This design comes from an exercise in tuning for small area and a short achievable clock period on the open sky130 flow, not from production work. Where RTL was checked, it was by simulation tests only, not by an equivalence proof against the original. Some runs may be left out. An edit can pass the tests and still lose a function that they never use. Function not checked in runs 6 to 12, 14 to 17 and 19: the RTL went through the layout flow alone.

==> flow/design.v <==
module mac_unit #(
    parameter AW = 16,
    parameter BW = 16,
    parameter ACCW = 40,
    parameter SIGNED = 0
)(
    input  wire clk,
    input  wire rst_n,
    input  wire en,
    input  wire valid_in,
    input  wire [AW-1:0] a,
    input  wire [BW-1:0] b,
    output reg  valid_out,
    output reg  [ACCW-1:0] acc_out
);
  reg [87:0] pr;
  reg valid_reg;
  wire [39:0] nacc = ~acc_out;
  wire p1;
  wire p2;
  wire p3;
  wire p4;
  wire p5;
  wire p6;
  wire p7;
  wire p8;
  wire p9;
  wire p10;
  wire p11;
  wire p12;
  wire p13;
  wire p14;
  wire p15;
  wire p16;
  wire p17;
  wire p18;
  wire p19;
  wire p20;
  wire p21;
  wire p22;
  wire p23;
  wire p24;
  wire p25;
  wire p26;
  wire p27;
  wire p28;
  wire p29;
  wire p30;
  wire p31;
  wire p32;
  wire p33;
  wire p34;
  wire p35;
  wire p36;
  wire p37;
  wire p38;
  wire p39;
  wire p40;
  wire p41;
  wire p42;
  wire p43;
  wire p44;
  wire p45;
  wire p46;
  wire p47;
  wire p48;
  wire p49;
  wire p50;
  wire p51;
  wire p52;
  wire p53;
  wire p54;
  wire p55;
  wire p56;
  wire p57;
  wire p58;
  wire p59;
  wire p60;
  wire p61;
  wire p62;
  wire p63;
  wire p64;
  wire p65;
  wire p66;
  wire p67;
  wire p68;
  wire p69;
  wire p70;
  wire p71;
  wire p72;
  wire p73;
  wire p74;
  wire p75;
  wire p76;
  wire p77;
  wire p78;
  wire p79;
  wire p80;
  wire p81;
  wire p82;
  wire p83;
  wire p84;
  wire p85;
  wire p86;
  wire p87;
  wire p88;
  wire p89;
  wire p90;
  wire p91;
  wire p92;
  wire p93;
  wire p94;
  wire p95;
  wire p96;
  wire p97;
  wire p98;
  wire p99;
  wire p100;
  wire p101;
  wire p102;
  wire p103;
  wire p104;
  wire p105;
  wire p106;
  wire p107;
  wire p108;
  wire p109;
  wire p110;
  wire p111;
  wire p112;
  wire p113;
  wire p114;
  wire p115;
  wire p116;
  wire p117;
  wire p118;
  wire p119;
  wire p120;
  wire p121;
  wire p122;
  wire p123;
  wire p124;
  wire p125;
  wire p126;
  wire p127;
  wire p128;
  wire p129;
  wire p130;
  wire p131;
  wire p132;
  wire p133;
  wire p134;
  wire p135;
  wire p136;
  wire p137;
  wire p138;
  wire p139;
  wire p140;
  wire p141;
  wire p142;
  wire p143;
  wire p144;
  wire p145;
  wire p146;
  wire p147;
  wire p148;
  wire p149;
  wire p150;
  wire p151;
  wire p152;
  wire p153;
  wire p154;
  wire p155;
  wire p156;
  wire p157;
  wire p158;
  wire p159;
  wire p160;
  wire p161;
  wire p162;
  wire p163;
  wire p164;
  wire p165;
  wire p166;
  wire p167;
  wire p168;
  wire p169;
  wire p170;
  wire p171;
  wire p172;
  wire p173;
  wire p174;
  wire p175;
  wire p176;
  wire p177;
  wire p178;
  wire p179;
  wire p180;
  wire p181;
  wire p182;
  wire p183;
  wire p184;
  wire p185;
  wire p186;
  wire p187;
  wire p188;
  wire p189;
  wire p190;
  wire p191;
  wire p192;
  wire p193;
  wire p194;
  wire p195;
  wire p196;
  wire p197;
  wire p198;
  wire p199;
  wire p200;
  wire p201;
  wire p202;
  wire p203;
  wire p204;
  wire p205;
  wire p206;
  wire p207;
  wire p208;
  wire p209;
  wire p210;
  wire p211;
  wire p212;
  wire p213;
  wire p214;
  wire p215;
  wire p216;
  wire p217;
  wire p218;
  wire p219;
  wire p220;
  wire p221;
  wire p222;
  wire p223;
  wire p224;
  wire p225;
  wire p226;
  wire p227;
  wire p228;
  wire p229;
  wire p230;
  wire p231;
  wire p232;
  wire p233;
  wire p234;
  wire p235;
  wire p236;
  wire p237;
  wire p238;
  wire p239;
  wire p240;
  wire p241;
  wire p242;
  wire p243;
  wire p244;
  wire p245;
  wire p246;
  wire p247;
  wire p248;
  wire p249;
  wire p250;
  wire p251;
  wire p252;
  wire p253;
  wire p254;
  wire p255;
  wire p256;
  wire s257;
  wire c258;
  wire s259;
  wire c260;
  wire s261;
  wire c262;
  wire s263;
  wire c264;
  wire s265;
  wire c266;
  wire s267;
  wire c268;
  wire s269;
  wire c270;
  wire s271;
  wire c272;
  wire s273;
  wire c274;
  wire s275;
  wire c276;
  wire s277;
  wire c278;
  wire s279;
  wire c280;
  wire s281;
  wire c282;
  wire s283;
  wire c284;
  wire s285;
  wire c286;
  wire s287;
  wire c288;
  wire s289;
  wire c290;
  wire s291;
  wire c292;
  wire s293;
  wire c294;
  wire s295;
  wire c296;
  wire s297;
  wire c298;
  wire s299;
  wire c300;
  wire s301;
  wire c302;
  wire s303;
  wire c304;
  wire s305;
  wire c306;
  wire s307;
  wire c308;
  wire s309;
  wire c310;
  wire s311;
  wire c312;
  wire s313;
  wire c314;
  wire s315;
  wire c316;
  wire s317;
  wire c318;
  wire s319;
  wire c320;
  wire s321;
  wire c322;
  wire s323;
  wire c324;
  wire s325;
  wire c326;
  wire s327;
  wire c328;
  wire s329;
  wire c330;
  wire s331;
  wire c332;
  wire s333;
  wire c334;
  wire s335;
  wire c336;
  wire s337;
  wire c338;
  wire s339;
  wire c340;
  wire s341;
  wire c342;
  wire s343;
  wire c344;
  wire s345;
  wire c346;
  wire s347;
  wire c348;
  wire s349;
  wire c350;
  wire s351;
  wire c352;
  wire s353;
  wire c354;
  wire s355;
  wire c356;
  wire s357;
  wire c358;
  wire s359;
  wire c360;
  wire s361;
  wire c362;
  wire s363;
  wire c364;
  wire s365;
  wire c366;
  wire s367;
  wire c368;
  wire s369;
  wire c370;
  wire s371;
  wire c372;
  wire s373;
  wire c374;
  wire s375;
  wire c376;
  wire s377;
  wire c378;
  wire s379;
  wire c380;
  wire s381;
  wire c382;
  wire s383;
  wire c384;
  wire s385;
  wire c386;
  wire s387;
  wire c388;
  wire s389;
  wire c390;
  wire s391;
  wire c392;
  wire s393;
  wire c394;
  wire s395;
  wire c396;
  wire s397;
  wire c398;
  wire s399;
  wire c400;
  wire s401;
  wire c402;
  wire s403;
  wire c404;
  wire s405;
  wire c406;
  wire s407;
  wire c408;
  wire s409;
  wire c410;
  wire s411;
  wire c412;
  wire s413;
  wire c414;
  wire s415;
  wire c416;
  wire s417;
  wire c418;
  wire s419;
  wire c420;
  wire s421;
  wire c422;
  wire s423;
  wire c424;
  wire s425;
  wire c426;
  wire s427;
  wire c428;
  wire s429;
  wire c430;
  wire s431;
  wire c432;
  wire s433;
  wire c434;
  wire s435;
  wire c436;
  wire s437;
  wire c438;
  wire s439;
  wire c440;
  wire s441;
  wire c442;
  wire s443;
  wire c444;
  wire s445;
  wire c446;
  wire s447;
  wire c448;
  wire s449;
  wire c450;
  wire s451;
  wire c452;
  wire s453;
  wire c454;
  wire s455;
  wire c456;
  wire s457;
  wire c458;
  wire s459;
  wire c460;
  wire s461;
  wire c462;
  wire s463;
  wire c464;
  wire s465;
  wire c466;
  wire s467;
  wire c468;
  wire s469;
  wire c470;
  wire s471;
  wire c472;
  wire s473;
  wire c474;
  wire s475;
  wire c476;
  wire s477;
  wire c478;
  wire s479;
  wire c480;
  wire s481;
  wire c482;
  wire s483;
  wire c484;
  wire s485;
  wire c486;
  wire s487;
  wire c488;
  wire s489;
  wire c490;
  wire s491;
  wire c492;
  wire s493;
  wire c494;
  wire s495;
  wire c496;
  wire s497;
  wire c498;
  wire s499;
  wire c500;
  wire s501;
  wire c502;
  wire s503;
  wire c504;
  wire s505;
  wire c506;
  wire s507;
  wire c508;
  wire s509;
  wire c510;
  wire s511;
  wire c512;
  wire s513;
  wire c514;
  wire s515;
  wire c516;
  wire s517;
  wire c518;
  wire s519;
  wire c520;
  wire s521;
  wire c522;
  wire s523;
  wire c524;
  wire s525;
  wire c526;
  wire s527;
  wire c528;
  wire s529;
  wire c530;
  wire s531;
  wire c532;
  wire s533;
  wire c534;
  wire s535;
  wire c536;
  wire s537;
  wire c538;
  wire s539;
  wire c540;
  wire s541;
  wire c542;
  wire s543;
  wire c544;
  wire s545;
  wire c546;
  wire s547;
  wire c548;
  wire s549;
  wire c550;
  wire s551;
  wire c552;
  wire s553;
  wire c554;
  wire s555;
  wire c556;
  wire s557;
  wire c558;
  wire s559;
  wire c560;
  wire s561;
  wire c562;
  wire s563;
  wire c564;
  wire s565;
  wire c566;
  wire s567;
  wire c568;
  wire s569;
  wire c570;
  wire s571;
  wire c572;
  wire s573;
  wire c574;
  wire s575;
  wire c576;
  wire s577;
  wire c578;
  wire s579;
  wire c580;
  wire s581;
  wire c582;
  wire s583;
  wire c584;
  wire s585;
  wire c586;
  wire s587;
  wire c588;
  wire s589;
  wire c590;
  wire s591;
  wire c592;
  wire s593;
  wire c594;
  wire s595;
  wire c596;
  wire s597;
  wire c598;
  wire s599;
  wire c600;
  wire s601;
  wire c602;
  wire s603;
  wire c604;
  wire s605;
  wire c606;
  wire s607;
  wire c608;
  wire s609;
  wire c610;
  wire s611;
  wire c612;
  wire s613;
  wire c614;
  wire s615;
  wire c616;
  wire s617;
  wire c618;
  wire s619;
  wire c620;
  wire s621;
  wire c622;
  wire s623;
  wire c624;
  wire s625;
  wire c626;
  wire s627;
  wire c628;
  wire s629;
  wire c630;
  wire s631;
  wire c632;
  wire s633;
  wire c634;
  wire s635;
  wire c636;
  wire s637;
  wire c638;
  wire s639;
  wire c640;
  wire s641;
  wire c642;
  wire s643;
  wire c644;
  wire s645;
  wire c646;
  wire s647;
  wire c648;
  wire s649;
  wire c650;
  wire s651;
  wire c652;
  wire s653;
  wire c654;
  wire s655;
  wire c656;
  wire s657;
  wire c658;
  wire s659;
  wire c660;
  wire s661;
  wire c662;
  wire s663;
  wire c664;
  wire s665;
  wire c666;
  wire s667;
  wire c668;
  wire s669;
  wire c670;
  wire s671;
  wire c672;
  wire s673;
  wire c674;
  wire s675;
  wire c676;
  wire s677;
  wire c678;
  wire s679;
  wire c680;
  wire s681;
  wire c682;
  wire s683;
  wire c684;
  wire s685;
  wire c686;
  wire s687;
  wire c688;
  wire s689;
  wire c690;
  wire s691;
  wire c692;
  wire s693;
  wire c694;
  wire s695;
  wire c696;
  wire s697;
  wire c698;
  wire s699;
  wire c700;
  wire s701;
  wire c702;
  wire s703;
  wire c704;
  wire s705;
  wire c706;
  wire s707;
  wire c708;
  wire s709;
  wire c710;
  wire s711;
  wire c712;
  wire s713;
  wire c714;
  wire s715;
  wire c716;
  wire s717;
  wire c718;
  wire s719;
  wire c720;
  wire s721;
  wire c722;
  wire s723;
  wire c724;
  wire s725;
  wire c726;
  wire s727;
  wire c728;
  wire s729;
  wire c730;
  wire s731;
  wire c732;
  wire s733;
  wire c734;
  wire s735;
  wire c736;
  assign p1 = ~(a[0] & b[0]);
  assign p2 = ~(a[0] & b[1]);
  assign p3 = ~(a[0] & b[2]);
  assign p4 = ~(a[0] & b[3]);
  assign p5 = ~(a[0] & b[4]);
  assign p6 = ~(a[0] & b[5]);
  assign p7 = ~(a[0] & b[6]);
  assign p8 = ~(a[0] & b[7]);
  assign p9 = ~(a[0] & b[8]);
  assign p10 = ~(a[0] & b[9]);
  assign p11 = ~(a[0] & b[10]);
  assign p12 = ~(a[0] & b[11]);
  assign p13 = ~(a[0] & b[12]);
  assign p14 = ~(a[0] & b[13]);
  assign p15 = ~(a[0] & b[14]);
  assign p16 = ~(a[0] & b[15]);
  assign p17 = ~(a[1] & b[0]);
  assign p18 = ~(a[1] & b[1]);
  assign p19 = ~(a[1] & b[2]);
  assign p20 = ~(a[1] & b[3]);
  assign p21 = ~(a[1] & b[4]);
  assign p22 = ~(a[1] & b[5]);
  assign p23 = ~(a[1] & b[6]);
  assign p24 = ~(a[1] & b[7]);
  assign p25 = ~(a[1] & b[8]);
  assign p26 = ~(a[1] & b[9]);
  assign p27 = ~(a[1] & b[10]);
  assign p28 = ~(a[1] & b[11]);
  assign p29 = ~(a[1] & b[12]);
  assign p30 = ~(a[1] & b[13]);
  assign p31 = ~(a[1] & b[14]);
  assign p32 = ~(a[1] & b[15]);
  assign p33 = ~(a[2] & b[0]);
  assign p34 = ~(a[2] & b[1]);
  assign p35 = ~(a[2] & b[2]);
  assign p36 = ~(a[2] & b[3]);
  assign p37 = ~(a[2] & b[4]);
  assign p38 = ~(a[2] & b[5]);
  assign p39 = ~(a[2] & b[6]);
  assign p40 = ~(a[2] & b[7]);
  assign p41 = ~(a[2] & b[8]);
  assign p42 = ~(a[2] & b[9]);
  assign p43 = ~(a[2] & b[10]);
  assign p44 = ~(a[2] & b[11]);
  assign p45 = ~(a[2] & b[12]);
  assign p46 = ~(a[2] & b[13]);
  assign p47 = ~(a[2] & b[14]);
  assign p48 = ~(a[2] & b[15]);
  assign p49 = ~(a[3] & b[0]);
  assign p50 = ~(a[3] & b[1]);
  assign p51 = ~(a[3] & b[2]);
  assign p52 = ~(a[3] & b[3]);
  assign p53 = ~(a[3] & b[4]);
  assign p54 = ~(a[3] & b[5]);
  assign p55 = ~(a[3] & b[6]);
  assign p56 = ~(a[3] & b[7]);
  assign p57 = ~(a[3] & b[8]);
  assign p58 = ~(a[3] & b[9]);
  assign p59 = ~(a[3] & b[10]);
  assign p60 = ~(a[3] & b[11]);
  assign p61 = ~(a[3] & b[12]);
  assign p62 = ~(a[3] & b[13]);
  assign p63 = ~(a[3] & b[14]);
  assign p64 = ~(a[3] & b[15]);
  assign p65 = ~(a[4] & b[0]);
  assign p66 = ~(a[4] & b[1]);
  assign p67 = ~(a[4] & b[2]);
  assign p68 = ~(a[4] & b[3]);
  assign p69 = ~(a[4] & b[4]);
  assign p70 = ~(a[4] & b[5]);
  assign p71 = ~(a[4] & b[6]);
  assign p72 = ~(a[4] & b[7]);
  assign p73 = ~(a[4] & b[8]);
  assign p74 = ~(a[4] & b[9]);
  assign p75 = ~(a[4] & b[10]);
  assign p76 = ~(a[4] & b[11]);
  assign p77 = ~(a[4] & b[12]);
  assign p78 = ~(a[4] & b[13]);
  assign p79 = ~(a[4] & b[14]);
  assign p80 = ~(a[4] & b[15]);
  assign p81 = ~(a[5] & b[0]);
  assign p82 = ~(a[5] & b[1]);
  assign p83 = ~(a[5] & b[2]);
  assign p84 = ~(a[5] & b[3]);
  assign p85 = ~(a[5] & b[4]);
  assign p86 = ~(a[5] & b[5]);
  assign p87 = ~(a[5] & b[6]);
  assign p88 = ~(a[5] & b[7]);
  assign p89 = ~(a[5] & b[8]);
  assign p90 = ~(a[5] & b[9]);
  assign p91 = ~(a[5] & b[10]);
  assign p92 = ~(a[5] & b[11]);
  assign p93 = ~(a[5] & b[12]);
  assign p94 = ~(a[5] & b[13]);
  assign p95 = ~(a[5] & b[14]);
  assign p96 = ~(a[5] & b[15]);
  assign p97 = ~(a[6] & b[0]);
  assign p98 = ~(a[6] & b[1]);
  assign p99 = ~(a[6] & b[2]);
  assign p100 = ~(a[6] & b[3]);
  assign p101 = ~(a[6] & b[4]);
  assign p102 = ~(a[6] & b[5]);
  assign p103 = ~(a[6] & b[6]);
  assign p104 = ~(a[6] & b[7]);
  assign p105 = ~(a[6] & b[8]);
  assign p106 = ~(a[6] & b[9]);
  assign p107 = ~(a[6] & b[10]);
  assign p108 = ~(a[6] & b[11]);
  assign p109 = ~(a[6] & b[12]);
  assign p110 = ~(a[6] & b[13]);
  assign p111 = ~(a[6] & b[14]);
  assign p112 = ~(a[6] & b[15]);
  assign p113 = ~(a[7] & b[0]);
  assign p114 = ~(a[7] & b[1]);
  assign p115 = ~(a[7] & b[2]);
  assign p116 = ~(a[7] & b[3]);
  assign p117 = ~(a[7] & b[4]);
  assign p118 = ~(a[7] & b[5]);
  assign p119 = ~(a[7] & b[6]);
  assign p120 = ~(a[7] & b[7]);
  assign p121 = ~(a[7] & b[8]);
  assign p122 = ~(a[7] & b[9]);
  assign p123 = ~(a[7] & b[10]);
  assign p124 = ~(a[7] & b[11]);
  assign p125 = ~(a[7] & b[12]);
  assign p126 = ~(a[7] & b[13]);
  assign p127 = ~(a[7] & b[14]);
  assign p128 = ~(a[7] & b[15]);
  assign p129 = ~(a[8] & b[0]);
  assign p130 = ~(a[8] & b[1]);
  assign p131 = ~(a[8] & b[2]);
  assign p132 = ~(a[8] & b[3]);
  assign p133 = ~(a[8] & b[4]);
  assign p134 = ~(a[8] & b[5]);
  assign p135 = ~(a[8] & b[6]);
  assign p136 = ~(a[8] & b[7]);
  assign p137 = ~(a[8] & b[8]);
  assign p138 = ~(a[8] & b[9]);
  assign p139 = ~(a[8] & b[10]);
  assign p140 = ~(a[8] & b[11]);
  assign p141 = ~(a[8] & b[12]);
  assign p142 = ~(a[8] & b[13]);
  assign p143 = ~(a[8] & b[14]);
  assign p144 = ~(a[8] & b[15]);
  assign p145 = ~(a[9] & b[0]);
  assign p146 = ~(a[9] & b[1]);
  assign p147 = ~(a[9] & b[2]);
  assign p148 = ~(a[9] & b[3]);
  assign p149 = ~(a[9] & b[4]);
  assign p150 = ~(a[9] & b[5]);
  assign p151 = ~(a[9] & b[6]);
  assign p152 = ~(a[9] & b[7]);
  assign p153 = ~(a[9] & b[8]);
  assign p154 = ~(a[9] & b[9]);
  assign p155 = ~(a[9] & b[10]);
  assign p156 = ~(a[9] & b[11]);
  assign p157 = ~(a[9] & b[12]);
  assign p158 = ~(a[9] & b[13]);
  assign p159 = ~(a[9] & b[14]);
  assign p160 = ~(a[9] & b[15]);
  assign p161 = ~(a[10] & b[0]);
  assign p162 = ~(a[10] & b[1]);
  assign p163 = ~(a[10] & b[2]);
  assign p164 = ~(a[10] & b[3]);
  assign p165 = ~(a[10] & b[4]);
  assign p166 = ~(a[10] & b[5]);
  assign p167 = ~(a[10] & b[6]);
  assign p168 = ~(a[10] & b[7]);
  assign p169 = ~(a[10] & b[8]);
  assign p170 = ~(a[10] & b[9]);
  assign p171 = ~(a[10] & b[10]);
  assign p172 = ~(a[10] & b[11]);
  assign p173 = ~(a[10] & b[12]);
  assign p174 = ~(a[10] & b[13]);
  assign p175 = ~(a[10] & b[14]);
  assign p176 = ~(a[10] & b[15]);
  assign p177 = ~(a[11] & b[0]);
  assign p178 = ~(a[11] & b[1]);
  assign p179 = ~(a[11] & b[2]);
  assign p180 = ~(a[11] & b[3]);
  assign p181 = ~(a[11] & b[4]);
  assign p182 = ~(a[11] & b[5]);
  assign p183 = ~(a[11] & b[6]);
  assign p184 = ~(a[11] & b[7]);
  assign p185 = ~(a[11] & b[8]);
  assign p186 = ~(a[11] & b[9]);
  assign p187 = ~(a[11] & b[10]);
  assign p188 = ~(a[11] & b[11]);
  assign p189 = ~(a[11] & b[12]);
  assign p190 = ~(a[11] & b[13]);
  assign p191 = ~(a[11] & b[14]);
  assign p192 = ~(a[11] & b[15]);
  assign p193 = ~(a[12] & b[0]);
  assign p194 = ~(a[12] & b[1]);
  assign p195 = ~(a[12] & b[2]);
  assign p196 = ~(a[12] & b[3]);
  assign p197 = ~(a[12] & b[4]);
  assign p198 = ~(a[12] & b[5]);
  assign p199 = ~(a[12] & b[6]);
  assign p200 = ~(a[12] & b[7]);
  assign p201 = ~(a[12] & b[8]);
  assign p202 = ~(a[12] & b[9]);
  assign p203 = ~(a[12] & b[10]);
  assign p204 = ~(a[12] & b[11]);
  assign p205 = ~(a[12] & b[12]);
  assign p206 = ~(a[12] & b[13]);
  assign p207 = ~(a[12] & b[14]);
  assign p208 = ~(a[12] & b[15]);
  assign p209 = ~(a[13] & b[0]);
  assign p210 = ~(a[13] & b[1]);
  assign p211 = ~(a[13] & b[2]);
  assign p212 = ~(a[13] & b[3]);
  assign p213 = ~(a[13] & b[4]);
  assign p214 = ~(a[13] & b[5]);
  assign p215 = ~(a[13] & b[6]);
  assign p216 = ~(a[13] & b[7]);
  assign p217 = ~(a[13] & b[8]);
  assign p218 = ~(a[13] & b[9]);
  assign p219 = ~(a[13] & b[10]);
  assign p220 = ~(a[13] & b[11]);
  assign p221 = ~(a[13] & b[12]);
  assign p222 = ~(a[13] & b[13]);
  assign p223 = ~(a[13] & b[14]);
  assign p224 = ~(a[13] & b[15]);
  assign p225 = ~(a[14] & b[0]);
  assign p226 = ~(a[14] & b[1]);
  assign p227 = ~(a[14] & b[2]);
  assign p228 = ~(a[14] & b[3]);
  assign p229 = ~(a[14] & b[4]);
  assign p230 = ~(a[14] & b[5]);
  assign p231 = ~(a[14] & b[6]);
  assign p232 = ~(a[14] & b[7]);
  assign p233 = ~(a[14] & b[8]);
  assign p234 = ~(a[14] & b[9]);
  assign p235 = ~(a[14] & b[10]);
  assign p236 = ~(a[14] & b[11]);
  assign p237 = ~(a[14] & b[12]);
  assign p238 = ~(a[14] & b[13]);
  assign p239 = ~(a[14] & b[14]);
  assign p240 = ~(a[14] & b[15]);
  assign p241 = ~(a[15] & b[0]);
  assign p242 = ~(a[15] & b[1]);
  assign p243 = ~(a[15] & b[2]);
  assign p244 = ~(a[15] & b[3]);
  assign p245 = ~(a[15] & b[4]);
  assign p246 = ~(a[15] & b[5]);
  assign p247 = ~(a[15] & b[6]);
  assign p248 = ~(a[15] & b[7]);
  assign p249 = ~(a[15] & b[8]);
  assign p250 = ~(a[15] & b[9]);
  assign p251 = ~(a[15] & b[10]);
  assign p252 = ~(a[15] & b[11]);
  assign p253 = ~(a[15] & b[12]);
  assign p254 = ~(a[15] & b[13]);
  assign p255 = ~(a[15] & b[14]);
  assign p256 = ~(a[15] & b[15]);
  mac_fa ha1 (.a(p104), .b(p119), .ci(1'b1), .s(s257), .co(c258));
  mac_fa fa1 (.a(p105), .b(p120), .ci(p135), .s(s259), .co(c260));
  mac_fa ha2 (.a(p15), .b(p150), .ci(1'b1), .s(s261), .co(c262));
  mac_fa fa2 (.a(p106), .b(p121), .ci(p136), .s(s263), .co(c264));
  mac_fa fa3 (.a(p151), .b(p16), .ci(p166), .s(s265), .co(c266));
  mac_fa ha3 (.a(p181), .b(p196), .ci(1'b1), .s(s267), .co(c268));
  mac_fa fa4 (.a(p107), .b(p122), .ci(p137), .s(s269), .co(c270));
  mac_fa fa5 (.a(p152), .b(p167), .ci(p182), .s(s271), .co(c272));
  mac_fa ha4 (.a(p197), .b(p212), .ci(1'b1), .s(s273), .co(c274));
  mac_fa fa6 (.a(p108), .b(p123), .ci(p138), .s(s275), .co(c276));
  mac_fa fa7 (.a(p153), .b(p168), .ci(p183), .s(s277), .co(c278));
  mac_fa fa8 (.a(p109), .b(p124), .ci(p139), .s(s279), .co(c280));
  mac_fa ha5 (.a(p10), .b(p100), .ci(1'b1), .s(s281), .co(c282));
  mac_fa fa9 (.a(p101), .b(p11), .ci(p116), .s(s283), .co(c284));
  mac_fa ha6 (.a(p131), .b(p146), .ci(1'b1), .s(s285), .co(c286));
  mac_fa fa10 (.a(p102), .b(p117), .ci(p12), .s(s287), .co(c288));
  mac_fa fa11 (.a(p132), .b(p147), .ci(p162), .s(s289), .co(c290));
  mac_fa ha7 (.a(p177), .b(p27), .ci(1'b1), .s(s291), .co(c292));
  mac_fa fa12 (.a(p103), .b(p118), .ci(p13), .s(s293), .co(c294));
  mac_fa fa13 (.a(p133), .b(p148), .ci(p163), .s(s295), .co(c296));
  mac_fa fa14 (.a(p178), .b(p193), .ci(p28), .s(s297), .co(c298));
  mac_fa ha8 (.a(p43), .b(p58), .ci(1'b1), .s(s299), .co(c300));
  mac_fa fa15 (.a(p134), .b(p14), .ci(p149), .s(s301), .co(c302));
  mac_fa fa16 (.a(p164), .b(p179), .ci(p194), .s(s303), .co(c304));
  mac_fa fa17 (.a(p209), .b(p29), .ci(p44), .s(s305), .co(c306));
  mac_fa fa18 (.a(p59), .b(p74), .ci(p89), .s(s307), .co(c308));
  mac_fa fa19 (.a(p165), .b(p180), .ci(p195), .s(s309), .co(c310));
  mac_fa fa20 (.a(p210), .b(p225), .ci(p30), .s(s311), .co(c312));
  mac_fa fa21 (.a(p45), .b(p60), .ci(p75), .s(s313), .co(c314));
  mac_fa fa22 (.a(p90), .b(c258), .ci(s261), .s(s315), .co(c316));
  mac_fa fa23 (.a(p211), .b(p226), .ci(p241), .s(s317), .co(c318));
  mac_fa fa24 (.a(p31), .b(p46), .ci(p61), .s(s319), .co(c320));
  mac_fa fa25 (.a(p76), .b(p91), .ci(c262), .s(s321), .co(c322));
  mac_fa fa26 (.a(s267), .b(c260), .ci(s263), .s(s323), .co(c324));
  mac_fa fa27 (.a(p227), .b(p242), .ci(p32), .s(s325), .co(c326));
  mac_fa fa28 (.a(p47), .b(p62), .ci(p77), .s(s327), .co(c328));
  mac_fa fa29 (.a(p92), .b(c268), .ci(s273), .s(s329), .co(c330));
  mac_fa fa30 (.a(c264), .b(c266), .ci(s269), .s(s331), .co(c332));
  mac_fa fa31 (.a(p198), .b(p213), .ci(p228), .s(s333), .co(c334));
  mac_fa fa32 (.a(p243), .b(p48), .ci(p63), .s(s335), .co(c336));
  mac_fa fa33 (.a(p78), .b(p93), .ci(c274), .s(s337), .co(c338));
  mac_fa fa34 (.a(c270), .b(c272), .ci(s275), .s(s339), .co(c340));
  mac_fa fa35 (.a(p154), .b(p169), .ci(p184), .s(s341), .co(c342));
  mac_fa fa36 (.a(p199), .b(p214), .ci(p229), .s(s343), .co(c344));
  mac_fa fa37 (.a(p244), .b(p64), .ci(p79), .s(s345), .co(c346));
  mac_fa fa38 (.a(p94), .b(c276), .ci(c278), .s(s347), .co(c348));
  mac_fa fa39 (.a(p110), .b(p125), .ci(p140), .s(s349), .co(c350));
  mac_fa fa40 (.a(p155), .b(p170), .ci(p185), .s(s351), .co(c352));
  mac_fa fa41 (.a(p200), .b(p215), .ci(p230), .s(s353), .co(c354));
  mac_fa fa42 (.a(p245), .b(p80), .ci(p95), .s(s355), .co(c356));
  mac_fa fa43 (.a(p111), .b(p126), .ci(p141), .s(s357), .co(c358));
  mac_fa fa44 (.a(p156), .b(p171), .ci(p186), .s(s359), .co(c360));
  mac_fa fa45 (.a(p201), .b(p216), .ci(p231), .s(s361), .co(c362));
  mac_fa fa46 (.a(p112), .b(p127), .ci(p142), .s(s363), .co(c364));
  mac_fa fa47 (.a(p157), .b(p172), .ci(p187), .s(s365), .co(c366));
  mac_fa fa48 (.a(p128), .b(p143), .ci(p158), .s(s367), .co(c368));
  mac_fa ha9 (.a(p22), .b(p37), .ci(1'b1), .s(s369), .co(c370));
  mac_fa fa49 (.a(p113), .b(p23), .ci(p38), .s(s371), .co(c372));
  mac_fa ha10 (.a(p53), .b(p68), .ci(1'b1), .s(s373), .co(c374));
  mac_fa fa50 (.a(p114), .b(p129), .ci(p24), .s(s375), .co(c376));
  mac_fa fa51 (.a(p39), .b(p54), .ci(p69), .s(s377), .co(c378));
  mac_fa ha11 (.a(p84), .b(p9), .ci(1'b1), .s(s379), .co(c380));
  mac_fa fa52 (.a(p115), .b(p130), .ci(p145), .s(s381), .co(c382));
  mac_fa fa53 (.a(p25), .b(p40), .ci(p55), .s(s383), .co(c384));
  mac_fa fa54 (.a(p70), .b(p85), .ci(s281), .s(s385), .co(c386));
  mac_fa fa55 (.a(p161), .b(p26), .ci(p41), .s(s387), .co(c388));
  mac_fa fa56 (.a(p56), .b(p71), .ci(p86), .s(s389), .co(c390));
  mac_fa fa57 (.a(c282), .b(s285), .ci(s283), .s(s391), .co(c392));
  mac_fa fa58 (.a(p42), .b(p57), .ci(p72), .s(s393), .co(c394));
  mac_fa fa59 (.a(p87), .b(c286), .ci(s291), .s(s395), .co(c396));
  mac_fa fa60 (.a(c284), .b(s287), .ci(s289), .s(s397), .co(c398));
  mac_fa fa61 (.a(p73), .b(p88), .ci(c292), .s(s399), .co(c400));
  mac_fa fa62 (.a(s299), .b(c288), .ci(c290), .s(s401), .co(c402));
  mac_fa fa63 (.a(s293), .b(s295), .ci(s297), .s(s403), .co(c404));
  mac_fa fa64 (.a(c300), .b(s257), .ci(c294), .s(s405), .co(c406));
  mac_fa fa65 (.a(c296), .b(c298), .ci(s301), .s(s407), .co(c408));
  mac_fa fa66 (.a(s303), .b(s305), .ci(s307), .s(s409), .co(c410));
  mac_fa fa67 (.a(c302), .b(c304), .ci(c306), .s(s411), .co(c412));
  mac_fa fa68 (.a(c308), .b(s259), .ci(s309), .s(s413), .co(c414));
  mac_fa fa69 (.a(s311), .b(s313), .ci(s315), .s(s415), .co(c416));
  mac_fa fa70 (.a(c310), .b(c312), .ci(c314), .s(s417), .co(c418));
  mac_fa fa71 (.a(s265), .b(s317), .ci(s319), .s(s419), .co(c420));
  mac_fa fa72 (.a(c316), .b(s321), .ci(s323), .s(s421), .co(c422));
  mac_fa fa73 (.a(c318), .b(c320), .ci(s271), .s(s423), .co(c424));
  mac_fa fa74 (.a(s325), .b(s327), .ci(c322), .s(s425), .co(c426));
  mac_fa fa75 (.a(s329), .b(c324), .ci(s331), .s(s427), .co(c428));
  mac_fa fa76 (.a(c326), .b(c328), .ci(s277), .s(s429), .co(c430));
  mac_fa fa77 (.a(s333), .b(s335), .ci(c330), .s(s431), .co(c432));
  mac_fa fa78 (.a(s337), .b(c332), .ci(s339), .s(s433), .co(c434));
  mac_fa fa79 (.a(c334), .b(c336), .ci(s279), .s(s435), .co(c436));
  mac_fa fa80 (.a(s341), .b(s343), .ci(s345), .s(s437), .co(c438));
  mac_fa fa81 (.a(c338), .b(c340), .ci(s347), .s(s439), .co(c440));
  mac_fa fa82 (.a(c280), .b(c342), .ci(c344), .s(s441), .co(c442));
  mac_fa fa83 (.a(c346), .b(s349), .ci(s351), .s(s443), .co(c444));
  mac_fa fa84 (.a(s353), .b(s355), .ci(c348), .s(s445), .co(c446));
  mac_fa fa85 (.a(p246), .b(p96), .ci(c350), .s(s447), .co(c448));
  mac_fa fa86 (.a(c352), .b(c354), .ci(c356), .s(s449), .co(c450));
  mac_fa fa87 (.a(s357), .b(s359), .ci(s361), .s(s451), .co(c452));
  mac_fa fa88 (.a(p202), .b(p217), .ci(p232), .s(s453), .co(c454));
  mac_fa fa89 (.a(p247), .b(c358), .ci(c360), .s(s455), .co(c456));
  mac_fa fa90 (.a(c362), .b(s363), .ci(s365), .s(s457), .co(c458));
  mac_fa fa91 (.a(p173), .b(p188), .ci(p203), .s(s459), .co(c460));
  mac_fa fa92 (.a(p218), .b(p233), .ci(p248), .s(s461), .co(c462));
  mac_fa fa93 (.a(c364), .b(c366), .ci(s367), .s(s463), .co(c464));
  mac_fa fa94 (.a(p144), .b(p159), .ci(p174), .s(s465), .co(c466));
  mac_fa fa95 (.a(p189), .b(p204), .ci(p219), .s(s467), .co(c468));
  mac_fa fa96 (.a(p234), .b(p249), .ci(c368), .s(s469), .co(c470));
  mac_fa fa97 (.a(p160), .b(p175), .ci(p190), .s(s471), .co(c472));
  mac_fa fa98 (.a(p205), .b(p220), .ci(p235), .s(s473), .co(c474));
  mac_fa fa99 (.a(p176), .b(p191), .ci(p206), .s(s475), .co(c476));
  mac_fa ha12 (.a(p20), .b(p35), .ci(1'b1), .s(s477), .co(c478));
  mac_fa fa100 (.a(p21), .b(p36), .ci(p51), .s(s479), .co(c480));
  mac_fa ha13 (.a(p6), .b(p66), .ci(1'b1), .s(s481), .co(c482));
  mac_fa fa101 (.a(p52), .b(p67), .ci(p7), .s(s483), .co(c484));
  mac_fa fa102 (.a(p82), .b(p97), .ci(s369), .s(s485), .co(c486));
  mac_fa fa103 (.a(p8), .b(p83), .ci(p98), .s(s487), .co(c488));
  mac_fa fa104 (.a(c370), .b(s373), .ci(s371), .s(s489), .co(c490));
  mac_fa fa105 (.a(p99), .b(c374), .ci(s379), .s(s491), .co(c492));
  mac_fa fa106 (.a(c372), .b(s375), .ci(s377), .s(s493), .co(c494));
  mac_fa fa107 (.a(c380), .b(c376), .ci(c378), .s(s495), .co(c496));
  mac_fa fa108 (.a(s381), .b(s383), .ci(s385), .s(s497), .co(c498));
  mac_fa fa109 (.a(c382), .b(c384), .ci(s387), .s(s499), .co(c500));
  mac_fa fa110 (.a(s389), .b(c386), .ci(s391), .s(s501), .co(c502));
  mac_fa fa111 (.a(c388), .b(c390), .ci(s393), .s(s503), .co(c504));
  mac_fa fa112 (.a(s395), .b(c392), .ci(s397), .s(s505), .co(c506));
  mac_fa fa113 (.a(c394), .b(c396), .ci(s399), .s(s507), .co(c508));
  mac_fa fa114 (.a(c398), .b(s401), .ci(s403), .s(s509), .co(c510));
  mac_fa fa115 (.a(c400), .b(c402), .ci(c404), .s(s511), .co(c512));
  mac_fa fa116 (.a(s405), .b(s407), .ci(s409), .s(s513), .co(c514));
  mac_fa fa117 (.a(c406), .b(c408), .ci(c410), .s(s515), .co(c516));
  mac_fa fa118 (.a(s411), .b(s413), .ci(s415), .s(s517), .co(c518));
  mac_fa fa119 (.a(c412), .b(c414), .ci(s417), .s(s519), .co(c520));
  mac_fa fa120 (.a(s419), .b(c416), .ci(s421), .s(s521), .co(c522));
  mac_fa fa121 (.a(c418), .b(c420), .ci(s423), .s(s523), .co(c524));
  mac_fa fa122 (.a(s425), .b(c422), .ci(s427), .s(s525), .co(c526));
  mac_fa fa123 (.a(c424), .b(s429), .ci(c426), .s(s527), .co(c528));
  mac_fa fa124 (.a(s431), .b(c428), .ci(s433), .s(s529), .co(c530));
  mac_fa fa125 (.a(c430), .b(s435), .ci(s437), .s(s531), .co(c532));
  mac_fa fa126 (.a(c432), .b(c434), .ci(s439), .s(s533), .co(c534));
  mac_fa fa127 (.a(c436), .b(c438), .ci(s441), .s(s535), .co(c536));
  mac_fa fa128 (.a(s443), .b(c440), .ci(s445), .s(s537), .co(c538));
  mac_fa fa129 (.a(c442), .b(c444), .ci(s447), .s(s539), .co(c540));
  mac_fa fa130 (.a(s449), .b(s451), .ci(c446), .s(s541), .co(c542));
  mac_fa fa131 (.a(s453), .b(c448), .ci(c450), .s(s543), .co(c544));
  mac_fa fa132 (.a(c452), .b(s455), .ci(s457), .s(s545), .co(c546));
  mac_fa fa133 (.a(c454), .b(s459), .ci(s461), .s(s547), .co(c548));
  mac_fa fa134 (.a(c456), .b(c458), .ci(s463), .s(s549), .co(c550));
  mac_fa fa135 (.a(c460), .b(c462), .ci(s465), .s(s551), .co(c552));
  mac_fa fa136 (.a(s467), .b(c464), .ci(s469), .s(s553), .co(c554));
  mac_fa fa137 (.a(p250), .b(c466), .ci(c468), .s(s555), .co(c556));
  mac_fa fa138 (.a(s471), .b(s473), .ci(c470), .s(s557), .co(c558));
  mac_fa fa139 (.a(p221), .b(p236), .ci(p251), .s(s559), .co(c560));
  mac_fa fa140 (.a(c472), .b(c474), .ci(s475), .s(s561), .co(c562));
  mac_fa fa141 (.a(p192), .b(p207), .ci(p222), .s(s563), .co(c564));
  mac_fa fa142 (.a(p237), .b(p252), .ci(c476), .s(s565), .co(c566));
  mac_fa fa143 (.a(p208), .b(p223), .ci(p238), .s(s567), .co(c568));
  mac_fa ha14 (.a(p19), .b(p34), .ci(1'b1), .s(s569), .co(c570));
  mac_fa fa144 (.a(p5), .b(p50), .ci(p65), .s(s571), .co(c572));
  mac_fa fa145 (.a(p81), .b(c478), .ci(s481), .s(s573), .co(c574));
  mac_fa fa146 (.a(c482), .b(c480), .ci(s483), .s(s575), .co(c576));
  mac_fa fa147 (.a(c484), .b(s487), .ci(c486), .s(s577), .co(c578));
  mac_fa fa148 (.a(c488), .b(s491), .ci(c490), .s(s579), .co(c580));
  mac_fa fa149 (.a(c492), .b(c494), .ci(s495), .s(s581), .co(c582));
  mac_fa fa150 (.a(c496), .b(s499), .ci(c498), .s(s583), .co(c584));
  mac_fa fa151 (.a(c500), .b(s503), .ci(c502), .s(s585), .co(c586));
  mac_fa fa152 (.a(c504), .b(s507), .ci(c506), .s(s587), .co(c588));
  mac_fa fa153 (.a(c508), .b(c510), .ci(s511), .s(s589), .co(c590));
  mac_fa fa154 (.a(c512), .b(c514), .ci(s515), .s(s591), .co(c592));
  mac_fa fa155 (.a(c516), .b(s519), .ci(c518), .s(s593), .co(c594));
  mac_fa fa156 (.a(c520), .b(s523), .ci(c522), .s(s595), .co(c596));
  mac_fa fa157 (.a(c524), .b(s527), .ci(c526), .s(s597), .co(c598));
  mac_fa fa158 (.a(s531), .b(c528), .ci(c530), .s(s599), .co(c600));
  mac_fa fa159 (.a(c532), .b(s535), .ci(c534), .s(s601), .co(c602));
  mac_fa fa160 (.a(c536), .b(s539), .ci(c538), .s(s603), .co(c604));
  mac_fa fa161 (.a(c540), .b(s543), .ci(s545), .s(s605), .co(c606));
  mac_fa fa162 (.a(s547), .b(c544), .ci(c546), .s(s607), .co(c608));
  mac_fa fa163 (.a(c548), .b(s551), .ci(c550), .s(s609), .co(c610));
  mac_fa fa164 (.a(c552), .b(s555), .ci(c554), .s(s611), .co(c612));
  mac_fa fa165 (.a(s559), .b(c556), .ci(s561), .s(s613), .co(c614));
  mac_fa fa166 (.a(c560), .b(s563), .ci(c562), .s(s615), .co(c616));
  mac_fa fa167 (.a(p253), .b(c564), .ci(s567), .s(s617), .co(c618));
  mac_fa fa168 (.a(p224), .b(p239), .ci(p254), .s(s619), .co(c620));
  mac_fa ha15 (.a(nacc[2]), .b(pr[3]), .ci(1'b1), .s(s621), .co(c622));
  mac_fa fa169 (.a(nacc[3]), .b(pr[6]), .ci(pr[7]), .s(s623), .co(c624));
  mac_fa fa170 (.a(nacc[4]), .b(pr[10]), .ci(pr[11]), .s(s625), .co(c626));
  mac_fa fa171 (.a(nacc[5]), .b(pr[12]), .ci(pr[13]), .s(s627), .co(c628));
  mac_fa fa172 (.a(nacc[6]), .b(pr[15]), .ci(pr[16]), .s(s629), .co(c630));
  mac_fa fa173 (.a(nacc[7]), .b(pr[18]), .ci(pr[19]), .s(s631), .co(c632));
  mac_fa fa174 (.a(nacc[8]), .b(pr[21]), .ci(pr[22]), .s(s633), .co(c634));
  mac_fa fa175 (.a(nacc[9]), .b(pr[24]), .ci(pr[25]), .s(s635), .co(c636));
  mac_fa fa176 (.a(nacc[10]), .b(pr[27]), .ci(pr[28]), .s(s637), .co(c638));
  mac_fa fa177 (.a(nacc[11]), .b(pr[30]), .ci(pr[31]), .s(s639), .co(c640));
  mac_fa fa178 (.a(nacc[12]), .b(pr[33]), .ci(pr[34]), .s(s641), .co(c642));
  mac_fa fa179 (.a(nacc[13]), .b(pr[36]), .ci(pr[37]), .s(s643), .co(c644));
  mac_fa fa180 (.a(nacc[14]), .b(pr[39]), .ci(pr[40]), .s(s645), .co(c646));
  mac_fa fa181 (.a(nacc[15]), .b(pr[42]), .ci(pr[43]), .s(s647), .co(c648));
  mac_fa fa182 (.a(nacc[16]), .b(pr[45]), .ci(pr[46]), .s(s649), .co(c650));
  mac_fa fa183 (.a(nacc[17]), .b(pr[48]), .ci(pr[49]), .s(s651), .co(c652));
  mac_fa fa184 (.a(nacc[18]), .b(pr[51]), .ci(pr[52]), .s(s653), .co(c654));
  mac_fa fa185 (.a(nacc[19]), .b(pr[54]), .ci(pr[55]), .s(s655), .co(c656));
  mac_fa fa186 (.a(nacc[20]), .b(pr[57]), .ci(pr[58]), .s(s657), .co(c658));
  mac_fa fa187 (.a(nacc[21]), .b(pr[60]), .ci(pr[61]), .s(s659), .co(c660));
  mac_fa fa188 (.a(nacc[22]), .b(pr[63]), .ci(pr[64]), .s(s661), .co(c662));
  mac_fa fa189 (.a(nacc[23]), .b(pr[66]), .ci(pr[67]), .s(s663), .co(c664));
  mac_fa fa190 (.a(nacc[24]), .b(pr[69]), .ci(pr[70]), .s(s665), .co(c666));
  mac_fa fa191 (.a(nacc[25]), .b(pr[72]), .ci(pr[73]), .s(s667), .co(c668));
  mac_fa fa192 (.a(nacc[26]), .b(pr[75]), .ci(pr[76]), .s(s669), .co(c670));
  mac_fa fa193 (.a(nacc[27]), .b(pr[78]), .ci(pr[79]), .s(s671), .co(c672));
  mac_fa fa194 (.a(nacc[28]), .b(pr[81]), .ci(pr[82]), .s(s673), .co(c674));
  mac_fa fa195 (.a(nacc[29]), .b(pr[84]), .ci(pr[85]), .s(s675), .co(c676));
  mac_fa ha16 (.a(nacc[1]), .b(pr[1]), .ci(1'b1), .s(s677), .co(c678));
  mac_fa fa196 (.a(pr[4]), .b(pr[5]), .ci(s621), .s(s679), .co(c680));
  mac_fa fa197 (.a(pr[8]), .b(c622), .ci(s623), .s(s681), .co(c682));
  mac_fa fa198 (.a(pr[9]), .b(c624), .ci(s625), .s(s683), .co(c684));
  mac_fa fa199 (.a(pr[14]), .b(c626), .ci(s627), .s(s685), .co(c686));
  mac_fa fa200 (.a(pr[17]), .b(c628), .ci(s629), .s(s687), .co(c688));
  mac_fa fa201 (.a(pr[20]), .b(c630), .ci(s631), .s(s689), .co(c690));
  mac_fa fa202 (.a(pr[23]), .b(c632), .ci(s633), .s(s691), .co(c692));
  mac_fa fa203 (.a(pr[26]), .b(c634), .ci(s635), .s(s693), .co(c694));
  mac_fa fa204 (.a(pr[29]), .b(c636), .ci(s637), .s(s695), .co(c696));
  mac_fa fa205 (.a(pr[32]), .b(c638), .ci(s639), .s(s697), .co(c698));
  mac_fa fa206 (.a(pr[35]), .b(c640), .ci(s641), .s(s699), .co(c700));
  mac_fa fa207 (.a(pr[38]), .b(c642), .ci(s643), .s(s701), .co(c702));
  mac_fa fa208 (.a(pr[41]), .b(c644), .ci(s645), .s(s703), .co(c704));
  mac_fa fa209 (.a(pr[44]), .b(c646), .ci(s647), .s(s705), .co(c706));
  mac_fa fa210 (.a(pr[47]), .b(c648), .ci(s649), .s(s707), .co(c708));
  mac_fa fa211 (.a(pr[50]), .b(c650), .ci(s651), .s(s709), .co(c710));
  mac_fa fa212 (.a(pr[53]), .b(c652), .ci(s653), .s(s711), .co(c712));
  mac_fa fa213 (.a(pr[56]), .b(c654), .ci(s655), .s(s713), .co(c714));
  mac_fa fa214 (.a(pr[59]), .b(c656), .ci(s657), .s(s715), .co(c716));
  mac_fa fa215 (.a(pr[62]), .b(c658), .ci(s659), .s(s717), .co(c718));
  mac_fa fa216 (.a(pr[65]), .b(c660), .ci(s661), .s(s719), .co(c720));
  mac_fa fa217 (.a(pr[68]), .b(c662), .ci(s663), .s(s721), .co(c722));
  mac_fa fa218 (.a(pr[71]), .b(c664), .ci(s665), .s(s723), .co(c724));
  mac_fa fa219 (.a(pr[74]), .b(c666), .ci(s667), .s(s725), .co(c726));
  mac_fa fa220 (.a(pr[77]), .b(c668), .ci(s669), .s(s727), .co(c728));
  mac_fa fa221 (.a(pr[80]), .b(c670), .ci(s671), .s(s729), .co(c730));
  mac_fa fa222 (.a(pr[83]), .b(c672), .ci(s673), .s(s731), .co(c732));
  mac_fa fa223 (.a(pr[86]), .b(c674), .ci(s675), .s(s733), .co(c734));
  mac_fa fa224 (.a(nacc[30]), .b(pr[87]), .ci(c676), .s(s735), .co(c736));
  wire [39:0] ra = {nacc[39], nacc[38], nacc[37], nacc[36], nacc[35], nacc[34], nacc[33], nacc[32], nacc[31], c734, c732, c730, c728, c726, c724, c722, c720, c718, c716, c714, c712, c710, c708, c706, c704, c702, c700, c698, c696, c694, c692, c690, c688, c686, c684, c682, c680, c678, pr[2], nacc[0]};
  wire [39:0] rb = {1'b1, 1'b1, 1'b1, 1'b1, 1'b1, 1'b1, 1'b1, 1'b1, c736, s735, s733, s731, s729, s727, s725, s723, s721, s719, s717, s715, s713, s711, s709, s707, s705, s703, s701, s699, s697, s695, s693, s691, s689, s687, s685, s683, s681, s679, s677, pr[0]};
  wire [39:0] sum = ~(ra + rb + 40'd1);
  always @(posedge clk) begin
    pr <= {p256, c620, p255, p240, c618, s619, c568, c616, s617, c566, s615, c614, s565, c612, s613, c558, s611, c610, s557, s609, c608, s553, s607, c606, s549, c604, s605, c542, s603, c602, s541, c600, s601, s537, s599, c598, s533, s597, c596, s529, s595, c594, s525, s593, s521, c592, s591, c590, s517, s589, c588, s513, s587, c586, s509, s585, c584, s505, s583, s501, c582, s581, c580, s497, s579, c578, s493, s577, s489, c576, s575, s485, c574, s573, s479, c572, s571, s477, c570, s569, p49, p4, p33, p3, p18, p2, p17, p1};
    valid_reg <= valid_in & rst_n;
  end
  always @(posedge clk) begin
    if (!rst_n) begin
      acc_out <= 40'd0;
      valid_out <= 1'b0;
    end else begin
      valid_out <= valid_reg;
      if (en && valid_reg)
        acc_out <= sum;
    end
  end
endmodule
module mac_fa (input wire a, input wire b, input wire ci,
               output wire s, output wire co);
  assign s = a ^ b ^ ci;
  assign co = (a & b) | (a & ci) | (b & ci);
endmodule
module mac_ha (input wire a, input wire b, output wire s, output wire co);
  assign s = a ^ b;
  assign co = a & b;
endmodule
==> flow/run.sh <==
#!/bin/bash
# synth_recipe.tcl (not shown) runs the flow's synth.tcl, then flattens the netlist and writes it again
# the make line also repeats each setting of config.mk as NAME=value (left out here)
make -C /OpenROAD-flow-scripts/flow DESIGN_CONFIG=/design/flow/config.mk WORK_HOME=/design/flow/orfs CLKGATE_MAP_FILE= SYNTH_SCRIPT=/design/flow/synth_recipe.tcl finish
==> flow/config.mk <==
export PLATFORM = sky130hd
export DESIGN_NAME = mac_unit
export DESIGN_NICKNAME = mac_unit
export VERILOG_FILES = /design/flow/design.v
export SDC_FILE = /design/flow/constraint.sdc
export NUM_CORES = 4
export LEC_CHECK = 0
export CAP_MARGIN = 20
export CORE_MARGIN = 2
export CORE_UTILIZATION = 40
export SETUP_SLACK_MARGIN = 3.4
export SLEW_MARGIN = 20
export SYNTH_HIERARCHICAL = 1
export SYNTH_MINIMUM_KEEP_SIZE = 0
==> flow/constraint.sdc <==
create_clock -name core_clock -period 7.0 [get_ports {clk}]
set_input_delay 1.4000 -clock core_clock [delete_from_list [all_inputs] [get_ports {clk}]]
set_output_delay 1.4000 -clock core_clock [all_outputs]
set_load 0.01 [all_outputs]
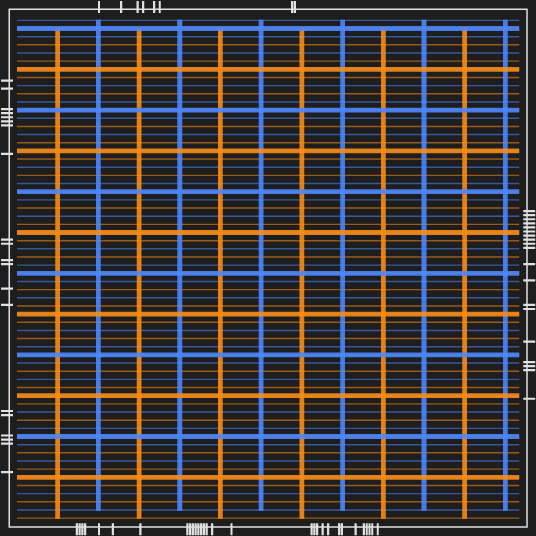
Fig. 1. Power grid (run 1).
Scale: 3 px per um. Pins as bars on the die edge.
- blue: VDD
- orange: VSS
- met4 straps: 12
- met1 rails: 62
- rows: 61
- signal pins: 77
die width: 172 um
die height: 172 um
total core area: 27800 um2

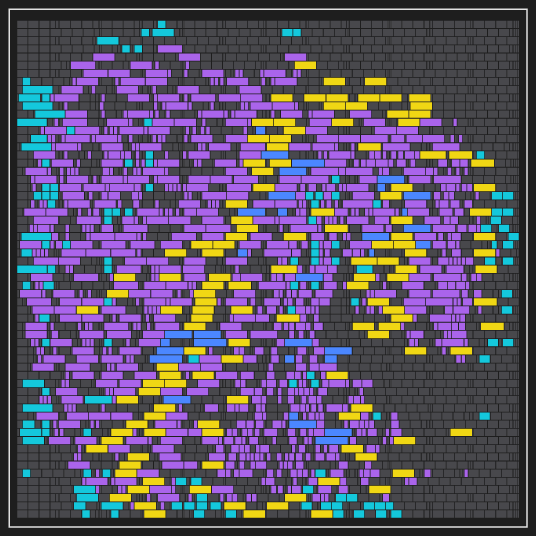
Fig. 2. Cells colored by class (run 1).
Scale: 3 px per um. Fill, decap, tap and diode cells in gray.
- yellow: registers (cells 130; share of their area 19%)
- blue: clock drivers and dummy loads (cells 32; share of their area 4.7%)
- purple: remaining logic cells (cells 925; share of their area 66%)
- cyan: remaining buffers and delay cells (cells 132; share of their area 10%)
final core occ: 0.508
Cell Rows: 61

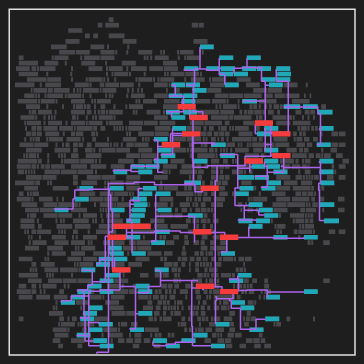
Fig. 3. Clock wires, drivers and flops (run 1).
Scale: 2 px per um.
- cyan: flip-flops (count 130)
- red: clock-net drivers (count 17)
- purple: clock wires (length 1810 um)
- routed clock nets: 18
skew final: 0.0131 ns

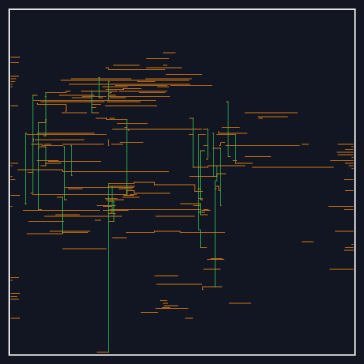
Fig. 4. Routed metal, one color a layer (run 1).
Scale: 2 px per um. Only two layers are drawn.
- green: M4 (wire length 672 um)
- orange: M3 (wire length 2210 um)
total number of vias: 8519
GRT Resource Usage Total: 0.221
WL/cell: 20.1 um
Routed Wire Length: 32000 um

==> flow_metrics.py, run 1 <==
metrics = {
    "run_status": {
        "status": "timing/DRC/antenna clean",
    },
    "cts": {
        "clock-sinks": 130,
        "cts_tree": "built",
    },
    "setup_path": {
        "critPathCaptureType": "flip-flop",
        "reg2reg_from": "acc_out[15]",
        "critPathTopFamily": "adder cells",
        "start_kind": "primary input",
        "worstPathCellList": "buf_16 > nand2_4 > fa_1 > fa_2 > fa_2 > fa_2 > fa_1",
    },
    "placement": {
        "hpwl_um": 23400,
    },
    "grt": {
        "antenna_found_initial": 0,
    },
    "layout": {
        "final-clk-cell-share": 0.0454,
        "top_regs": "pr (88), acc_out (40)",
        "nClkBuffers": 18,
        "area_delta_synth_final_pct": 24.9,
        "largest-register": "pr",
    },
    "yosys": {
        "synth_top_area_frac": 0.427,
        "synth_common_cells": "nand2_1, fa_1, dfxtp_1",
        "syn-cell-area_um2": 11300,
        "ys_top_cells_by_area": "fa_1, dfxtp_1, nand2_1, ha_1, clkbuf_1",
        "synth_xor_area_frac": 0.0209,
    },
    "floorplanning": {
        "nWellTaps": 378,
    },
    "sta": {
        "finalMaxSlewViolations": 0,
        "setup_viol": 0,
    },
    "drt": {
        "dr.first_iter.drc_count": 736,
        "wl_met1_um": 14100,
    },
    "min_path": {
        "min_from": "acc_out[1]",
    },
    "run": {
        "maxCapViolCount": 0,
    },
}
## Run 2: what changed since run 1
--- a/flow/config.mk
+++ b/flow/config.mk
@@ -8,7 +8,7 @@
 export CAP_MARGIN = 20
 export CORE_MARGIN = 2
 export CORE_UTILIZATION = 40
-export SETUP_SLACK_MARGIN = 3.4
+export SETUP_SLACK_MARGIN = 3.7
 export SLEW_MARGIN = 20
 export SYNTH_HIERARCHICAL = 1
 export SYNTH_MINIMUM_KEEP_SIZE = 0
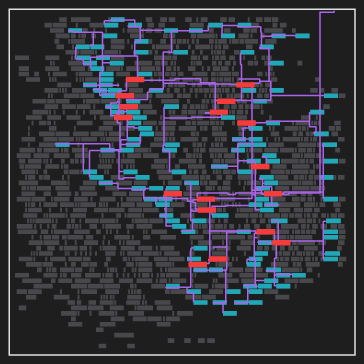
Fig. 5. Clock wires, drivers and flops (run 2).
Scale: 2 px per um.
- red: clock-net drivers (count 17)
- cyan: flip-flops (count 130)
- purple: clock wires (length 1980 um)
- routed clock nets: 18

==> run 2 against run 1 <==
Net effect: worst hold slack improved by 0.0021 ns; via count increased by 1.9%; first-iteration DRC count decreased by 6.0%; fmax decreased by 0.80%; die area unchanged; largest cell class unchanged; final area increased by 7.4%; cell count increased by 2.2%; setup slack got worse by 0.029 ns; still clean on timing, DRC and antenna; critical path type unchanged; critical endpoint unchanged; clock skew increased by 0.0028 ns; sequential cell count unchanged.
==> flow_metrics.py, run 2 <==
metrics = {
    "run_status": {
        "status": "timing/DRC/antenna clean",
    },
    "floorplanning": {
        "core-area_um2": 27800,
        "rows": 61,
        "die_y_um": 172,
        "nWellTaps": 378,
        "fp.dieArea_um2": 29600,
        "dieWidth_um": 172,
    },
    "cts": {
        "cts_tree": "built",
        "cts_hold_buf": 0,
        "clock-sinks": 130,
        "clockBufferDepth": 2,
        "root_buffer": "clkbuf_16",
    },
    "layout": {
        "area_delta_synth_final_pct": 34.1,
        "top_regs": "pr (88), acc_out (40)",
        "largest_register_ffs": 88,
        "num-fill-cells": 2443,
        "largest-register": "pr",
        "final-clk-cell-share": 0.0372,
        "nClkBuffers": 21,
        "layout_commonest_cell": "nand2_1",
        "seq_cell_count": 130,
        "finish.utilization": 0.546,
    },
    "setup_path": {
        "critPathCaptureType": "flip-flop",
        "worstPathCellList": "buf_12 > buf_12 > nand2_4 > fa_2 > fa_1 > fa_2 > fa_2 > fa_2",
        "crit_type": "in -> reg",
        "critPathTopFamily": "adder cells",
        "reg2reg_from": "acc_out[12]",
        "cp_num_cells": 8,
    },
    "yosys": {
        "yosysUniqueCellTypes": 58,
        "synth_xor_area_frac": 0.0209,
        "synth_top_family_by_area": "adder cells",
        "synth_common_cells": "nand2_1, fa_1, dfxtp_1",
        "ys_top_cells_by_area": "fa_1, dfxtp_1, nand2_1, ha_1, clkbuf_1",
        "synth_top_area_frac": 0.427,
    },
    "placement": {
        "place_inst": 1515,
        "hpwl_um": 24000,
    },
    "min_path": {
        "min_from": "acc_out[1]",
        "hp-class": "reg -> reg",
    },
    "drt": {
        "wl_met1_um": 14800,
        "dr.first_iter.drc_count": 692,
        "wirelength_um": 33800,
        "highest_layer": "met4",
        "num_vias": 8681,
    },
    "sta": {
        "setup_viol": 0,
        "fmax_mhz": 275,
        "rsz0062_at_grt": "yes",
        "skew_ns": 0.0159,
        "finalMaxSlewViolations": 0,
    },
    "grt": {
        "grt_overflow": 0,
    },
    "run": {
        "maxCapViolCount": 0,
    },
}
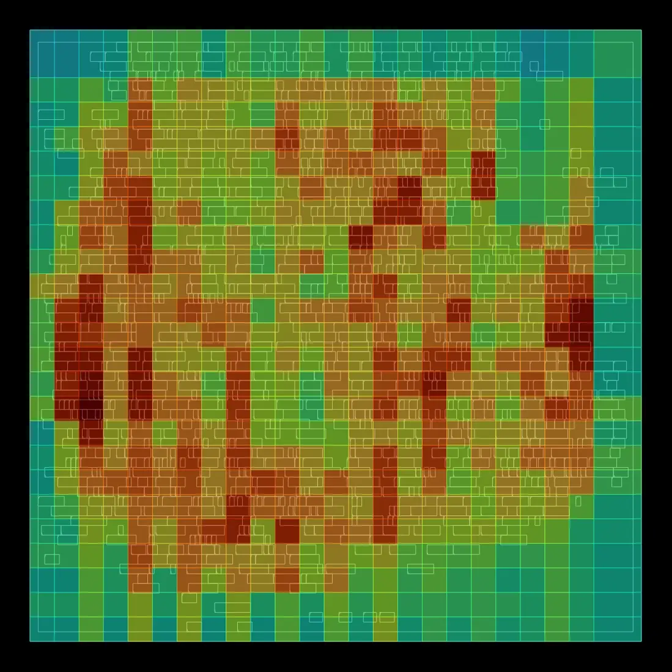
Fig. 6. Track usage over the die (run 2).
layer with the highest usage: met2
WL/cell: 20.7 um
GRT Resource Usage Total: 0.239
grt met3 use: 0.0449
grt met1 use: 0.331

## Run 3: what changed since run 2
--- a/flow/config.mk
+++ b/flow/config.mk
@@ -5,10 +5,11 @@
 export SDC_FILE = /design/flow/constraint.sdc
 export NUM_CORES = 4
 export LEC_CHECK = 0
+export ABC_AREA = 1
 export CAP_MARGIN = 20
 export CORE_MARGIN = 2
 export CORE_UTILIZATION = 40
-export SETUP_SLACK_MARGIN = 3.7
+export SETUP_SLACK_MARGIN = 3
 export SLEW_MARGIN = 20
 export SYNTH_HIERARCHICAL = 1
 export SYNTH_MINIMUM_KEEP_SIZE = 0
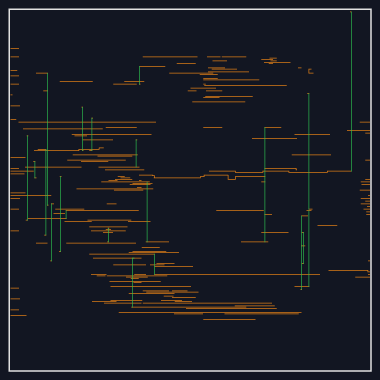
Fig. 7. Routed metal, one color a layer (run 3).
Scale: 2 px per um. Only two layers are drawn.
GRT Resource Usage Total: 0.227
Routed Wire Length: 35200 um

==> run 3 against run 2 <==
Net effect: final area decreased by 7.1%; sequential share of layout area increased by 1.1 points; die area increased by 9.6%; via count increased by 11%; synthesized area increased by 9.9%; non-clock buffer count decreased by 77; setup slack got worse by 0.34 ns; critical path depth decreased by 1; synthesized cell count increased by 32%; first-iteration DRC count increased by 1.6%.
==> flow_metrics.py, run 3 <==
metrics = {
    "yosys": {
        "synth_top_family_by_area": "adder cells",
        "synth_top_area_frac": 0.389,
        "synth_xor_area_frac": 0.00988,
        "syn-cell-area_um2": 12400,
        "ys_top_cells_by_area": "fa_1, dfxtp_1, nand2_1, inv_1, ha_1",
    },
    "placement": {
        "hpwl_um": 27400,
        "place_inst": 1906,
    },
    "cts": {
        "cts_tree": "built",
        "cts_hold_buf": 0,
        "clock-sinks": 130,
        "clockBufferDepth": 2,
        "root_buffer": "clkbuf_16",
    },
    "floorplanning": {
        "rows": 64,
        "fp.dieArea_um2": 32500,
        "dieWidth_um": 180,
        "die_y_um": 180,
    },
    "drt": {
        "dr.first_iter.drc_count": 703,
        "wl_per_cell_um": 18.1,
    },
    "layout": {
        "num-fill-cells": 3016,
        "layout_commonest_cell": "nand2_1",
        "nClkBuffers": 17,
        "seq_cell_count": 130,
        "final-clk-cell-share": 0.0401,
        "largest_register_ffs": 88,
    },
    "run_status": {
        "status": "timing/DRC/antenna clean",
    },
    "min_path": {
        "hp-class": "reg -> reg",
        "min_from": "valid_reg",
    },
    "sta": {
        "finalMaxSlewViolations": 0,
        "setup_viol": 0,
        "rsz0062_at_grt": "yes",
    },
    "setup_path": {
        "critPathTopFamily": "adder cells",
        "worstPathCellList": "clkdlybuf4s18_2 > nand2_1 > fa_1 > fa_1 > fa_1 > fa_2 > fa_1",
        "start_kind": "primary input",
        "cp_num_cells": 7,
        "crit_type": "in -> reg",
    },
    "grt": {
        "antenna_found_initial": 0,
        "grt-busiest-layer": "met2",
    },
}
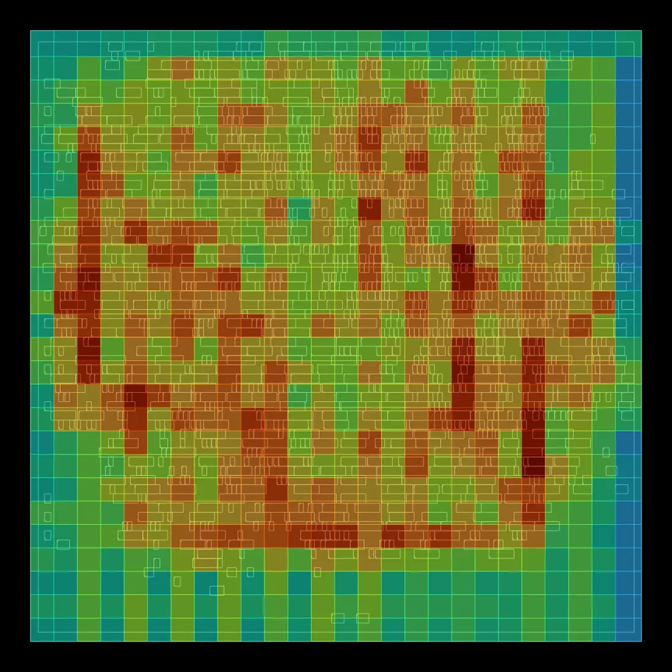
Fig. 8. Track usage over the die (run 3).
grt met3 use: 0.0473
GR met2 Demand/Resource: 0.374

## Run 4: what changed since run 3
--- a/flow/config.mk
+++ b/flow/config.mk
@@ -5,10 +5,9 @@
 export SDC_FILE = /design/flow/constraint.sdc
 export NUM_CORES = 4
 export LEC_CHECK = 0
-export ABC_AREA = 1
 export CAP_MARGIN = 20
 export CORE_MARGIN = 2
-export CORE_UTILIZATION = 40
+export CORE_UTILIZATION = 65
 export SETUP_SLACK_MARGIN = 3
 export SLEW_MARGIN = 20
 export SYNTH_HIERARCHICAL = 1
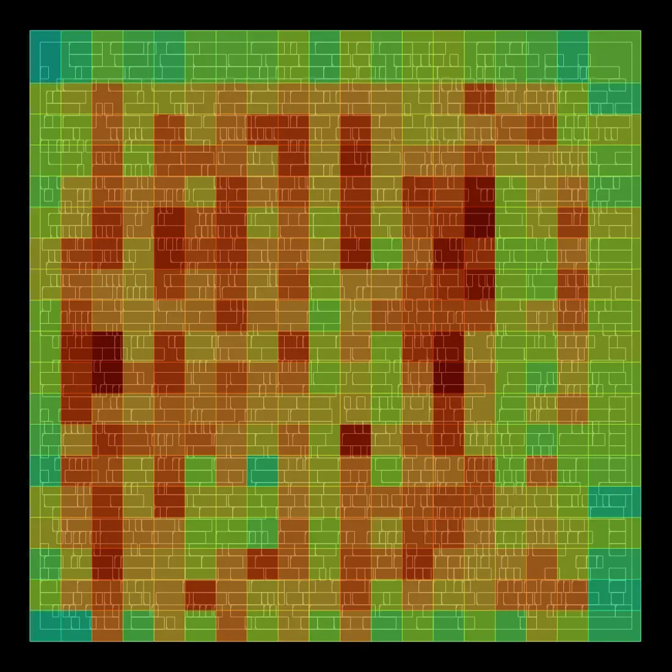
Fig. 9. Track usage over the die (run 4).
GRT Resource Usage Total: 0.336
WL/cell: 20.4 um
grt met3 use: 0.0720
final core occ: 0.733

==> run 4 against run 3 <==
Net effect: via count fell by 14%; wire length is 19% lower; still clean; setup slack improved by 0.018 ns; worst hold slack gained 0.032 ns; synthesized area fell by 9.0%; register-to-register slack lost 0.71 ns.
==> flow_metrics.py, run 4 <==
metrics = {
    "run_status": {
        "status": "timing/DRC/antenna clean",
    },
    "grt": {
        "met1_usage": 0.482,
        "use_met2": 0.524,
        "antenna_found_initial": 0,
    },
    "floorplanning": {
        "nWellTaps": 225,
        "dieWidth_um": 136,
        "fp.dieArea_um2": 18500,
        "rows": 48,
        "die_y_um": 136,
        "core-area_um2": 17200,
    },
    "drt": {
        "dr.first_iter.drc_count": 692,
        "highest_layer": "met4",
        "num_vias": 8257,
        "wirelength_um": 28400,
        "wl_met1_um": 12200,
    },
    "sta": {
        "skew_ns": 0.0122,
        "setup_viol": 0,
        "fmax_mhz": 253,
    },
    "layout": {
        "nClkBuffers": 17,
        "layout_commonest_cell": "nand2_1",
        "top_regs": "pr (88), acc_out (40)",
        "largest-register": "pr",
        "largest_register_ffs": 88,
        "area_delta_synth_final_pct": 11.4,
        "num-fill-cells": 1299,
    },
    "setup_path": {
        "critPathTopFamily": "adder cells",
        "worstPathCellList": "buf_2 > nand2_2 > fa_1 > fa_2 > fa_2 > fa_2 > fa_1",
        "crit_type": "in -> reg",
        "start_kind": "primary input",
        "critPathCaptureType": "flip-flop",
        "reg2reg_from": "acc_out[3]",
        "cp_num_cells": 7,
    },
    "yosys": {
        "synth_common_cells": "nand2_1, fa_1, dfxtp_1",
        "synth_xor_area_frac": 0.0209,
        "yosysUniqueCellTypes": 58,
        "synth_top_area_frac": 0.427,
        "syn-cell-area_um2": 11300,
        "synth_top_family_by_area": "adder cells",
    },
    "cts": {
        "clockBufferDepth": 2,
        "cts_hold_buf": 0,
        "clock-sinks": 130,
    },
    "placement": {
        "place_inst": 1358,
        "hpwl_um": 21300,
    },
    "run": {
        "maxCapViolCount": 0,
    },
    "min_path": {
        "min_from": "valid_reg",
        "hp-class": "reg -> reg",
    },
}
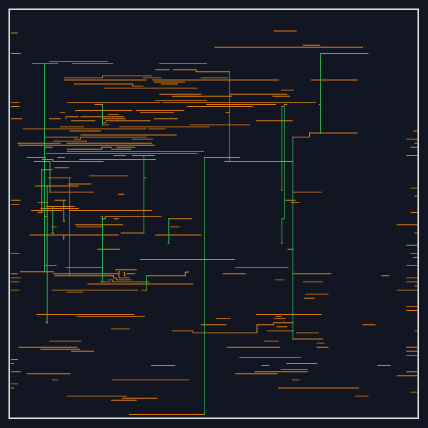
Fig. 10. Routed metal, one color a layer (run 4).
Scale: 3 px per um. Only two layers are drawn.
- green: M4 (wire length 540 um)
- orange: M3 (wire length 2390 um)

## Run 5: what changed since run 4
--- a/flow/config.mk
+++ b/flow/config.mk
@@ -8,6 +8,7 @@
 export CAP_MARGIN = 20
 export CORE_MARGIN = 2
 export CORE_UTILIZATION = 65
+export CTS_BUF_LIST = sky130_fd_sc_hd__clkbuf_4 sky130_fd_sc_hd__clkbuf_8
 export SETUP_SLACK_MARGIN = 3
 export SLEW_MARGIN = 20
 export SYNTH_HIERARCHICAL = 1
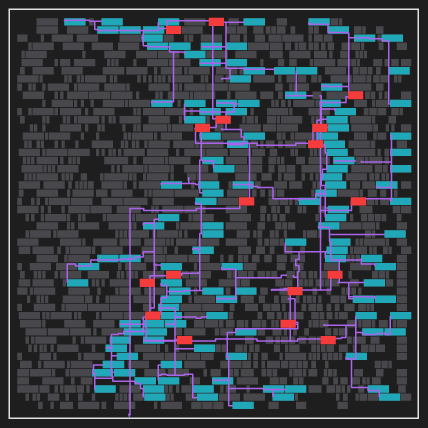
Fig. 11. Clock wires, drivers and flops (run 5).
Scale: 3 px per um.
- cyan: flip-flops (count 130)
- purple: clock wires (length 1670 um)
- red: clock-net drivers (count 17)
- flops lie: all over the die
- routed clock nets: 18

==> run 5 against run 4 <==
Net effect: critical path depth did not move; register-to-register slack barely moved; synthesized cell count did not move; core utilization fell by 0.82 points; die area did not move; setup slack got worse by 0.021 ns; critical endpoint unchanged; highest routed layer unchanged.
==> flow_metrics.py, run 5 <==
metrics = {
    "drt": {
        "wl_per_cell_um": 20.4,
        "wl_met1_um": 12100,
    },
    "floorplanning": {
        "core-area_um2": 17200,
        "die_y_um": 136,
        "nWellTaps": 225,
        "rows": 48,
    },
    "min_path": {
        "min_from": "acc_out[1]",
        "hp-class": "reg -> reg",
    },
    "setup_path": {
        "start_kind": "primary input",
        "reg2reg_from": "acc_out[10]",
        "critPathCaptureType": "flip-flop",
        "critPathTopFamily": "adder cells",
        "cp_num_cells": 7,
    },
    "layout": {
        "area_delta_synth_final_pct": 10.2,
        "top_regs": "pr (88), acc_out (40)",
        "nClkBuffers": 17,
        "finish.utilization": 0.725,
        "layout_commonest_cell": "nand2_1",
    },
    "yosys": {
        "syn-cell-area_um2": 11300,
        "synth_top_family_by_area": "adder cells",
        "ys_top_cells_by_area": "fa_1, dfxtp_1, nand2_1, ha_1, clkbuf_1",
        "synth_top_area_frac": 0.427,
        "yosysUniqueCellTypes": 58,
    },
    "sta": {
        "setup_viol": 0,
    },
    "run_status": {
        "status": "timing/DRC/antenna clean",
    },
    "placement": {
        "place_inst": 1358,
        "hpwl_um": 21300,
    },
    "grt": {
        "grt-busiest-layer": "met2",
        "grt_overflow": 0,
        "antenna_found_initial": 0,
        "met1_usage": 0.477,
    },
    "cts": {
        "cts_tree": "built",
    },
    "run": {
        "maxCapViolCount": 0,
    },
}
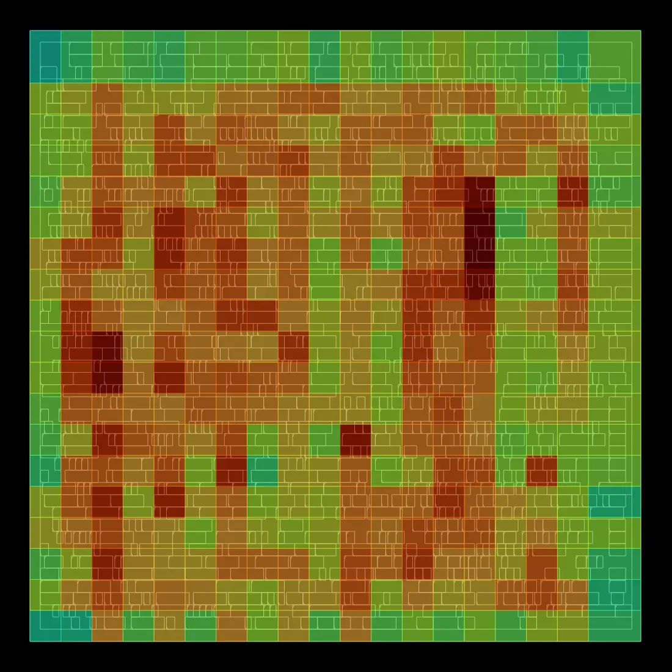
Fig. 12. Track usage over the die (run 5).
GRT Resource Usage Total: 0.332
grt met3 use: 0.0712

## Run 6: what changed since run 5
--- a/flow/design.v
+++ b/flow/design.v
@@ -13,7 +13,7 @@
     output reg  valid_out,
     output reg  [ACCW-1:0] acc_out
 );
-  reg [87:0] pr;
+  reg [67:0] pr;
   reg valid_reg;
   wire [39:0] nacc = ~acc_out;
   wire p1;
@@ -1037,19 +1037,19 @@
   mac_fa fa19 (.a(p165), .b(p180), .ci(p195), .s(s309), .co(c310));
   mac_fa fa20 (.a(p210), .b(p225), .ci(p30), .s(s311), .co(c312));
   mac_fa fa21 (.a(p45), .b(p60), .ci(p75), .s(s313), .co(c314));
-  mac_fa fa22 (.a(p90), .b(c258), .ci(s261), .s(s315), .co(c316));
+  mac_fa fa22 (.a(p90), .b(c258), .ci(s259), .s(s315), .co(c316));
   mac_fa fa23 (.a(p211), .b(p226), .ci(p241), .s(s317), .co(c318));
   mac_fa fa24 (.a(p31), .b(p46), .ci(p61), .s(s319), .co(c320));
-  mac_fa fa25 (.a(p76), .b(p91), .ci(c262), .s(s321), .co(c322));
-  mac_fa fa26 (.a(s267), .b(c260), .ci(s263), .s(s323), .co(c324));
+  mac_fa fa25 (.a(p76), .b(p91), .ci(c260), .s(s321), .co(c322));
+  mac_fa fa26 (.a(c262), .b(s263), .ci(s265), .s(s323), .co(c324));
   mac_fa fa27 (.a(p227), .b(p242), .ci(p32), .s(s325), .co(c326));
   mac_fa fa28 (.a(p47), .b(p62), .ci(p77), .s(s327), .co(c328));
-  mac_fa fa29 (.a(p92), .b(c268), .ci(s273), .s(s329), .co(c330));
-  mac_fa fa30 (.a(c264), .b(c266), .ci(s269), .s(s331), .co(c332));
+  mac_fa fa29 (.a(p92), .b(c264), .ci(c266), .s(s329), .co(c330));
+  mac_fa fa30 (.a(c268), .b(s269), .ci(s271), .s(s331), .co(c332));
   mac_fa fa31 (.a(p198), .b(p213), .ci(p228), .s(s333), .co(c334));
   mac_fa fa32 (.a(p243), .b(p48), .ci(p63), .s(s335), .co(c336));
-  mac_fa fa33 (.a(p78), .b(p93), .ci(c274), .s(s337), .co(c338));
-  mac_fa fa34 (.a(c270), .b(c272), .ci(s275), .s(s339), .co(c340));
+  mac_fa fa33 (.a(p78), .b(p93), .ci(c270), .s(s337), .co(c338));
+  mac_fa fa34 (.a(c272), .b(c274), .ci(s275), .s(s339), .co(c340));
   mac_fa fa35 (.a(p154), .b(p169), .ci(p184), .s(s341), .co(c342));
   mac_fa fa36 (.a(p199), .b(p214), .ci(p229), .s(s343), .co(c344));
   mac_fa fa37 (.a(p244), .b(p64), .ci(p79), .s(s345), .co(c346));
@@ -1075,23 +1075,23 @@
   mac_fa fa54 (.a(p70), .b(p85), .ci(s281), .s(s385), .co(c386));
   mac_fa fa55 (.a(p161), .b(p26), .ci(p41), .s(s387), .co(c388));
   mac_fa fa56 (.a(p56), .b(p71), .ci(p86), .s(s389), .co(c390));
-  mac_fa fa57 (.a(c282), .b(s285), .ci(s283), .s(s391), .co(c392));
+  mac_fa fa57 (.a(c282), .b(s283), .ci(s285), .s(s391), .co(c392));
   mac_fa fa58 (.a(p42), .b(p57), .ci(p72), .s(s393), .co(c394));
-  mac_fa fa59 (.a(p87), .b(c286), .ci(s291), .s(s395), .co(c396));
-  mac_fa fa60 (.a(c284), .b(s287), .ci(s289), .s(s397), .co(c398));
-  mac_fa fa61 (.a(p73), .b(p88), .ci(c292), .s(s399), .co(c400));
-  mac_fa fa62 (.a(s299), .b(c288), .ci(c290), .s(s401), .co(c402));
-  mac_fa fa63 (.a(s293), .b(s295), .ci(s297), .s(s403), .co(c404));
-  mac_fa fa64 (.a(c300), .b(s257), .ci(c294), .s(s405), .co(c406));
-  mac_fa fa65 (.a(c296), .b(c298), .ci(s301), .s(s407), .co(c408));
+  mac_fa fa59 (.a(p87), .b(c284), .ci(c286), .s(s395), .co(c396));
+  mac_fa fa60 (.a(s287), .b(s289), .ci(s291), .s(s397), .co(c398));
+  mac_fa fa61 (.a(p73), .b(p88), .ci(c288), .s(s399), .co(c400));
+  mac_fa fa62 (.a(c290), .b(c292), .ci(s293), .s(s401), .co(c402));
+  mac_fa fa63 (.a(s295), .b(s297), .ci(s299), .s(s403), .co(c404));
+  mac_fa fa64 (.a(c294), .b(c296), .ci(c298), .s(s405), .co(c406));
+  mac_fa fa65 (.a(c300), .b(s257), .ci(s301), .s(s407), .co(c408));
   mac_fa fa66 (.a(s303), .b(s305), .ci(s307), .s(s409), .co(c410));
   mac_fa fa67 (.a(c302), .b(c304), .ci(c306), .s(s411), .co(c412));
-  mac_fa fa68 (.a(c308), .b(s259), .ci(s309), .s(s413), .co(c414));
+  mac_fa fa68 (.a(c308), .b(s261), .ci(s309), .s(s413), .co(c414));
   mac_fa fa69 (.a(s311), .b(s313), .ci(s315), .s(s415), .co(c416));
   mac_fa fa70 (.a(c310), .b(c312), .ci(c314), .s(s417), .co(c418));
-  mac_fa fa71 (.a(s265), .b(s317), .ci(s319), .s(s419), .co(c420));
-  mac_fa fa72 (.a(c316), .b(s321), .ci(s323), .s(s421), .co(c422));
-  mac_fa fa73 (.a(c318), .b(c320), .ci(s271), .s(s423), .co(c424));
+  mac_fa fa71 (.a(s267), .b(s317), .ci(s319), .s(s419), .co(c420));
+  mac_fa fa72 (.a(s321), .b(c316), .ci(s323), .s(s421), .co(c422));
+  mac_fa fa73 (.a(c318), .b(c320), .ci(s273), .s(s423), .co(c424));
   mac_fa fa74 (.a(s325), .b(s327), .ci(c322), .s(s425), .co(c426));
   mac_fa fa75 (.a(s329), .b(c324), .ci(s331), .s(s427), .co(c428));
   mac_fa fa76 (.a(c326), .b(c328), .ci(s277), .s(s429), .co(c430));
@@ -1099,7 +1099,7 @@
   mac_fa fa78 (.a(s337), .b(c332), .ci(s339), .s(s433), .co(c434));
   mac_fa fa79 (.a(c334), .b(c336), .ci(s279), .s(s435), .co(c436));
   mac_fa fa80 (.a(s341), .b(s343), .ci(s345), .s(s437), .co(c438));
-  mac_fa fa81 (.a(c338), .b(c340), .ci(s347), .s(s439), .co(c440));
+  mac_fa fa81 (.a(c338), .b(s347), .ci(c340), .s(s439), .co(c440));
   mac_fa fa82 (.a(c280), .b(c342), .ci(c344), .s(s441), .co(c442));
   mac_fa fa83 (.a(c346), .b(s349), .ci(s351), .s(s443), .co(c444));
   mac_fa fa84 (.a(s353), .b(s355), .ci(c348), .s(s445), .co(c446));
@@ -1124,10 +1124,10 @@
   mac_fa fa101 (.a(p52), .b(p67), .ci(p7), .s(s483), .co(c484));
   mac_fa fa102 (.a(p82), .b(p97), .ci(s369), .s(s485), .co(c486));
   mac_fa fa103 (.a(p8), .b(p83), .ci(p98), .s(s487), .co(c488));
-  mac_fa fa104 (.a(c370), .b(s373), .ci(s371), .s(s489), .co(c490));
-  mac_fa fa105 (.a(p99), .b(c374), .ci(s379), .s(s491), .co(c492));
-  mac_fa fa106 (.a(c372), .b(s375), .ci(s377), .s(s493), .co(c494));
-  mac_fa fa107 (.a(c380), .b(c376), .ci(c378), .s(s495), .co(c496));
+  mac_fa fa104 (.a(c370), .b(s371), .ci(s373), .s(s489), .co(c490));
+  mac_fa fa105 (.a(p99), .b(c372), .ci(c374), .s(s491), .co(c492));
+  mac_fa fa106 (.a(s375), .b(s377), .ci(s379), .s(s493), .co(c494));
+  mac_fa fa107 (.a(c376), .b(c378), .ci(c380), .s(s495), .co(c496));
   mac_fa fa108 (.a(s381), .b(s383), .ci(s385), .s(s497), .co(c498));
   mac_fa fa109 (.a(c382), .b(c384), .ci(s387), .s(s499), .co(c500));
   mac_fa fa110 (.a(s389), .b(c386), .ci(s391), .s(s501), .co(c502));
@@ -1148,15 +1148,15 @@
   mac_fa fa125 (.a(c430), .b(s435), .ci(s437), .s(s531), .co(c532));
   mac_fa fa126 (.a(c432), .b(c434), .ci(s439), .s(s533), .co(c534));
   mac_fa fa127 (.a(c436), .b(c438), .ci(s441), .s(s535), .co(c536));
-  mac_fa fa128 (.a(s443), .b(c440), .ci(s445), .s(s537), .co(c538));
-  mac_fa fa129 (.a(c442), .b(c444), .ci(s447), .s(s539), .co(c540));
+  mac_fa fa128 (.a(s443), .b(s445), .ci(c440), .s(s537), .co(c538));
+  mac_fa fa129 (.a(c442), .b(s447), .ci(c444), .s(s539), .co(c540));
   mac_fa fa130 (.a(s449), .b(s451), .ci(c446), .s(s541), .co(c542));
   mac_fa fa131 (.a(s453), .b(c448), .ci(c450), .s(s543), .co(c544));
-  mac_fa fa132 (.a(c452), .b(s455), .ci(s457), .s(s545), .co(c546));
+  mac_fa fa132 (.a(s455), .b(c452), .ci(s457), .s(s545), .co(c546));
   mac_fa fa133 (.a(c454), .b(s459), .ci(s461), .s(s547), .co(c548));
   mac_fa fa134 (.a(c456), .b(c458), .ci(s463), .s(s549), .co(c550));
   mac_fa fa135 (.a(c460), .b(c462), .ci(s465), .s(s551), .co(c552));
-  mac_fa fa136 (.a(s467), .b(c464), .ci(s469), .s(s553), .co(c554));
+  mac_fa fa136 (.a(s467), .b(s469), .ci(c464), .s(s553), .co(c554));
   mac_fa fa137 (.a(p250), .b(c466), .ci(c468), .s(s555), .co(c556));
   mac_fa fa138 (.a(s471), .b(s473), .ci(c470), .s(s557), .co(c558));
   mac_fa fa139 (.a(p221), .b(p236), .ci(p251), .s(s559), .co(c560));
@@ -1166,93 +1166,93 @@
   mac_fa fa143 (.a(p208), .b(p223), .ci(p238), .s(s567), .co(c568));
   mac_fa ha14 (.a(p19), .b(p34), .ci(1'b1), .s(s569), .co(c570));
   mac_fa fa144 (.a(p5), .b(p50), .ci(p65), .s(s571), .co(c572));
-  mac_fa fa145 (.a(p81), .b(c478), .ci(s481), .s(s573), .co(c574));
-  mac_fa fa146 (.a(c482), .b(c480), .ci(s483), .s(s575), .co(c576));
+  mac_fa fa145 (.a(p81), .b(c478), .ci(s479), .s(s573), .co(c574));
+  mac_fa fa146 (.a(c480), .b(c482), .ci(s483), .s(s575), .co(c576));
   mac_fa fa147 (.a(c484), .b(s487), .ci(c486), .s(s577), .co(c578));
   mac_fa fa148 (.a(c488), .b(s491), .ci(c490), .s(s579), .co(c580));
   mac_fa fa149 (.a(c492), .b(c494), .ci(s495), .s(s581), .co(c582));
   mac_fa fa150 (.a(c496), .b(s499), .ci(c498), .s(s583), .co(c584));
   mac_fa fa151 (.a(c500), .b(s503), .ci(c502), .s(s585), .co(c586));
   mac_fa fa152 (.a(c504), .b(s507), .ci(c506), .s(s587), .co(c588));
-  mac_fa fa153 (.a(c508), .b(c510), .ci(s511), .s(s589), .co(c590));
-  mac_fa fa154 (.a(c512), .b(c514), .ci(s515), .s(s591), .co(c592));
+  mac_fa fa153 (.a(c508), .b(s511), .ci(c510), .s(s589), .co(c590));
+  mac_fa fa154 (.a(c512), .b(s515), .ci(c514), .s(s591), .co(c592));
   mac_fa fa155 (.a(c516), .b(s519), .ci(c518), .s(s593), .co(c594));
   mac_fa fa156 (.a(c520), .b(s523), .ci(c522), .s(s595), .co(c596));
   mac_fa fa157 (.a(c524), .b(s527), .ci(c526), .s(s597), .co(c598));
   mac_fa fa158 (.a(s531), .b(c528), .ci(c530), .s(s599), .co(c600));
   mac_fa fa159 (.a(c532), .b(s535), .ci(c534), .s(s601), .co(c602));
-  mac_fa fa160 (.a(c536), .b(s539), .ci(c538), .s(s603), .co(c604));
-  mac_fa fa161 (.a(c540), .b(s543), .ci(s545), .s(s605), .co(c606));
+  mac_fa fa160 (.a(c536), .b(s539), .ci(s541), .s(s603), .co(c604));
+  mac_fa fa161 (.a(s543), .b(c540), .ci(s545), .s(s605), .co(c606));
   mac_fa fa162 (.a(s547), .b(c544), .ci(c546), .s(s607), .co(c608));
   mac_fa fa163 (.a(c548), .b(s551), .ci(c550), .s(s609), .co(c610));
-  mac_fa fa164 (.a(c552), .b(s555), .ci(c554), .s(s611), .co(c612));
+  mac_fa fa164 (.a(s555), .b(c552), .ci(s557), .s(s611), .co(c612));
   mac_fa fa165 (.a(s559), .b(c556), .ci(s561), .s(s613), .co(c614));
-  mac_fa fa166 (.a(c560), .b(s563), .ci(c562), .s(s615), .co(c616));
+  mac_fa fa166 (.a(c560), .b(s563), .ci(s565), .s(s615), .co(c616));
   mac_fa fa167 (.a(p253), .b(c564), .ci(s567), .s(s617), .co(c618));
   mac_fa fa168 (.a(p224), .b(p239), .ci(p254), .s(s619), .co(c620));
-  mac_fa ha15 (.a(nacc[2]), .b(pr[3]), .ci(1'b1), .s(s621), .co(c622));
-  mac_fa fa169 (.a(nacc[3]), .b(pr[6]), .ci(pr[7]), .s(s623), .co(c624));
-  mac_fa fa170 (.a(nacc[4]), .b(pr[10]), .ci(pr[11]), .s(s625), .co(c626));
-  mac_fa fa171 (.a(nacc[5]), .b(pr[12]), .ci(pr[13]), .s(s627), .co(c628));
-  mac_fa fa172 (.a(nacc[6]), .b(pr[15]), .ci(pr[16]), .s(s629), .co(c630));
-  mac_fa fa173 (.a(nacc[7]), .b(pr[18]), .ci(pr[19]), .s(s631), .co(c632));
-  mac_fa fa174 (.a(nacc[8]), .b(pr[21]), .ci(pr[22]), .s(s633), .co(c634));
-  mac_fa fa175 (.a(nacc[9]), .b(pr[24]), .ci(pr[25]), .s(s635), .co(c636));
-  mac_fa fa176 (.a(nacc[10]), .b(pr[27]), .ci(pr[28]), .s(s637), .co(c638));
-  mac_fa fa177 (.a(nacc[11]), .b(pr[30]), .ci(pr[31]), .s(s639), .co(c640));
-  mac_fa fa178 (.a(nacc[12]), .b(pr[33]), .ci(pr[34]), .s(s641), .co(c642));
-  mac_fa fa179 (.a(nacc[13]), .b(pr[36]), .ci(pr[37]), .s(s643), .co(c644));
-  mac_fa fa180 (.a(nacc[14]), .b(pr[39]), .ci(pr[40]), .s(s645), .co(c646));
-  mac_fa fa181 (.a(nacc[15]), .b(pr[42]), .ci(pr[43]), .s(s647), .co(c648));
-  mac_fa fa182 (.a(nacc[16]), .b(pr[45]), .ci(pr[46]), .s(s649), .co(c650));
-  mac_fa fa183 (.a(nacc[17]), .b(pr[48]), .ci(pr[49]), .s(s651), .co(c652));
-  mac_fa fa184 (.a(nacc[18]), .b(pr[51]), .ci(pr[52]), .s(s653), .co(c654));
-  mac_fa fa185 (.a(nacc[19]), .b(pr[54]), .ci(pr[55]), .s(s655), .co(c656));
-  mac_fa fa186 (.a(nacc[20]), .b(pr[57]), .ci(pr[58]), .s(s657), .co(c658));
-  mac_fa fa187 (.a(nacc[21]), .b(pr[60]), .ci(pr[61]), .s(s659), .co(c660));
-  mac_fa fa188 (.a(nacc[22]), .b(pr[63]), .ci(pr[64]), .s(s661), .co(c662));
-  mac_fa fa189 (.a(nacc[23]), .b(pr[66]), .ci(pr[67]), .s(s663), .co(c664));
-  mac_fa fa190 (.a(nacc[24]), .b(pr[69]), .ci(pr[70]), .s(s665), .co(c666));
-  mac_fa fa191 (.a(nacc[25]), .b(pr[72]), .ci(pr[73]), .s(s667), .co(c668));
-  mac_fa fa192 (.a(nacc[26]), .b(pr[75]), .ci(pr[76]), .s(s669), .co(c670));
-  mac_fa fa193 (.a(nacc[27]), .b(pr[78]), .ci(pr[79]), .s(s671), .co(c672));
-  mac_fa fa194 (.a(nacc[28]), .b(pr[81]), .ci(pr[82]), .s(s673), .co(c674));
-  mac_fa fa195 (.a(nacc[29]), .b(pr[84]), .ci(pr[85]), .s(s675), .co(c676));
-  mac_fa ha16 (.a(nacc[1]), .b(pr[1]), .ci(1'b1), .s(s677), .co(c678));
-  mac_fa fa196 (.a(pr[4]), .b(pr[5]), .ci(s621), .s(s679), .co(c680));
-  mac_fa fa197 (.a(pr[8]), .b(c622), .ci(s623), .s(s681), .co(c682));
-  mac_fa fa198 (.a(pr[9]), .b(c624), .ci(s625), .s(s683), .co(c684));
-  mac_fa fa199 (.a(pr[14]), .b(c626), .ci(s627), .s(s685), .co(c686));
-  mac_fa fa200 (.a(pr[17]), .b(c628), .ci(s629), .s(s687), .co(c688));
-  mac_fa fa201 (.a(pr[20]), .b(c630), .ci(s631), .s(s689), .co(c690));
-  mac_fa fa202 (.a(pr[23]), .b(c632), .ci(s633), .s(s691), .co(c692));
-  mac_fa fa203 (.a(pr[26]), .b(c634), .ci(s635), .s(s693), .co(c694));
-  mac_fa fa204 (.a(pr[29]), .b(c636), .ci(s637), .s(s695), .co(c696));
-  mac_fa fa205 (.a(pr[32]), .b(c638), .ci(s639), .s(s697), .co(c698));
-  mac_fa fa206 (.a(pr[35]), .b(c640), .ci(s641), .s(s699), .co(c700));
-  mac_fa fa207 (.a(pr[38]), .b(c642), .ci(s643), .s(s701), .co(c702));
-  mac_fa fa208 (.a(pr[41]), .b(c644), .ci(s645), .s(s703), .co(c704));
-  mac_fa fa209 (.a(pr[44]), .b(c646), .ci(s647), .s(s705), .co(c706));
-  mac_fa fa210 (.a(pr[47]), .b(c648), .ci(s649), .s(s707), .co(c708));
-  mac_fa fa211 (.a(pr[50]), .b(c650), .ci(s651), .s(s709), .co(c710));
-  mac_fa fa212 (.a(pr[53]), .b(c652), .ci(s653), .s(s711), .co(c712));
-  mac_fa fa213 (.a(pr[56]), .b(c654), .ci(s655), .s(s713), .co(c714));
-  mac_fa fa214 (.a(pr[59]), .b(c656), .ci(s657), .s(s715), .co(c716));
-  mac_fa fa215 (.a(pr[62]), .b(c658), .ci(s659), .s(s717), .co(c718));
-  mac_fa fa216 (.a(pr[65]), .b(c660), .ci(s661), .s(s719), .co(c720));
-  mac_fa fa217 (.a(pr[68]), .b(c662), .ci(s663), .s(s721), .co(c722));
-  mac_fa fa218 (.a(pr[71]), .b(c664), .ci(s665), .s(s723), .co(c724));
-  mac_fa fa219 (.a(pr[74]), .b(c666), .ci(s667), .s(s725), .co(c726));
-  mac_fa fa220 (.a(pr[77]), .b(c668), .ci(s669), .s(s727), .co(c728));
-  mac_fa fa221 (.a(pr[80]), .b(c670), .ci(s671), .s(s729), .co(c730));
-  mac_fa fa222 (.a(pr[83]), .b(c672), .ci(s673), .s(s731), .co(c732));
-  mac_fa fa223 (.a(pr[86]), .b(c674), .ci(s675), .s(s733), .co(c734));
-  mac_fa fa224 (.a(nacc[30]), .b(pr[87]), .ci(c676), .s(s735), .co(c736));
-  wire [39:0] ra = {nacc[39], nacc[38], nacc[37], nacc[36], nacc[35], nacc[34], nacc[33], nacc[32], nacc[31], c734, c732, c730, c728, c726, c724, c722, c720, c718, c716, c714, c712, c710, c708, c706, c704, c702, c700, c698, c696, c694, c692, c690, c688, c686, c684, c682, c680, c678, pr[2], nacc[0]};
-  wire [39:0] rb = {1'b1, 1'b1, 1'b1, 1'b1, 1'b1, 1'b1, 1'b1, 1'b1, c736, s735, s733, s731, s729, s727, s725, s723, s721, s719, s717, s715, s713, s711, s709, s707, s705, s703, s701, s699, s697, s695, s693, s691, s689, s687, s685, s683, s681, s679, s677, pr[0]};
+  mac_fa fa169 (.a(p18), .b(p3), .ci(p33), .s(s621), .co(c622));
+  mac_fa fa170 (.a(p4), .b(p49), .ci(s569), .s(s623), .co(c624));
+  mac_fa fa171 (.a(c570), .b(s477), .ci(s571), .s(s625), .co(c626));
+  mac_fa fa172 (.a(c572), .b(s481), .ci(s573), .s(s627), .co(c628));
+  mac_fa fa173 (.a(c574), .b(s485), .ci(s575), .s(s629), .co(c630));
+  mac_fa fa174 (.a(c576), .b(s489), .ci(s577), .s(s631), .co(c632));
+  mac_fa fa175 (.a(s493), .b(c578), .ci(s579), .s(s633), .co(c634));
+  mac_fa fa176 (.a(c580), .b(s581), .ci(s497), .s(s635), .co(c636));
+  mac_fa fa177 (.a(c582), .b(s501), .ci(s583), .s(s637), .co(c638));
+  mac_fa fa178 (.a(s505), .b(c584), .ci(s585), .s(s639), .co(c640));
+  mac_fa fa179 (.a(s509), .b(c586), .ci(s587), .s(s641), .co(c642));
+  mac_fa fa180 (.a(s513), .b(c588), .ci(s589), .s(s643), .co(c644));
+  mac_fa fa181 (.a(s549), .b(c606), .ci(s607), .s(s645), .co(c646));
+  mac_fa fa182 (.a(s553), .b(c608), .ci(s609), .s(s647), .co(c648));
+  mac_fa fa183 (.a(c554), .b(s611), .ci(c610), .s(s649), .co(c650));
+  mac_fa fa184 (.a(c558), .b(s613), .ci(c612), .s(s651), .co(c652));
+  mac_fa fa185 (.a(c562), .b(s615), .ci(c614), .s(s653), .co(c654));
+  mac_fa fa186 (.a(c566), .b(s617), .ci(c616), .s(s655), .co(c656));
+  mac_fa fa187 (.a(c568), .b(s619), .ci(c618), .s(s657), .co(c658));
+  mac_fa fa188 (.a(p240), .b(p255), .ci(c620), .s(s659), .co(c660));
+  mac_fa ha15 (.a(pr[1]), .b(pr[2]), .ci(1'b1), .s(s661), .co(c662));
+  mac_fa ha16 (.a(pr[3]), .b(nacc[2]), .ci(1'b1), .s(s663), .co(c664));
+  mac_fa fa189 (.a(pr[4]), .b(pr[5]), .ci(nacc[3]), .s(s665), .co(c666));
+  mac_fa fa190 (.a(pr[6]), .b(pr[7]), .ci(nacc[4]), .s(s667), .co(c668));
+  mac_fa fa191 (.a(pr[8]), .b(pr[9]), .ci(nacc[5]), .s(s669), .co(c670));
+  mac_fa fa192 (.a(pr[10]), .b(pr[11]), .ci(nacc[6]), .s(s671), .co(c672));
+  mac_fa fa193 (.a(pr[12]), .b(pr[13]), .ci(nacc[7]), .s(s673), .co(c674));
+  mac_fa fa194 (.a(pr[14]), .b(pr[15]), .ci(nacc[8]), .s(s675), .co(c676));
+  mac_fa fa195 (.a(pr[16]), .b(pr[17]), .ci(nacc[9]), .s(s677), .co(c678));
+  mac_fa fa196 (.a(pr[18]), .b(pr[19]), .ci(nacc[10]), .s(s679), .co(c680));
+  mac_fa fa197 (.a(pr[20]), .b(pr[21]), .ci(nacc[11]), .s(s681), .co(c682));
+  mac_fa fa198 (.a(pr[22]), .b(pr[23]), .ci(nacc[12]), .s(s683), .co(c684));
+  mac_fa fa199 (.a(pr[24]), .b(pr[25]), .ci(nacc[13]), .s(s685), .co(c686));
+  mac_fa fa200 (.a(pr[26]), .b(pr[27]), .ci(pr[28]), .s(s687), .co(c688));
+  mac_fa fa201 (.a(pr[29]), .b(nacc[14]), .ci(c686), .s(s689), .co(c690));
+  mac_fa fa202 (.a(pr[30]), .b(pr[31]), .ci(pr[32]), .s(s691), .co(c692));
+  mac_fa fa203 (.a(nacc[15]), .b(c688), .ci(s691), .s(s693), .co(c694));
+  mac_fa fa204 (.a(pr[33]), .b(pr[34]), .ci(pr[35]), .s(s695), .co(c696));
+  mac_fa fa205 (.a(nacc[16]), .b(c692), .ci(s695), .s(s697), .co(c698));
+  mac_fa fa206 (.a(pr[36]), .b(pr[37]), .ci(pr[38]), .s(s699), .co(c700));
+  mac_fa fa207 (.a(nacc[17]), .b(c696), .ci(s699), .s(s701), .co(c702));
+  mac_fa fa208 (.a(pr[39]), .b(pr[40]), .ci(pr[41]), .s(s703), .co(c704));
+  mac_fa fa209 (.a(nacc[18]), .b(c700), .ci(s703), .s(s705), .co(c706));
+  mac_fa fa210 (.a(pr[42]), .b(pr[43]), .ci(pr[44]), .s(s707), .co(c708));
+  mac_fa fa211 (.a(nacc[19]), .b(c704), .ci(s707), .s(s709), .co(c710));
+  mac_fa fa212 (.a(pr[45]), .b(pr[46]), .ci(pr[47]), .s(s711), .co(c712));
+  mac_fa fa213 (.a(nacc[20]), .b(c708), .ci(s711), .s(s713), .co(c714));
+  mac_fa fa214 (.a(pr[48]), .b(pr[49]), .ci(pr[50]), .s(s715), .co(c716));
+  mac_fa fa215 (.a(nacc[21]), .b(c712), .ci(s715), .s(s717), .co(c718));
+  mac_fa fa216 (.a(pr[51]), .b(nacc[22]), .ci(c716), .s(s719), .co(c720));
+  mac_fa fa217 (.a(pr[52]), .b(pr[53]), .ci(nacc[23]), .s(s721), .co(c722));
+  mac_fa fa218 (.a(pr[54]), .b(pr[55]), .ci(nacc[24]), .s(s723), .co(c724));
+  mac_fa fa219 (.a(pr[56]), .b(pr[57]), .ci(nacc[25]), .s(s725), .co(c726));
+  mac_fa fa220 (.a(pr[58]), .b(pr[59]), .ci(nacc[26]), .s(s727), .co(c728));
+  mac_fa fa221 (.a(pr[60]), .b(pr[61]), .ci(nacc[27]), .s(s729), .co(c730));
+  mac_fa fa222 (.a(pr[62]), .b(pr[63]), .ci(nacc[28]), .s(s731), .co(c732));
+  mac_fa fa223 (.a(pr[64]), .b(pr[65]), .ci(nacc[29]), .s(s733), .co(c734));
+  mac_fa fa224 (.a(pr[66]), .b(pr[67]), .ci(nacc[30]), .s(s735), .co(c736));
+  wire [39:0] ra = {nacc[39], nacc[38], nacc[37], nacc[36], nacc[35], nacc[34], nacc[33], nacc[32], nacc[31], c734, c732, c730, c728, c726, c724, c722, s721, s719, c714, c710, c706, c702, c698, c694, c690, s687, c684, c682, c680, c678, c676, c674, c672, c670, c668, c666, c664, c662, nacc[1], pr[0]};
+  wire [39:0] rb = {1'b1, 1'b1, 1'b1, 1'b1, 1'b1, 1'b1, 1'b1, 1'b1, c736, s735, s733, s731, s729, s727, s725, s723, c720, c718, s717, s713, s709, s705, s701, s697, s693, s689, s685, s683, s681, s679, s677, s675, s673, s671, s669, s667, s665, s663, s661, nacc[0]};
   wire [39:0] sum = ~(ra + rb + 40'd1);
   always @(posedge clk) begin
-    pr <= {p256, c620, p255, p240, c618, s619, c568, c616, s617, c566, s615, c614, s565, c612, s613, c558, s611, c610, s557, s609, c608, s553, s607, c606, s549, c604, s605, c542, s603, c602, s541, c600, s601, s537, s599, c598, s533, s597, c596, s529, s595, c594, s525, s593, s521, c592, s591, c590, s517, s589, c588, s513, s587, c586, s509, s585, c584, s505, s583, s501, c582, s581, c580, s497, s579, c578, s493, s577, s489, c576, s575, s485, c574, s573, s479, c572, s571, s477, c570, s569, p49, p4, p33, p3, p18, p2, p17, p1};
+    pr <= {c660, p256, c658, s659, c656, s657, c654, s655, c652, s653, c650, s651, s649, c648, s647, c646, s645, c604, s605, c542, c602, s603, c538, s601, c600, s537, s599, c598, s533, s597, c596, s529, s595, c594, s525, s593, s521, c592, c644, s517, s591, c590, s643, c642, s641, c640, s639, c638, s637, c636, s635, c634, s633, c632, s631, c630, s629, c628, s627, c626, s625, c624, s623, c622, s621, p2, p17, p1};
     valid_reg <= valid_in & rst_n;
   end
   always @(posedge clk) begin
@@ -1271,7 +1271,16 @@
   assign s = a ^ b ^ ci;
   assign co = (a & b) | (a & ci) | (b & ci);
 endmodule
-module mac_ha (input wire a, input wire b, output wire s, output wire co);
-  assign s = a ^ b;
-  assign co = a & b;
+module mac_fx (input wire a, input wire b, input wire ci,
+               output wire s, output wire co);
+  wire t;
+  mac_xor x0 (.a(a), .b(b), .y(t));
+  mac_xor x1 (.a(t), .b(ci), .y(s));
+  mac_mux m0 (.s(t), .d0(a), .d1(ci), .y(co));
+endmodule
+module mac_xor (input wire a, input wire b, output wire y);
+  assign y = a ^ b;
+endmodule
+module mac_mux (input wire s, input wire d0, input wire d1, output wire y);
+  assign y = s ? d1 : d0;
 endmodule
--- a/flow/config.mk
+++ b/flow/config.mk
@@ -8,7 +8,6 @@
 export CAP_MARGIN = 20
 export CORE_MARGIN = 2
 export CORE_UTILIZATION = 65
-export CTS_BUF_LIST = sky130_fd_sc_hd__clkbuf_4 sky130_fd_sc_hd__clkbuf_8
 export SETUP_SLACK_MARGIN = 3
 export SLEW_MARGIN = 20
 export SYNTH_HIERARCHICAL = 1
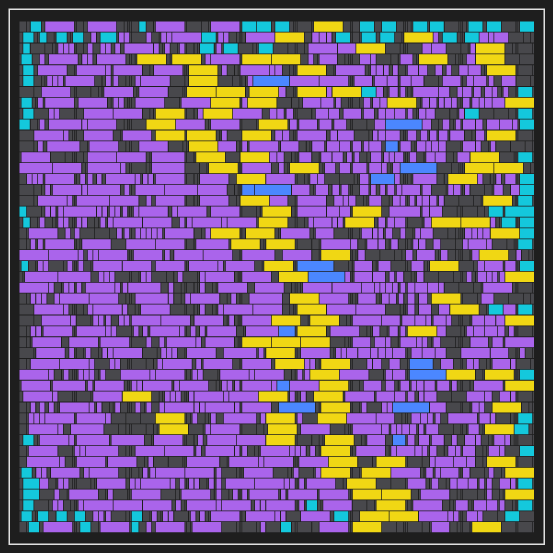
Fig. 13. Cells colored by class (run 6).
Scale: 4 px per um. Fill, decap, tap and diode cells in gray.
- yellow: registers (cells 110; share of their area 19%)
- blue: clock drivers and dummy loads (cells 16; share of their area 2.6%)
- purple: remaining logic cells (cells 912; share of their area 73%)
- cyan: remaining buffers and delay cells (cells 77; share of their area 6.0%)
sequential share of cell area: 0.185
fin area: 11900 um2
final core occ: 0.725
Cell Rows: 47

==> run 6 against run 5 <==
Net effect: sequential share of layout area down 2.5 points; non-clock buffer count down 3; critical path depth unchanged; global-route usage down 0.063 points; critical endpoint is now pr[23]; largest cell class unchanged.
==> flow_metrics.py, run 6 <==
metrics = {
    "sta": {
        "rsz0062_at_grt": "yes",
        "finalMaxSlewViolations": 0,
        "fmax_mhz": 252,
        "setup_viol": 0,
        "skew_ns": 0.0147,
    },
    "layout": {
        "seq_cell_count": 110,
        "largest_register_ffs": 68,
        "largest-register": "pr",
        "nClkBuffers": 9,
        "layout_commonest_cell": "nand2_1",
        "area_delta_synth_final_pct": 9.72,
        "top_regs": "pr (68), acc_out (40)",
        "final-clk-cell-share": 0.0255,
    },
    "floorplanning": {
        "fp.dieArea_um2": 17800,
        "dieWidth_um": 133,
        "die_y_um": 133,
        "core-area_um2": 16500,
        "nWellTaps": 220,
    },
    "setup_path": {
        "crit_type": "in -> reg",
        "start_kind": "primary input",
        "critPathTopFamily": "adder cells",
        "reg2reg_from": "pr[39]",
    },
    "cts": {
        "cts_hold_buf": 0,
        "root_buffer": "clkbuf_16",
        "cts_tree": "built",
        "clock-sinks": 110,
    },
    "grt": {
        "use_met2": 0.532,
        "grt_usage": 0.332,
        "grt-busiest-layer": "met2",
    },
    "yosys": {
        "syn-cell-area_um2": 10900,
        "synth_top_area_frac": 0.444,
        "synth_xor_area_frac": 0.0242,
        "ys_top_cells_by_area": "fa_1, dfxtp_1, nand2_1, ha_1, clkbuf_1",
        "synth_common_cells": "nand2_1, fa_1, dfxtp_1",
    },
    "placement": {
        "hpwl_um": 20900,
    },
    "min_path": {
        "min_from": "acc_out[39]",
        "hp-class": "reg -> reg",
    },
    "drt": {
        "dr.first_iter.drc_count": 726,
    },
    "run_status": {
        "status": "timing/DRC/antenna clean",
    },
}
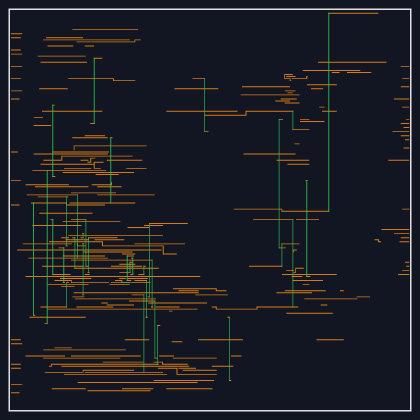
Fig. 14. Routed metal, one color a layer (run 6).
Scale: 3 px per um. Only two layers are drawn.
- green: M4 (wire length 644 um)
- orange: M3 (wire length 2520 um)

## Run 7: what changed since run 6
--- a/flow/design.v
+++ b/flow/design.v
@@ -1250,7 +1250,9 @@
   mac_fa fa224 (.a(pr[66]), .b(pr[67]), .ci(nacc[30]), .s(s735), .co(c736));
   wire [39:0] ra = {nacc[39], nacc[38], nacc[37], nacc[36], nacc[35], nacc[34], nacc[33], nacc[32], nacc[31], c734, c732, c730, c728, c726, c724, c722, s721, s719, c714, c710, c706, c702, c698, c694, c690, s687, c684, c682, c680, c678, c676, c674, c672, c670, c668, c666, c664, c662, nacc[1], pr[0]};
   wire [39:0] rb = {1'b1, 1'b1, 1'b1, 1'b1, 1'b1, 1'b1, 1'b1, 1'b1, c736, s735, s733, s731, s729, s727, s725, s723, c720, c718, s717, s713, s709, s705, s701, s697, s693, s689, s685, s683, s681, s679, s677, s675, s673, s671, s669, s667, s665, s663, s661, nacc[0]};
-  wire [39:0] sum = ~(ra + rb + 40'd1);
+  wire [33:0] lo = {1'b0, ra[32:0]} + {1'b0, rb[32:0]} + 34'd1;
+  wire [6:0] hi_inc = acc_out[39:33] + 7'd1;
+  wire [39:0] sum = {lo[33] ? acc_out[39:33] : hi_inc, ~lo[32:0]};
   always @(posedge clk) begin
     pr <= {c660, p256, c658, s659, c656, s657, c654, s655, c652, s653, c650, s651, s649, c648, s647, c646, s645, c604, s605, c542, c602, s603, c538, s601, c600, s537, s599, c598, s533, s597, c596, s529, s595, c594, s525, s593, s521, c592, c644, s517, s591, c590, s643, c642, s641, c640, s639, c638, s637, c636, s635, c634, s633, c632, s631, c630, s629, c628, s627, c626, s625, c624, s623, c622, s621, p2, p17, p1};
     valid_reg <= valid_in & rst_n;
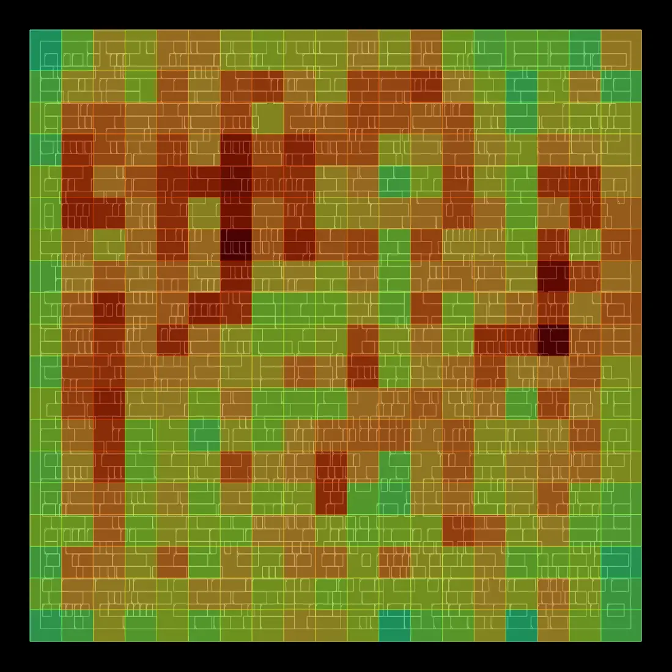
Fig. 15. Track usage over the die (run 7).
GR met2 Demand/Resource: 0.503
grt met1 use: 0.437
WL/cell: 20.2 um

==> run 7 against run 6 <==
Net effect: still clean; sequential cell count is the same; via count fell by 1.2%; wire length fell by 2.3%; final area fell by 0.58%; largest cell class unchanged; die area down 0.56%; first-iteration DRC count shrank 25%; setup slack improved by 0.0058 ns; register-to-register slack lost 0.32 ns.
==> flow_metrics.py, run 7 <==
metrics = {
    "setup_path": {
        "crit_type": "in -> reg",
        "worstPathCellList": "buf_2 > nand2_1 > fa_1 > fa_2 > fa_1 > fa_1 > fa_1",
        "critPathTopFamily": "adder cells",
    },
    "layout": {
        "nClkBuffers": 12,
        "final-clk-cell-share": 0.0246,
        "finish.utilization": 0.723,
        "seq_cell_count": 110,
        "area_delta_synth_final_pct": 9.72,
        "top_regs": "pr (68), acc_out (40)",
        "fin_area_um2": 11900,
        "num-fill-cells": 1248,
        "seq-cell-share": 0.186,
    },
    "run": {
        "maxCapViolCount": 0,
    },
    "min_path": {
        "min_from": "acc_out[2]",
    },
    "floorplanning": {
        "nWellTaps": 220,
        "rows": 47,
        "dieWidth_um": 133,
    },
    "grt": {
        "grt_overflow": 0,
        "grt_util_met3": 0.0920,
    },
    "yosys": {
        "ys_top_cells_by_area": "fa_1, dfxtp_1, nand2_1, ha_1, clkbuf_1",
        "yosysUniqueCellTypes": 54,
        "synth_xor_area_frac": 0.0219,
        "syn-cell-area_um2": 10800,
    },
    "drt": {
        "num_vias": 7882,
        "highest_layer": "met4",
        "wirelength_um": 26600,
    },
    "placement": {
        "place_inst": 1304,
    },
    "run_status": {
        "status": "timing/DRC/antenna clean",
    },
    "sta": {
        "finalMaxSlewViolations": 0,
    },
    "cts": {
        "clock-sinks": 110,
    },
}
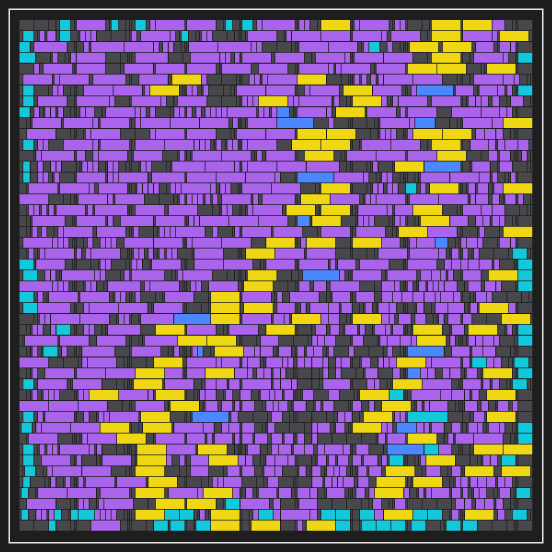
Fig. 16. Cells colored by class (run 7).
Scale: 4 px per um. Fill, decap, tap and diode cells in gray.
- cyan: remaining buffers and delay cells (cells 77; share of their area 6.0%)
- purple: remaining logic cells (cells 898; share of their area 73%)
- yellow: registers (cells 110; share of their area 19%)
- blue: clock drivers and dummy loads (cells 16; share of their area 2.5%)

## Run 8: what changed since run 7
--- a/flow/design.v
+++ b/flow/design.v
@@ -1008,28 +1008,28 @@
   assign p254 = ~(a[15] & b[13]);
   assign p255 = ~(a[15] & b[14]);
   assign p256 = ~(a[15] & b[15]);
-  mac_fa ha1 (.a(p104), .b(p119), .ci(1'b1), .s(s257), .co(c258));
+  mac_hai ha1 (.a(p104), .b(p119), .s(s257), .co(c258));
   mac_fa fa1 (.a(p105), .b(p120), .ci(p135), .s(s259), .co(c260));
-  mac_fa ha2 (.a(p15), .b(p150), .ci(1'b1), .s(s261), .co(c262));
+  mac_hai ha2 (.a(p15), .b(p150), .s(s261), .co(c262));
   mac_fa fa2 (.a(p106), .b(p121), .ci(p136), .s(s263), .co(c264));
   mac_fa fa3 (.a(p151), .b(p16), .ci(p166), .s(s265), .co(c266));
-  mac_fa ha3 (.a(p181), .b(p196), .ci(1'b1), .s(s267), .co(c268));
+  mac_hai ha3 (.a(p181), .b(p196), .s(s267), .co(c268));
   mac_fa fa4 (.a(p107), .b(p122), .ci(p137), .s(s269), .co(c270));
   mac_fa fa5 (.a(p152), .b(p167), .ci(p182), .s(s271), .co(c272));
-  mac_fa ha4 (.a(p197), .b(p212), .ci(1'b1), .s(s273), .co(c274));
+  mac_hai ha4 (.a(p197), .b(p212), .s(s273), .co(c274));
   mac_fa fa6 (.a(p108), .b(p123), .ci(p138), .s(s275), .co(c276));
   mac_fa fa7 (.a(p153), .b(p168), .ci(p183), .s(s277), .co(c278));
   mac_fa fa8 (.a(p109), .b(p124), .ci(p139), .s(s279), .co(c280));
-  mac_fa ha5 (.a(p10), .b(p100), .ci(1'b1), .s(s281), .co(c282));
+  mac_hai ha5 (.a(p10), .b(p100), .s(s281), .co(c282));
   mac_fa fa9 (.a(p101), .b(p11), .ci(p116), .s(s283), .co(c284));
-  mac_fa ha6 (.a(p131), .b(p146), .ci(1'b1), .s(s285), .co(c286));
+  mac_hai ha6 (.a(p131), .b(p146), .s(s285), .co(c286));
   mac_fa fa10 (.a(p102), .b(p117), .ci(p12), .s(s287), .co(c288));
   mac_fa fa11 (.a(p132), .b(p147), .ci(p162), .s(s289), .co(c290));
-  mac_fa ha7 (.a(p177), .b(p27), .ci(1'b1), .s(s291), .co(c292));
+  mac_hai ha7 (.a(p177), .b(p27), .s(s291), .co(c292));
   mac_fa fa12 (.a(p103), .b(p118), .ci(p13), .s(s293), .co(c294));
   mac_fa fa13 (.a(p133), .b(p148), .ci(p163), .s(s295), .co(c296));
   mac_fa fa14 (.a(p178), .b(p193), .ci(p28), .s(s297), .co(c298));
-  mac_fa ha8 (.a(p43), .b(p58), .ci(1'b1), .s(s299), .co(c300));
+  mac_hai ha8 (.a(p43), .b(p58), .s(s299), .co(c300));
   mac_fa fa15 (.a(p134), .b(p14), .ci(p149), .s(s301), .co(c302));
   mac_fa fa16 (.a(p164), .b(p179), .ci(p194), .s(s303), .co(c304));
   mac_fa fa17 (.a(p209), .b(p29), .ci(p44), .s(s305), .co(c306));
@@ -1037,19 +1037,19 @@
   mac_fa fa19 (.a(p165), .b(p180), .ci(p195), .s(s309), .co(c310));
   mac_fa fa20 (.a(p210), .b(p225), .ci(p30), .s(s311), .co(c312));
   mac_fa fa21 (.a(p45), .b(p60), .ci(p75), .s(s313), .co(c314));
-  mac_fa fa22 (.a(p90), .b(c258), .ci(s259), .s(s315), .co(c316));
+  mac_fa fa22 (.a(p90), .b(c258), .ci(s261), .s(s315), .co(c316));
   mac_fa fa23 (.a(p211), .b(p226), .ci(p241), .s(s317), .co(c318));
   mac_fa fa24 (.a(p31), .b(p46), .ci(p61), .s(s319), .co(c320));
-  mac_fa fa25 (.a(p76), .b(p91), .ci(c260), .s(s321), .co(c322));
-  mac_fa fa26 (.a(c262), .b(s263), .ci(s265), .s(s323), .co(c324));
+  mac_fa fa25 (.a(p76), .b(p91), .ci(c262), .s(s321), .co(c322));
+  mac_fa fa26 (.a(s267), .b(c260), .ci(s263), .s(s323), .co(c324));
   mac_fa fa27 (.a(p227), .b(p242), .ci(p32), .s(s325), .co(c326));
   mac_fa fa28 (.a(p47), .b(p62), .ci(p77), .s(s327), .co(c328));
-  mac_fa fa29 (.a(p92), .b(c264), .ci(c266), .s(s329), .co(c330));
-  mac_fa fa30 (.a(c268), .b(s269), .ci(s271), .s(s331), .co(c332));
+  mac_fa fa29 (.a(p92), .b(c268), .ci(s273), .s(s329), .co(c330));
+  mac_fa fa30 (.a(c264), .b(c266), .ci(s269), .s(s331), .co(c332));
   mac_fa fa31 (.a(p198), .b(p213), .ci(p228), .s(s333), .co(c334));
   mac_fa fa32 (.a(p243), .b(p48), .ci(p63), .s(s335), .co(c336));
-  mac_fa fa33 (.a(p78), .b(p93), .ci(c270), .s(s337), .co(c338));
-  mac_fa fa34 (.a(c272), .b(c274), .ci(s275), .s(s339), .co(c340));
+  mac_fa fa33 (.a(p78), .b(p93), .ci(c274), .s(s337), .co(c338));
+  mac_fa fa34 (.a(c270), .b(c272), .ci(s275), .s(s339), .co(c340));
   mac_fa fa35 (.a(p154), .b(p169), .ci(p184), .s(s341), .co(c342));
   mac_fa fa36 (.a(p199), .b(p214), .ci(p229), .s(s343), .co(c344));
   mac_fa fa37 (.a(p244), .b(p64), .ci(p79), .s(s345), .co(c346));
@@ -1064,34 +1064,34 @@
   mac_fa fa46 (.a(p112), .b(p127), .ci(p142), .s(s363), .co(c364));
   mac_fa fa47 (.a(p157), .b(p172), .ci(p187), .s(s365), .co(c366));
   mac_fa fa48 (.a(p128), .b(p143), .ci(p158), .s(s367), .co(c368));
-  mac_fa ha9 (.a(p22), .b(p37), .ci(1'b1), .s(s369), .co(c370));
+  mac_hai ha9 (.a(p22), .b(p37), .s(s369), .co(c370));
   mac_fa fa49 (.a(p113), .b(p23), .ci(p38), .s(s371), .co(c372));
-  mac_fa ha10 (.a(p53), .b(p68), .ci(1'b1), .s(s373), .co(c374));
+  mac_hai ha10 (.a(p53), .b(p68), .s(s373), .co(c374));
   mac_fa fa50 (.a(p114), .b(p129), .ci(p24), .s(s375), .co(c376));
   mac_fa fa51 (.a(p39), .b(p54), .ci(p69), .s(s377), .co(c378));
-  mac_fa ha11 (.a(p84), .b(p9), .ci(1'b1), .s(s379), .co(c380));
+  mac_hai ha11 (.a(p84), .b(p9), .s(s379), .co(c380));
   mac_fa fa52 (.a(p115), .b(p130), .ci(p145), .s(s381), .co(c382));
   mac_fa fa53 (.a(p25), .b(p40), .ci(p55), .s(s383), .co(c384));
   mac_fa fa54 (.a(p70), .b(p85), .ci(s281), .s(s385), .co(c386));
   mac_fa fa55 (.a(p161), .b(p26), .ci(p41), .s(s387), .co(c388));
   mac_fa fa56 (.a(p56), .b(p71), .ci(p86), .s(s389), .co(c390));
-  mac_fa fa57 (.a(c282), .b(s283), .ci(s285), .s(s391), .co(c392));
+  mac_fa fa57 (.a(c282), .b(s285), .ci(s283), .s(s391), .co(c392));
   mac_fa fa58 (.a(p42), .b(p57), .ci(p72), .s(s393), .co(c394));
-  mac_fa fa59 (.a(p87), .b(c284), .ci(c286), .s(s395), .co(c396));
-  mac_fa fa60 (.a(s287), .b(s289), .ci(s291), .s(s397), .co(c398));
-  mac_fa fa61 (.a(p73), .b(p88), .ci(c288), .s(s399), .co(c400));
-  mac_fa fa62 (.a(c290), .b(c292), .ci(s293), .s(s401), .co(c402));
-  mac_fa fa63 (.a(s295), .b(s297), .ci(s299), .s(s403), .co(c404));
-  mac_fa fa64 (.a(c294), .b(c296), .ci(c298), .s(s405), .co(c406));
-  mac_fa fa65 (.a(c300), .b(s257), .ci(s301), .s(s407), .co(c408));
+  mac_fa fa59 (.a(p87), .b(c286), .ci(s291), .s(s395), .co(c396));
+  mac_fa fa60 (.a(c284), .b(s287), .ci(s289), .s(s397), .co(c398));
+  mac_fa fa61 (.a(p73), .b(p88), .ci(c292), .s(s399), .co(c400));
+  mac_fa fa62 (.a(s299), .b(c288), .ci(c290), .s(s401), .co(c402));
+  mac_fa fa63 (.a(s293), .b(s295), .ci(s297), .s(s403), .co(c404));
+  mac_fa fa64 (.a(c300), .b(s257), .ci(c294), .s(s405), .co(c406));
+  mac_fa fa65 (.a(c296), .b(c298), .ci(s301), .s(s407), .co(c408));
   mac_fa fa66 (.a(s303), .b(s305), .ci(s307), .s(s409), .co(c410));
   mac_fa fa67 (.a(c302), .b(c304), .ci(c306), .s(s411), .co(c412));
-  mac_fa fa68 (.a(c308), .b(s261), .ci(s309), .s(s413), .co(c414));
+  mac_fa fa68 (.a(c308), .b(s259), .ci(s309), .s(s413), .co(c414));
   mac_fa fa69 (.a(s311), .b(s313), .ci(s315), .s(s415), .co(c416));
   mac_fa fa70 (.a(c310), .b(c312), .ci(c314), .s(s417), .co(c418));
-  mac_fa fa71 (.a(s267), .b(s317), .ci(s319), .s(s419), .co(c420));
-  mac_fa fa72 (.a(s321), .b(c316), .ci(s323), .s(s421), .co(c422));
-  mac_fa fa73 (.a(c318), .b(c320), .ci(s273), .s(s423), .co(c424));
+  mac_fa fa71 (.a(s265), .b(s317), .ci(s319), .s(s419), .co(c420));
+  mac_fa fa72 (.a(c316), .b(s321), .ci(s323), .s(s421), .co(c422));
+  mac_fa fa73 (.a(c318), .b(c320), .ci(s271), .s(s423), .co(c424));
   mac_fa fa74 (.a(s325), .b(s327), .ci(c322), .s(s425), .co(c426));
   mac_fa fa75 (.a(s329), .b(c324), .ci(s331), .s(s427), .co(c428));
   mac_fa fa76 (.a(c326), .b(c328), .ci(s277), .s(s429), .co(c430));
@@ -1118,25 +1118,25 @@
   mac_fa fa97 (.a(p160), .b(p175), .ci(p190), .s(s471), .co(c472));
   mac_fa fa98 (.a(p205), .b(p220), .ci(p235), .s(s473), .co(c474));
   mac_fa fa99 (.a(p176), .b(p191), .ci(p206), .s(s475), .co(c476));
-  mac_fa ha12 (.a(p20), .b(p35), .ci(1'b1), .s(s477), .co(c478));
+  mac_hai ha12 (.a(p20), .b(p35), .s(s477), .co(c478));
   mac_fa fa100 (.a(p21), .b(p36), .ci(p51), .s(s479), .co(c480));
-  mac_fa ha13 (.a(p6), .b(p66), .ci(1'b1), .s(s481), .co(c482));
+  mac_hai ha13 (.a(p6), .b(p66), .s(s481), .co(c482));
   mac_fa fa101 (.a(p52), .b(p67), .ci(p7), .s(s483), .co(c484));
   mac_fa fa102 (.a(p82), .b(p97), .ci(s369), .s(s485), .co(c486));
   mac_fa fa103 (.a(p8), .b(p83), .ci(p98), .s(s487), .co(c488));
-  mac_fa fa104 (.a(c370), .b(s371), .ci(s373), .s(s489), .co(c490));
-  mac_fa fa105 (.a(p99), .b(c372), .ci(c374), .s(s491), .co(c492));
-  mac_fa fa106 (.a(s375), .b(s377), .ci(s379), .s(s493), .co(c494));
-  mac_fa fa107 (.a(c376), .b(c378), .ci(c380), .s(s495), .co(c496));
+  mac_fa fa104 (.a(c370), .b(s373), .ci(s371), .s(s489), .co(c490));
+  mac_fa fa105 (.a(p99), .b(c374), .ci(s379), .s(s491), .co(c492));
+  mac_fa fa106 (.a(c372), .b(s375), .ci(s377), .s(s493), .co(c494));
+  mac_fa fa107 (.a(c380), .b(c376), .ci(c378), .s(s495), .co(c496));
   mac_fa fa108 (.a(s381), .b(s383), .ci(s385), .s(s497), .co(c498));
   mac_fa fa109 (.a(c382), .b(c384), .ci(s387), .s(s499), .co(c500));
   mac_fa fa110 (.a(s389), .b(c386), .ci(s391), .s(s501), .co(c502));
   mac_fa fa111 (.a(c388), .b(c390), .ci(s393), .s(s503), .co(c504));
   mac_fa fa112 (.a(s395), .b(c392), .ci(s397), .s(s505), .co(c506));
   mac_fa fa113 (.a(c394), .b(c396), .ci(s399), .s(s507), .co(c508));
-  mac_fa fa114 (.a(c398), .b(s401), .ci(s403), .s(s509), .co(c510));
-  mac_fa fa115 (.a(c400), .b(c402), .ci(c404), .s(s511), .co(c512));
-  mac_fa fa116 (.a(s405), .b(s407), .ci(s409), .s(s513), .co(c514));
+  mac_fa fa114 (.a(s401), .b(c398), .ci(s403), .s(s509), .co(c510));
+  mac_fa fa115 (.a(c400), .b(c402), .ci(s405), .s(s511), .co(c512));
+  mac_fa fa116 (.a(c404), .b(s407), .ci(s409), .s(s513), .co(c514));
   mac_fa fa117 (.a(c406), .b(c408), .ci(c410), .s(s515), .co(c516));
   mac_fa fa118 (.a(s411), .b(s413), .ci(s415), .s(s517), .co(c518));
   mac_fa fa119 (.a(c412), .b(c414), .ci(s417), .s(s519), .co(c520));
@@ -1164,13 +1164,13 @@
   mac_fa fa141 (.a(p192), .b(p207), .ci(p222), .s(s563), .co(c564));
   mac_fa fa142 (.a(p237), .b(p252), .ci(c476), .s(s565), .co(c566));
   mac_fa fa143 (.a(p208), .b(p223), .ci(p238), .s(s567), .co(c568));
-  mac_fa ha14 (.a(p19), .b(p34), .ci(1'b1), .s(s569), .co(c570));
+  mac_hai ha14 (.a(p19), .b(p34), .s(s569), .co(c570));
   mac_fa fa144 (.a(p5), .b(p50), .ci(p65), .s(s571), .co(c572));
-  mac_fa fa145 (.a(p81), .b(c478), .ci(s479), .s(s573), .co(c574));
-  mac_fa fa146 (.a(c480), .b(c482), .ci(s483), .s(s575), .co(c576));
+  mac_fa fa145 (.a(p81), .b(c478), .ci(s481), .s(s573), .co(c574));
+  mac_fa fa146 (.a(c482), .b(c480), .ci(s483), .s(s575), .co(c576));
   mac_fa fa147 (.a(c484), .b(s487), .ci(c486), .s(s577), .co(c578));
   mac_fa fa148 (.a(c488), .b(s491), .ci(c490), .s(s579), .co(c580));
-  mac_fa fa149 (.a(c492), .b(c494), .ci(s495), .s(s581), .co(c582));
+  mac_fa fa149 (.a(c492), .b(s495), .ci(c494), .s(s581), .co(c582));
   mac_fa fa150 (.a(c496), .b(s499), .ci(c498), .s(s583), .co(c584));
   mac_fa fa151 (.a(c500), .b(s503), .ci(c502), .s(s585), .co(c586));
   mac_fa fa152 (.a(c504), .b(s507), .ci(c506), .s(s587), .co(c588));
@@ -1179,7 +1179,7 @@
   mac_fa fa155 (.a(c516), .b(s519), .ci(c518), .s(s593), .co(c594));
   mac_fa fa156 (.a(c520), .b(s523), .ci(c522), .s(s595), .co(c596));
   mac_fa fa157 (.a(c524), .b(s527), .ci(c526), .s(s597), .co(c598));
-  mac_fa fa158 (.a(s531), .b(c528), .ci(c530), .s(s599), .co(c600));
+  mac_fa fa158 (.a(c528), .b(s531), .ci(c530), .s(s599), .co(c600));
   mac_fa fa159 (.a(c532), .b(s535), .ci(c534), .s(s601), .co(c602));
   mac_fa fa160 (.a(c536), .b(s539), .ci(s541), .s(s603), .co(c604));
   mac_fa fa161 (.a(s543), .b(c540), .ci(s545), .s(s605), .co(c606));
@@ -1193,11 +1193,11 @@
   mac_fa fa169 (.a(p18), .b(p3), .ci(p33), .s(s621), .co(c622));
   mac_fa fa170 (.a(p4), .b(p49), .ci(s569), .s(s623), .co(c624));
   mac_fa fa171 (.a(c570), .b(s477), .ci(s571), .s(s625), .co(c626));
-  mac_fa fa172 (.a(c572), .b(s481), .ci(s573), .s(s627), .co(c628));
+  mac_fa fa172 (.a(c572), .b(s479), .ci(s573), .s(s627), .co(c628));
   mac_fa fa173 (.a(c574), .b(s485), .ci(s575), .s(s629), .co(c630));
   mac_fa fa174 (.a(c576), .b(s489), .ci(s577), .s(s631), .co(c632));
   mac_fa fa175 (.a(s493), .b(c578), .ci(s579), .s(s633), .co(c634));
-  mac_fa fa176 (.a(c580), .b(s581), .ci(s497), .s(s635), .co(c636));
+  mac_fa fa176 (.a(s497), .b(c580), .ci(s581), .s(s635), .co(c636));
   mac_fa fa177 (.a(c582), .b(s501), .ci(s583), .s(s637), .co(c638));
   mac_fa fa178 (.a(s505), .b(c584), .ci(s585), .s(s639), .co(c640));
   mac_fa fa179 (.a(s509), .b(c586), .ci(s587), .s(s641), .co(c642));
@@ -1210,8 +1210,8 @@
   mac_fa fa186 (.a(c566), .b(s617), .ci(c616), .s(s655), .co(c656));
   mac_fa fa187 (.a(c568), .b(s619), .ci(c618), .s(s657), .co(c658));
   mac_fa fa188 (.a(p240), .b(p255), .ci(c620), .s(s659), .co(c660));
-  mac_fa ha15 (.a(pr[1]), .b(pr[2]), .ci(1'b1), .s(s661), .co(c662));
-  mac_fa ha16 (.a(pr[3]), .b(nacc[2]), .ci(1'b1), .s(s663), .co(c664));
+  mac_hai ha15 (.a(pr[1]), .b(pr[2]), .s(s661), .co(c662));
+  mac_hai ha16 (.a(pr[3]), .b(nacc[2]), .s(s663), .co(c664));
   mac_fa fa189 (.a(pr[4]), .b(pr[5]), .ci(nacc[3]), .s(s665), .co(c666));
   mac_fa fa190 (.a(pr[6]), .b(pr[7]), .ci(nacc[4]), .s(s667), .co(c668));
   mac_fa fa191 (.a(pr[8]), .b(pr[9]), .ci(nacc[5]), .s(s669), .co(c670));
@@ -1254,7 +1254,7 @@
   wire [6:0] hi_inc = acc_out[39:33] + 7'd1;
   wire [39:0] sum = {lo[33] ? acc_out[39:33] : hi_inc, ~lo[32:0]};
   always @(posedge clk) begin
-    pr <= {c660, p256, c658, s659, c656, s657, c654, s655, c652, s653, c650, s651, s649, c648, s647, c646, s645, c604, s605, c542, c602, s603, c538, s601, c600, s537, s599, c598, s533, s597, c596, s529, s595, c594, s525, s593, s521, c592, c644, s517, s591, c590, s643, c642, s641, c640, s639, c638, s637, c636, s635, c634, s633, c632, s631, c630, s629, c628, s627, c626, s625, c624, s623, c622, s621, p2, p17, p1};
+    pr <= {c660, p256, c658, s659, c656, s657, c654, s655, c652, s653, c650, s651, s649, c648, s647, c646, s645, c604, s605, c542, c602, s603, c538, s601, c600, s537, s599, c598, s533, s597, c596, s529, s595, c594, s525, s593, s521, c592, c644, s591, c590, s517, s643, c642, s641, c640, s639, c638, s637, c636, s635, c634, s633, c632, s631, c630, s629, c628, s627, c626, s625, c624, s623, c622, s621, p2, p17, p1};
     valid_reg <= valid_in & rst_n;
   end
   always @(posedge clk) begin
@@ -1273,6 +1273,16 @@
   assign s = a ^ b ^ ci;
   assign co = (a & b) | (a & ci) | (b & ci);
 endmodule
+module mac_hai (input wire a, input wire b, output wire s, output wire co);
+  mac_xnor x0 (.a(a), .b(b), .y(s));
+  mac_or o0 (.a(a), .b(b), .y(co));
+endmodule
+module mac_xnor (input wire a, input wire b, output wire y);
+  assign y = ~(a ^ b);
+endmodule
+module mac_or (input wire a, input wire b, output wire y);
+  assign y = a | b;
+endmodule
 module mac_fx (input wire a, input wire b, input wire ci,
                output wire s, output wire co);
   wire t;
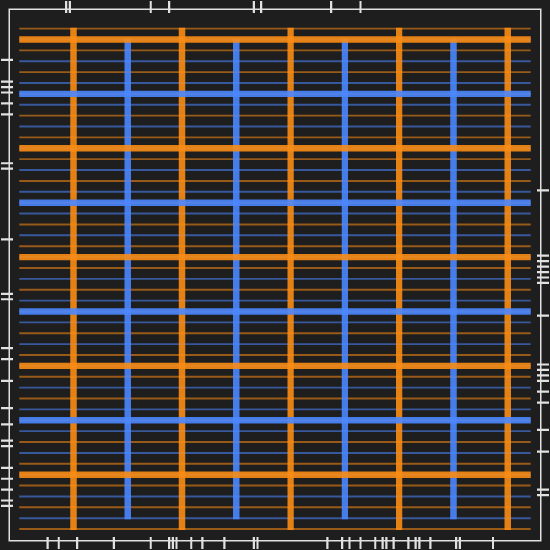
Fig. 17. Power grid (run 8).
Scale: 4 px per um. Pins as bars on the die edge.
- orange: VSS
- blue: VDD
- met1 rails: 47
- met4 straps: 9
- rows: 46
- met5 straps: 9
- signal pins: 77
die width: 132 um
die height: 132 um

==> run 8 against run 7 <==
Net effect: setup slack improved by 0.012 ns; fmax up 0.30%; core utilization up 0.85 points; critical path type unchanged; still clean.
==> flow_metrics.py, run 8 <==
metrics = {
    "run_status": {
        "status": "timing/DRC/antenna clean",
    },
    "floorplanning": {
        "nWellTaps": 216,
        "core-area_um2": 16000,
        "rows": 46,
    },
    "grt": {
        "grt_usage": 0.314,
        "antenna_found_initial": 0,
    },
    "sta": {
        "fmax_mhz": 253,
        "setup_viol": 0,
        "rsz0062_at_grt": "yes",
    },
    "yosys": {
        "synth_xor_area_frac": 0.0351,
        "yosysUniqueCellTypes": 53,
        "ys_top_cells_by_area": "fa_1, dfxtp_1, nand2_1, ha_1, clkbuf_1",
        "syn-cell-area_um2": 10700,
    },
    "setup_path": {
        "start_kind": "primary input",
        "cp_num_cells": 7,
        "critPathCaptureType": "flip-flop",
        "crit_type": "in -> reg",
        "reg2reg_from": "pr[39]",
        "worstPathCellList": "buf_2 > nand2_1 > fa_1 > fa_1 > fa_1 > fa_2 > fa_1",
    },
    "drt": {
        "wirelength_um": 26400,
        "dr.first_iter.drc_count": 742,
        "wl_met1_um": 10400,
    },
    "min_path": {
        "hp-class": "reg -> reg",
    },
    "placement": {
        "hpwl_um": 20500,
        "place_inst": 1300,
    },
    "layout": {
        "seq_cell_count": 110,
        "largest_register_ffs": 68,
        "fin_area_um2": 11700,
    },
}
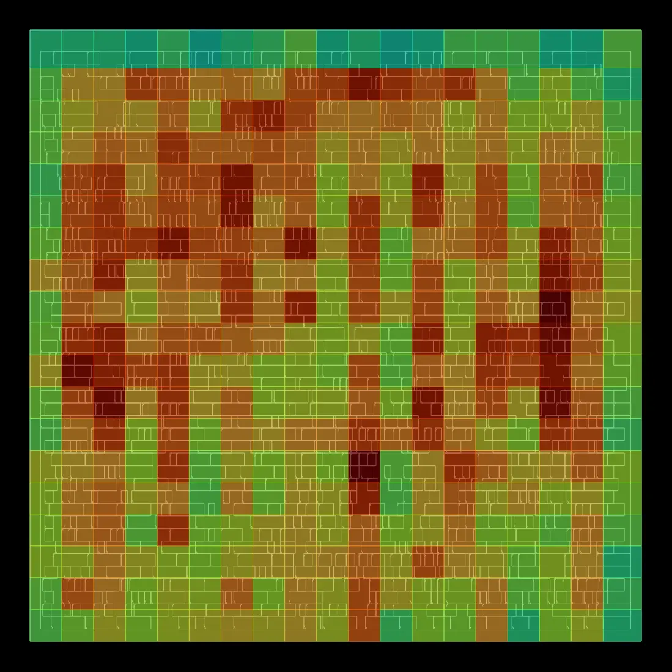
Fig. 18. Track usage over the die (run 8).
GR met2 Demand/Resource: 0.496
grt met3 use: 0.0962
final core occ: 0.732
grt met1 use: 0.425

## Run 9: what changed since run 8
--- a/flow/design.v
+++ b/flow/design.v
@@ -13,7 +13,7 @@
     output reg  valid_out,
     output reg  [ACCW-1:0] acc_out
 );
-  reg [67:0] pr;
+  reg [81:0] pr;
   reg valid_reg;
   wire [39:0] nacc = ~acc_out;
   wire p1;
@@ -1164,97 +1164,97 @@
   mac_fa fa141 (.a(p192), .b(p207), .ci(p222), .s(s563), .co(c564));
   mac_fa fa142 (.a(p237), .b(p252), .ci(c476), .s(s565), .co(c566));
   mac_fa fa143 (.a(p208), .b(p223), .ci(p238), .s(s567), .co(c568));
-  mac_hai ha14 (.a(p19), .b(p34), .s(s569), .co(c570));
-  mac_fa fa144 (.a(p5), .b(p50), .ci(p65), .s(s571), .co(c572));
-  mac_fa fa145 (.a(p81), .b(c478), .ci(s481), .s(s573), .co(c574));
-  mac_fa fa146 (.a(c482), .b(c480), .ci(s483), .s(s575), .co(c576));
-  mac_fa fa147 (.a(c484), .b(s487), .ci(c486), .s(s577), .co(c578));
-  mac_fa fa148 (.a(c488), .b(s491), .ci(c490), .s(s579), .co(c580));
-  mac_fa fa149 (.a(c492), .b(s495), .ci(c494), .s(s581), .co(c582));
-  mac_fa fa150 (.a(c496), .b(s499), .ci(c498), .s(s583), .co(c584));
-  mac_fa fa151 (.a(c500), .b(s503), .ci(c502), .s(s585), .co(c586));
-  mac_fa fa152 (.a(c504), .b(s507), .ci(c506), .s(s587), .co(c588));
-  mac_fa fa153 (.a(c508), .b(s511), .ci(c510), .s(s589), .co(c590));
-  mac_fa fa154 (.a(c512), .b(s515), .ci(c514), .s(s591), .co(c592));
-  mac_fa fa155 (.a(c516), .b(s519), .ci(c518), .s(s593), .co(c594));
-  mac_fa fa156 (.a(c520), .b(s523), .ci(c522), .s(s595), .co(c596));
-  mac_fa fa157 (.a(c524), .b(s527), .ci(c526), .s(s597), .co(c598));
-  mac_fa fa158 (.a(c528), .b(s531), .ci(c530), .s(s599), .co(c600));
-  mac_fa fa159 (.a(c532), .b(s535), .ci(c534), .s(s601), .co(c602));
-  mac_fa fa160 (.a(c536), .b(s539), .ci(s541), .s(s603), .co(c604));
-  mac_fa fa161 (.a(s543), .b(c540), .ci(s545), .s(s605), .co(c606));
-  mac_fa fa162 (.a(s547), .b(c544), .ci(c546), .s(s607), .co(c608));
-  mac_fa fa163 (.a(c548), .b(s551), .ci(c550), .s(s609), .co(c610));
-  mac_fa fa164 (.a(s555), .b(c552), .ci(s557), .s(s611), .co(c612));
-  mac_fa fa165 (.a(s559), .b(c556), .ci(s561), .s(s613), .co(c614));
-  mac_fa fa166 (.a(c560), .b(s563), .ci(s565), .s(s615), .co(c616));
-  mac_fa fa167 (.a(p253), .b(c564), .ci(s567), .s(s617), .co(c618));
-  mac_fa fa168 (.a(p224), .b(p239), .ci(p254), .s(s619), .co(c620));
-  mac_fa fa169 (.a(p18), .b(p3), .ci(p33), .s(s621), .co(c622));
-  mac_fa fa170 (.a(p4), .b(p49), .ci(s569), .s(s623), .co(c624));
-  mac_fa fa171 (.a(c570), .b(s477), .ci(s571), .s(s625), .co(c626));
-  mac_fa fa172 (.a(c572), .b(s479), .ci(s573), .s(s627), .co(c628));
-  mac_fa fa173 (.a(c574), .b(s485), .ci(s575), .s(s629), .co(c630));
-  mac_fa fa174 (.a(c576), .b(s489), .ci(s577), .s(s631), .co(c632));
-  mac_fa fa175 (.a(s493), .b(c578), .ci(s579), .s(s633), .co(c634));
-  mac_fa fa176 (.a(s497), .b(c580), .ci(s581), .s(s635), .co(c636));
-  mac_fa fa177 (.a(c582), .b(s501), .ci(s583), .s(s637), .co(c638));
-  mac_fa fa178 (.a(s505), .b(c584), .ci(s585), .s(s639), .co(c640));
-  mac_fa fa179 (.a(s509), .b(c586), .ci(s587), .s(s641), .co(c642));
-  mac_fa fa180 (.a(s513), .b(c588), .ci(s589), .s(s643), .co(c644));
-  mac_fa fa181 (.a(s549), .b(c606), .ci(s607), .s(s645), .co(c646));
-  mac_fa fa182 (.a(s553), .b(c608), .ci(s609), .s(s647), .co(c648));
-  mac_fa fa183 (.a(c554), .b(s611), .ci(c610), .s(s649), .co(c650));
-  mac_fa fa184 (.a(c558), .b(s613), .ci(c612), .s(s651), .co(c652));
-  mac_fa fa185 (.a(c562), .b(s615), .ci(c614), .s(s653), .co(c654));
-  mac_fa fa186 (.a(c566), .b(s617), .ci(c616), .s(s655), .co(c656));
-  mac_fa fa187 (.a(c568), .b(s619), .ci(c618), .s(s657), .co(c658));
-  mac_fa fa188 (.a(p240), .b(p255), .ci(c620), .s(s659), .co(c660));
-  mac_hai ha15 (.a(pr[1]), .b(pr[2]), .s(s661), .co(c662));
-  mac_hai ha16 (.a(pr[3]), .b(nacc[2]), .s(s663), .co(c664));
-  mac_fa fa189 (.a(pr[4]), .b(pr[5]), .ci(nacc[3]), .s(s665), .co(c666));
-  mac_fa fa190 (.a(pr[6]), .b(pr[7]), .ci(nacc[4]), .s(s667), .co(c668));
-  mac_fa fa191 (.a(pr[8]), .b(pr[9]), .ci(nacc[5]), .s(s669), .co(c670));
-  mac_fa fa192 (.a(pr[10]), .b(pr[11]), .ci(nacc[6]), .s(s671), .co(c672));
-  mac_fa fa193 (.a(pr[12]), .b(pr[13]), .ci(nacc[7]), .s(s673), .co(c674));
-  mac_fa fa194 (.a(pr[14]), .b(pr[15]), .ci(nacc[8]), .s(s675), .co(c676));
-  mac_fa fa195 (.a(pr[16]), .b(pr[17]), .ci(nacc[9]), .s(s677), .co(c678));
-  mac_fa fa196 (.a(pr[18]), .b(pr[19]), .ci(nacc[10]), .s(s679), .co(c680));
-  mac_fa fa197 (.a(pr[20]), .b(pr[21]), .ci(nacc[11]), .s(s681), .co(c682));
-  mac_fa fa198 (.a(pr[22]), .b(pr[23]), .ci(nacc[12]), .s(s683), .co(c684));
-  mac_fa fa199 (.a(pr[24]), .b(pr[25]), .ci(nacc[13]), .s(s685), .co(c686));
-  mac_fa fa200 (.a(pr[26]), .b(pr[27]), .ci(pr[28]), .s(s687), .co(c688));
-  mac_fa fa201 (.a(pr[29]), .b(nacc[14]), .ci(c686), .s(s689), .co(c690));
-  mac_fa fa202 (.a(pr[30]), .b(pr[31]), .ci(pr[32]), .s(s691), .co(c692));
-  mac_fa fa203 (.a(nacc[15]), .b(c688), .ci(s691), .s(s693), .co(c694));
-  mac_fa fa204 (.a(pr[33]), .b(pr[34]), .ci(pr[35]), .s(s695), .co(c696));
-  mac_fa fa205 (.a(nacc[16]), .b(c692), .ci(s695), .s(s697), .co(c698));
-  mac_fa fa206 (.a(pr[36]), .b(pr[37]), .ci(pr[38]), .s(s699), .co(c700));
-  mac_fa fa207 (.a(nacc[17]), .b(c696), .ci(s699), .s(s701), .co(c702));
-  mac_fa fa208 (.a(pr[39]), .b(pr[40]), .ci(pr[41]), .s(s703), .co(c704));
-  mac_fa fa209 (.a(nacc[18]), .b(c700), .ci(s703), .s(s705), .co(c706));
-  mac_fa fa210 (.a(pr[42]), .b(pr[43]), .ci(pr[44]), .s(s707), .co(c708));
-  mac_fa fa211 (.a(nacc[19]), .b(c704), .ci(s707), .s(s709), .co(c710));
-  mac_fa fa212 (.a(pr[45]), .b(pr[46]), .ci(pr[47]), .s(s711), .co(c712));
-  mac_fa fa213 (.a(nacc[20]), .b(c708), .ci(s711), .s(s713), .co(c714));
-  mac_fa fa214 (.a(pr[48]), .b(pr[49]), .ci(pr[50]), .s(s715), .co(c716));
-  mac_fa fa215 (.a(nacc[21]), .b(c712), .ci(s715), .s(s717), .co(c718));
-  mac_fa fa216 (.a(pr[51]), .b(nacc[22]), .ci(c716), .s(s719), .co(c720));
-  mac_fa fa217 (.a(pr[52]), .b(pr[53]), .ci(nacc[23]), .s(s721), .co(c722));
-  mac_fa fa218 (.a(pr[54]), .b(pr[55]), .ci(nacc[24]), .s(s723), .co(c724));
-  mac_fa fa219 (.a(pr[56]), .b(pr[57]), .ci(nacc[25]), .s(s725), .co(c726));
-  mac_fa fa220 (.a(pr[58]), .b(pr[59]), .ci(nacc[26]), .s(s727), .co(c728));
-  mac_fa fa221 (.a(pr[60]), .b(pr[61]), .ci(nacc[27]), .s(s729), .co(c730));
-  mac_fa fa222 (.a(pr[62]), .b(pr[63]), .ci(nacc[28]), .s(s731), .co(c732));
-  mac_fa fa223 (.a(pr[64]), .b(pr[65]), .ci(nacc[29]), .s(s733), .co(c734));
-  mac_fa fa224 (.a(pr[66]), .b(pr[67]), .ci(nacc[30]), .s(s735), .co(c736));
-  wire [39:0] ra = {nacc[39], nacc[38], nacc[37], nacc[36], nacc[35], nacc[34], nacc[33], nacc[32], nacc[31], c734, c732, c730, c728, c726, c724, c722, s721, s719, c714, c710, c706, c702, c698, c694, c690, s687, c684, c682, c680, c678, c676, c674, c672, c670, c668, c666, c664, c662, nacc[1], pr[0]};
-  wire [39:0] rb = {1'b1, 1'b1, 1'b1, 1'b1, 1'b1, 1'b1, 1'b1, 1'b1, c736, s735, s733, s731, s729, s727, s725, s723, c720, c718, s717, s713, s709, s705, s701, s697, s693, s689, s685, s683, s681, s679, s677, s675, s673, s671, s669, s667, s665, s663, s661, nacc[0]};
+  mac_fa fa144 (.a(p18), .b(p3), .ci(p33), .s(s569), .co(c570));
+  mac_fa fa145 (.a(p19), .b(p34), .ci(p4), .s(s571), .co(c572));
+  mac_fa fa146 (.a(p49), .b(c570), .ci(s571), .s(s573), .co(c574));
+  mac_fa fa147 (.a(p5), .b(p50), .ci(p65), .s(s575), .co(c576));
+  mac_fa fa148 (.a(s477), .b(c572), .ci(s575), .s(s577), .co(c578));
+  mac_fa fa149 (.a(p81), .b(c478), .ci(s481), .s(s579), .co(c580));
+  mac_fa fa150 (.a(c576), .b(s479), .ci(s579), .s(s581), .co(c582));
+  mac_fa fa151 (.a(c482), .b(c480), .ci(s483), .s(s583), .co(c584));
+  mac_fa fa152 (.a(c580), .b(s485), .ci(s583), .s(s585), .co(c586));
+  mac_fa fa153 (.a(c484), .b(s487), .ci(c486), .s(s587), .co(c588));
+  mac_fa fa154 (.a(c584), .b(s489), .ci(s587), .s(s589), .co(c590));
+  mac_fa fa155 (.a(c488), .b(s491), .ci(c490), .s(s591), .co(c592));
+  mac_fa fa156 (.a(s493), .b(c588), .ci(s591), .s(s593), .co(c594));
+  mac_fa fa157 (.a(c492), .b(s495), .ci(c494), .s(s595), .co(c596));
+  mac_fa fa158 (.a(s497), .b(c592), .ci(s595), .s(s597), .co(c598));
+  mac_fa fa159 (.a(c496), .b(s499), .ci(c498), .s(s599), .co(c600));
+  mac_fa fa160 (.a(c500), .b(s503), .ci(c502), .s(s601), .co(c602));
+  mac_fa fa161 (.a(c504), .b(s507), .ci(c506), .s(s603), .co(c604));
+  mac_fa fa162 (.a(c508), .b(s511), .ci(c510), .s(s605), .co(c606));
+  mac_fa fa163 (.a(c512), .b(s515), .ci(c514), .s(s607), .co(c608));
+  mac_fa fa164 (.a(s547), .b(c544), .ci(c546), .s(s609), .co(c610));
+  mac_fa fa165 (.a(c548), .b(s551), .ci(c550), .s(s611), .co(c612));
+  mac_fa fa166 (.a(s555), .b(c552), .ci(s557), .s(s613), .co(c614));
+  mac_fa fa167 (.a(s559), .b(c556), .ci(s561), .s(s615), .co(c616));
+  mac_fa fa168 (.a(c560), .b(s563), .ci(s565), .s(s617), .co(c618));
+  mac_fa fa169 (.a(c562), .b(s617), .ci(c616), .s(s619), .co(c620));
+  mac_fa fa170 (.a(p253), .b(c564), .ci(s567), .s(s621), .co(c622));
+  mac_fa fa171 (.a(c566), .b(s621), .ci(c618), .s(s623), .co(c624));
+  mac_fa fa172 (.a(p224), .b(p239), .ci(p254), .s(s625), .co(c626));
+  mac_fa fa173 (.a(c568), .b(s625), .ci(c622), .s(s627), .co(c628));
+  mac_fa fa174 (.a(p240), .b(p255), .ci(c626), .s(s629), .co(c630));
+  mac_hai ha14 (.a(pr[1]), .b(pr[2]), .s(s631), .co(c632));
+  mac_hai ha15 (.a(pr[3]), .b(nacc[2]), .s(s633), .co(c634));
+  mac_hai ha16 (.a(pr[4]), .b(nacc[3]), .s(s635), .co(c636));
+  mac_fa fa175 (.a(pr[5]), .b(pr[6]), .ci(nacc[4]), .s(s637), .co(c638));
+  mac_fa fa176 (.a(pr[7]), .b(pr[8]), .ci(nacc[5]), .s(s639), .co(c640));
+  mac_fa fa177 (.a(pr[10]), .b(pr[9]), .ci(nacc[6]), .s(s641), .co(c642));
+  mac_fa fa178 (.a(pr[11]), .b(pr[12]), .ci(nacc[7]), .s(s643), .co(c644));
+  mac_fa fa179 (.a(pr[13]), .b(pr[14]), .ci(nacc[8]), .s(s645), .co(c646));
+  mac_fa fa180 (.a(pr[15]), .b(pr[16]), .ci(nacc[9]), .s(s647), .co(c648));
+  mac_fa fa181 (.a(pr[17]), .b(pr[18]), .ci(pr[19]), .s(s649), .co(c650));
+  mac_fa fa182 (.a(pr[20]), .b(nacc[10]), .ci(c648), .s(s651), .co(c652));
+  mac_fa fa183 (.a(pr[21]), .b(pr[22]), .ci(pr[23]), .s(s653), .co(c654));
+  mac_fa fa184 (.a(nacc[11]), .b(c650), .ci(s653), .s(s655), .co(c656));
+  mac_fa fa185 (.a(pr[24]), .b(pr[25]), .ci(pr[26]), .s(s657), .co(c658));
+  mac_fa fa186 (.a(nacc[12]), .b(c654), .ci(s657), .s(s659), .co(c660));
+  mac_fa fa187 (.a(pr[27]), .b(pr[28]), .ci(pr[29]), .s(s661), .co(c662));
+  mac_fa fa188 (.a(nacc[13]), .b(c658), .ci(s661), .s(s663), .co(c664));
+  mac_fa fa189 (.a(pr[30]), .b(pr[31]), .ci(pr[32]), .s(s665), .co(c666));
+  mac_fa fa190 (.a(nacc[14]), .b(c662), .ci(s665), .s(s667), .co(c668));
+  mac_fa fa191 (.a(pr[33]), .b(pr[34]), .ci(pr[35]), .s(s669), .co(c670));
+  mac_fa fa192 (.a(pr[36]), .b(pr[37]), .ci(nacc[15]), .s(s671), .co(c672));
+  mac_fa fa193 (.a(c666), .b(s669), .ci(s671), .s(s673), .co(c674));
+  mac_fa fa194 (.a(pr[38]), .b(pr[39]), .ci(pr[40]), .s(s675), .co(c676));
+  mac_fa fa195 (.a(pr[41]), .b(nacc[16]), .ci(c670), .s(s677), .co(c678));
+  mac_fa fa196 (.a(c672), .b(s675), .ci(s677), .s(s679), .co(c680));
+  mac_fa fa197 (.a(pr[42]), .b(pr[43]), .ci(pr[44]), .s(s681), .co(c682));
+  mac_fa fa198 (.a(pr[45]), .b(nacc[17]), .ci(c676), .s(s683), .co(c684));
+  mac_fa fa199 (.a(s681), .b(c678), .ci(s683), .s(s685), .co(c686));
+  mac_fa fa200 (.a(pr[46]), .b(pr[47]), .ci(pr[48]), .s(s687), .co(c688));
+  mac_fa fa201 (.a(pr[49]), .b(nacc[18]), .ci(c682), .s(s689), .co(c690));
+  mac_fa fa202 (.a(s687), .b(c684), .ci(s689), .s(s691), .co(c692));
+  mac_fa fa203 (.a(pr[50]), .b(pr[51]), .ci(pr[52]), .s(s693), .co(c694));
+  mac_fa fa204 (.a(pr[53]), .b(nacc[19]), .ci(c688), .s(s695), .co(c696));
+  mac_fa fa205 (.a(s693), .b(c690), .ci(s695), .s(s697), .co(c698));
+  mac_fa fa206 (.a(pr[54]), .b(pr[55]), .ci(pr[56]), .s(s699), .co(c700));
+  mac_fa fa207 (.a(pr[57]), .b(nacc[20]), .ci(c694), .s(s701), .co(c702));
+  mac_fa fa208 (.a(s699), .b(c696), .ci(s701), .s(s703), .co(c704));
+  mac_fa fa209 (.a(pr[58]), .b(pr[59]), .ci(pr[60]), .s(s705), .co(c706));
+  mac_fa fa210 (.a(pr[61]), .b(nacc[21]), .ci(c700), .s(s707), .co(c708));
+  mac_fa fa211 (.a(s705), .b(c702), .ci(s707), .s(s709), .co(c710));
+  mac_fa fa212 (.a(pr[62]), .b(pr[63]), .ci(nacc[22]), .s(s711), .co(c712));
+  mac_fa fa213 (.a(c706), .b(s711), .ci(c708), .s(s713), .co(c714));
+  mac_fa fa214 (.a(pr[64]), .b(pr[65]), .ci(pr[66]), .s(s715), .co(c716));
+  mac_fa fa215 (.a(nacc[23]), .b(c712), .ci(s715), .s(s717), .co(c718));
+  mac_fa fa216 (.a(pr[67]), .b(pr[68]), .ci(pr[69]), .s(s719), .co(c720));
+  mac_fa fa217 (.a(nacc[24]), .b(c716), .ci(s719), .s(s721), .co(c722));
+  mac_fa fa218 (.a(pr[70]), .b(pr[71]), .ci(pr[72]), .s(s723), .co(c724));
+  mac_fa fa219 (.a(nacc[25]), .b(c720), .ci(s723), .s(s725), .co(c726));
+  mac_fa fa220 (.a(pr[73]), .b(nacc[26]), .ci(c724), .s(s727), .co(c728));
+  mac_fa fa221 (.a(pr[74]), .b(pr[75]), .ci(nacc[27]), .s(s729), .co(c730));
+  mac_fa fa222 (.a(pr[76]), .b(pr[77]), .ci(nacc[28]), .s(s731), .co(c732));
+  mac_fa fa223 (.a(pr[78]), .b(pr[79]), .ci(nacc[29]), .s(s733), .co(c734));
+  mac_fa fa224 (.a(pr[80]), .b(pr[81]), .ci(nacc[30]), .s(s735), .co(c736));
+  wire [39:0] ra = {nacc[39], nacc[38], nacc[37], nacc[36], nacc[35], nacc[34], nacc[33], nacc[32], nacc[31], c734, c732, c730, s729, s727, c722, c718, s717, c710, c704, c698, c692, c686, c680, c674, c668, c664, c660, c656, c652, s649, c646, c644, c642, c640, c638, c636, c634, c632, nacc[1], pr[0]};
+  wire [39:0] rb = {1'b1, 1'b1, 1'b1, 1'b1, 1'b1, 1'b1, 1'b1, 1'b1, c736, s735, s733, s731, c728, c726, s725, s721, c714, s713, s709, s703, s697, s691, s685, s679, s673, s667, s663, s659, s655, s651, s647, s645, s643, s641, s639, s637, s635, s633, s631, nacc[0]};
   wire [33:0] lo = {1'b0, ra[32:0]} + {1'b0, rb[32:0]} + 34'd1;
   wire [6:0] hi_inc = acc_out[39:33] + 7'd1;
   wire [39:0] sum = {lo[33] ? acc_out[39:33] : hi_inc, ~lo[32:0]};
   always @(posedge clk) begin
-    pr <= {c660, p256, c658, s659, c656, s657, c654, s655, c652, s653, c650, s651, s649, c648, s647, c646, s645, c604, s605, c542, c602, s603, c538, s601, c600, s537, s599, c598, s533, s597, c596, s529, s595, c594, s525, s593, s521, c592, c644, s591, c590, s517, s643, c642, s641, c640, s639, c638, s637, c636, s635, c634, s633, c632, s631, c630, s629, c628, s627, c626, s625, c624, s623, c622, s621, p2, p17, p1};
+    pr <= {c630, p256, c628, s629, c624, s627, c620, s623, s619, c614, s615, c558, c612, s613, c554, s611, c610, s553, s609, s549, c542, s545, c540, s543, c538, s541, s539, c536, s537, c534, s535, c532, s533, c530, s531, c528, s529, c526, s527, c524, s525, c522, s523, c520, s521, c608, c518, s519, c516, s607, c606, s517, s605, c604, s513, s603, c602, s509, s601, c600, s505, c598, s599, s501, c596, s597, c594, s593, c590, s589, c586, s585, c582, s581, c578, s577, c574, s573, s569, p2, p17, p1};
     valid_reg <= valid_in & rst_n;
   end
   always @(posedge clk) begin
--- a/flow/config.mk
+++ b/flow/config.mk
@@ -8,7 +8,7 @@
 export CAP_MARGIN = 20
 export CORE_MARGIN = 2
 export CORE_UTILIZATION = 65
-export SETUP_SLACK_MARGIN = 3
+export SETUP_SLACK_MARGIN = 3.3
 export SLEW_MARGIN = 20
 export SYNTH_HIERARCHICAL = 1
 export SYNTH_MINIMUM_KEEP_SIZE = 0
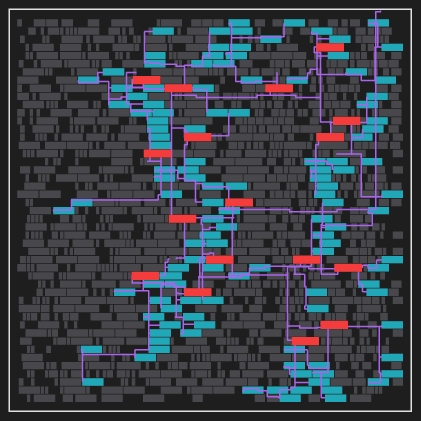
Fig. 19. Clock wires, drivers and flops (run 9).
Scale: 3 px per um.
- red: clock-net drivers (count 17)
- cyan: flip-flops (count 124)
- purple: clock wires (length 1570 um)
- routed clock nets: 18
clock latency (worst-skew pair): 0.42 ns
skew final: 0.0106 ns

==> run 9 against run 8 <==
Net effect: critical path depth rose by 5; via count rose by 3.1%; first-iteration DRC count fell by 18%; register-to-register slack got worse by 0.12 ns; critical endpoint is now acc_out[39]; still clean on timing, DRC and antenna; highest routed layer unchanged; global-route usage rose by 1.4 points.
==> flow_metrics.py, run 9 <==
metrics = {
    "run_status": {
        "status": "timing/DRC/antenna clean",
    },
    "layout": {
        "largest_register_ffs": 82,
        "seq-cell-share": 0.198,
        "finish.utilization": 0.763,
        "num-fill-cells": 1161,
        "area_delta_synth_final_pct": 15.3,
        "top_regs": "pr (82), acc_out (40)",
        "final-clk-cell-share": 0.0506,
        "nClkBuffers": 22,
        "layout_commonest_cell": "nand2_1",
    },
    "yosys": {
        "yosysUniqueCellTypes": 55,
        "synth_top_family_by_area": "adder cells",
        "syn-cell-area_um2": 10900,
        "ys_top_cells_by_area": "fa_1, dfxtp_1, nand2_1, ha_1, xnor2_1",
        "synth_top_area_frac": 0.413,
    },
    "drt": {
        "wl_met1_um": 11400,
        "dr.first_iter.drc_count": 609,
        "highest_layer": "met4",
    },
    "grt": {
        "grt-busiest-layer": "met2",
        "grt_util_met3": 0.0993,
        "met1_usage": 0.444,
        "antenna_found_initial": 0,
    },
    "cts": {
        "cts_tree": "built",
        "cts_hold_buf": 0,
    },
    "floorplanning": {
        "core-area_um2": 16500,
        "fp.dieArea_um2": 17800,
        "rows": 47,
        "dieWidth_um": 134,
    },
    "setup_path": {
        "reg2reg_from": "pr[35]",
        "critPathCaptureType": "flip-flop",
        "critPathTopFamily": "adder cells",
        "start_kind": "flip-flop",
        "cp_num_cells": 12,
        "crit_type": "reg -> reg",
    },
    "run": {
        "maxCapViolCount": 0,
    },
    "min_path": {
        "hp-class": "reg -> reg",
    },
    "placement": {
        "hpwl_um": 19800,
    },
    "sta": {
        "setup_viol": 0,
        "fmax_mhz": 269,
    },
}
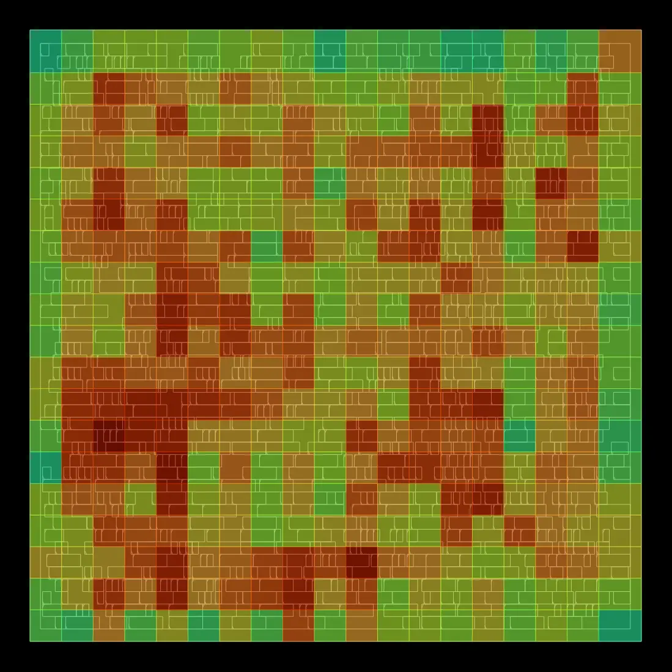
Fig. 20. Track usage over the die (run 9).
WL/cell: 20.3 um
GRT Resource Usage Total: 0.328
GR met2 Demand/Resource: 0.523

## Run 10: what changed since run 9
--- a/flow/design.v
+++ b/flow/design.v
@@ -13,7 +13,7 @@
     output reg  valid_out,
     output reg  [ACCW-1:0] acc_out
 );
-  reg [81:0] pr;
+  reg [78:0] pr;
   reg valid_reg;
   wire [39:0] nacc = ~acc_out;
   wire p1;
@@ -1180,81 +1180,81 @@
   mac_fa fa157 (.a(c492), .b(s495), .ci(c494), .s(s595), .co(c596));
   mac_fa fa158 (.a(s497), .b(c592), .ci(s595), .s(s597), .co(c598));
   mac_fa fa159 (.a(c496), .b(s499), .ci(c498), .s(s599), .co(c600));
-  mac_fa fa160 (.a(c500), .b(s503), .ci(c502), .s(s601), .co(c602));
-  mac_fa fa161 (.a(c504), .b(s507), .ci(c506), .s(s603), .co(c604));
-  mac_fa fa162 (.a(c508), .b(s511), .ci(c510), .s(s605), .co(c606));
-  mac_fa fa163 (.a(c512), .b(s515), .ci(c514), .s(s607), .co(c608));
-  mac_fa fa164 (.a(s547), .b(c544), .ci(c546), .s(s609), .co(c610));
-  mac_fa fa165 (.a(c548), .b(s551), .ci(c550), .s(s611), .co(c612));
-  mac_fa fa166 (.a(s555), .b(c552), .ci(s557), .s(s613), .co(c614));
-  mac_fa fa167 (.a(s559), .b(c556), .ci(s561), .s(s615), .co(c616));
-  mac_fa fa168 (.a(c560), .b(s563), .ci(s565), .s(s617), .co(c618));
-  mac_fa fa169 (.a(c562), .b(s617), .ci(c616), .s(s619), .co(c620));
-  mac_fa fa170 (.a(p253), .b(c564), .ci(s567), .s(s621), .co(c622));
-  mac_fa fa171 (.a(c566), .b(s621), .ci(c618), .s(s623), .co(c624));
-  mac_fa fa172 (.a(p224), .b(p239), .ci(p254), .s(s625), .co(c626));
-  mac_fa fa173 (.a(c568), .b(s625), .ci(c622), .s(s627), .co(c628));
-  mac_fa fa174 (.a(p240), .b(p255), .ci(c626), .s(s629), .co(c630));
-  mac_hai ha14 (.a(pr[1]), .b(pr[2]), .s(s631), .co(c632));
-  mac_hai ha15 (.a(pr[3]), .b(nacc[2]), .s(s633), .co(c634));
-  mac_hai ha16 (.a(pr[4]), .b(nacc[3]), .s(s635), .co(c636));
-  mac_fa fa175 (.a(pr[5]), .b(pr[6]), .ci(nacc[4]), .s(s637), .co(c638));
-  mac_fa fa176 (.a(pr[7]), .b(pr[8]), .ci(nacc[5]), .s(s639), .co(c640));
-  mac_fa fa177 (.a(pr[10]), .b(pr[9]), .ci(nacc[6]), .s(s641), .co(c642));
-  mac_fa fa178 (.a(pr[11]), .b(pr[12]), .ci(nacc[7]), .s(s643), .co(c644));
-  mac_fa fa179 (.a(pr[13]), .b(pr[14]), .ci(nacc[8]), .s(s645), .co(c646));
-  mac_fa fa180 (.a(pr[15]), .b(pr[16]), .ci(nacc[9]), .s(s647), .co(c648));
-  mac_fa fa181 (.a(pr[17]), .b(pr[18]), .ci(pr[19]), .s(s649), .co(c650));
-  mac_fa fa182 (.a(pr[20]), .b(nacc[10]), .ci(c648), .s(s651), .co(c652));
-  mac_fa fa183 (.a(pr[21]), .b(pr[22]), .ci(pr[23]), .s(s653), .co(c654));
-  mac_fa fa184 (.a(nacc[11]), .b(c650), .ci(s653), .s(s655), .co(c656));
-  mac_fa fa185 (.a(pr[24]), .b(pr[25]), .ci(pr[26]), .s(s657), .co(c658));
-  mac_fa fa186 (.a(nacc[12]), .b(c654), .ci(s657), .s(s659), .co(c660));
-  mac_fa fa187 (.a(pr[27]), .b(pr[28]), .ci(pr[29]), .s(s661), .co(c662));
-  mac_fa fa188 (.a(nacc[13]), .b(c658), .ci(s661), .s(s663), .co(c664));
-  mac_fa fa189 (.a(pr[30]), .b(pr[31]), .ci(pr[32]), .s(s665), .co(c666));
-  mac_fa fa190 (.a(nacc[14]), .b(c662), .ci(s665), .s(s667), .co(c668));
-  mac_fa fa191 (.a(pr[33]), .b(pr[34]), .ci(pr[35]), .s(s669), .co(c670));
-  mac_fa fa192 (.a(pr[36]), .b(pr[37]), .ci(nacc[15]), .s(s671), .co(c672));
-  mac_fa fa193 (.a(c666), .b(s669), .ci(s671), .s(s673), .co(c674));
-  mac_fa fa194 (.a(pr[38]), .b(pr[39]), .ci(pr[40]), .s(s675), .co(c676));
-  mac_fa fa195 (.a(pr[41]), .b(nacc[16]), .ci(c670), .s(s677), .co(c678));
-  mac_fa fa196 (.a(c672), .b(s675), .ci(s677), .s(s679), .co(c680));
-  mac_fa fa197 (.a(pr[42]), .b(pr[43]), .ci(pr[44]), .s(s681), .co(c682));
-  mac_fa fa198 (.a(pr[45]), .b(nacc[17]), .ci(c676), .s(s683), .co(c684));
-  mac_fa fa199 (.a(s681), .b(c678), .ci(s683), .s(s685), .co(c686));
-  mac_fa fa200 (.a(pr[46]), .b(pr[47]), .ci(pr[48]), .s(s687), .co(c688));
-  mac_fa fa201 (.a(pr[49]), .b(nacc[18]), .ci(c682), .s(s689), .co(c690));
-  mac_fa fa202 (.a(s687), .b(c684), .ci(s689), .s(s691), .co(c692));
-  mac_fa fa203 (.a(pr[50]), .b(pr[51]), .ci(pr[52]), .s(s693), .co(c694));
-  mac_fa fa204 (.a(pr[53]), .b(nacc[19]), .ci(c688), .s(s695), .co(c696));
-  mac_fa fa205 (.a(s693), .b(c690), .ci(s695), .s(s697), .co(c698));
-  mac_fa fa206 (.a(pr[54]), .b(pr[55]), .ci(pr[56]), .s(s699), .co(c700));
-  mac_fa fa207 (.a(pr[57]), .b(nacc[20]), .ci(c694), .s(s701), .co(c702));
-  mac_fa fa208 (.a(s699), .b(c696), .ci(s701), .s(s703), .co(c704));
-  mac_fa fa209 (.a(pr[58]), .b(pr[59]), .ci(pr[60]), .s(s705), .co(c706));
-  mac_fa fa210 (.a(pr[61]), .b(nacc[21]), .ci(c700), .s(s707), .co(c708));
-  mac_fa fa211 (.a(s705), .b(c702), .ci(s707), .s(s709), .co(c710));
-  mac_fa fa212 (.a(pr[62]), .b(pr[63]), .ci(nacc[22]), .s(s711), .co(c712));
-  mac_fa fa213 (.a(c706), .b(s711), .ci(c708), .s(s713), .co(c714));
-  mac_fa fa214 (.a(pr[64]), .b(pr[65]), .ci(pr[66]), .s(s715), .co(c716));
+  mac_fa fa160 (.a(c596), .b(s501), .ci(s599), .s(s601), .co(c602));
+  mac_fa fa161 (.a(c500), .b(s503), .ci(c502), .s(s603), .co(c604));
+  mac_fa fa162 (.a(c504), .b(s507), .ci(c506), .s(s605), .co(c606));
+  mac_fa fa163 (.a(c508), .b(s511), .ci(c510), .s(s607), .co(c608));
+  mac_fa fa164 (.a(c512), .b(s515), .ci(c514), .s(s609), .co(c610));
+  mac_fa fa165 (.a(c516), .b(s519), .ci(c518), .s(s611), .co(c612));
+  mac_fa fa166 (.a(s543), .b(c540), .ci(s545), .s(s613), .co(c614));
+  mac_fa fa167 (.a(s547), .b(c544), .ci(c546), .s(s615), .co(c616));
+  mac_fa fa168 (.a(c548), .b(s551), .ci(c550), .s(s617), .co(c618));
+  mac_fa fa169 (.a(s555), .b(c552), .ci(s557), .s(s619), .co(c620));
+  mac_fa fa170 (.a(s559), .b(c556), .ci(s561), .s(s621), .co(c622));
+  mac_fa fa171 (.a(c560), .b(s563), .ci(s565), .s(s623), .co(c624));
+  mac_fa fa172 (.a(c562), .b(s623), .ci(c622), .s(s625), .co(c626));
+  mac_fa fa173 (.a(p253), .b(c564), .ci(s567), .s(s627), .co(c628));
+  mac_fa fa174 (.a(c566), .b(s627), .ci(c624), .s(s629), .co(c630));
+  mac_fa fa175 (.a(p224), .b(p239), .ci(p254), .s(s631), .co(c632));
+  mac_fa fa176 (.a(c568), .b(s631), .ci(c628), .s(s633), .co(c634));
+  mac_fa fa177 (.a(p240), .b(p255), .ci(c632), .s(s635), .co(c636));
+  mac_hai ha14 (.a(pr[1]), .b(pr[2]), .s(s637), .co(c638));
+  mac_hai ha15 (.a(pr[3]), .b(nacc[2]), .s(s639), .co(c640));
+  mac_hai ha16 (.a(pr[4]), .b(nacc[3]), .s(s641), .co(c642));
+  mac_fa fa178 (.a(pr[5]), .b(pr[6]), .ci(nacc[4]), .s(s643), .co(c644));
+  mac_fa fa179 (.a(pr[7]), .b(pr[8]), .ci(nacc[5]), .s(s645), .co(c646));
+  mac_fa fa180 (.a(pr[10]), .b(pr[9]), .ci(nacc[6]), .s(s647), .co(c648));
+  mac_fa fa181 (.a(pr[11]), .b(pr[12]), .ci(nacc[7]), .s(s649), .co(c650));
+  mac_fa fa182 (.a(pr[13]), .b(pr[14]), .ci(nacc[8]), .s(s651), .co(c652));
+  mac_fa fa183 (.a(pr[15]), .b(pr[16]), .ci(nacc[9]), .s(s653), .co(c654));
+  mac_fa fa184 (.a(pr[17]), .b(pr[18]), .ci(nacc[10]), .s(s655), .co(c656));
+  mac_fa fa185 (.a(pr[19]), .b(pr[20]), .ci(pr[21]), .s(s657), .co(c658));
+  mac_fa fa186 (.a(pr[22]), .b(nacc[11]), .ci(c656), .s(s659), .co(c660));
+  mac_fa fa187 (.a(pr[23]), .b(pr[24]), .ci(pr[25]), .s(s661), .co(c662));
+  mac_fa fa188 (.a(nacc[12]), .b(c658), .ci(s661), .s(s663), .co(c664));
+  mac_fa fa189 (.a(pr[26]), .b(pr[27]), .ci(pr[28]), .s(s665), .co(c666));
+  mac_fa fa190 (.a(nacc[13]), .b(c662), .ci(s665), .s(s667), .co(c668));
+  mac_fa fa191 (.a(pr[29]), .b(pr[30]), .ci(pr[31]), .s(s669), .co(c670));
+  mac_fa fa192 (.a(nacc[14]), .b(c666), .ci(s669), .s(s671), .co(c672));
+  mac_fa fa193 (.a(pr[32]), .b(pr[33]), .ci(pr[34]), .s(s673), .co(c674));
+  mac_fa fa194 (.a(nacc[15]), .b(c670), .ci(s673), .s(s675), .co(c676));
+  mac_fa fa195 (.a(pr[35]), .b(pr[36]), .ci(pr[37]), .s(s677), .co(c678));
+  mac_fa fa196 (.a(pr[38]), .b(pr[39]), .ci(nacc[16]), .s(s679), .co(c680));
+  mac_fa fa197 (.a(c674), .b(s677), .ci(s679), .s(s681), .co(c682));
+  mac_fa fa198 (.a(pr[40]), .b(pr[41]), .ci(pr[42]), .s(s683), .co(c684));
+  mac_fa fa199 (.a(pr[43]), .b(nacc[17]), .ci(c678), .s(s685), .co(c686));
+  mac_fa fa200 (.a(c680), .b(s683), .ci(s685), .s(s687), .co(c688));
+  mac_fa fa201 (.a(pr[44]), .b(pr[45]), .ci(pr[46]), .s(s689), .co(c690));
+  mac_fa fa202 (.a(pr[47]), .b(nacc[18]), .ci(c684), .s(s691), .co(c692));
+  mac_fa fa203 (.a(s689), .b(c686), .ci(s691), .s(s693), .co(c694));
+  mac_fa fa204 (.a(pr[48]), .b(pr[49]), .ci(pr[50]), .s(s695), .co(c696));
+  mac_fa fa205 (.a(pr[51]), .b(nacc[19]), .ci(c690), .s(s697), .co(c698));
+  mac_fa fa206 (.a(s695), .b(c692), .ci(s697), .s(s699), .co(c700));
+  mac_fa fa207 (.a(pr[52]), .b(pr[53]), .ci(pr[54]), .s(s701), .co(c702));
+  mac_fa fa208 (.a(pr[55]), .b(nacc[20]), .ci(c696), .s(s703), .co(c704));
+  mac_fa fa209 (.a(s701), .b(c698), .ci(s703), .s(s705), .co(c706));
+  mac_fa fa210 (.a(pr[56]), .b(pr[57]), .ci(nacc[21]), .s(s707), .co(c708));
+  mac_fa fa211 (.a(c702), .b(s707), .ci(c704), .s(s709), .co(c710));
+  mac_fa fa212 (.a(pr[58]), .b(pr[59]), .ci(pr[60]), .s(s711), .co(c712));
+  mac_fa fa213 (.a(nacc[22]), .b(c708), .ci(s711), .s(s713), .co(c714));
+  mac_fa fa214 (.a(pr[61]), .b(pr[62]), .ci(pr[63]), .s(s715), .co(c716));
   mac_fa fa215 (.a(nacc[23]), .b(c712), .ci(s715), .s(s717), .co(c718));
-  mac_fa fa216 (.a(pr[67]), .b(pr[68]), .ci(pr[69]), .s(s719), .co(c720));
+  mac_fa fa216 (.a(pr[64]), .b(pr[65]), .ci(pr[66]), .s(s719), .co(c720));
   mac_fa fa217 (.a(nacc[24]), .b(c716), .ci(s719), .s(s721), .co(c722));
-  mac_fa fa218 (.a(pr[70]), .b(pr[71]), .ci(pr[72]), .s(s723), .co(c724));
+  mac_fa fa218 (.a(pr[67]), .b(pr[68]), .ci(pr[69]), .s(s723), .co(c724));
   mac_fa fa219 (.a(nacc[25]), .b(c720), .ci(s723), .s(s725), .co(c726));
-  mac_fa fa220 (.a(pr[73]), .b(nacc[26]), .ci(c724), .s(s727), .co(c728));
-  mac_fa fa221 (.a(pr[74]), .b(pr[75]), .ci(nacc[27]), .s(s729), .co(c730));
-  mac_fa fa222 (.a(pr[76]), .b(pr[77]), .ci(nacc[28]), .s(s731), .co(c732));
-  mac_fa fa223 (.a(pr[78]), .b(pr[79]), .ci(nacc[29]), .s(s733), .co(c734));
-  mac_fa fa224 (.a(pr[80]), .b(pr[81]), .ci(nacc[30]), .s(s735), .co(c736));
-  wire [39:0] ra = {nacc[39], nacc[38], nacc[37], nacc[36], nacc[35], nacc[34], nacc[33], nacc[32], nacc[31], c734, c732, c730, s729, s727, c722, c718, s717, c710, c704, c698, c692, c686, c680, c674, c668, c664, c660, c656, c652, s649, c646, c644, c642, c640, c638, c636, c634, c632, nacc[1], pr[0]};
-  wire [39:0] rb = {1'b1, 1'b1, 1'b1, 1'b1, 1'b1, 1'b1, 1'b1, 1'b1, c736, s735, s733, s731, c728, c726, s725, s721, c714, s713, s709, s703, s697, s691, s685, s679, s673, s667, s663, s659, s655, s651, s647, s645, s643, s641, s639, s637, s635, s633, s631, nacc[0]};
+  mac_fa fa220 (.a(pr[70]), .b(nacc[26]), .ci(c724), .s(s727), .co(c728));
+  mac_fa fa221 (.a(pr[71]), .b(pr[72]), .ci(nacc[27]), .s(s729), .co(c730));
+  mac_fa fa222 (.a(pr[73]), .b(pr[74]), .ci(nacc[28]), .s(s731), .co(c732));
+  mac_fa fa223 (.a(pr[75]), .b(pr[76]), .ci(nacc[29]), .s(s733), .co(c734));
+  mac_fa fa224 (.a(pr[77]), .b(pr[78]), .ci(nacc[30]), .s(s735), .co(c736));
+  wire [39:0] ra = {nacc[39], nacc[38], nacc[37], nacc[36], nacc[35], nacc[34], nacc[33], nacc[32], nacc[31], c734, c732, c730, s729, s727, c722, c718, c714, s713, c706, c700, c694, c688, c682, c676, c672, c668, c664, c660, s657, c654, c652, c650, c648, c646, c644, c642, c640, c638, nacc[1], pr[0]};
+  wire [39:0] rb = {1'b1, 1'b1, 1'b1, 1'b1, 1'b1, 1'b1, 1'b1, 1'b1, c736, s735, s733, s731, c728, c726, s725, s721, s717, c710, s709, s705, s699, s693, s687, s681, s675, s671, s667, s663, s659, s655, s653, s651, s649, s647, s645, s643, s641, s639, s637, nacc[0]};
   wire [33:0] lo = {1'b0, ra[32:0]} + {1'b0, rb[32:0]} + 34'd1;
   wire [6:0] hi_inc = acc_out[39:33] + 7'd1;
   wire [39:0] sum = {lo[33] ? acc_out[39:33] : hi_inc, ~lo[32:0]};
   always @(posedge clk) begin
-    pr <= {c630, p256, c628, s629, c624, s627, c620, s623, s619, c614, s615, c558, c612, s613, c554, s611, c610, s553, s609, s549, c542, s545, c540, s543, c538, s541, s539, c536, s537, c534, s535, c532, s533, c530, s531, c528, s529, c526, s527, c524, s525, c522, s523, c520, s521, c608, c518, s519, c516, s607, c606, s517, s605, c604, s513, s603, c602, s509, s601, c600, s505, c598, s599, s501, c596, s597, c594, s593, c590, s589, c586, s585, c582, s581, c578, s577, c574, s573, s569, p2, p17, p1};
+    pr <= {c636, p256, c634, s635, c630, s633, c626, s629, s625, c620, s621, c558, c618, s619, c554, s617, c616, s553, s615, c614, s549, s613, c542, c538, s541, s539, c536, s537, c534, s535, c532, s533, c530, s531, c528, s529, c526, s527, c524, c612, s525, c522, s523, c520, s611, s521, c610, s609, c608, s517, s607, c606, s513, s605, c604, s509, c602, s603, c600, s505, s601, c598, s597, c594, s593, c590, s589, c586, s585, c582, s581, c578, s577, c574, s573, s569, p2, p17, p1};
     valid_reg <= valid_in & rst_n;
   end
   always @(posedge clk) begin
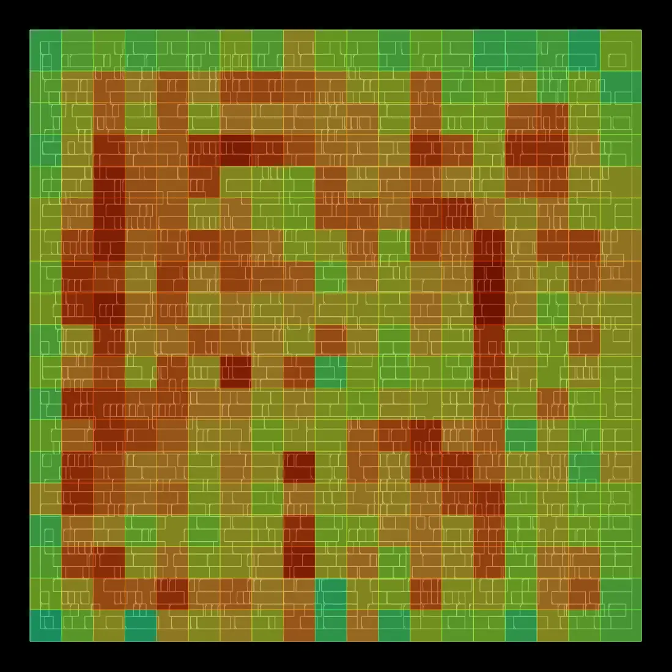
Fig. 21. Track usage over the die (run 10).
grt met1 use: 0.472
grt met3 use: 0.0841

==> run 10 against run 9 <==
Net effect: clock-buffer cell count down 3; wire length down 0.30%; fmax down 0.23%; first-iteration DRC count up 22%; synthesized cell count down 0.28%; via count down 1.2%.
==> flow_metrics.py, run 10 <==
metrics = {
    "run": {
        "maxCapViolCount": 0,
    },
    "sta": {
        "fmax_mhz": 268,
        "skew_ns": 0.00944,
        "rsz0062_at_grt": "yes",
        "finalMaxSlewViolations": 0,
    },
    "grt": {
        "grt_pass1_vias": 8374,
        "grt-busiest-layer": "met2",
        "grt_usage": 0.329,
        "antenna_found_initial": 0,
        "use_met2": 0.514,
    },
    "setup_path": {
        "worstPathCellList": "fa_2 > fa_1 > fa_1 > ha_4 > a21o_1 > a21oi_2 > nor2b_2 > o22ai_2 > o21ai_2 > o31a_1 > or4_1 > a21oi_2",
        "start_kind": "flip-flop",
        "critPathCaptureType": "flip-flop",
        "crit_type": "reg -> reg",
        "critPathTopFamily": "adder cells",
        "cp_num_cells": 12,
        "reg2reg_from": "pr[42]",
    },
    "yosys": {
        "synth_top_area_frac": 0.415,
        "synth_top_family_by_area": "adder cells",
        "yosysUniqueCellTypes": 55,
        "synth_common_cells": "nand2_1, fa_1, dfxtp_1",
        "syn-cell-area_um2": 10800,
    },
    "floorplanning": {
        "dieWidth_um": 133,
        "nWellTaps": 220,
        "core-area_um2": 16500,
        "fp.dieArea_um2": 17700,
    },
    "placement": {
        "place_inst": 1303,
        "hpwl_um": 20100,
    },
    "layout": {
        "fin_area_um2": 12300,
        "largest_register_ffs": 79,
        "area_delta_synth_final_pct": 13.8,
        "num-fill-cells": 1158,
        "layout_commonest_cell": "nand2_1",
        "final-clk-cell-share": 0.0485,
        "seq_cell_count": 121,
        "seq-cell-share": 0.196,
        "largest-register": "pr",
        "nClkBuffers": 19,
    },
    "drt": {
        "wirelength_um": 27400,
        "dr.first_iter.drc_count": 741,
        "wl_met1_um": 11700,
        "wl_per_cell_um": 20.4,
        "num_vias": 8008,
    },
    "cts": {
        "cts_tree": "built",
        "root_buffer": "clkbuf_16",
        "clock-sinks": 121,
        "clockBufferDepth": 2,
        "clk_latency_ns": 0.43,
    },
    "min_path": {
        "min_from": "acc_out[2]",
    },
    "run_status": {
        "status": "timing/DRC/antenna clean",
    },
}
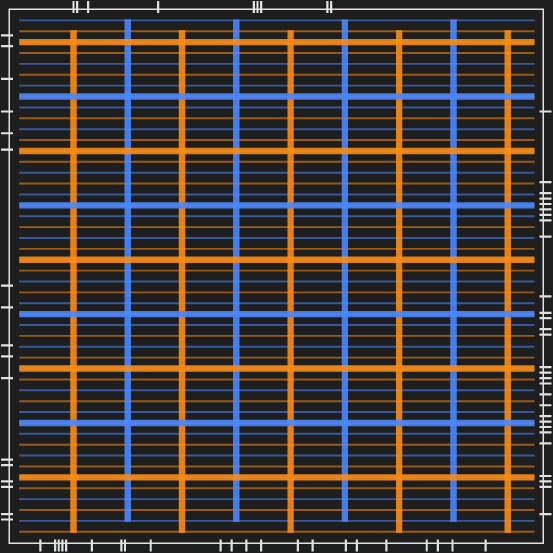
Fig. 22. Power grid (run 10).
Scale: 4 px per um. Pins as bars on the die edge.
- orange: VSS
- blue: VDD
- met5 straps: 9
- met1 rails: 48
- rows: 47
- signal pins: 77

## Run 11: what changed since run 10
--- a/flow/config.mk
+++ b/flow/config.mk
@@ -8,6 +8,7 @@
 export CAP_MARGIN = 20
 export CORE_MARGIN = 2
 export CORE_UTILIZATION = 65
+export CTS_BUF_LIST = sky130_fd_sc_hd__clkbuf_4 sky130_fd_sc_hd__clkbuf_8
 export SETUP_SLACK_MARGIN = 3.3
 export SLEW_MARGIN = 20
 export SYNTH_HIERARCHICAL = 1
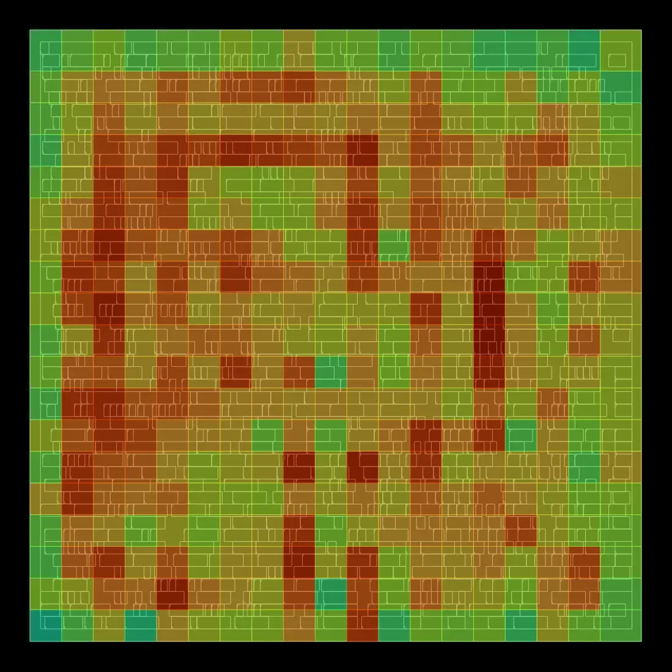
Fig. 23. Track usage over the die (run 11).
grt met1 use: 0.472
GR met2 Demand/Resource: 0.500
final core occ: 0.747

==> run 11 against run 10 <==
Net effect: still clean on timing, DRC and antenna; synthesized cell count unchanged; setup slack better by 0.083 ns; fmax up 2.3%; clock-buffer cell count unchanged; global-route usage down 0.40 points; die area unchanged; synthesized area unchanged; critical path type is now in -> reg; largest cell class unchanged; highest routed layer unchanged.
==> flow_metrics.py, run 11 <==
metrics = {
    "run_status": {
        "status": "timing/DRC/antenna clean",
    },
    "setup_path": {
        "start_kind": "primary input",
        "worstPathCellList": "clkdlybuf4s15_2 > nand2_1 > fa_1 > fa_1 > fa_1 > fa_1",
        "critPathCaptureType": "flip-flop",
        "critPathTopFamily": "adder cells",
    },
    "grt": {
        "grt_pass1_vias": 8170,
        "grt_overflow": 0,
        "grt_util_met3": 0.0845,
    },
    "cts": {
        "cts_hold_buf": 0,
        "clockBufferDepth": 2,
        "cts_tree": "built",
        "clock-sinks": 121,
    },
    "drt": {
        "highest_layer": "met4",
        "wirelength_um": 27000,
        "num_vias": 8012,
        "dr.first_iter.drc_count": 782,
    },
    "sta": {
        "setup_viol": 0,
        "rsz0062_at_grt": "yes",
    },
    "layout": {
        "largest-register": "pr",
        "largest_register_ffs": 79,
        "final-clk-cell-share": 0.0331,
        "layout_commonest_cell": "nand2_1",
        "top_regs": "pr (79), acc_out (40)",
    },
    "yosys": {
        "synth_top_area_frac": 0.415,
        "syn-cell-area_um2": 10800,
        "ys_top_cells_by_area": "fa_1, dfxtp_1, nand2_1, ha_1, xnor2_1",
    },
    "floorplanning": {
        "rows": 47,
        "dieWidth_um": 133,
        "core-area_um2": 16500,
        "fp.dieArea_um2": 17700,
    },
    "min_path": {
        "min_from": "acc_out[2]",
        "hp-class": "reg -> reg",
    },
    "run": {
        "maxCapViolCount": 0,
    },
}
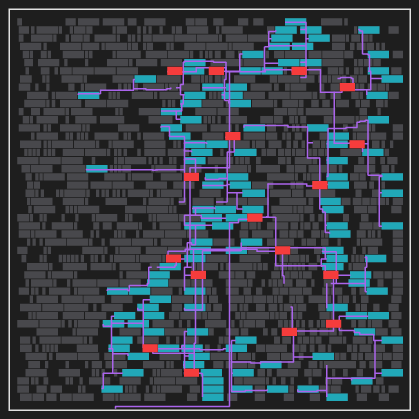
Fig. 24. Clock wires, drivers and flops (run 11).
Scale: 3 px per um.
- cyan: flip-flops (count 121)
- red: clock-net drivers (count 17)
- purple: clock wires (length 1580 um)
- routed clock nets: 18

## Run 12: what changed since run 11
--- a/flow/config.mk
+++ b/flow/config.mk
@@ -9,7 +9,7 @@
 export CORE_MARGIN = 2
 export CORE_UTILIZATION = 65
 export CTS_BUF_LIST = sky130_fd_sc_hd__clkbuf_4 sky130_fd_sc_hd__clkbuf_8
-export SETUP_SLACK_MARGIN = 3.3
+export SETUP_SLACK_MARGIN = 3.5
 export SLEW_MARGIN = 20
 export SYNTH_HIERARCHICAL = 1
 export SYNTH_MINIMUM_KEEP_SIZE = 0
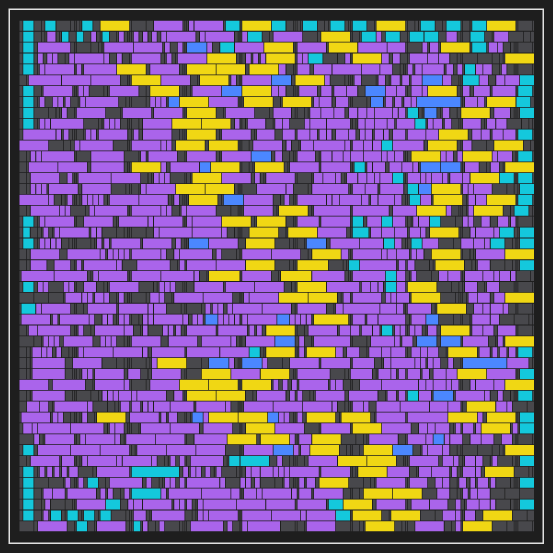
Fig. 25. Cells colored by class (run 12).
Scale: 4 px per um. Fill, decap, tap and diode cells in gray.
- purple: remaining logic cells (cells 886; share of their area 70%)
- blue: clock drivers and dummy loads (cells 32; share of their area 3.3%)
- yellow: registers (cells 121; share of their area 20%)
- cyan: remaining buffers and delay cells (cells 101; share of their area 7.4%)

==> run 12 against run 11 <==
Net effect: sequential cell count unchanged; cell count increased by 1.3%; die area unchanged; critical endpoint is now acc_out[33]; global-route usage increased by 0.47 points; sequential share of layout area decreased by 0.58 points; wire length increased by 2.1%; synthesized cell count unchanged; clock skew decreased by 0.0049 ns; fmax decreased by 0.25%; setup slack got worse by 0.0092 ns; critical path depth increased by 7.
==> flow_metrics.py, run 12 <==
metrics = {
    "layout": {
        "final-clk-cell-share": 0.0324,
        "seq_cell_count": 121,
        "largest_register_ffs": 79,
        "seq-cell-share": 0.191,
        "num-fill-cells": 1155,
        "area_delta_synth_final_pct": 17.1,
        "nClkBuffers": 20,
        "fin_area_um2": 12700,
        "top_regs": "pr (79), acc_out (40)",
        "finish.utilization": 0.771,
    },
    "yosys": {
        "ys_top_cells_by_area": "fa_1, dfxtp_1, nand2_1, ha_1, xnor2_1",
        "syn-cell-area_um2": 10800,
        "synth_top_area_frac": 0.415,
        "yosysUniqueCellTypes": 55,
        "synth_common_cells": "nand2_1, fa_1, dfxtp_1",
        "synth.area.mux_share": 0.00369,
        "synth_top_family_by_area": "adder cells",
        "synth_xor_area_frac": 0.0355,
    },
    "grt": {
        "grt-busiest-layer": "met2",
        "antenna_found_initial": 0,
        "grt_pass1_vias": 8359,
        "grt_usage": 0.330,
        "grt_overflow": 0,
        "met1_usage": 0.475,
        "grt_util_met3": 0.0818,
        "use_met2": 0.508,
    },
    "floorplanning": {
        "fp.dieArea_um2": 17700,
        "die_y_um": 133,
        "rows": 47,
        "dieWidth_um": 133,
        "core-area_um2": 16500,
        "nWellTaps": 220,
    },
    "setup_path": {
        "critPathTopFamily": "adder cells",
        "worstPathCellList": "fa_2 > fa_2 > fa_1 > ha_4 > a21o_1 > a21oi_4 > nor2b_2 > o22ai_2 > o21ai_2 > o31a_1 > buf_6 > or3_4 > a21oi_2",
        "crit_type": "reg -> reg",
        "critPathCaptureType": "flip-flop",
        "cp_num_cells": 13,
    },
    "drt": {
        "wirelength_um": 27500,
        "num_vias": 8093,
        "wl_per_cell_um": 20.2,
        "highest_layer": "met4",
        "wl_met1_um": 11500,
        "dr.first_iter.drc_count": 666,
    },
    "cts": {
        "cts_tree": "built",
        "root_buffer": "clkbuf_8",
        "clock-sinks": 121,
    },
    "placement": {
        "place_inst": 1304,
        "hpwl_um": 19800,
    },
    "min_path": {
        "min_from": "acc_out[39]",
        "hp-class": "reg -> reg",
    },
    "sta": {
        "fmax_mhz": 273,
        "rsz0062_at_grt": "yes",
        "setup_viol": 0,
        "finalMaxSlewViolations": 0,
    },
    "run": {
        "maxCapViolCount": 0,
    },
    "run_status": {
        "status": "timing/DRC/antenna clean",
    },
}
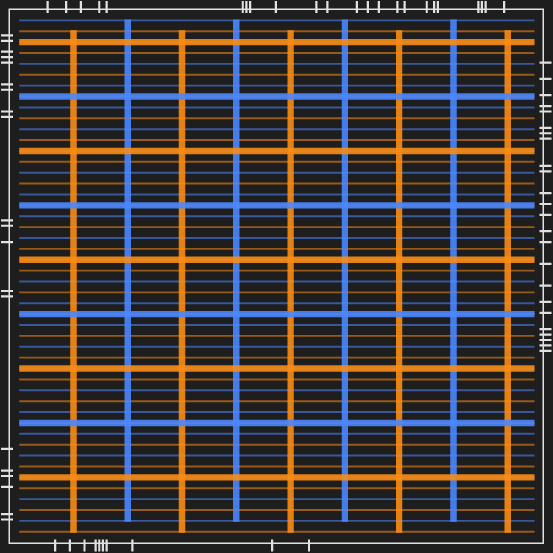
Fig. 26. Power grid (run 12).
Scale: 4 px per um. Pins as bars on the die edge.
- orange: VSS
- blue: VDD
- met4 straps: 9
- signal pins: 77

## Run 13: what changed since run 12
--- a/flow/design.v
+++ b/flow/design.v
@@ -1283,16 +1283,3 @@
 module mac_or (input wire a, input wire b, output wire y);
   assign y = a | b;
 endmodule
-module mac_fx (input wire a, input wire b, input wire ci,
-               output wire s, output wire co);
-  wire t;
-  mac_xor x0 (.a(a), .b(b), .y(t));
-  mac_xor x1 (.a(t), .b(ci), .y(s));
-  mac_mux m0 (.s(t), .d0(a), .d1(ci), .y(co));
-endmodule
-module mac_xor (input wire a, input wire b, output wire y);
-  assign y = a ^ b;
-endmodule
-module mac_mux (input wire s, input wire d0, input wire d1, output wire y);
-  assign y = s ? d1 : d0;
-endmodule
--- a/flow/config.mk
+++ b/flow/config.mk
@@ -8,8 +8,7 @@
 export CAP_MARGIN = 20
 export CORE_MARGIN = 2
 export CORE_UTILIZATION = 65
-export CTS_BUF_LIST = sky130_fd_sc_hd__clkbuf_4 sky130_fd_sc_hd__clkbuf_8
-export SETUP_SLACK_MARGIN = 3.5
+export SETUP_SLACK_MARGIN = 3.3
 export SLEW_MARGIN = 20
 export SYNTH_HIERARCHICAL = 1
 export SYNTH_MINIMUM_KEEP_SIZE = 0
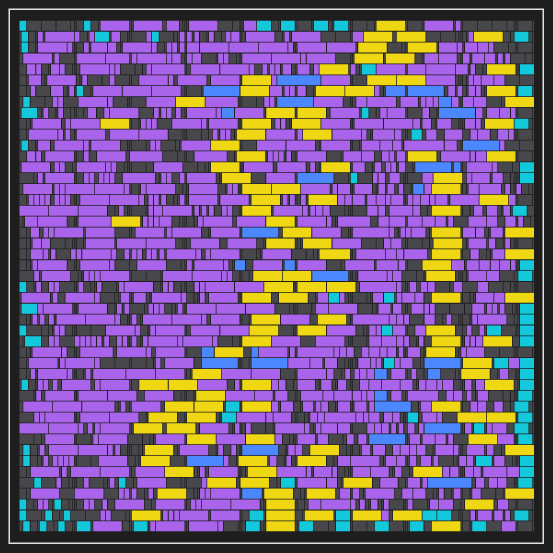
Fig. 27. Cells colored by class (run 13).
Scale: 4 px per um. Fill, decap, tap and diode cells in gray.
total core area: 16500 um2
sequential share of cell area: 0.196

==> run 13 against run 12 <==
Net effect: die area unchanged; synthesized area stayed put; non-clock buffer count down 17; first-iteration DRC count grew 11%; cell count shrank 1.3%; final area decreased by 2.8%.
==> flow_metrics.py, run 13 <==
metrics = {
    "layout": {
        "seq_cell_count": 121,
        "top_regs": "pr (79), acc_out (40)",
        "largest_register_ffs": 79,
        "num-fill-cells": 1158,
        "largest-register": "pr",
    },
    "min_path": {
        "hp-class": "reg -> reg",
        "min_from": "acc_out[2]",
    },
    "cts": {
        "clk_latency_ns": 0.43,
    },
    "yosys": {
        "synth_xor_area_frac": 0.0355,
        "syn-cell-area_um2": 10800,
        "yosysUniqueCellTypes": 55,
        "synth.area.mux_share": 0.00369,
    },
    "grt": {
        "grt_overflow": 0,
        "antenna_found_initial": 0,
        "grt-busiest-layer": "met2",
    },
    "floorplanning": {
        "rows": 47,
        "nWellTaps": 220,
    },
    "drt": {
        "wirelength_um": 27400,
        "wl_per_cell_um": 20.4,
        "num_vias": 8008,
        "highest_layer": "met4",
        "dr.first_iter.drc_count": 741,
    },
    "placement": {
        "place_inst": 1303,
    },
    "sta": {
        "fmax_mhz": 268,
        "skew_ns": 0.00944,
        "setup_viol": 0,
    },
    "run_status": {
        "status": "timing/DRC/antenna clean",
    },
    "run": {
        "maxCapViolCount": 0,
    },
    "setup_path": {
        "critPathCaptureType": "flip-flop",
    },
}
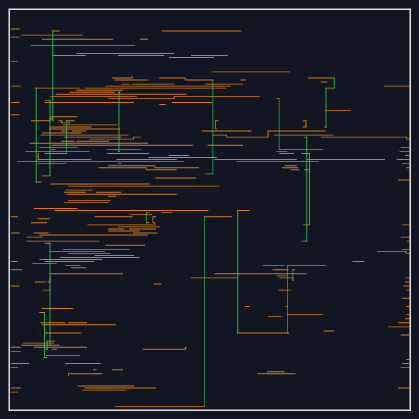
Fig. 28. Routed metal, one color a layer (run 13).
Scale: 3 px per um. Only two layers are drawn.
- green: M4 (wire length 427 um)
- orange: M3 (wire length 2530 um)

## Run 14: what changed since run 13
--- a/flow/design.v
+++ b/flow/design.v
@@ -1251,23 +1251,35 @@
   wire [39:0] ra = {nacc[39], nacc[38], nacc[37], nacc[36], nacc[35], nacc[34], nacc[33], nacc[32], nacc[31], c734, c732, c730, s729, s727, c722, c718, c714, s713, c706, c700, c694, c688, c682, c676, c672, c668, c664, c660, s657, c654, c652, c650, c648, c646, c644, c642, c640, c638, nacc[1], pr[0]};
   wire [39:0] rb = {1'b1, 1'b1, 1'b1, 1'b1, 1'b1, 1'b1, 1'b1, 1'b1, c736, s735, s733, s731, c728, c726, s725, s721, s717, c710, s709, s705, s699, s693, s687, s681, s675, s671, s667, s663, s659, s655, s653, s651, s649, s647, s645, s643, s641, s639, s637, nacc[0]};
   wire [33:0] lo = {1'b0, ra[32:0]} + {1'b0, rb[32:0]} + 34'd1;
-  wire [6:0] hi_inc = acc_out[39:33] + 7'd1;
-  wire [39:0] sum = {lo[33] ? acc_out[39:33] : hi_inc, ~lo[32:0]};
+  wire [6:0] hi_next;
+  mac_hi #(.N(7)) hi (.acc(acc_out[39:33]), .cn(lo[33]), .sel(en & valid_reg), .rst_n(rst_n), .d(hi_next));
+  wire [32:0] sum = ~lo[32:0];
   always @(posedge clk) begin
     pr <= {c636, p256, c634, s635, c630, s633, c626, s629, s625, c620, s621, c558, c618, s619, c554, s617, c616, s553, s615, c614, s549, s613, c542, c538, s541, s539, c536, s537, c534, s535, c532, s533, c530, s531, c528, s529, c526, s527, c524, c612, s525, c522, s523, c520, s611, s521, c610, s609, c608, s517, s607, c606, s513, s605, c604, s509, c602, s603, c600, s505, s601, c598, s597, c594, s593, c590, s589, c586, s585, c582, s581, c578, s577, c574, s573, s569, p2, p17, p1};
     valid_reg <= valid_in & rst_n;
   end
   always @(posedge clk) begin
     if (!rst_n) begin
-      acc_out <= 40'd0;
+      acc_out[32:0] <= 33'd0;
       valid_out <= 1'b0;
     end else begin
       valid_out <= valid_reg;
       if (en && valid_reg)
-        acc_out <= sum;
+        acc_out[32:0] <= sum;
     end
+    acc_out[39:33] <= hi_next;
   end
 endmodule
+module mac_hi #(parameter N = 7) (
+    input  wire [N-1:0] acc,
+    input  wire cn,        
+    input  wire sel,       
+    input  wire rst_n,
+    output wire [N-1:0] d
+);
+  wire [N-1:0] inc = acc + 1'b1;
+  assign d = !rst_n ? {N{1'b0}} : (sel & ~cn) ? inc : acc;
+endmodule
 module mac_fa (input wire a, input wire b, input wire ci,
                output wire s, output wire co);
   assign s = a ^ b ^ ci;
--- a/flow/config.mk
+++ b/flow/config.mk
@@ -8,7 +8,8 @@
 export CAP_MARGIN = 20
 export CORE_MARGIN = 2
 export CORE_UTILIZATION = 65
-export SETUP_SLACK_MARGIN = 3.3
+export CTS_BUF_LIST = sky130_fd_sc_hd__clkbuf_4 sky130_fd_sc_hd__clkbuf_8
+export SETUP_SLACK_MARGIN = 3.4
 export SLEW_MARGIN = 20
 export SYNTH_HIERARCHICAL = 1
 export SYNTH_MINIMUM_KEEP_SIZE = 0
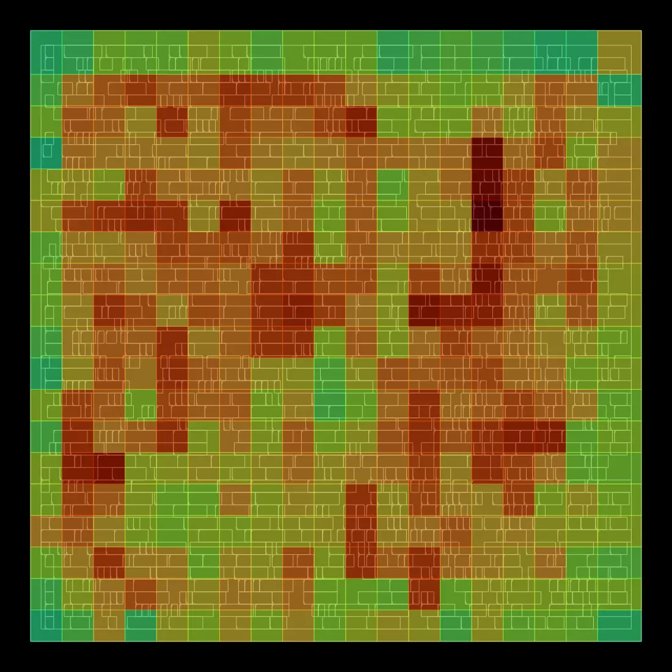
Fig. 29. Track usage over the die (run 14).
final core occ: 0.757
GR met2 Demand/Resource: 0.515

==> run 14 against run 13 <==
Net effect: still clean; global-route usage up 0.89 points; clock-buffer cell count down 1; final area is 1.3% higher; setup slack improved by 0.048 ns; synthesized cell count grew 2.9%; synthesized area up 0.97%; die area increased by 0.94%; wire length grew 4.3%; worst hold slack got worse by 0.024 ns; largest cell class unchanged.
==> flow_metrics.py, run 14 <==
metrics = {
    "setup_path": {
        "start_kind": "flip-flop",
        "cp_num_cells": 11,
        "critPathTopFamily": "adder cells",
        "crit_type": "reg -> reg",
    },
    "layout": {
        "layout_commonest_cell": "nand2_1",
        "nClkBuffers": 18,
        "num-fill-cells": 1207,
        "largest_register_ffs": 79,
        "area_delta_synth_final_pct": 14.3,
        "largest-register": "pr",
        "seq-cell-share": 0.194,
    },
    "floorplanning": {
        "rows": 47,
        "fp.dieArea_um2": 17900,
        "nWellTaps": 220,
    },
    "cts": {
        "clk_latency_ns": 0.46,
        "clockBufferDepth": 2,
        "cts_hold_buf": 0,
    },
    "drt": {
        "highest_layer": "met4",
        "num_vias": 8404,
    },
    "placement": {
        "place_inst": 1339,
    },
    "yosys": {
        "yosysUniqueCellTypes": 58,
        "synth_common_cells": "nand2_1, fa_1, dfxtp_1",
        "synth.area.mux_share": 0.00274,
        "ys_top_cells_by_area": "fa_1, dfxtp_1, nand2_1, ha_1, clkbuf_1",
    },
    "run": {
        "maxCapViolCount": 0,
    },
    "sta": {
        "skew_ns": 0.0129,
        "rsz0062_at_grt": "yes",
        "setup_viol": 0,
    },
    "grt": {
        "grt_overflow": 0,
        "antenna_found_initial": 0,
    },
    "run_status": {
        "status": "timing/DRC/antenna clean",
    },
    "min_path": {
        "hp-class": "reg -> reg",
    },
}
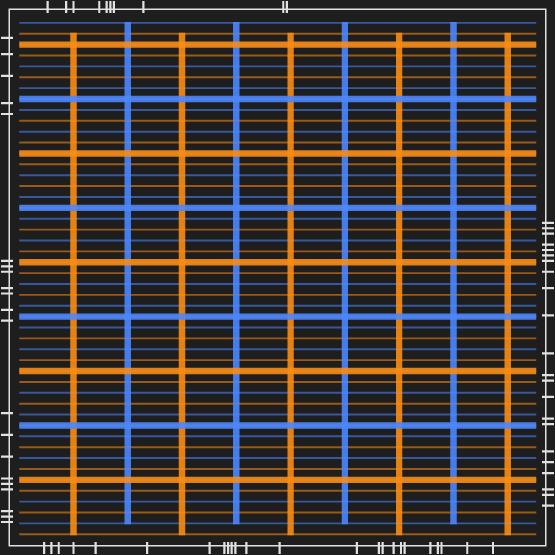
Fig. 30. Power grid (run 14).
Scale: 4 px per um. Pins as bars on the die edge.
die width: 134 um
total core area: 16500 um2
die height: 134 um

--- run 15: outline of the changes from run 14 ---
flow/design.v: 1297 -> 1970 lines; modules unchanged: 5
  mac_unit: edited, 1272 -> 1930 lines
  mac_aoi21: new, 3 lines
  mac_nand2: new, 3 lines
  mac_nor2: new, 3 lines
  mac_oai21: new, 3 lines
  mac_xor: new, 3 lines
==> module mac_nor2 as of run 15 <==
module mac_nor2 (input wire a, input wire b, output wire y);
  assign y = ~(a | b);
endmodule
==> module mac_oai21 as of run 15 <==
module mac_oai21 (input wire a1, input wire a2, input wire b1, output wire y);
  assign y = ~((a1 | a2) & b1);
endmodule
==> module mac_nand2 as of run 15 <==
module mac_nand2 (input wire a, input wire b, output wire y);
  assign y = ~(a & b);
endmodule
==> module mac_aoi21 as of run 15 <==
module mac_aoi21 (input wire a1, input wire a2, input wire b1, output wire y);
  assign y = ~((a1 & a2) | b1);
endmodule
==> module mac_xor as of run 15 <==
module mac_xor (input wire a, input wire b, output wire y);
  assign y = a ^ b;
endmodule
--- a/flow/config.mk
+++ b/flow/config.mk
@@ -10,5 +10,5 @@
 export CORE_UTILIZATION = 65
 export CTS_BUF_LIST = sky130_fd_sc_hd__clkbuf_4 sky130_fd_sc_hd__clkbuf_8
-export SETUP_SLACK_MARGIN = 3.4
+export SETUP_SLACK_MARGIN = 3.6
 export SLEW_MARGIN = 20
 export SYNTH_HIERARCHICAL = 1
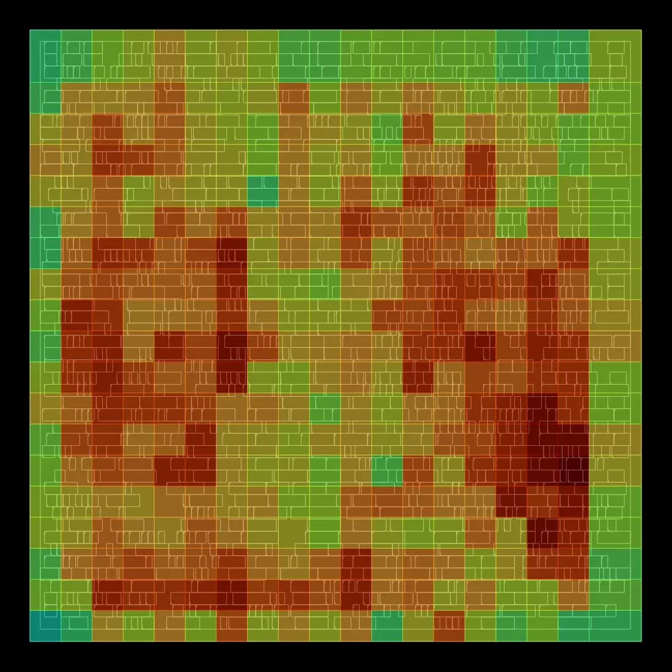
Fig. 31. Track usage over the die (run 15).
grt met3 use: 0.109
GRT Resource Usage Total: 0.353
GR met2 Demand/Resource: 0.547

==> run 15 against run 14 <==
Net effect: still clean on timing, DRC and antenna; clock-buffer cell count increased by 2; sequential share of layout area fell by 0.63 points; setup slack improved by 0.22 ns; cell count rose by 4.7%; wire length up 5.7%; sequential cell count unchanged; via count is 2.2% higher; critical path type unchanged.
==> flow_metrics.py, run 15 <==
metrics = {
    "run_status": {
        "status": "timing/DRC/antenna clean",
    },
    "placement": {
        "place_inst": 1414,
        "hpwl_um": 23000,
    },
    "min_path": {
        "min_from": "acc_out[29]",
        "hp-class": "reg -> reg",
    },
    "setup_path": {
        "crit_type": "reg -> reg",
        "start_kind": "flip-flop",
    },
    "floorplanning": {
        "die_y_um": 136,
        "dieWidth_um": 136,
        "core-area_um2": 17100,
    },
    "drt": {
        "wl_met1_um": 12100,
        "dr.first_iter.drc_count": 568,
        "wl_per_cell_um": 20.7,
    },
    "grt": {
        "grt_overflow": 0,
        "antenna_found_initial": 0,
    },
    "yosys": {
        "synth_xor_area_frac": 0.0644,
    },
    "cts": {
        "clk_latency_ns": 0.44,
    },
    "sta": {
        "skew_ns": 0.00993,
        "finalMaxSlewViolations": 0,
    },
    "layout": {
        "seq_cell_count": 121,
        "area_delta_synth_final_pct": 14.4,
        "layout_commonest_cell": "nand2_1",
        "top_regs": "pr (79), acc_out (40)",
    },
}
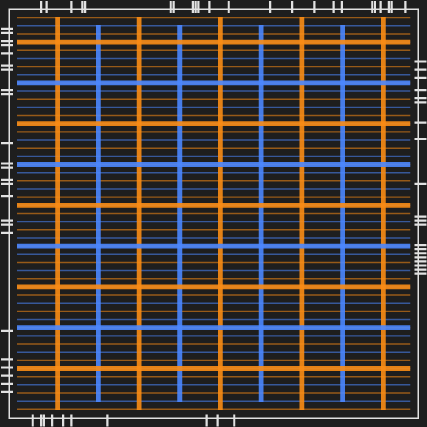
Fig. 32. Power grid (run 15).
Scale: 3 px per um. Pins as bars on the die edge.
- orange: VSS
- blue: VDD
- met4 straps: 9
- met5 straps: 9
- signal pins: 77
- rows: 48
- met1 rails: 49

## Run 16: what changed since run 15
--- a/flow/config.mk
+++ b/flow/config.mk
@@ -9,7 +9,7 @@
 export CORE_MARGIN = 2
 export CORE_UTILIZATION = 65
 export CTS_BUF_LIST = sky130_fd_sc_hd__clkbuf_4 sky130_fd_sc_hd__clkbuf_8
-export SETUP_SLACK_MARGIN = 3.6
+export SETUP_SLACK_MARGIN = 3.4
 export SLEW_MARGIN = 20
 export SYNTH_HIERARCHICAL = 1
 export SYNTH_MINIMUM_KEEP_SIZE = 0
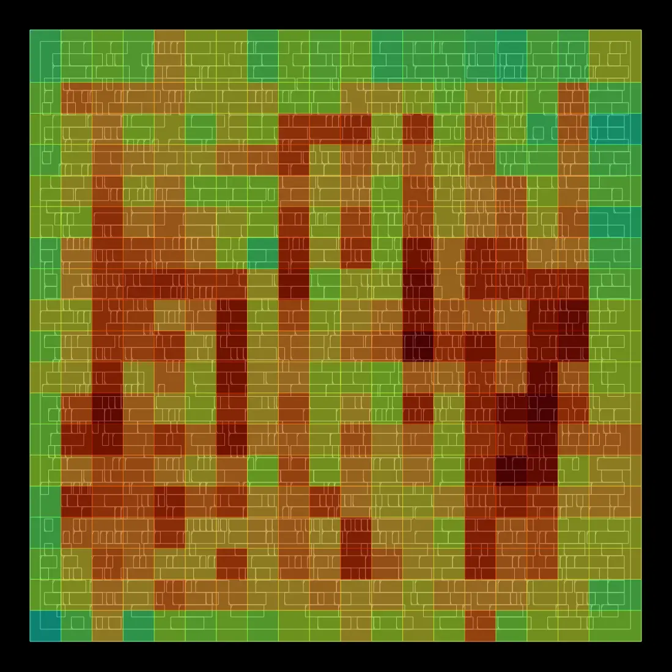
Fig. 33. Track usage over the die (run 16).
GR met2 Demand/Resource: 0.550
final core occ: 0.737
GRT Resource Usage Total: 0.350
grt met1 use: 0.472
WL/cell: 20.7 um

==> run 16 against run 15 <==
Net effect: synthesized area stayed put; final area is 2.4% lower; core utilization is 1.8 points lower; critical path depth is 8 lower; setup slack worse by 0.12 ns; clock skew is 0.0025 ns higher; critical path type is now in -> reg.
==> flow_metrics.py, run 16 <==
metrics = {
    "run_status": {
        "status": "timing/DRC/antenna clean",
    },
    "layout": {
        "area_delta_synth_final_pct": 11.6,
        "seq-cell-share": 0.192,
        "largest-register": "pr",
        "layout_commonest_cell": "nand2_1",
        "num-fill-cells": 1311,
    },
    "yosys": {
        "synth.area.mux_share": 0.00177,
        "synth_common_cells": "nand2_1, fa_1, dfxtp_1",
        "ys_top_cells_by_area": "fa_1, dfxtp_1, nand2_1, a21oi_2, xor2_1",
    },
    "grt": {
        "grt-busiest-layer": "met2",
        "antenna_found_initial": 0,
        "grt_overflow": 0,
        "grt_util_met3": 0.0828,
    },
    "sta": {
        "skew_ns": 0.0124,
        "fmax_mhz": 279,
        "rsz0062_at_grt": "yes",
        "setup_viol": 0,
    },
    "drt": {
        "dr.first_iter.drc_count": 532,
        "wl_met1_um": 12000,
    },
    "min_path": {
        "hp-class": "reg -> reg",
        "min_from": "acc_out[32]",
    },
    "cts": {
        "clock-sinks": 121,
        "cts_tree": "built",
        "clockBufferDepth": 2,
    },
    "floorplanning": {
        "rows": 48,
    },
    "setup_path": {
        "reg2reg_from": "pr[40]",
        "critPathCaptureType": "flip-flop",
    },
    "placement": {
        "place_inst": 1414,
    },
}
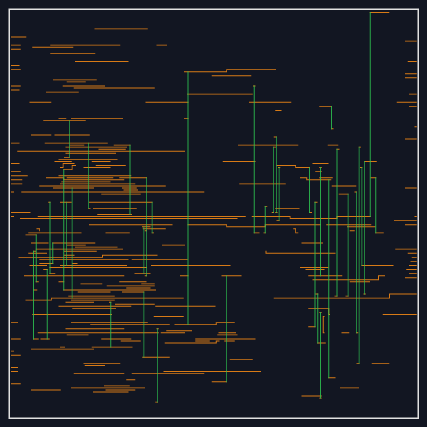
Fig. 34. Routed metal, one color a layer (run 16).
Scale: 3 px per um. Only two layers are drawn.
- green: M4 (wire length 1190 um)
- orange: M3 (wire length 2670 um)

## Run 17: what changed since run 16
--- a/flow/design.v
+++ b/flow/design.v
@@ -1910,7 +1910,7 @@
   assign ks_s[32] = ~ks_y66 ^ ks_y309;
   wire [33:0] lo = ~{ks_y312, ks_s};
   wire [6:0] hi_next;
-  mac_hi #(.N(7)) hi (.acc(acc_out[39:33]), .cn(lo[33]), .sel(en & valid_reg), .rst_n(rst_n), .d(hi_next));
+  mac_hi2 #(.N(7)) hi (.acc(acc_out[39:33]), .cn(lo[33]), .sel(en & valid_reg), .rst_n(rst_n), .d(hi_next));
   wire [32:0] sum = ~lo[32:0];
   always @(posedge clk) begin
     pr <= {c636, p256, c634, s635, c630, s633, c626, s629, s625, c620, s621, c558, c618, s619, c554, s617, c616, s553, s615, c614, s549, s613, c542, c538, s541, s539, c536, s537, c534, s535, c532, s533, c530, s531, c528, s529, c526, s527, c524, c612, s525, c522, s523, c520, s611, s521, c610, s609, c608, s517, s607, c606, s513, s605, c604, s509, c602, s603, c600, s505, s601, c598, s597, c594, s593, c590, s589, c586, s585, c582, s581, c578, s577, c574, s573, s569, p2, p17, p1};
@@ -1938,6 +1938,26 @@
   wire [N-1:0] inc = acc + 1'b1;
   assign d = !rst_n ? {N{1'b0}} : (sel & ~cn) ? inc : acc;
 endmodule
+module mac_hi2 #(parameter N = 7) (
+    input  wire [N-1:0] acc,
+    input  wire cn,        
+    input  wire sel,       
+    input  wire rst_n,
+    output wire [N-1:0] d
+);
+  wire [N-1:0] inc = acc + 1'b1;
+  wire [N-1:0] xn = ~(!rst_n ? {N{1'b0}} : sel ? inc : acc);
+  wire [N-1:0] yn = ~(!rst_n ? {N{1'b0}} : acc);
+  genvar i;
+  generate
+    for (i = 0; i < N; i = i + 1) begin : m
+      mac_muxi mx (.s(cn), .d0(xn[i]), .d1(yn[i]), .y(d[i]));
+    end
+  endgenerate
+endmodule
+module mac_muxi (input wire s, input wire d0, input wire d1, output wire y);
+  assign y = ~(s ? d1 : d0);
+endmodule
 module mac_fa (input wire a, input wire b, input wire ci,
                output wire s, output wire co);
   assign s = a ^ b ^ ci;
--- a/flow/config.mk
+++ b/flow/config.mk
@@ -9,7 +9,7 @@
 export CORE_MARGIN = 2
 export CORE_UTILIZATION = 65
 export CTS_BUF_LIST = sky130_fd_sc_hd__clkbuf_4 sky130_fd_sc_hd__clkbuf_8
-export SETUP_SLACK_MARGIN = 3.4
+export SETUP_SLACK_MARGIN = 3.6
 export SLEW_MARGIN = 20
 export SYNTH_HIERARCHICAL = 1
 export SYNTH_MINIMUM_KEEP_SIZE = 0
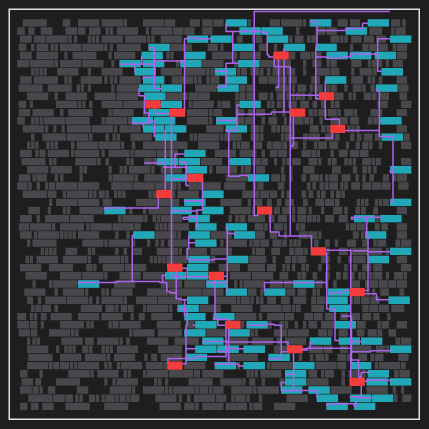
Fig. 35. Clock wires, drivers and flops (run 17).
Scale: 3 px per um.
- cyan: flip-flops (count 121)
- purple: clock wires (length 1600 um)
- red: clock-net drivers (count 17)
- routed clock nets: 18

==> run 17 against run 16 <==
Net effect: highest routed layer is now met5; register-to-register slack improved by 0.27 ns; sequential share of layout area decreased by 0.25 points; core utilization is 0.67 points higher; global-route usage down 0.45 points; wire length about the same; largest cell class unchanged; clock skew rose by 0.0011 ns; synthesized area increased by 0.56%.
==> flow_metrics.py, run 17 <==
metrics = {
    "grt": {
        "use_met2": 0.555,
        "grt_pass1_vias": 8916,
        "met1_usage": 0.452,
        "grt_util_met3": 0.0798,
        "grt_overflow": 0,
    },
    "layout": {
        "num-fill-cells": 1305,
        "seq_cell_count": 121,
        "largest_register_ffs": 79,
        "fin_area_um2": 12800,
        "top_regs": "pr (79), acc_out (40)",
        "seq-cell-share": 0.190,
        "area_delta_synth_final_pct": 12.4,
        "largest-register": "pr",
        "finish.utilization": 0.743,
        "final-clk-cell-share": 0.0354,
    },
    "setup_path": {
        "start_kind": "primary input",
        "critPathCaptureType": "flip-flop",
        "critPathTopFamily": "adder cells",
        "cp_num_cells": 7,
        "reg2reg_from": "pr[44]",
        "crit_type": "in -> reg",
    },
    "drt": {
        "wl_per_cell_um": 20.6,
        "highest_layer": "met5",
        "wirelength_um": 30000,
        "dr.first_iter.drc_count": 558,
        "wl_met1_um": 11900,
    },
    "min_path": {
        "hp-class": "reg -> reg",
        "min_from": "acc_out[31]",
    },
    "cts": {
        "cts_tree": "built",
        "root_buffer": "clkbuf_8",
        "clockBufferDepth": 2,
        "cts_hold_buf": 0,
        "clock-sinks": 121,
    },
    "run_status": {
        "status": "timing/DRC/antenna clean",
    },
    "floorplanning": {
        "nWellTaps": 225,
        "fp.dieArea_um2": 18600,
        "die_y_um": 136,
        "core-area_um2": 17200,
        "dieWidth_um": 136,
    },
    "placement": {
        "hpwl_um": 22900,
        "place_inst": 1425,
    },
    "yosys": {
        "synth_common_cells": "nand2_1, fa_1, dfxtp_1",
        "synth_top_area_frac": 0.395,
        "synth.area.mux_share": 0.00716,
        "synth_xor_area_frac": 0.0655,
    },
    "sta": {
        "skew_ns": 0.0136,
        "setup_viol": 0,
        "finalMaxSlewViolations": 0,
        "fmax_mhz": 297,
        "rsz0062_at_grt": "no",
    },
    "run": {
        "maxCapViolCount": 0,
    },
}
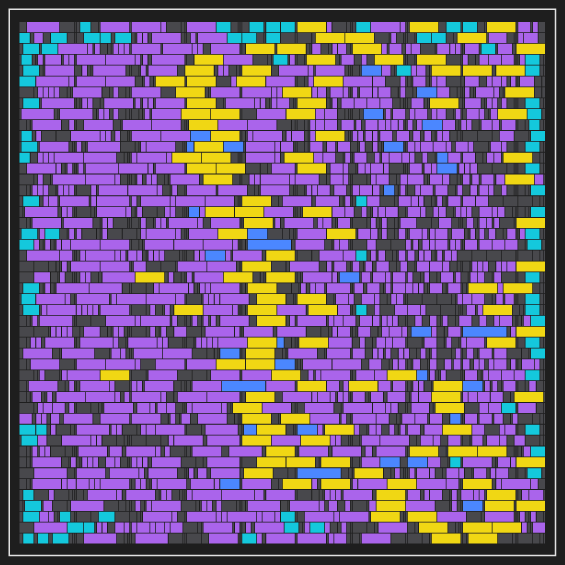
Fig. 36. Cells colored by class (run 17).
Scale: 4 px per um. Fill, decap, tap and diode cells in gray.
- purple: remaining logic cells (cells 1001; share of their area 71%)
- yellow: registers (cells 121; share of their area 19%)
- blue: clock drivers and dummy loads (cells 32; share of their area 3.6%)
- cyan: remaining buffers and delay cells (cells 81; share of their area 6.4%)

## Run 18: what changed since run 17
--- a/flow/design.v
+++ b/flow/design.v
@@ -1928,16 +1928,6 @@
     acc_out[39:33] <= hi_next;
   end
 endmodule
-module mac_hi #(parameter N = 7) (
-    input  wire [N-1:0] acc,
-    input  wire cn,        
-    input  wire sel,       
-    input  wire rst_n,
-    output wire [N-1:0] d
-);
-  wire [N-1:0] inc = acc + 1'b1;
-  assign d = !rst_n ? {N{1'b0}} : (sel & ~cn) ? inc : acc;
-endmodule
 module mac_hi2 #(parameter N = 7) (
     input  wire [N-1:0] acc,
     input  wire cn,        
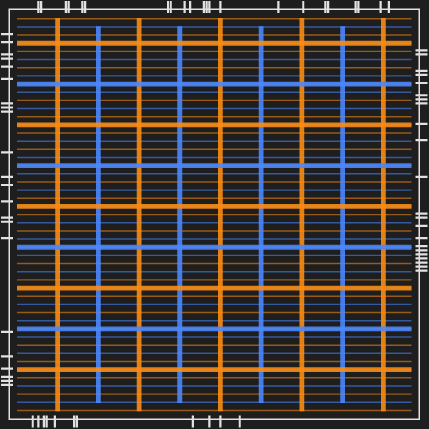
Fig. 37. Power grid (run 18).
Scale: 3 px per um. Pins as bars on the die edge.
- blue: VDD
- orange: VSS
- rows: 48
- met4 straps: 9
total core area: 17200 um2

==> run 18 against run 17 <==
Net effect: global-route usage unchanged; still clean on timing, DRC and antenna; largest cell class unchanged; sequential share of layout area is the same; first-iteration DRC count did not move; critical path type unchanged; highest routed layer unchanged.
==> flow_metrics.py, run 18 <==
metrics = {
    "cts": {
        "cts_tree": "built",
        "cts_hold_buf": 0,
        "root_buffer": "clkbuf_8",
        "clk_latency_ns": 0.46,
        "clock-sinks": 121,
        "clockBufferDepth": 2,
    },
    "yosys": {
        "syn-cell-area_um2": 11400,
        "ys_top_cells_by_area": "fa_1, dfxtp_1, nand2_1, a21oi_2, xor2_1",
        "synth_common_cells": "nand2_1, fa_1, dfxtp_1",
        "synth_xor_area_frac": 0.0655,
        "synth_top_area_frac": 0.395,
        "synth.area.mux_share": 0.00716,
    },
    "placement": {
        "place_inst": 1425,
    },
    "sta": {
        "rsz0062_at_grt": "no",
        "finalMaxSlewViolations": 0,
        "skew_ns": 0.0136,
        "fmax_mhz": 297,
    },
    "layout": {
        "top_regs": "pr (79), acc_out (40)",
        "largest_register_ffs": 79,
        "seq-cell-share": 0.190,
        "layout_commonest_cell": "nand2_1",
        "fin_area_um2": 12800,
        "finish.utilization": 0.743,
        "largest-register": "pr",
        "final-clk-cell-share": 0.0354,
        "area_delta_synth_final_pct": 12.4,
    },
    "drt": {
        "highest_layer": "met5",
        "wirelength_um": 30000,
        "wl_per_cell_um": 20.6,
        "dr.first_iter.drc_count": 558,
    },
    "floorplanning": {
        "nWellTaps": 225,
        "rows": 48,
        "dieWidth_um": 136,
        "fp.dieArea_um2": 18600,
    },
    "grt": {
        "grt_overflow": 0,
        "grt_pass1_vias": 8916,
        "grt-busiest-layer": "met2",
        "antenna_found_initial": 1,
        "grt_usage": 0.345,
        "met1_usage": 0.452,
    },
    "setup_path": {
        "critPathTopFamily": "adder cells",
        "reg2reg_from": "pr[44]",
        "cp_num_cells": 7,
        "worstPathCellList": "buf_4 > nand2_1 > xnor2_1 > fa_1 > fa_1 > fa_2 > fa_1",
    },
    "run": {
        "maxCapViolCount": 0,
    },
    "min_path": {
        "min_from": "acc_out[31]",
    },
    "run_status": {
        "status": "timing/DRC/antenna clean",
    },
}
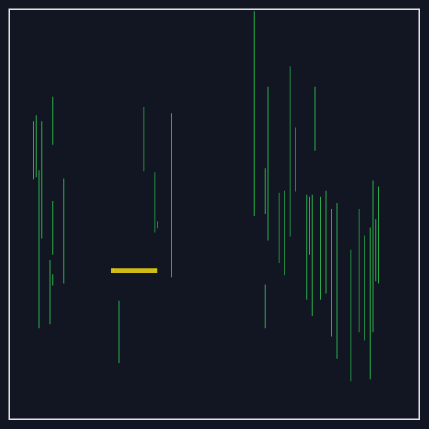
Fig. 38. Routed metal, one color a layer (run 18).
Scale: 3 px per um. Only two layers are drawn.
- green: M4 (wire length 1170 um)
- yellow: M5 (wire length 13.8 um)

## Run 19: what changed since run 18
--- a/flow/design.v
+++ b/flow/design.v
@@ -1875,59 +1875,195 @@
   mac_nand2 uks_y311 (.a(ks_y289), .b(ks_y257), .y(ks_y311));
   wire ks_y312;
   mac_oai21 uks_y312 (.a1(ks_y311), .a2(ks_n130), .b1(ks_y310), .y(ks_y312));
-  assign ks_s[0] = ks_y2;
-  assign ks_s[1] = ks_y4 ^ ks_y1;
-  assign ks_s[2] = ~ks_y6 ^ ks_y67;
-  assign ks_s[3] = ks_y8 ^ ks_y131;
-  assign ks_s[4] = ks_y10 ^ ks_y132;
-  assign ks_s[5] = ~ks_y12 ^ ks_y191;
-  assign ks_s[6] = ~ks_y14 ^ ks_y193;
-  assign ks_s[7] = ~ks_y16 ^ ks_y194;
-  assign ks_s[8] = ~ks_y18 ^ ks_y195;
-  assign ks_s[9] = ks_y20 ^ ks_y246;
-  assign ks_s[10] = ks_y22 ^ ks_y247;
-  assign ks_s[11] = ks_y24 ^ ks_y249;
-  assign ks_s[12] = ks_y26 ^ ks_y251;
-  assign ks_s[13] = ks_y28 ^ ks_y252;
-  assign ks_s[14] = ks_y30 ^ ks_y253;
-  assign ks_s[15] = ks_y32 ^ ks_y254;
-  assign ks_s[16] = ks_y34 ^ ks_y255;
-  assign ks_s[17] = ~ks_y36 ^ ks_y290;
-  assign ks_s[18] = ~ks_y38 ^ ks_y291;
-  assign ks_s[19] = ~ks_y40 ^ ks_y292;
-  assign ks_s[20] = ~ks_y42 ^ ks_y293;
-  assign ks_s[21] = ~ks_y44 ^ ks_y295;
-  assign ks_s[22] = ~ks_y46 ^ ks_y297;
-  assign ks_s[23] = ~ks_y48 ^ ks_y299;
-  assign ks_s[24] = ~ks_y50 ^ ks_y301;
-  assign ks_s[25] = ~ks_y52 ^ ks_y302;
-  assign ks_s[26] = ~ks_y54 ^ ks_y303;
-  assign ks_s[27] = ~ks_y56 ^ ks_y304;
-  assign ks_s[28] = ~ks_y58 ^ ks_y305;
-  assign ks_s[29] = ~ks_y60 ^ ks_y306;
-  assign ks_s[30] = ~ks_y62 ^ ks_y307;
-  assign ks_s[31] = ~ks_y64 ^ ks_y308;
-  assign ks_s[32] = ~ks_y66 ^ ks_y309;
-  wire [33:0] lo = ~{ks_y312, ks_s};
+  wire acc_sel = en & valid_reg;
+  wire [32:0] lo_next;
+  assign lo_next[0] = rst_n & (acc_sel ? ks_y2 : acc_out[0]);
+  wire ks_d0n313;
+  wire ks_d1n314;
+  assign ks_d0n313 = ~(rst_n & (acc_sel ? ks_y4 : acc_out[1]));
+  assign ks_d1n314 = ~(rst_n & (acc_sel ? ~ks_y4 : acc_out[1]));
+  mac_muxi um1 (.s(ks_y1), .d0(ks_d0n313), .d1(ks_d1n314), .y(lo_next[1]));
+  wire ks_d0n315;
+  wire ks_d1n316;
+  assign ks_d0n315 = ~(rst_n & (acc_sel ? ks_y6 : acc_out[2]));
+  assign ks_d1n316 = ~(rst_n & (acc_sel ? ~ks_y6 : acc_out[2]));
+  mac_muxi um2 (.s(ks_y67), .d0(ks_d1n316), .d1(ks_d0n315), .y(lo_next[2]));
+  wire ks_d0n317;
+  wire ks_d1n318;
+  assign ks_d0n317 = ~(rst_n & (acc_sel ? ks_y8 : acc_out[3]));
+  assign ks_d1n318 = ~(rst_n & (acc_sel ? ~ks_y8 : acc_out[3]));
+  mac_muxi um3 (.s(ks_y131), .d0(ks_d0n317), .d1(ks_d1n318), .y(lo_next[3]));
+  wire ks_d0n319;
+  wire ks_d1n320;
+  assign ks_d0n319 = ~(rst_n & (acc_sel ? ks_y10 : acc_out[4]));
+  assign ks_d1n320 = ~(rst_n & (acc_sel ? ~ks_y10 : acc_out[4]));
+  mac_muxi um4 (.s(ks_y132), .d0(ks_d0n319), .d1(ks_d1n320), .y(lo_next[4]));
+  wire ks_d0n321;
+  wire ks_d1n322;
+  assign ks_d0n321 = ~(rst_n & (acc_sel ? ks_y12 : acc_out[5]));
+  assign ks_d1n322 = ~(rst_n & (acc_sel ? ~ks_y12 : acc_out[5]));
+  mac_muxi um5 (.s(ks_y191), .d0(ks_d1n322), .d1(ks_d0n321), .y(lo_next[5]));
+  wire ks_d0n323;
+  wire ks_d1n324;
+  assign ks_d0n323 = ~(rst_n & (acc_sel ? ks_y14 : acc_out[6]));
+  assign ks_d1n324 = ~(rst_n & (acc_sel ? ~ks_y14 : acc_out[6]));
+  mac_muxi um6 (.s(ks_y193), .d0(ks_d1n324), .d1(ks_d0n323), .y(lo_next[6]));
+  wire ks_d0n325;
+  wire ks_d1n326;
+  assign ks_d0n325 = ~(rst_n & (acc_sel ? ks_y16 : acc_out[7]));
+  assign ks_d1n326 = ~(rst_n & (acc_sel ? ~ks_y16 : acc_out[7]));
+  mac_muxi um7 (.s(ks_y194), .d0(ks_d1n326), .d1(ks_d0n325), .y(lo_next[7]));
+  wire ks_d0n327;
+  wire ks_d1n328;
+  assign ks_d0n327 = ~(rst_n & (acc_sel ? ks_y18 : acc_out[8]));
+  assign ks_d1n328 = ~(rst_n & (acc_sel ? ~ks_y18 : acc_out[8]));
+  mac_muxi um8 (.s(ks_y195), .d0(ks_d1n328), .d1(ks_d0n327), .y(lo_next[8]));
+  wire ks_d0n329;
+  wire ks_d1n330;
+  assign ks_d0n329 = ~(rst_n & (acc_sel ? ks_y20 : acc_out[9]));
+  assign ks_d1n330 = ~(rst_n & (acc_sel ? ~ks_y20 : acc_out[9]));
+  mac_muxi um9 (.s(ks_y246), .d0(ks_d0n329), .d1(ks_d1n330), .y(lo_next[9]));
+  wire ks_d0n331;
+  wire ks_d1n332;
+  assign ks_d0n331 = ~(rst_n & (acc_sel ? ks_y22 : acc_out[10]));
+  assign ks_d1n332 = ~(rst_n & (acc_sel ? ~ks_y22 : acc_out[10]));
+  mac_muxi um10 (.s(ks_y247), .d0(ks_d0n331), .d1(ks_d1n332), .y(lo_next[10]));
+  wire ks_d0n333;
+  wire ks_d1n334;
+  assign ks_d0n333 = ~(rst_n & (acc_sel ? ks_y24 : acc_out[11]));
+  assign ks_d1n334 = ~(rst_n & (acc_sel ? ~ks_y24 : acc_out[11]));
+  mac_muxi um11 (.s(ks_y249), .d0(ks_d0n333), .d1(ks_d1n334), .y(lo_next[11]));
+  wire ks_d0n335;
+  wire ks_d1n336;
+  assign ks_d0n335 = ~(rst_n & (acc_sel ? ks_y26 : acc_out[12]));
+  assign ks_d1n336 = ~(rst_n & (acc_sel ? ~ks_y26 : acc_out[12]));
+  mac_muxi um12 (.s(ks_y251), .d0(ks_d0n335), .d1(ks_d1n336), .y(lo_next[12]));
+  wire ks_d0n337;
+  wire ks_d1n338;
+  assign ks_d0n337 = ~(rst_n & (acc_sel ? ks_y28 : acc_out[13]));
+  assign ks_d1n338 = ~(rst_n & (acc_sel ? ~ks_y28 : acc_out[13]));
+  mac_muxi um13 (.s(ks_y252), .d0(ks_d0n337), .d1(ks_d1n338), .y(lo_next[13]));
+  wire ks_d0n339;
+  wire ks_d1n340;
+  assign ks_d0n339 = ~(rst_n & (acc_sel ? ks_y30 : acc_out[14]));
+  assign ks_d1n340 = ~(rst_n & (acc_sel ? ~ks_y30 : acc_out[14]));
+  mac_muxi um14 (.s(ks_y253), .d0(ks_d0n339), .d1(ks_d1n340), .y(lo_next[14]));
+  wire ks_d0n341;
+  wire ks_d1n342;
+  assign ks_d0n341 = ~(rst_n & (acc_sel ? ks_y32 : acc_out[15]));
+  assign ks_d1n342 = ~(rst_n & (acc_sel ? ~ks_y32 : acc_out[15]));
+  mac_muxi um15 (.s(ks_y254), .d0(ks_d0n341), .d1(ks_d1n342), .y(lo_next[15]));
+  wire ks_d0n343;
+  wire ks_d1n344;
+  assign ks_d0n343 = ~(rst_n & (acc_sel ? ks_y34 : acc_out[16]));
+  assign ks_d1n344 = ~(rst_n & (acc_sel ? ~ks_y34 : acc_out[16]));
+  mac_muxi um16 (.s(ks_y255), .d0(ks_d0n343), .d1(ks_d1n344), .y(lo_next[16]));
+  wire ks_d0n345;
+  wire ks_d1n346;
+  assign ks_d0n345 = ~(rst_n & (acc_sel ? ks_y36 : acc_out[17]));
+  assign ks_d1n346 = ~(rst_n & (acc_sel ? ~ks_y36 : acc_out[17]));
+  mac_muxi um17 (.s(ks_y290), .d0(ks_d1n346), .d1(ks_d0n345), .y(lo_next[17]));
+  wire ks_d0n347;
+  wire ks_d1n348;
+  assign ks_d0n347 = ~(rst_n & (acc_sel ? ks_y38 : acc_out[18]));
+  assign ks_d1n348 = ~(rst_n & (acc_sel ? ~ks_y38 : acc_out[18]));
+  mac_muxi um18 (.s(ks_y291), .d0(ks_d1n348), .d1(ks_d0n347), .y(lo_next[18]));
+  wire ks_d0n349;
+  wire ks_d1n350;
+  assign ks_d0n349 = ~(rst_n & (acc_sel ? ks_y40 : acc_out[19]));
+  assign ks_d1n350 = ~(rst_n & (acc_sel ? ~ks_y40 : acc_out[19]));
+  mac_muxi um19 (.s(ks_y292), .d0(ks_d1n350), .d1(ks_d0n349), .y(lo_next[19]));
+  wire ks_d0n351;
+  wire ks_d1n352;
+  assign ks_d0n351 = ~(rst_n & (acc_sel ? ks_y42 : acc_out[20]));
+  assign ks_d1n352 = ~(rst_n & (acc_sel ? ~ks_y42 : acc_out[20]));
+  mac_muxi um20 (.s(ks_y293), .d0(ks_d1n352), .d1(ks_d0n351), .y(lo_next[20]));
+  wire ks_d0n353;
+  wire ks_d1n354;
+  assign ks_d0n353 = ~(rst_n & (acc_sel ? ks_y44 : acc_out[21]));
+  assign ks_d1n354 = ~(rst_n & (acc_sel ? ~ks_y44 : acc_out[21]));
+  mac_muxi um21 (.s(ks_y295), .d0(ks_d1n354), .d1(ks_d0n353), .y(lo_next[21]));
+  wire ks_d0n355;
+  wire ks_d1n356;
+  assign ks_d0n355 = ~(rst_n & (acc_sel ? ks_y46 : acc_out[22]));
+  assign ks_d1n356 = ~(rst_n & (acc_sel ? ~ks_y46 : acc_out[22]));
+  mac_muxi um22 (.s(ks_y297), .d0(ks_d1n356), .d1(ks_d0n355), .y(lo_next[22]));
+  wire ks_d0n357;
+  wire ks_d1n358;
+  assign ks_d0n357 = ~(rst_n & (acc_sel ? ks_y48 : acc_out[23]));
+  assign ks_d1n358 = ~(rst_n & (acc_sel ? ~ks_y48 : acc_out[23]));
+  mac_muxi um23 (.s(ks_y299), .d0(ks_d1n358), .d1(ks_d0n357), .y(lo_next[23]));
+  wire ks_d0n359;
+  wire ks_d1n360;
+  assign ks_d0n359 = ~(rst_n & (acc_sel ? ks_y50 : acc_out[24]));
+  assign ks_d1n360 = ~(rst_n & (acc_sel ? ~ks_y50 : acc_out[24]));
+  mac_muxi um24 (.s(ks_y301), .d0(ks_d1n360), .d1(ks_d0n359), .y(lo_next[24]));
+  wire ks_d0n361;
+  wire ks_d1n362;
+  assign ks_d0n361 = ~(rst_n & (acc_sel ? ks_y52 : acc_out[25]));
+  assign ks_d1n362 = ~(rst_n & (acc_sel ? ~ks_y52 : acc_out[25]));
+  mac_muxi um25 (.s(ks_y302), .d0(ks_d1n362), .d1(ks_d0n361), .y(lo_next[25]));
+  wire ks_d0n363;
+  wire ks_d1n364;
+  assign ks_d0n363 = ~(rst_n & (acc_sel ? ks_y54 : acc_out[26]));
+  assign ks_d1n364 = ~(rst_n & (acc_sel ? ~ks_y54 : acc_out[26]));
+  mac_muxi um26 (.s(ks_y303), .d0(ks_d1n364), .d1(ks_d0n363), .y(lo_next[26]));
+  wire ks_d0n365;
+  wire ks_d1n366;
+  assign ks_d0n365 = ~(rst_n & (acc_sel ? ks_y56 : acc_out[27]));
+  assign ks_d1n366 = ~(rst_n & (acc_sel ? ~ks_y56 : acc_out[27]));
+  mac_muxi um27 (.s(ks_y304), .d0(ks_d1n366), .d1(ks_d0n365), .y(lo_next[27]));
+  wire ks_d0n367;
+  wire ks_d1n368;
+  assign ks_d0n367 = ~(rst_n & (acc_sel ? ks_y58 : acc_out[28]));
+  assign ks_d1n368 = ~(rst_n & (acc_sel ? ~ks_y58 : acc_out[28]));
+  mac_muxi um28 (.s(ks_y305), .d0(ks_d1n368), .d1(ks_d0n367), .y(lo_next[28]));
+  wire ks_d0n369;
+  wire ks_d1n370;
+  assign ks_d0n369 = ~(rst_n & (acc_sel ? ks_y60 : acc_out[29]));
+  assign ks_d1n370 = ~(rst_n & (acc_sel ? ~ks_y60 : acc_out[29]));
+  mac_muxi um29 (.s(ks_y306), .d0(ks_d1n370), .d1(ks_d0n369), .y(lo_next[29]));
+  wire ks_d0n371;
+  wire ks_d1n372;
+  assign ks_d0n371 = ~(rst_n & (acc_sel ? ks_y62 : acc_out[30]));
+  assign ks_d1n372 = ~(rst_n & (acc_sel ? ~ks_y62 : acc_out[30]));
+  mac_muxi um30 (.s(ks_y307), .d0(ks_d1n372), .d1(ks_d0n371), .y(lo_next[30]));
+  wire ks_d0n373;
+  wire ks_d1n374;
+  assign ks_d0n373 = ~(rst_n & (acc_sel ? ks_y64 : acc_out[31]));
+  assign ks_d1n374 = ~(rst_n & (acc_sel ? ~ks_y64 : acc_out[31]));
+  mac_muxi um31 (.s(ks_y308), .d0(ks_d1n374), .d1(ks_d0n373), .y(lo_next[31]));
+  wire ks_d0n375;
+  wire ks_d1n376;
+  assign ks_d0n375 = ~(rst_n & (acc_sel ? ks_y66 : acc_out[32]));
+  assign ks_d1n376 = ~(rst_n & (acc_sel ? ~ks_y66 : acc_out[32]));
+  mac_muxi um32 (.s(ks_y309), .d0(ks_d1n376), .d1(ks_d0n375), .y(lo_next[32]));
+  wire [33:0] lo = {~ks_y312, 33'd0};
   wire [6:0] hi_next;
   mac_hi2 #(.N(7)) hi (.acc(acc_out[39:33]), .cn(lo[33]), .sel(en & valid_reg), .rst_n(rst_n), .d(hi_next));
-  wire [32:0] sum = ~lo[32:0];
   always @(posedge clk) begin
     pr <= {c636, p256, c634, s635, c630, s633, c626, s629, s625, c620, s621, c558, c618, s619, c554, s617, c616, s553, s615, c614, s549, s613, c542, c538, s541, s539, c536, s537, c534, s535, c532, s533, c530, s531, c528, s529, c526, s527, c524, c612, s525, c522, s523, c520, s611, s521, c610, s609, c608, s517, s607, c606, s513, s605, c604, s509, c602, s603, c600, s505, s601, c598, s597, c594, s593, c590, s589, c586, s585, c582, s581, c578, s577, c574, s573, s569, p2, p17, p1};
     valid_reg <= valid_in & rst_n;
   end
   always @(posedge clk) begin
     if (!rst_n) begin
-      acc_out[32:0] <= 33'd0;
       valid_out <= 1'b0;
     end else begin
       valid_out <= valid_reg;
-      if (en && valid_reg)
-        acc_out[32:0] <= sum;
     end
-    acc_out[39:33] <= hi_next;
+    acc_out <= {hi_next, lo_next};
   end
 endmodule
+module mac_hi #(parameter N = 7) (
+    input  wire [N-1:0] acc,
+    input  wire cn,        
+    input  wire sel,       
+    input  wire rst_n,
+    output wire [N-1:0] d
+);
+  wire [N-1:0] inc = acc + 1'b1;
+  assign d = !rst_n ? {N{1'b0}} : (sel & ~cn) ? inc : acc;
+endmodule
 module mac_hi2 #(parameter N = 7) (
     input  wire [N-1:0] acc,
     input  wire cn,        
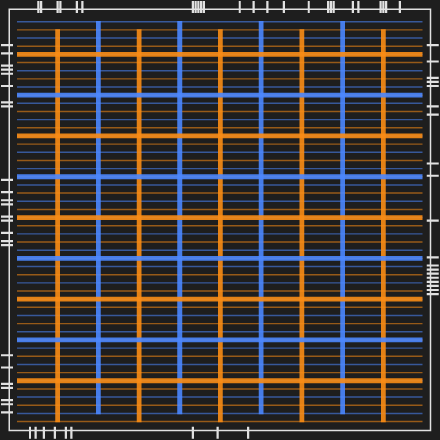
Fig. 39. Power grid (run 19).
Scale: 3 px per um. Pins as bars on the die edge.
- blue: VDD
- orange: VSS
- met5 straps: 9
- rows: 49
- signal pins: 77

==> run 19 against run 18 <==
Net effect: clock-buffer cell count shrank 4; sequential cell count did not move; cell count rose by 4.7%; setup slack lost 0.0082 ns; worst hold slack worse by 0.020 ns; register-to-register slack better by 0.04 ns; final area up 3.9%; wire length is 6.7% higher; critical endpoint is now pr[43]; highest routed layer is now met4.
==> flow_metrics.py, run 19 <==
metrics = {
    "setup_path": {
        "critPathCaptureType": "flip-flop",
        "reg2reg_from": "pr[48]",
        "start_kind": "primary input",
        "crit_type": "in -> reg",
        "critPathTopFamily": "adder cells",
        "cp_num_cells": 6,
        "worstPathCellList": "buf_4 > nand2_4 > fa_1 > fa_2 > fa_2 > fa_2",
    },
    "run_status": {
        "status": "timing/DRC/antenna clean",
    },
    "layout": {
        "largest_register_ffs": 79,
        "seq_cell_count": 121,
        "final-clk-cell-share": 0.0291,
        "area_delta_synth_final_pct": 10.5,
        "nClkBuffers": 17,
        "largest-register": "pr",
        "layout_commonest_cell": "nand2_1",
        "num-fill-cells": 1375,
    },
    "sta": {
        "skew_ns": 0.0133,
        "finalMaxSlewViolations": 0,
        "fmax_mhz": 297,
    },
    "yosys": {
        "synth.area.mux_share": 0.0335,
        "synth_top_family_by_area": "adder cells",
        "syn-cell-area_um2": 12000,
        "synth_common_cells": "nand2_1, fa_1, dfxtp_1",
        "synth_xor_area_frac": 0.0387,
        "synth_top_area_frac": 0.373,
    },
    "cts": {
        "clock-sinks": 121,
        "cts_hold_buf": 0,
        "clk_latency_ns": 0.46,
    },
    "placement": {
        "hpwl_um": 24100,
        "place_inst": 1493,
    },
    "grt": {
        "grt_util_met3": 0.114,
        "use_met2": 0.552,
        "grt_overflow": 0,
        "grt_usage": 0.347,
        "met1_usage": 0.450,
        "grt_pass1_vias": 9917,
    },
    "floorplanning": {
        "core-area_um2": 18000,
        "dieWidth_um": 140,
        "die_y_um": 140,
        "fp.dieArea_um2": 19600,
        "nWellTaps": 229,
    },
    "drt": {
        "wl_per_cell_um": 21.0,
        "wl_met1_um": 12600,
        "highest_layer": "met4",
        "num_vias": 9480,
    },
    "min_path": {
        "min_from": "acc_out[0]",
    },
    "run": {
        "maxCapViolCount": 0,
    },
}
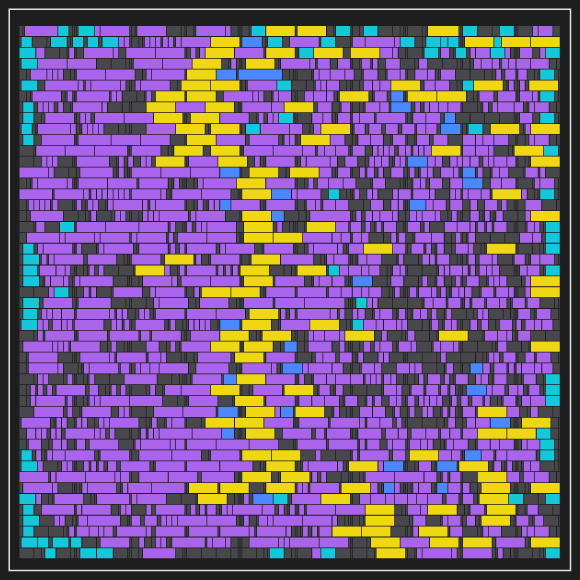
Fig. 40. Cells colored by class (run 19).
Scale: 4 px per um. Fill, decap, tap and diode cells in gray.
- blue: clock drivers and dummy loads (cells 32; share of their area 3.0%)
- purple: remaining logic cells (cells 1064; share of their area 72%)
- yellow: registers (cells 121; share of their area 19%)
- cyan: remaining buffers and delay cells (cells 83; share of their area 6.1%)
sequential share of cell area: 0.183
Cell Rows: 49
fin area: 13300 um2
final core occ: 0.736

## Run 20: large edit since run 19, in outline
flow/design.v: 2116 -> 1980 lines; modules unchanged: 11
  mac_unit: edited, 2056 -> 1930 lines
  removed: mac_hi
--- a/flow/config.mk
+++ b/flow/config.mk
@@ -10,5 +10,5 @@
 export CORE_UTILIZATION = 65
 export CTS_BUF_LIST = sky130_fd_sc_hd__clkbuf_4 sky130_fd_sc_hd__clkbuf_8
-export SETUP_SLACK_MARGIN = 3.6
+export SETUP_SLACK_MARGIN = 3.9
 export SLEW_MARGIN = 20
 export SYNTH_HIERARCHICAL = 1
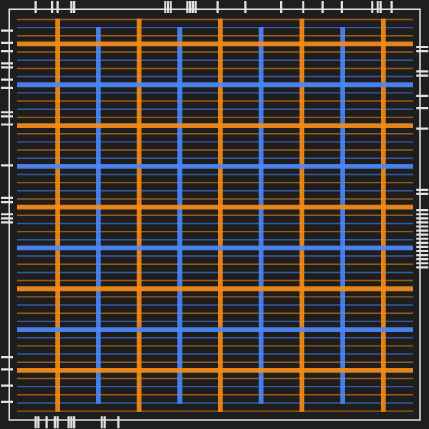
Fig. 41. Power grid (run 20).
Scale: 3 px per um. Pins as bars on the die edge.
- orange: VSS
- blue: VDD
- met4 straps: 9
- rows: 48
- met5 straps: 9
- met1 rails: 49
- signal pins: 77

==> run 20 against run 19 <==
Net effect: sequential cell count is 2 higher; sequential share of layout area is 1.9 points lower; cell count rose by 3.0%; largest cell class unchanged; clock-buffer cell count did not move; global-route usage is 4.0 points higher.
==> flow_metrics.py, run 20 <==
metrics = {
    "sta": {
        "skew_ns": 0.0179,
        "fmax_mhz": 288,
    },
    "cts": {
        "clk_latency_ns": 0.48,
        "cts_tree": "built",
        "root_buffer": "clkbuf_8",
        "clock-sinks": 123,
        "clockBufferDepth": 2,
    },
    "layout": {
        "top_regs": "pr (81), acc_out (40)",
        "final-clk-cell-share": 0.0279,
        "layout_commonest_cell": "nand2_1",
        "seq_cell_count": 123,
        "largest_register_ffs": 81,
        "largest-register": "pr",
        "seq-cell-share": 0.163,
        "num-fill-cells": 747,
        "area_delta_synth_final_pct": 32.6,
    },
    "yosys": {
        "syn-cell-area_um2": 11400,
        "ys_top_cells_by_area": "fa_1, dfxtp_1, nand2_1, a21oi_2, xor2_1",
        "synth_top_area_frac": 0.393,
        "yosysUniqueCellTypes": 29,
        "synth_xor_area_frac": 0.0653,
    },
    "run_status": {
        "status": "timing/DRC/antenna clean",
    },
    "setup_path": {
        "start_kind": "flip-flop",
        "worstPathCellList": "fa_1 > fa_1 > fa_1 > xor2_4 > nand2_2 > nor2_2 > nand2_1 > nor2_1 > a21oi_2 > xor2_1 > o22ai_1",
        "critPathCaptureType": "flip-flop",
        "critPathTopFamily": "adder cells",
        "crit_type": "reg -> reg",
    },
    "floorplanning": {
        "core-area_um2": 17200,
        "dieWidth_um": 136,
        "rows": 48,
        "nWellTaps": 225,
    },
    "grt": {
        "antenna_found_initial": 0,
        "grt_usage": 0.387,
        "grt-busiest-layer": "met2",
    },
    "min_path": {
        "min_from": "acc_out[30]",
    },
    "drt": {
        "dr.first_iter.drc_count": 1358,
        "highest_layer": "met5",
        "wl_per_cell_um": 27.2,
    },
}
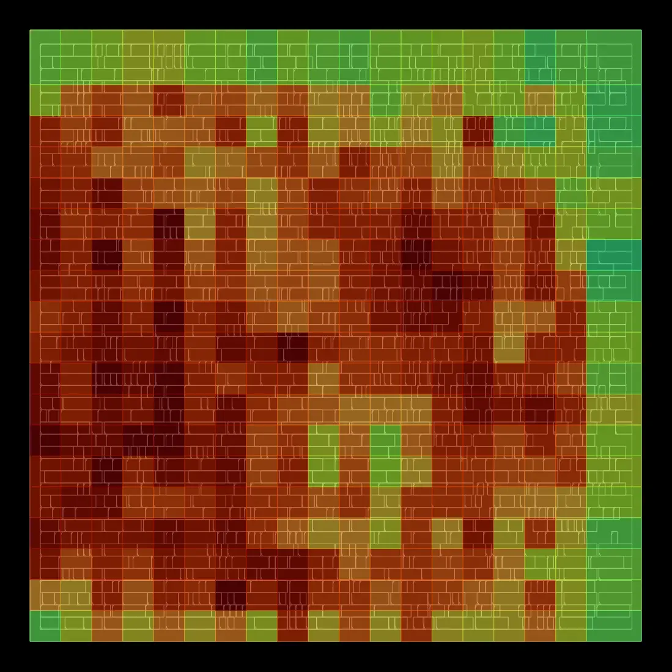
Fig. 42. Track usage over the die (run 20).
grt met1 use: 0.490
final core occ: 0.877
grt met3 use: 0.106

## Run 21: what changed since run 20
--- a/flow/config.mk
+++ b/flow/config.mk
@@ -9,7 +9,7 @@
 export CORE_MARGIN = 2
 export CORE_UTILIZATION = 65
 export CTS_BUF_LIST = sky130_fd_sc_hd__clkbuf_4 sky130_fd_sc_hd__clkbuf_8
-export SETUP_SLACK_MARGIN = 3.9
+export SETUP_SLACK_MARGIN = 3.75
 export SLEW_MARGIN = 20
 export SYNTH_HIERARCHICAL = 1
 export SYNTH_MINIMUM_KEEP_SIZE = 0
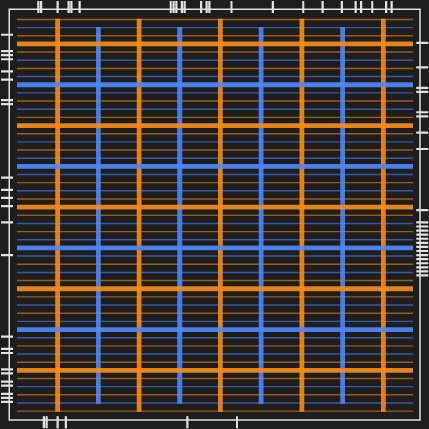
Fig. 43. Power grid (run 21).
Scale: 3 px per um. Pins as bars on the die edge.
- blue: VDD
- orange: VSS
- signal pins: 77
- met1 rails: 49
- met5 straps: 9

==> run 21 against run 20 <==
Net effect: setup slack gained 0.15 ns; sequential cell count is the same; still clean; core utilization shrank 8.6 points; worst hold slack lost 0.0012 ns; critical endpoint is now pr[45]; first-iteration DRC count shrank 44%.
==> flow_metrics.py, run 21 <==
metrics = {
    "run_status": {
        "status": "timing/DRC/antenna clean",
    },
    "sta": {
        "finalMaxSlewViolations": 0,
        "rsz0062_at_grt": "yes",
        "fmax_mhz": 301,
        "setup_viol": 0,
    },
    "grt": {
        "grt_usage": 0.341,
        "grt_pass1_vias": 9032,
        "antenna_found_initial": 0,
        "use_met2": 0.560,
        "grt-busiest-layer": "met2",
    },
    "drt": {
        "num_vias": 8940,
        "wl_per_cell_um": 20.7,
    },
    "setup_path": {
        "critPathTopFamily": "adder cells",
        "worstPathCellList": "buf_16 > buf_4 > nand2_2 > fa_1 > fa_1 > fa_1 > fa_1",
        "crit_type": "in -> reg",
        "cp_num_cells": 7,
    },
    "layout": {
        "num-fill-cells": 1109,
        "seq_cell_count": 123,
        "fin_area_um2": 13600,
        "largest_register_ffs": 81,
        "top_regs": "pr (81), acc_out (40)",
    },
    "yosys": {
        "synth_top_area_frac": 0.393,
        "ys_top_cells_by_area": "fa_1, dfxtp_1, nand2_1, a21oi_2, xor2_1",
        "synth_common_cells": "nand2_1, fa_1, dfxtp_1",
    },
    "cts": {
        "clock-sinks": 123,
    },
    "floorplanning": {
        "fp.dieArea_um2": 18600,
    },
}
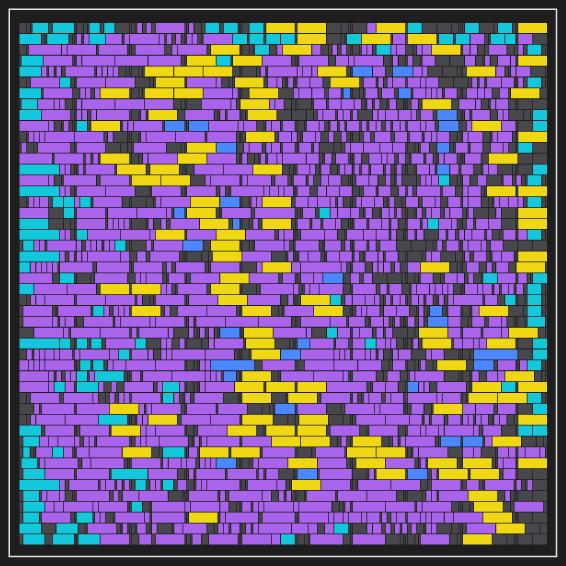
Fig. 44. Cells colored by class (run 21).
Scale: 4 px per um. Fill, decap, tap and diode cells in gray.
- yellow: registers (cells 123; share of their area 18%)
- cyan: remaining buffers and delay cells (cells 116; share of their area 9.9%)
- purple: remaining logic cells (cells 1001; share of their area 69%)
- blue: clock drivers and dummy loads (cells 32; share of their area 3.1%)
total core area: 17200 um2
Cell Rows: 48
final core occ: 0.791

## Run 22: what changed since run 21
--- a/flow/config.mk
+++ b/flow/config.mk
@@ -9,7 +9,7 @@
 export CORE_MARGIN = 2
 export CORE_UTILIZATION = 65
 export CTS_BUF_LIST = sky130_fd_sc_hd__clkbuf_4 sky130_fd_sc_hd__clkbuf_8
-export SETUP_SLACK_MARGIN = 3.75
+export SETUP_SLACK_MARGIN = 3.65
 export SLEW_MARGIN = 20
 export SYNTH_HIERARCHICAL = 1
 export SYNTH_MINIMUM_KEEP_SIZE = 0
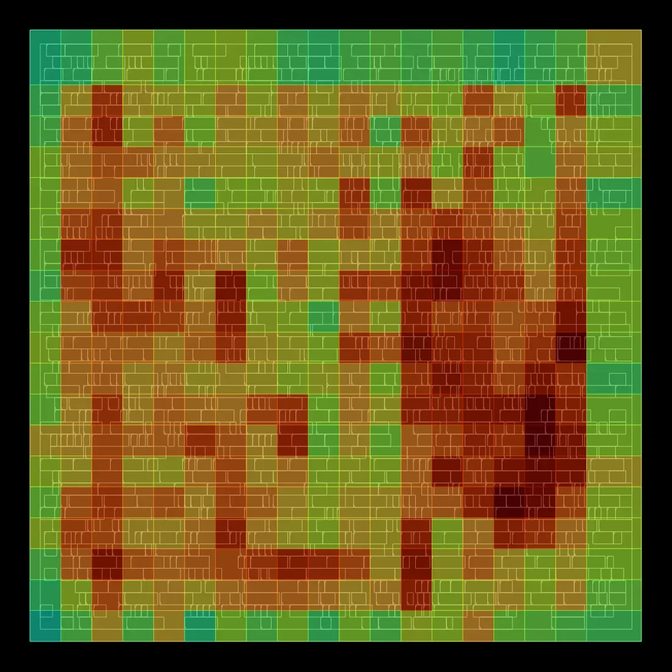
Fig. 45. Track usage over the die (run 22).
GRT Resource Usage Total: 0.345
final core occ: 0.755
WL/cell: 20.5 um

==> run 22 against run 21 <==
Net effect: still clean on timing, DRC and antenna; final area down 4.5%; synthesized area unchanged; wire length down 3.0%; global-route usage up 0.40 points; core utilization down 3.6 points; clock-buffer cell count down 1; critical path type unchanged.
==> flow_metrics.py, run 22 <==
metrics = {
    "run_status": {
        "status": "timing/DRC/antenna clean",
    },
    "sta": {
        "fmax_mhz": 300,
        "finalMaxSlewViolations": 0,
    },
    "layout": {
        "nClkBuffers": 19,
        "largest_register_ffs": 81,
        "num-fill-cells": 1251,
        "area_delta_synth_final_pct": 14.1,
        "seq_cell_count": 123,
        "fin_area_um2": 13000,
        "top_regs": "pr (81), acc_out (40)",
    },
    "yosys": {
        "synth_common_cells": "nand2_1, fa_1, dfxtp_1",
        "ys_top_cells_by_area": "fa_1, dfxtp_1, nand2_1, a21oi_2, xor2_1",
        "yosysUniqueCellTypes": 29,
        "synth.area.mux_share": 0.00713,
        "synth_xor_area_frac": 0.0653,
    },
    "drt": {
        "num_vias": 8673,
        "highest_layer": "met4",
    },
    "setup_path": {
        "critPathTopFamily": "adder cells",
        "cp_num_cells": 6,
        "reg2reg_from": "pr[40]",
        "crit_type": "in -> reg",
        "start_kind": "primary input",
        "critPathCaptureType": "flip-flop",
    },
    "cts": {
        "root_buffer": "clkbuf_8",
        "clk_latency_ns": 0.45,
        "clock-sinks": 123,
        "cts_hold_buf": 0,
    },
    "grt": {
        "antenna_found_initial": 0,
        "grt_overflow": 0,
        "grt_pass1_vias": 9018,
        "use_met2": 0.547,
    },
    "placement": {
        "place_inst": 1427,
        "hpwl_um": 22500,
    },
    "floorplanning": {
        "rows": 48,
        "dieWidth_um": 136,
    },
    "run": {
        "maxCapViolCount": 0,
    },
}
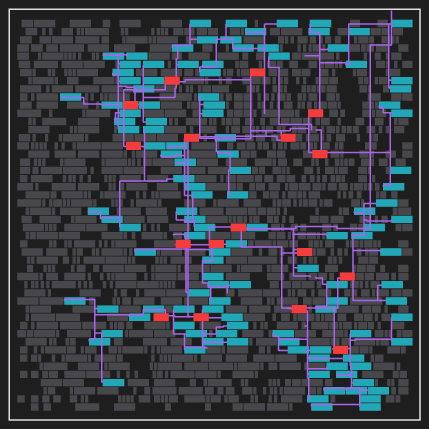
Fig. 46. Clock wires, drivers and flops (run 22).
Scale: 3 px per um.
skew final: 0.0190 ns


## Gallery

Cells colored by class.
panel A
Scale: 3 px per um. Fill, decap, tap and diode cells in gray.
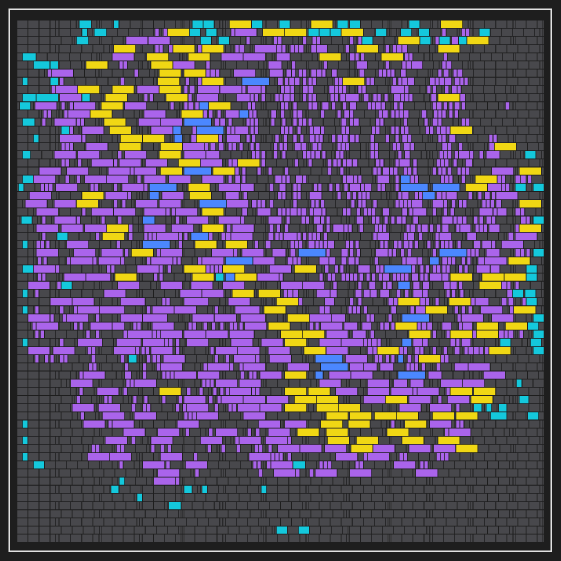
panel B
Scale: 3 px per um. Fill, decap, tap and diode cells in gray.
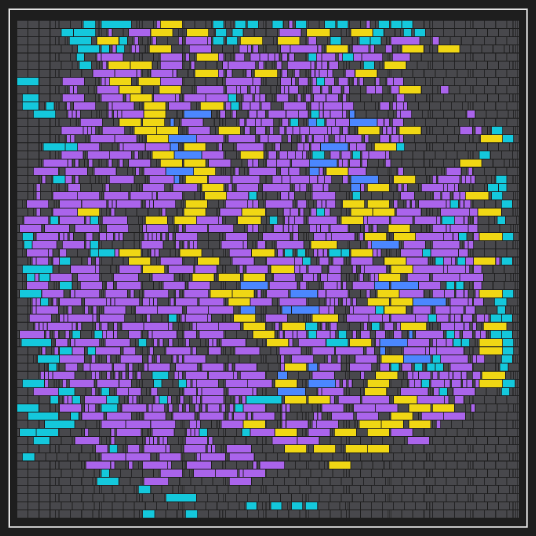
panel C
Scale: 4 px per um. Fill, decap, tap and diode cells in gray.
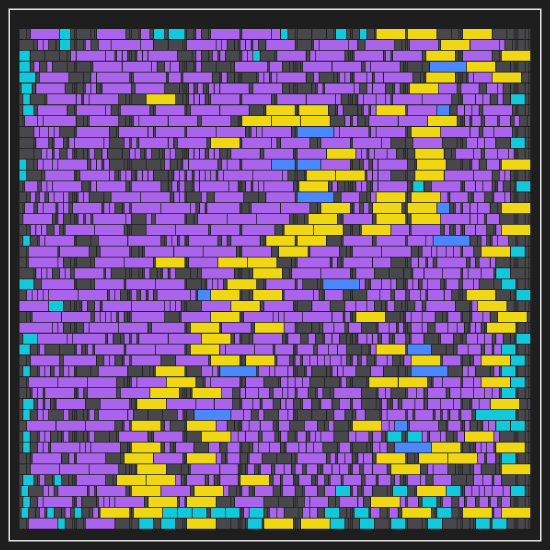
panel D
Scale: 4 px per um. Fill, decap, tap and diode cells in gray.
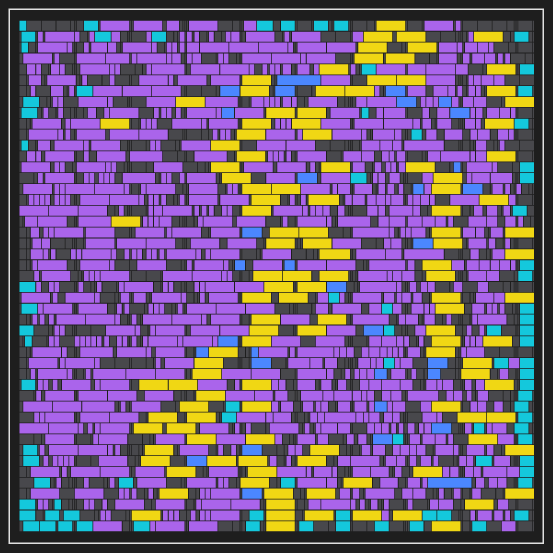
panel E
Scale: 4 px per um. Fill, decap, tap and diode cells in gray.
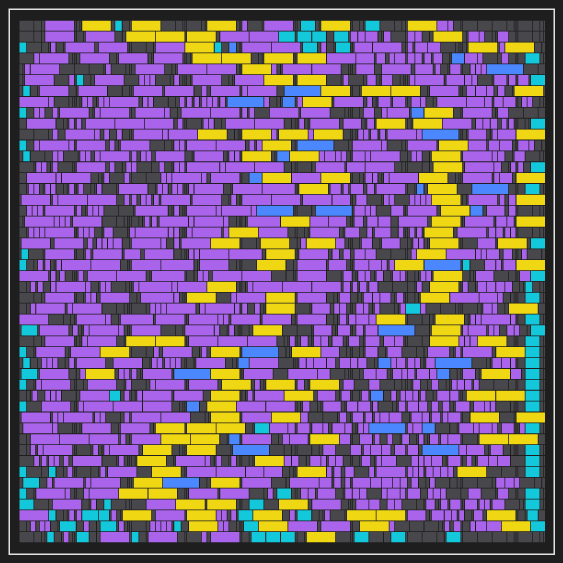
panel F
Scale: 4 px per um. Fill, decap, tap and diode cells in gray.
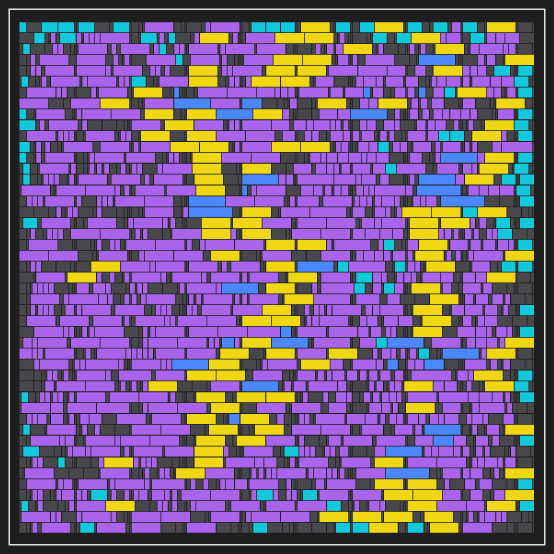
- panel F = run 9
- panel B = run 2
- panel E = run 4
- panel C = run 8
- panel D = run 11
- panel A = run 3
Of these, most cells: panel A
Of these, lowest utilization: panel A


## Gallery

Track usage over the die.
picture 1
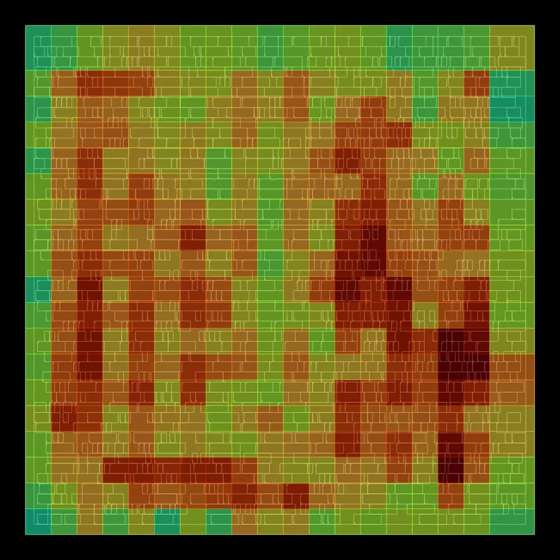
picture 2
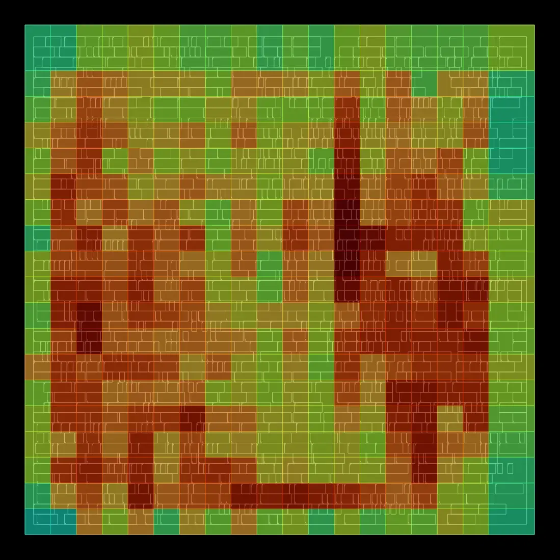
picture 3
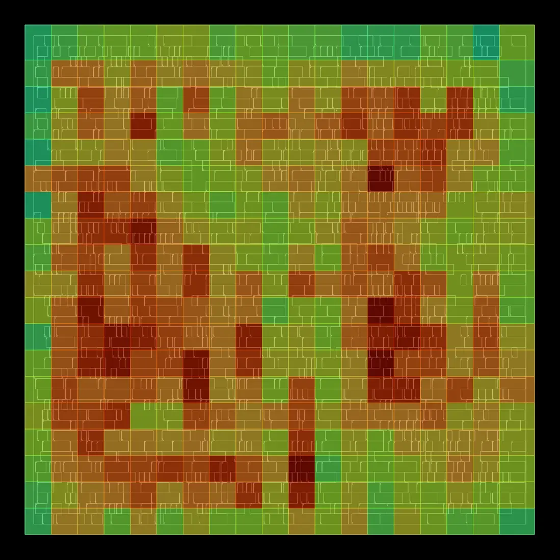
picture 4
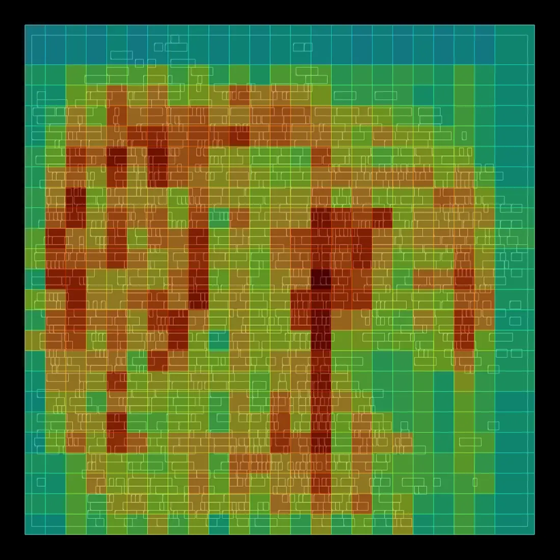
Picture 1 is run 18.
Picture 3 is run 6.
Picture 4 is run 1.
Picture 2 is run 21.
Of these, lowest utilization: picture 4
Of these, lowest track usage: picture 4

[separate check: timing with driven ports]
The flow's constraints put no driver on any port. The routed layouts listed below were extracted and timed again, unchanged, in two steps.
Step 1 sets driving cells, clkbuf_16 on the clock port and buf_2 on the other inputs (assumed; they add their load-dependent delay and slew).
Step 2, shift: input delay + t, output delay - t, t = (earliest + latest rising clock arrival at the registers) / 2. This alone moves slack from input paths to output paths.
Three values: ideal, step 1, step 2; two values: the first two.
run | shift t [ns] | slack for setup (ns) | slew at the worst register clock pin (ns) | worst data-port slew with drivers (ns) | pins driven straight from the clock port
run 1 | 0.461 | 3.396 / 3.354 / 2.893 | 0.07 / 0.07 | 0.12 | 1
run 2 | 0.471 | 3.366 / 3.363 / 2.892 | 0.07 / 0.07 | 0.08 | 1
run 3 | 0.470 | 3.022 / 3.048 / 2.578 | 0.07 / 0.07 | 0.04 | 1
run 4 | 0.471 | 3.041 / 3.059 / 2.588 | 0.07 / 0.07 | 0.04 | 1
run 5 | 0.491 | 3.019 / 3.013 / 2.522 | 0.09 / 0.09 | 0.04 | 1
run 6 | 0.397 | 3.034 / 3.055 / 2.659 | 0.08 / 0.08 | 0.04 | 1
run 7 | 0.395 | 3.040 / 3.059 / 2.664 | 0.08 / 0.08 | 0.05 | 1
run 8 | 0.401 | 3.052 / 3.069 / 2.668 | 0.08 / 0.08 | 0.05 | 1
run 9 | 0.465 | 3.278 / 3.278 / 2.876 | 0.06 / 0.06 | 0.06 | 1
run 10 | 0.461 | 3.269 / 3.269 / 2.914 | 0.06 / 0.06 | 0.06 | 1
run 11 | 0.486 | 3.352 / 3.348 / 2.862 | 0.08 / 0.08 | 0.06 | 1
run 12 | 0.482 | 3.343 / 3.343 / 3.060 | 0.08 / 0.08 | 0.03 | 1
run 13 | 0.461 | 3.269 / 3.269 / 2.914 | 0.06 / 0.06 | 0.06 | 1
run 14 | 0.486 | 3.317 / 3.317 / 2.970 | 0.08 / 0.08 | 0.04 | 1
run 15 | 0.475 | 3.540 / 3.540 / 3.143 | 0.08 / 0.08 | 0.06 | 1
run 16 | 0.488 | 3.419 / 3.428 / 2.940 | 0.08 / 0.08 | 0.07 | 1
run 17 | 0.487 | 3.637 / 3.639 / 3.152 | 0.08 / 0.08 | 0.04 | 1
run 18 | 0.487 | 3.637 / 3.639 / 3.152 | 0.08 / 0.08 | 0.04 | 1
run 19 | 0.495 | 3.629 / 3.638 / 3.142 | 0.09 / 0.09 | 0.04 | 1
run 20 | 0.501 | 3.529 / 3.529 / 3.035 | 0.09 / 0.09 | 0.24 | 1
run 21 | 0.487 | 3.681 / 3.582 / 3.095 | 0.08 / 0.08 | 0.14 | 1
run 22 | 0.484 | 3.670 / 3.673 / 3.189 | 0.09 / 0.09 | 0.05 | 1
After both steps setup and hold are still met in every run listed. The setup slack of run 21, which loses most, moves by -0.099 ns with the drivers and by -0.586 ns with both steps.
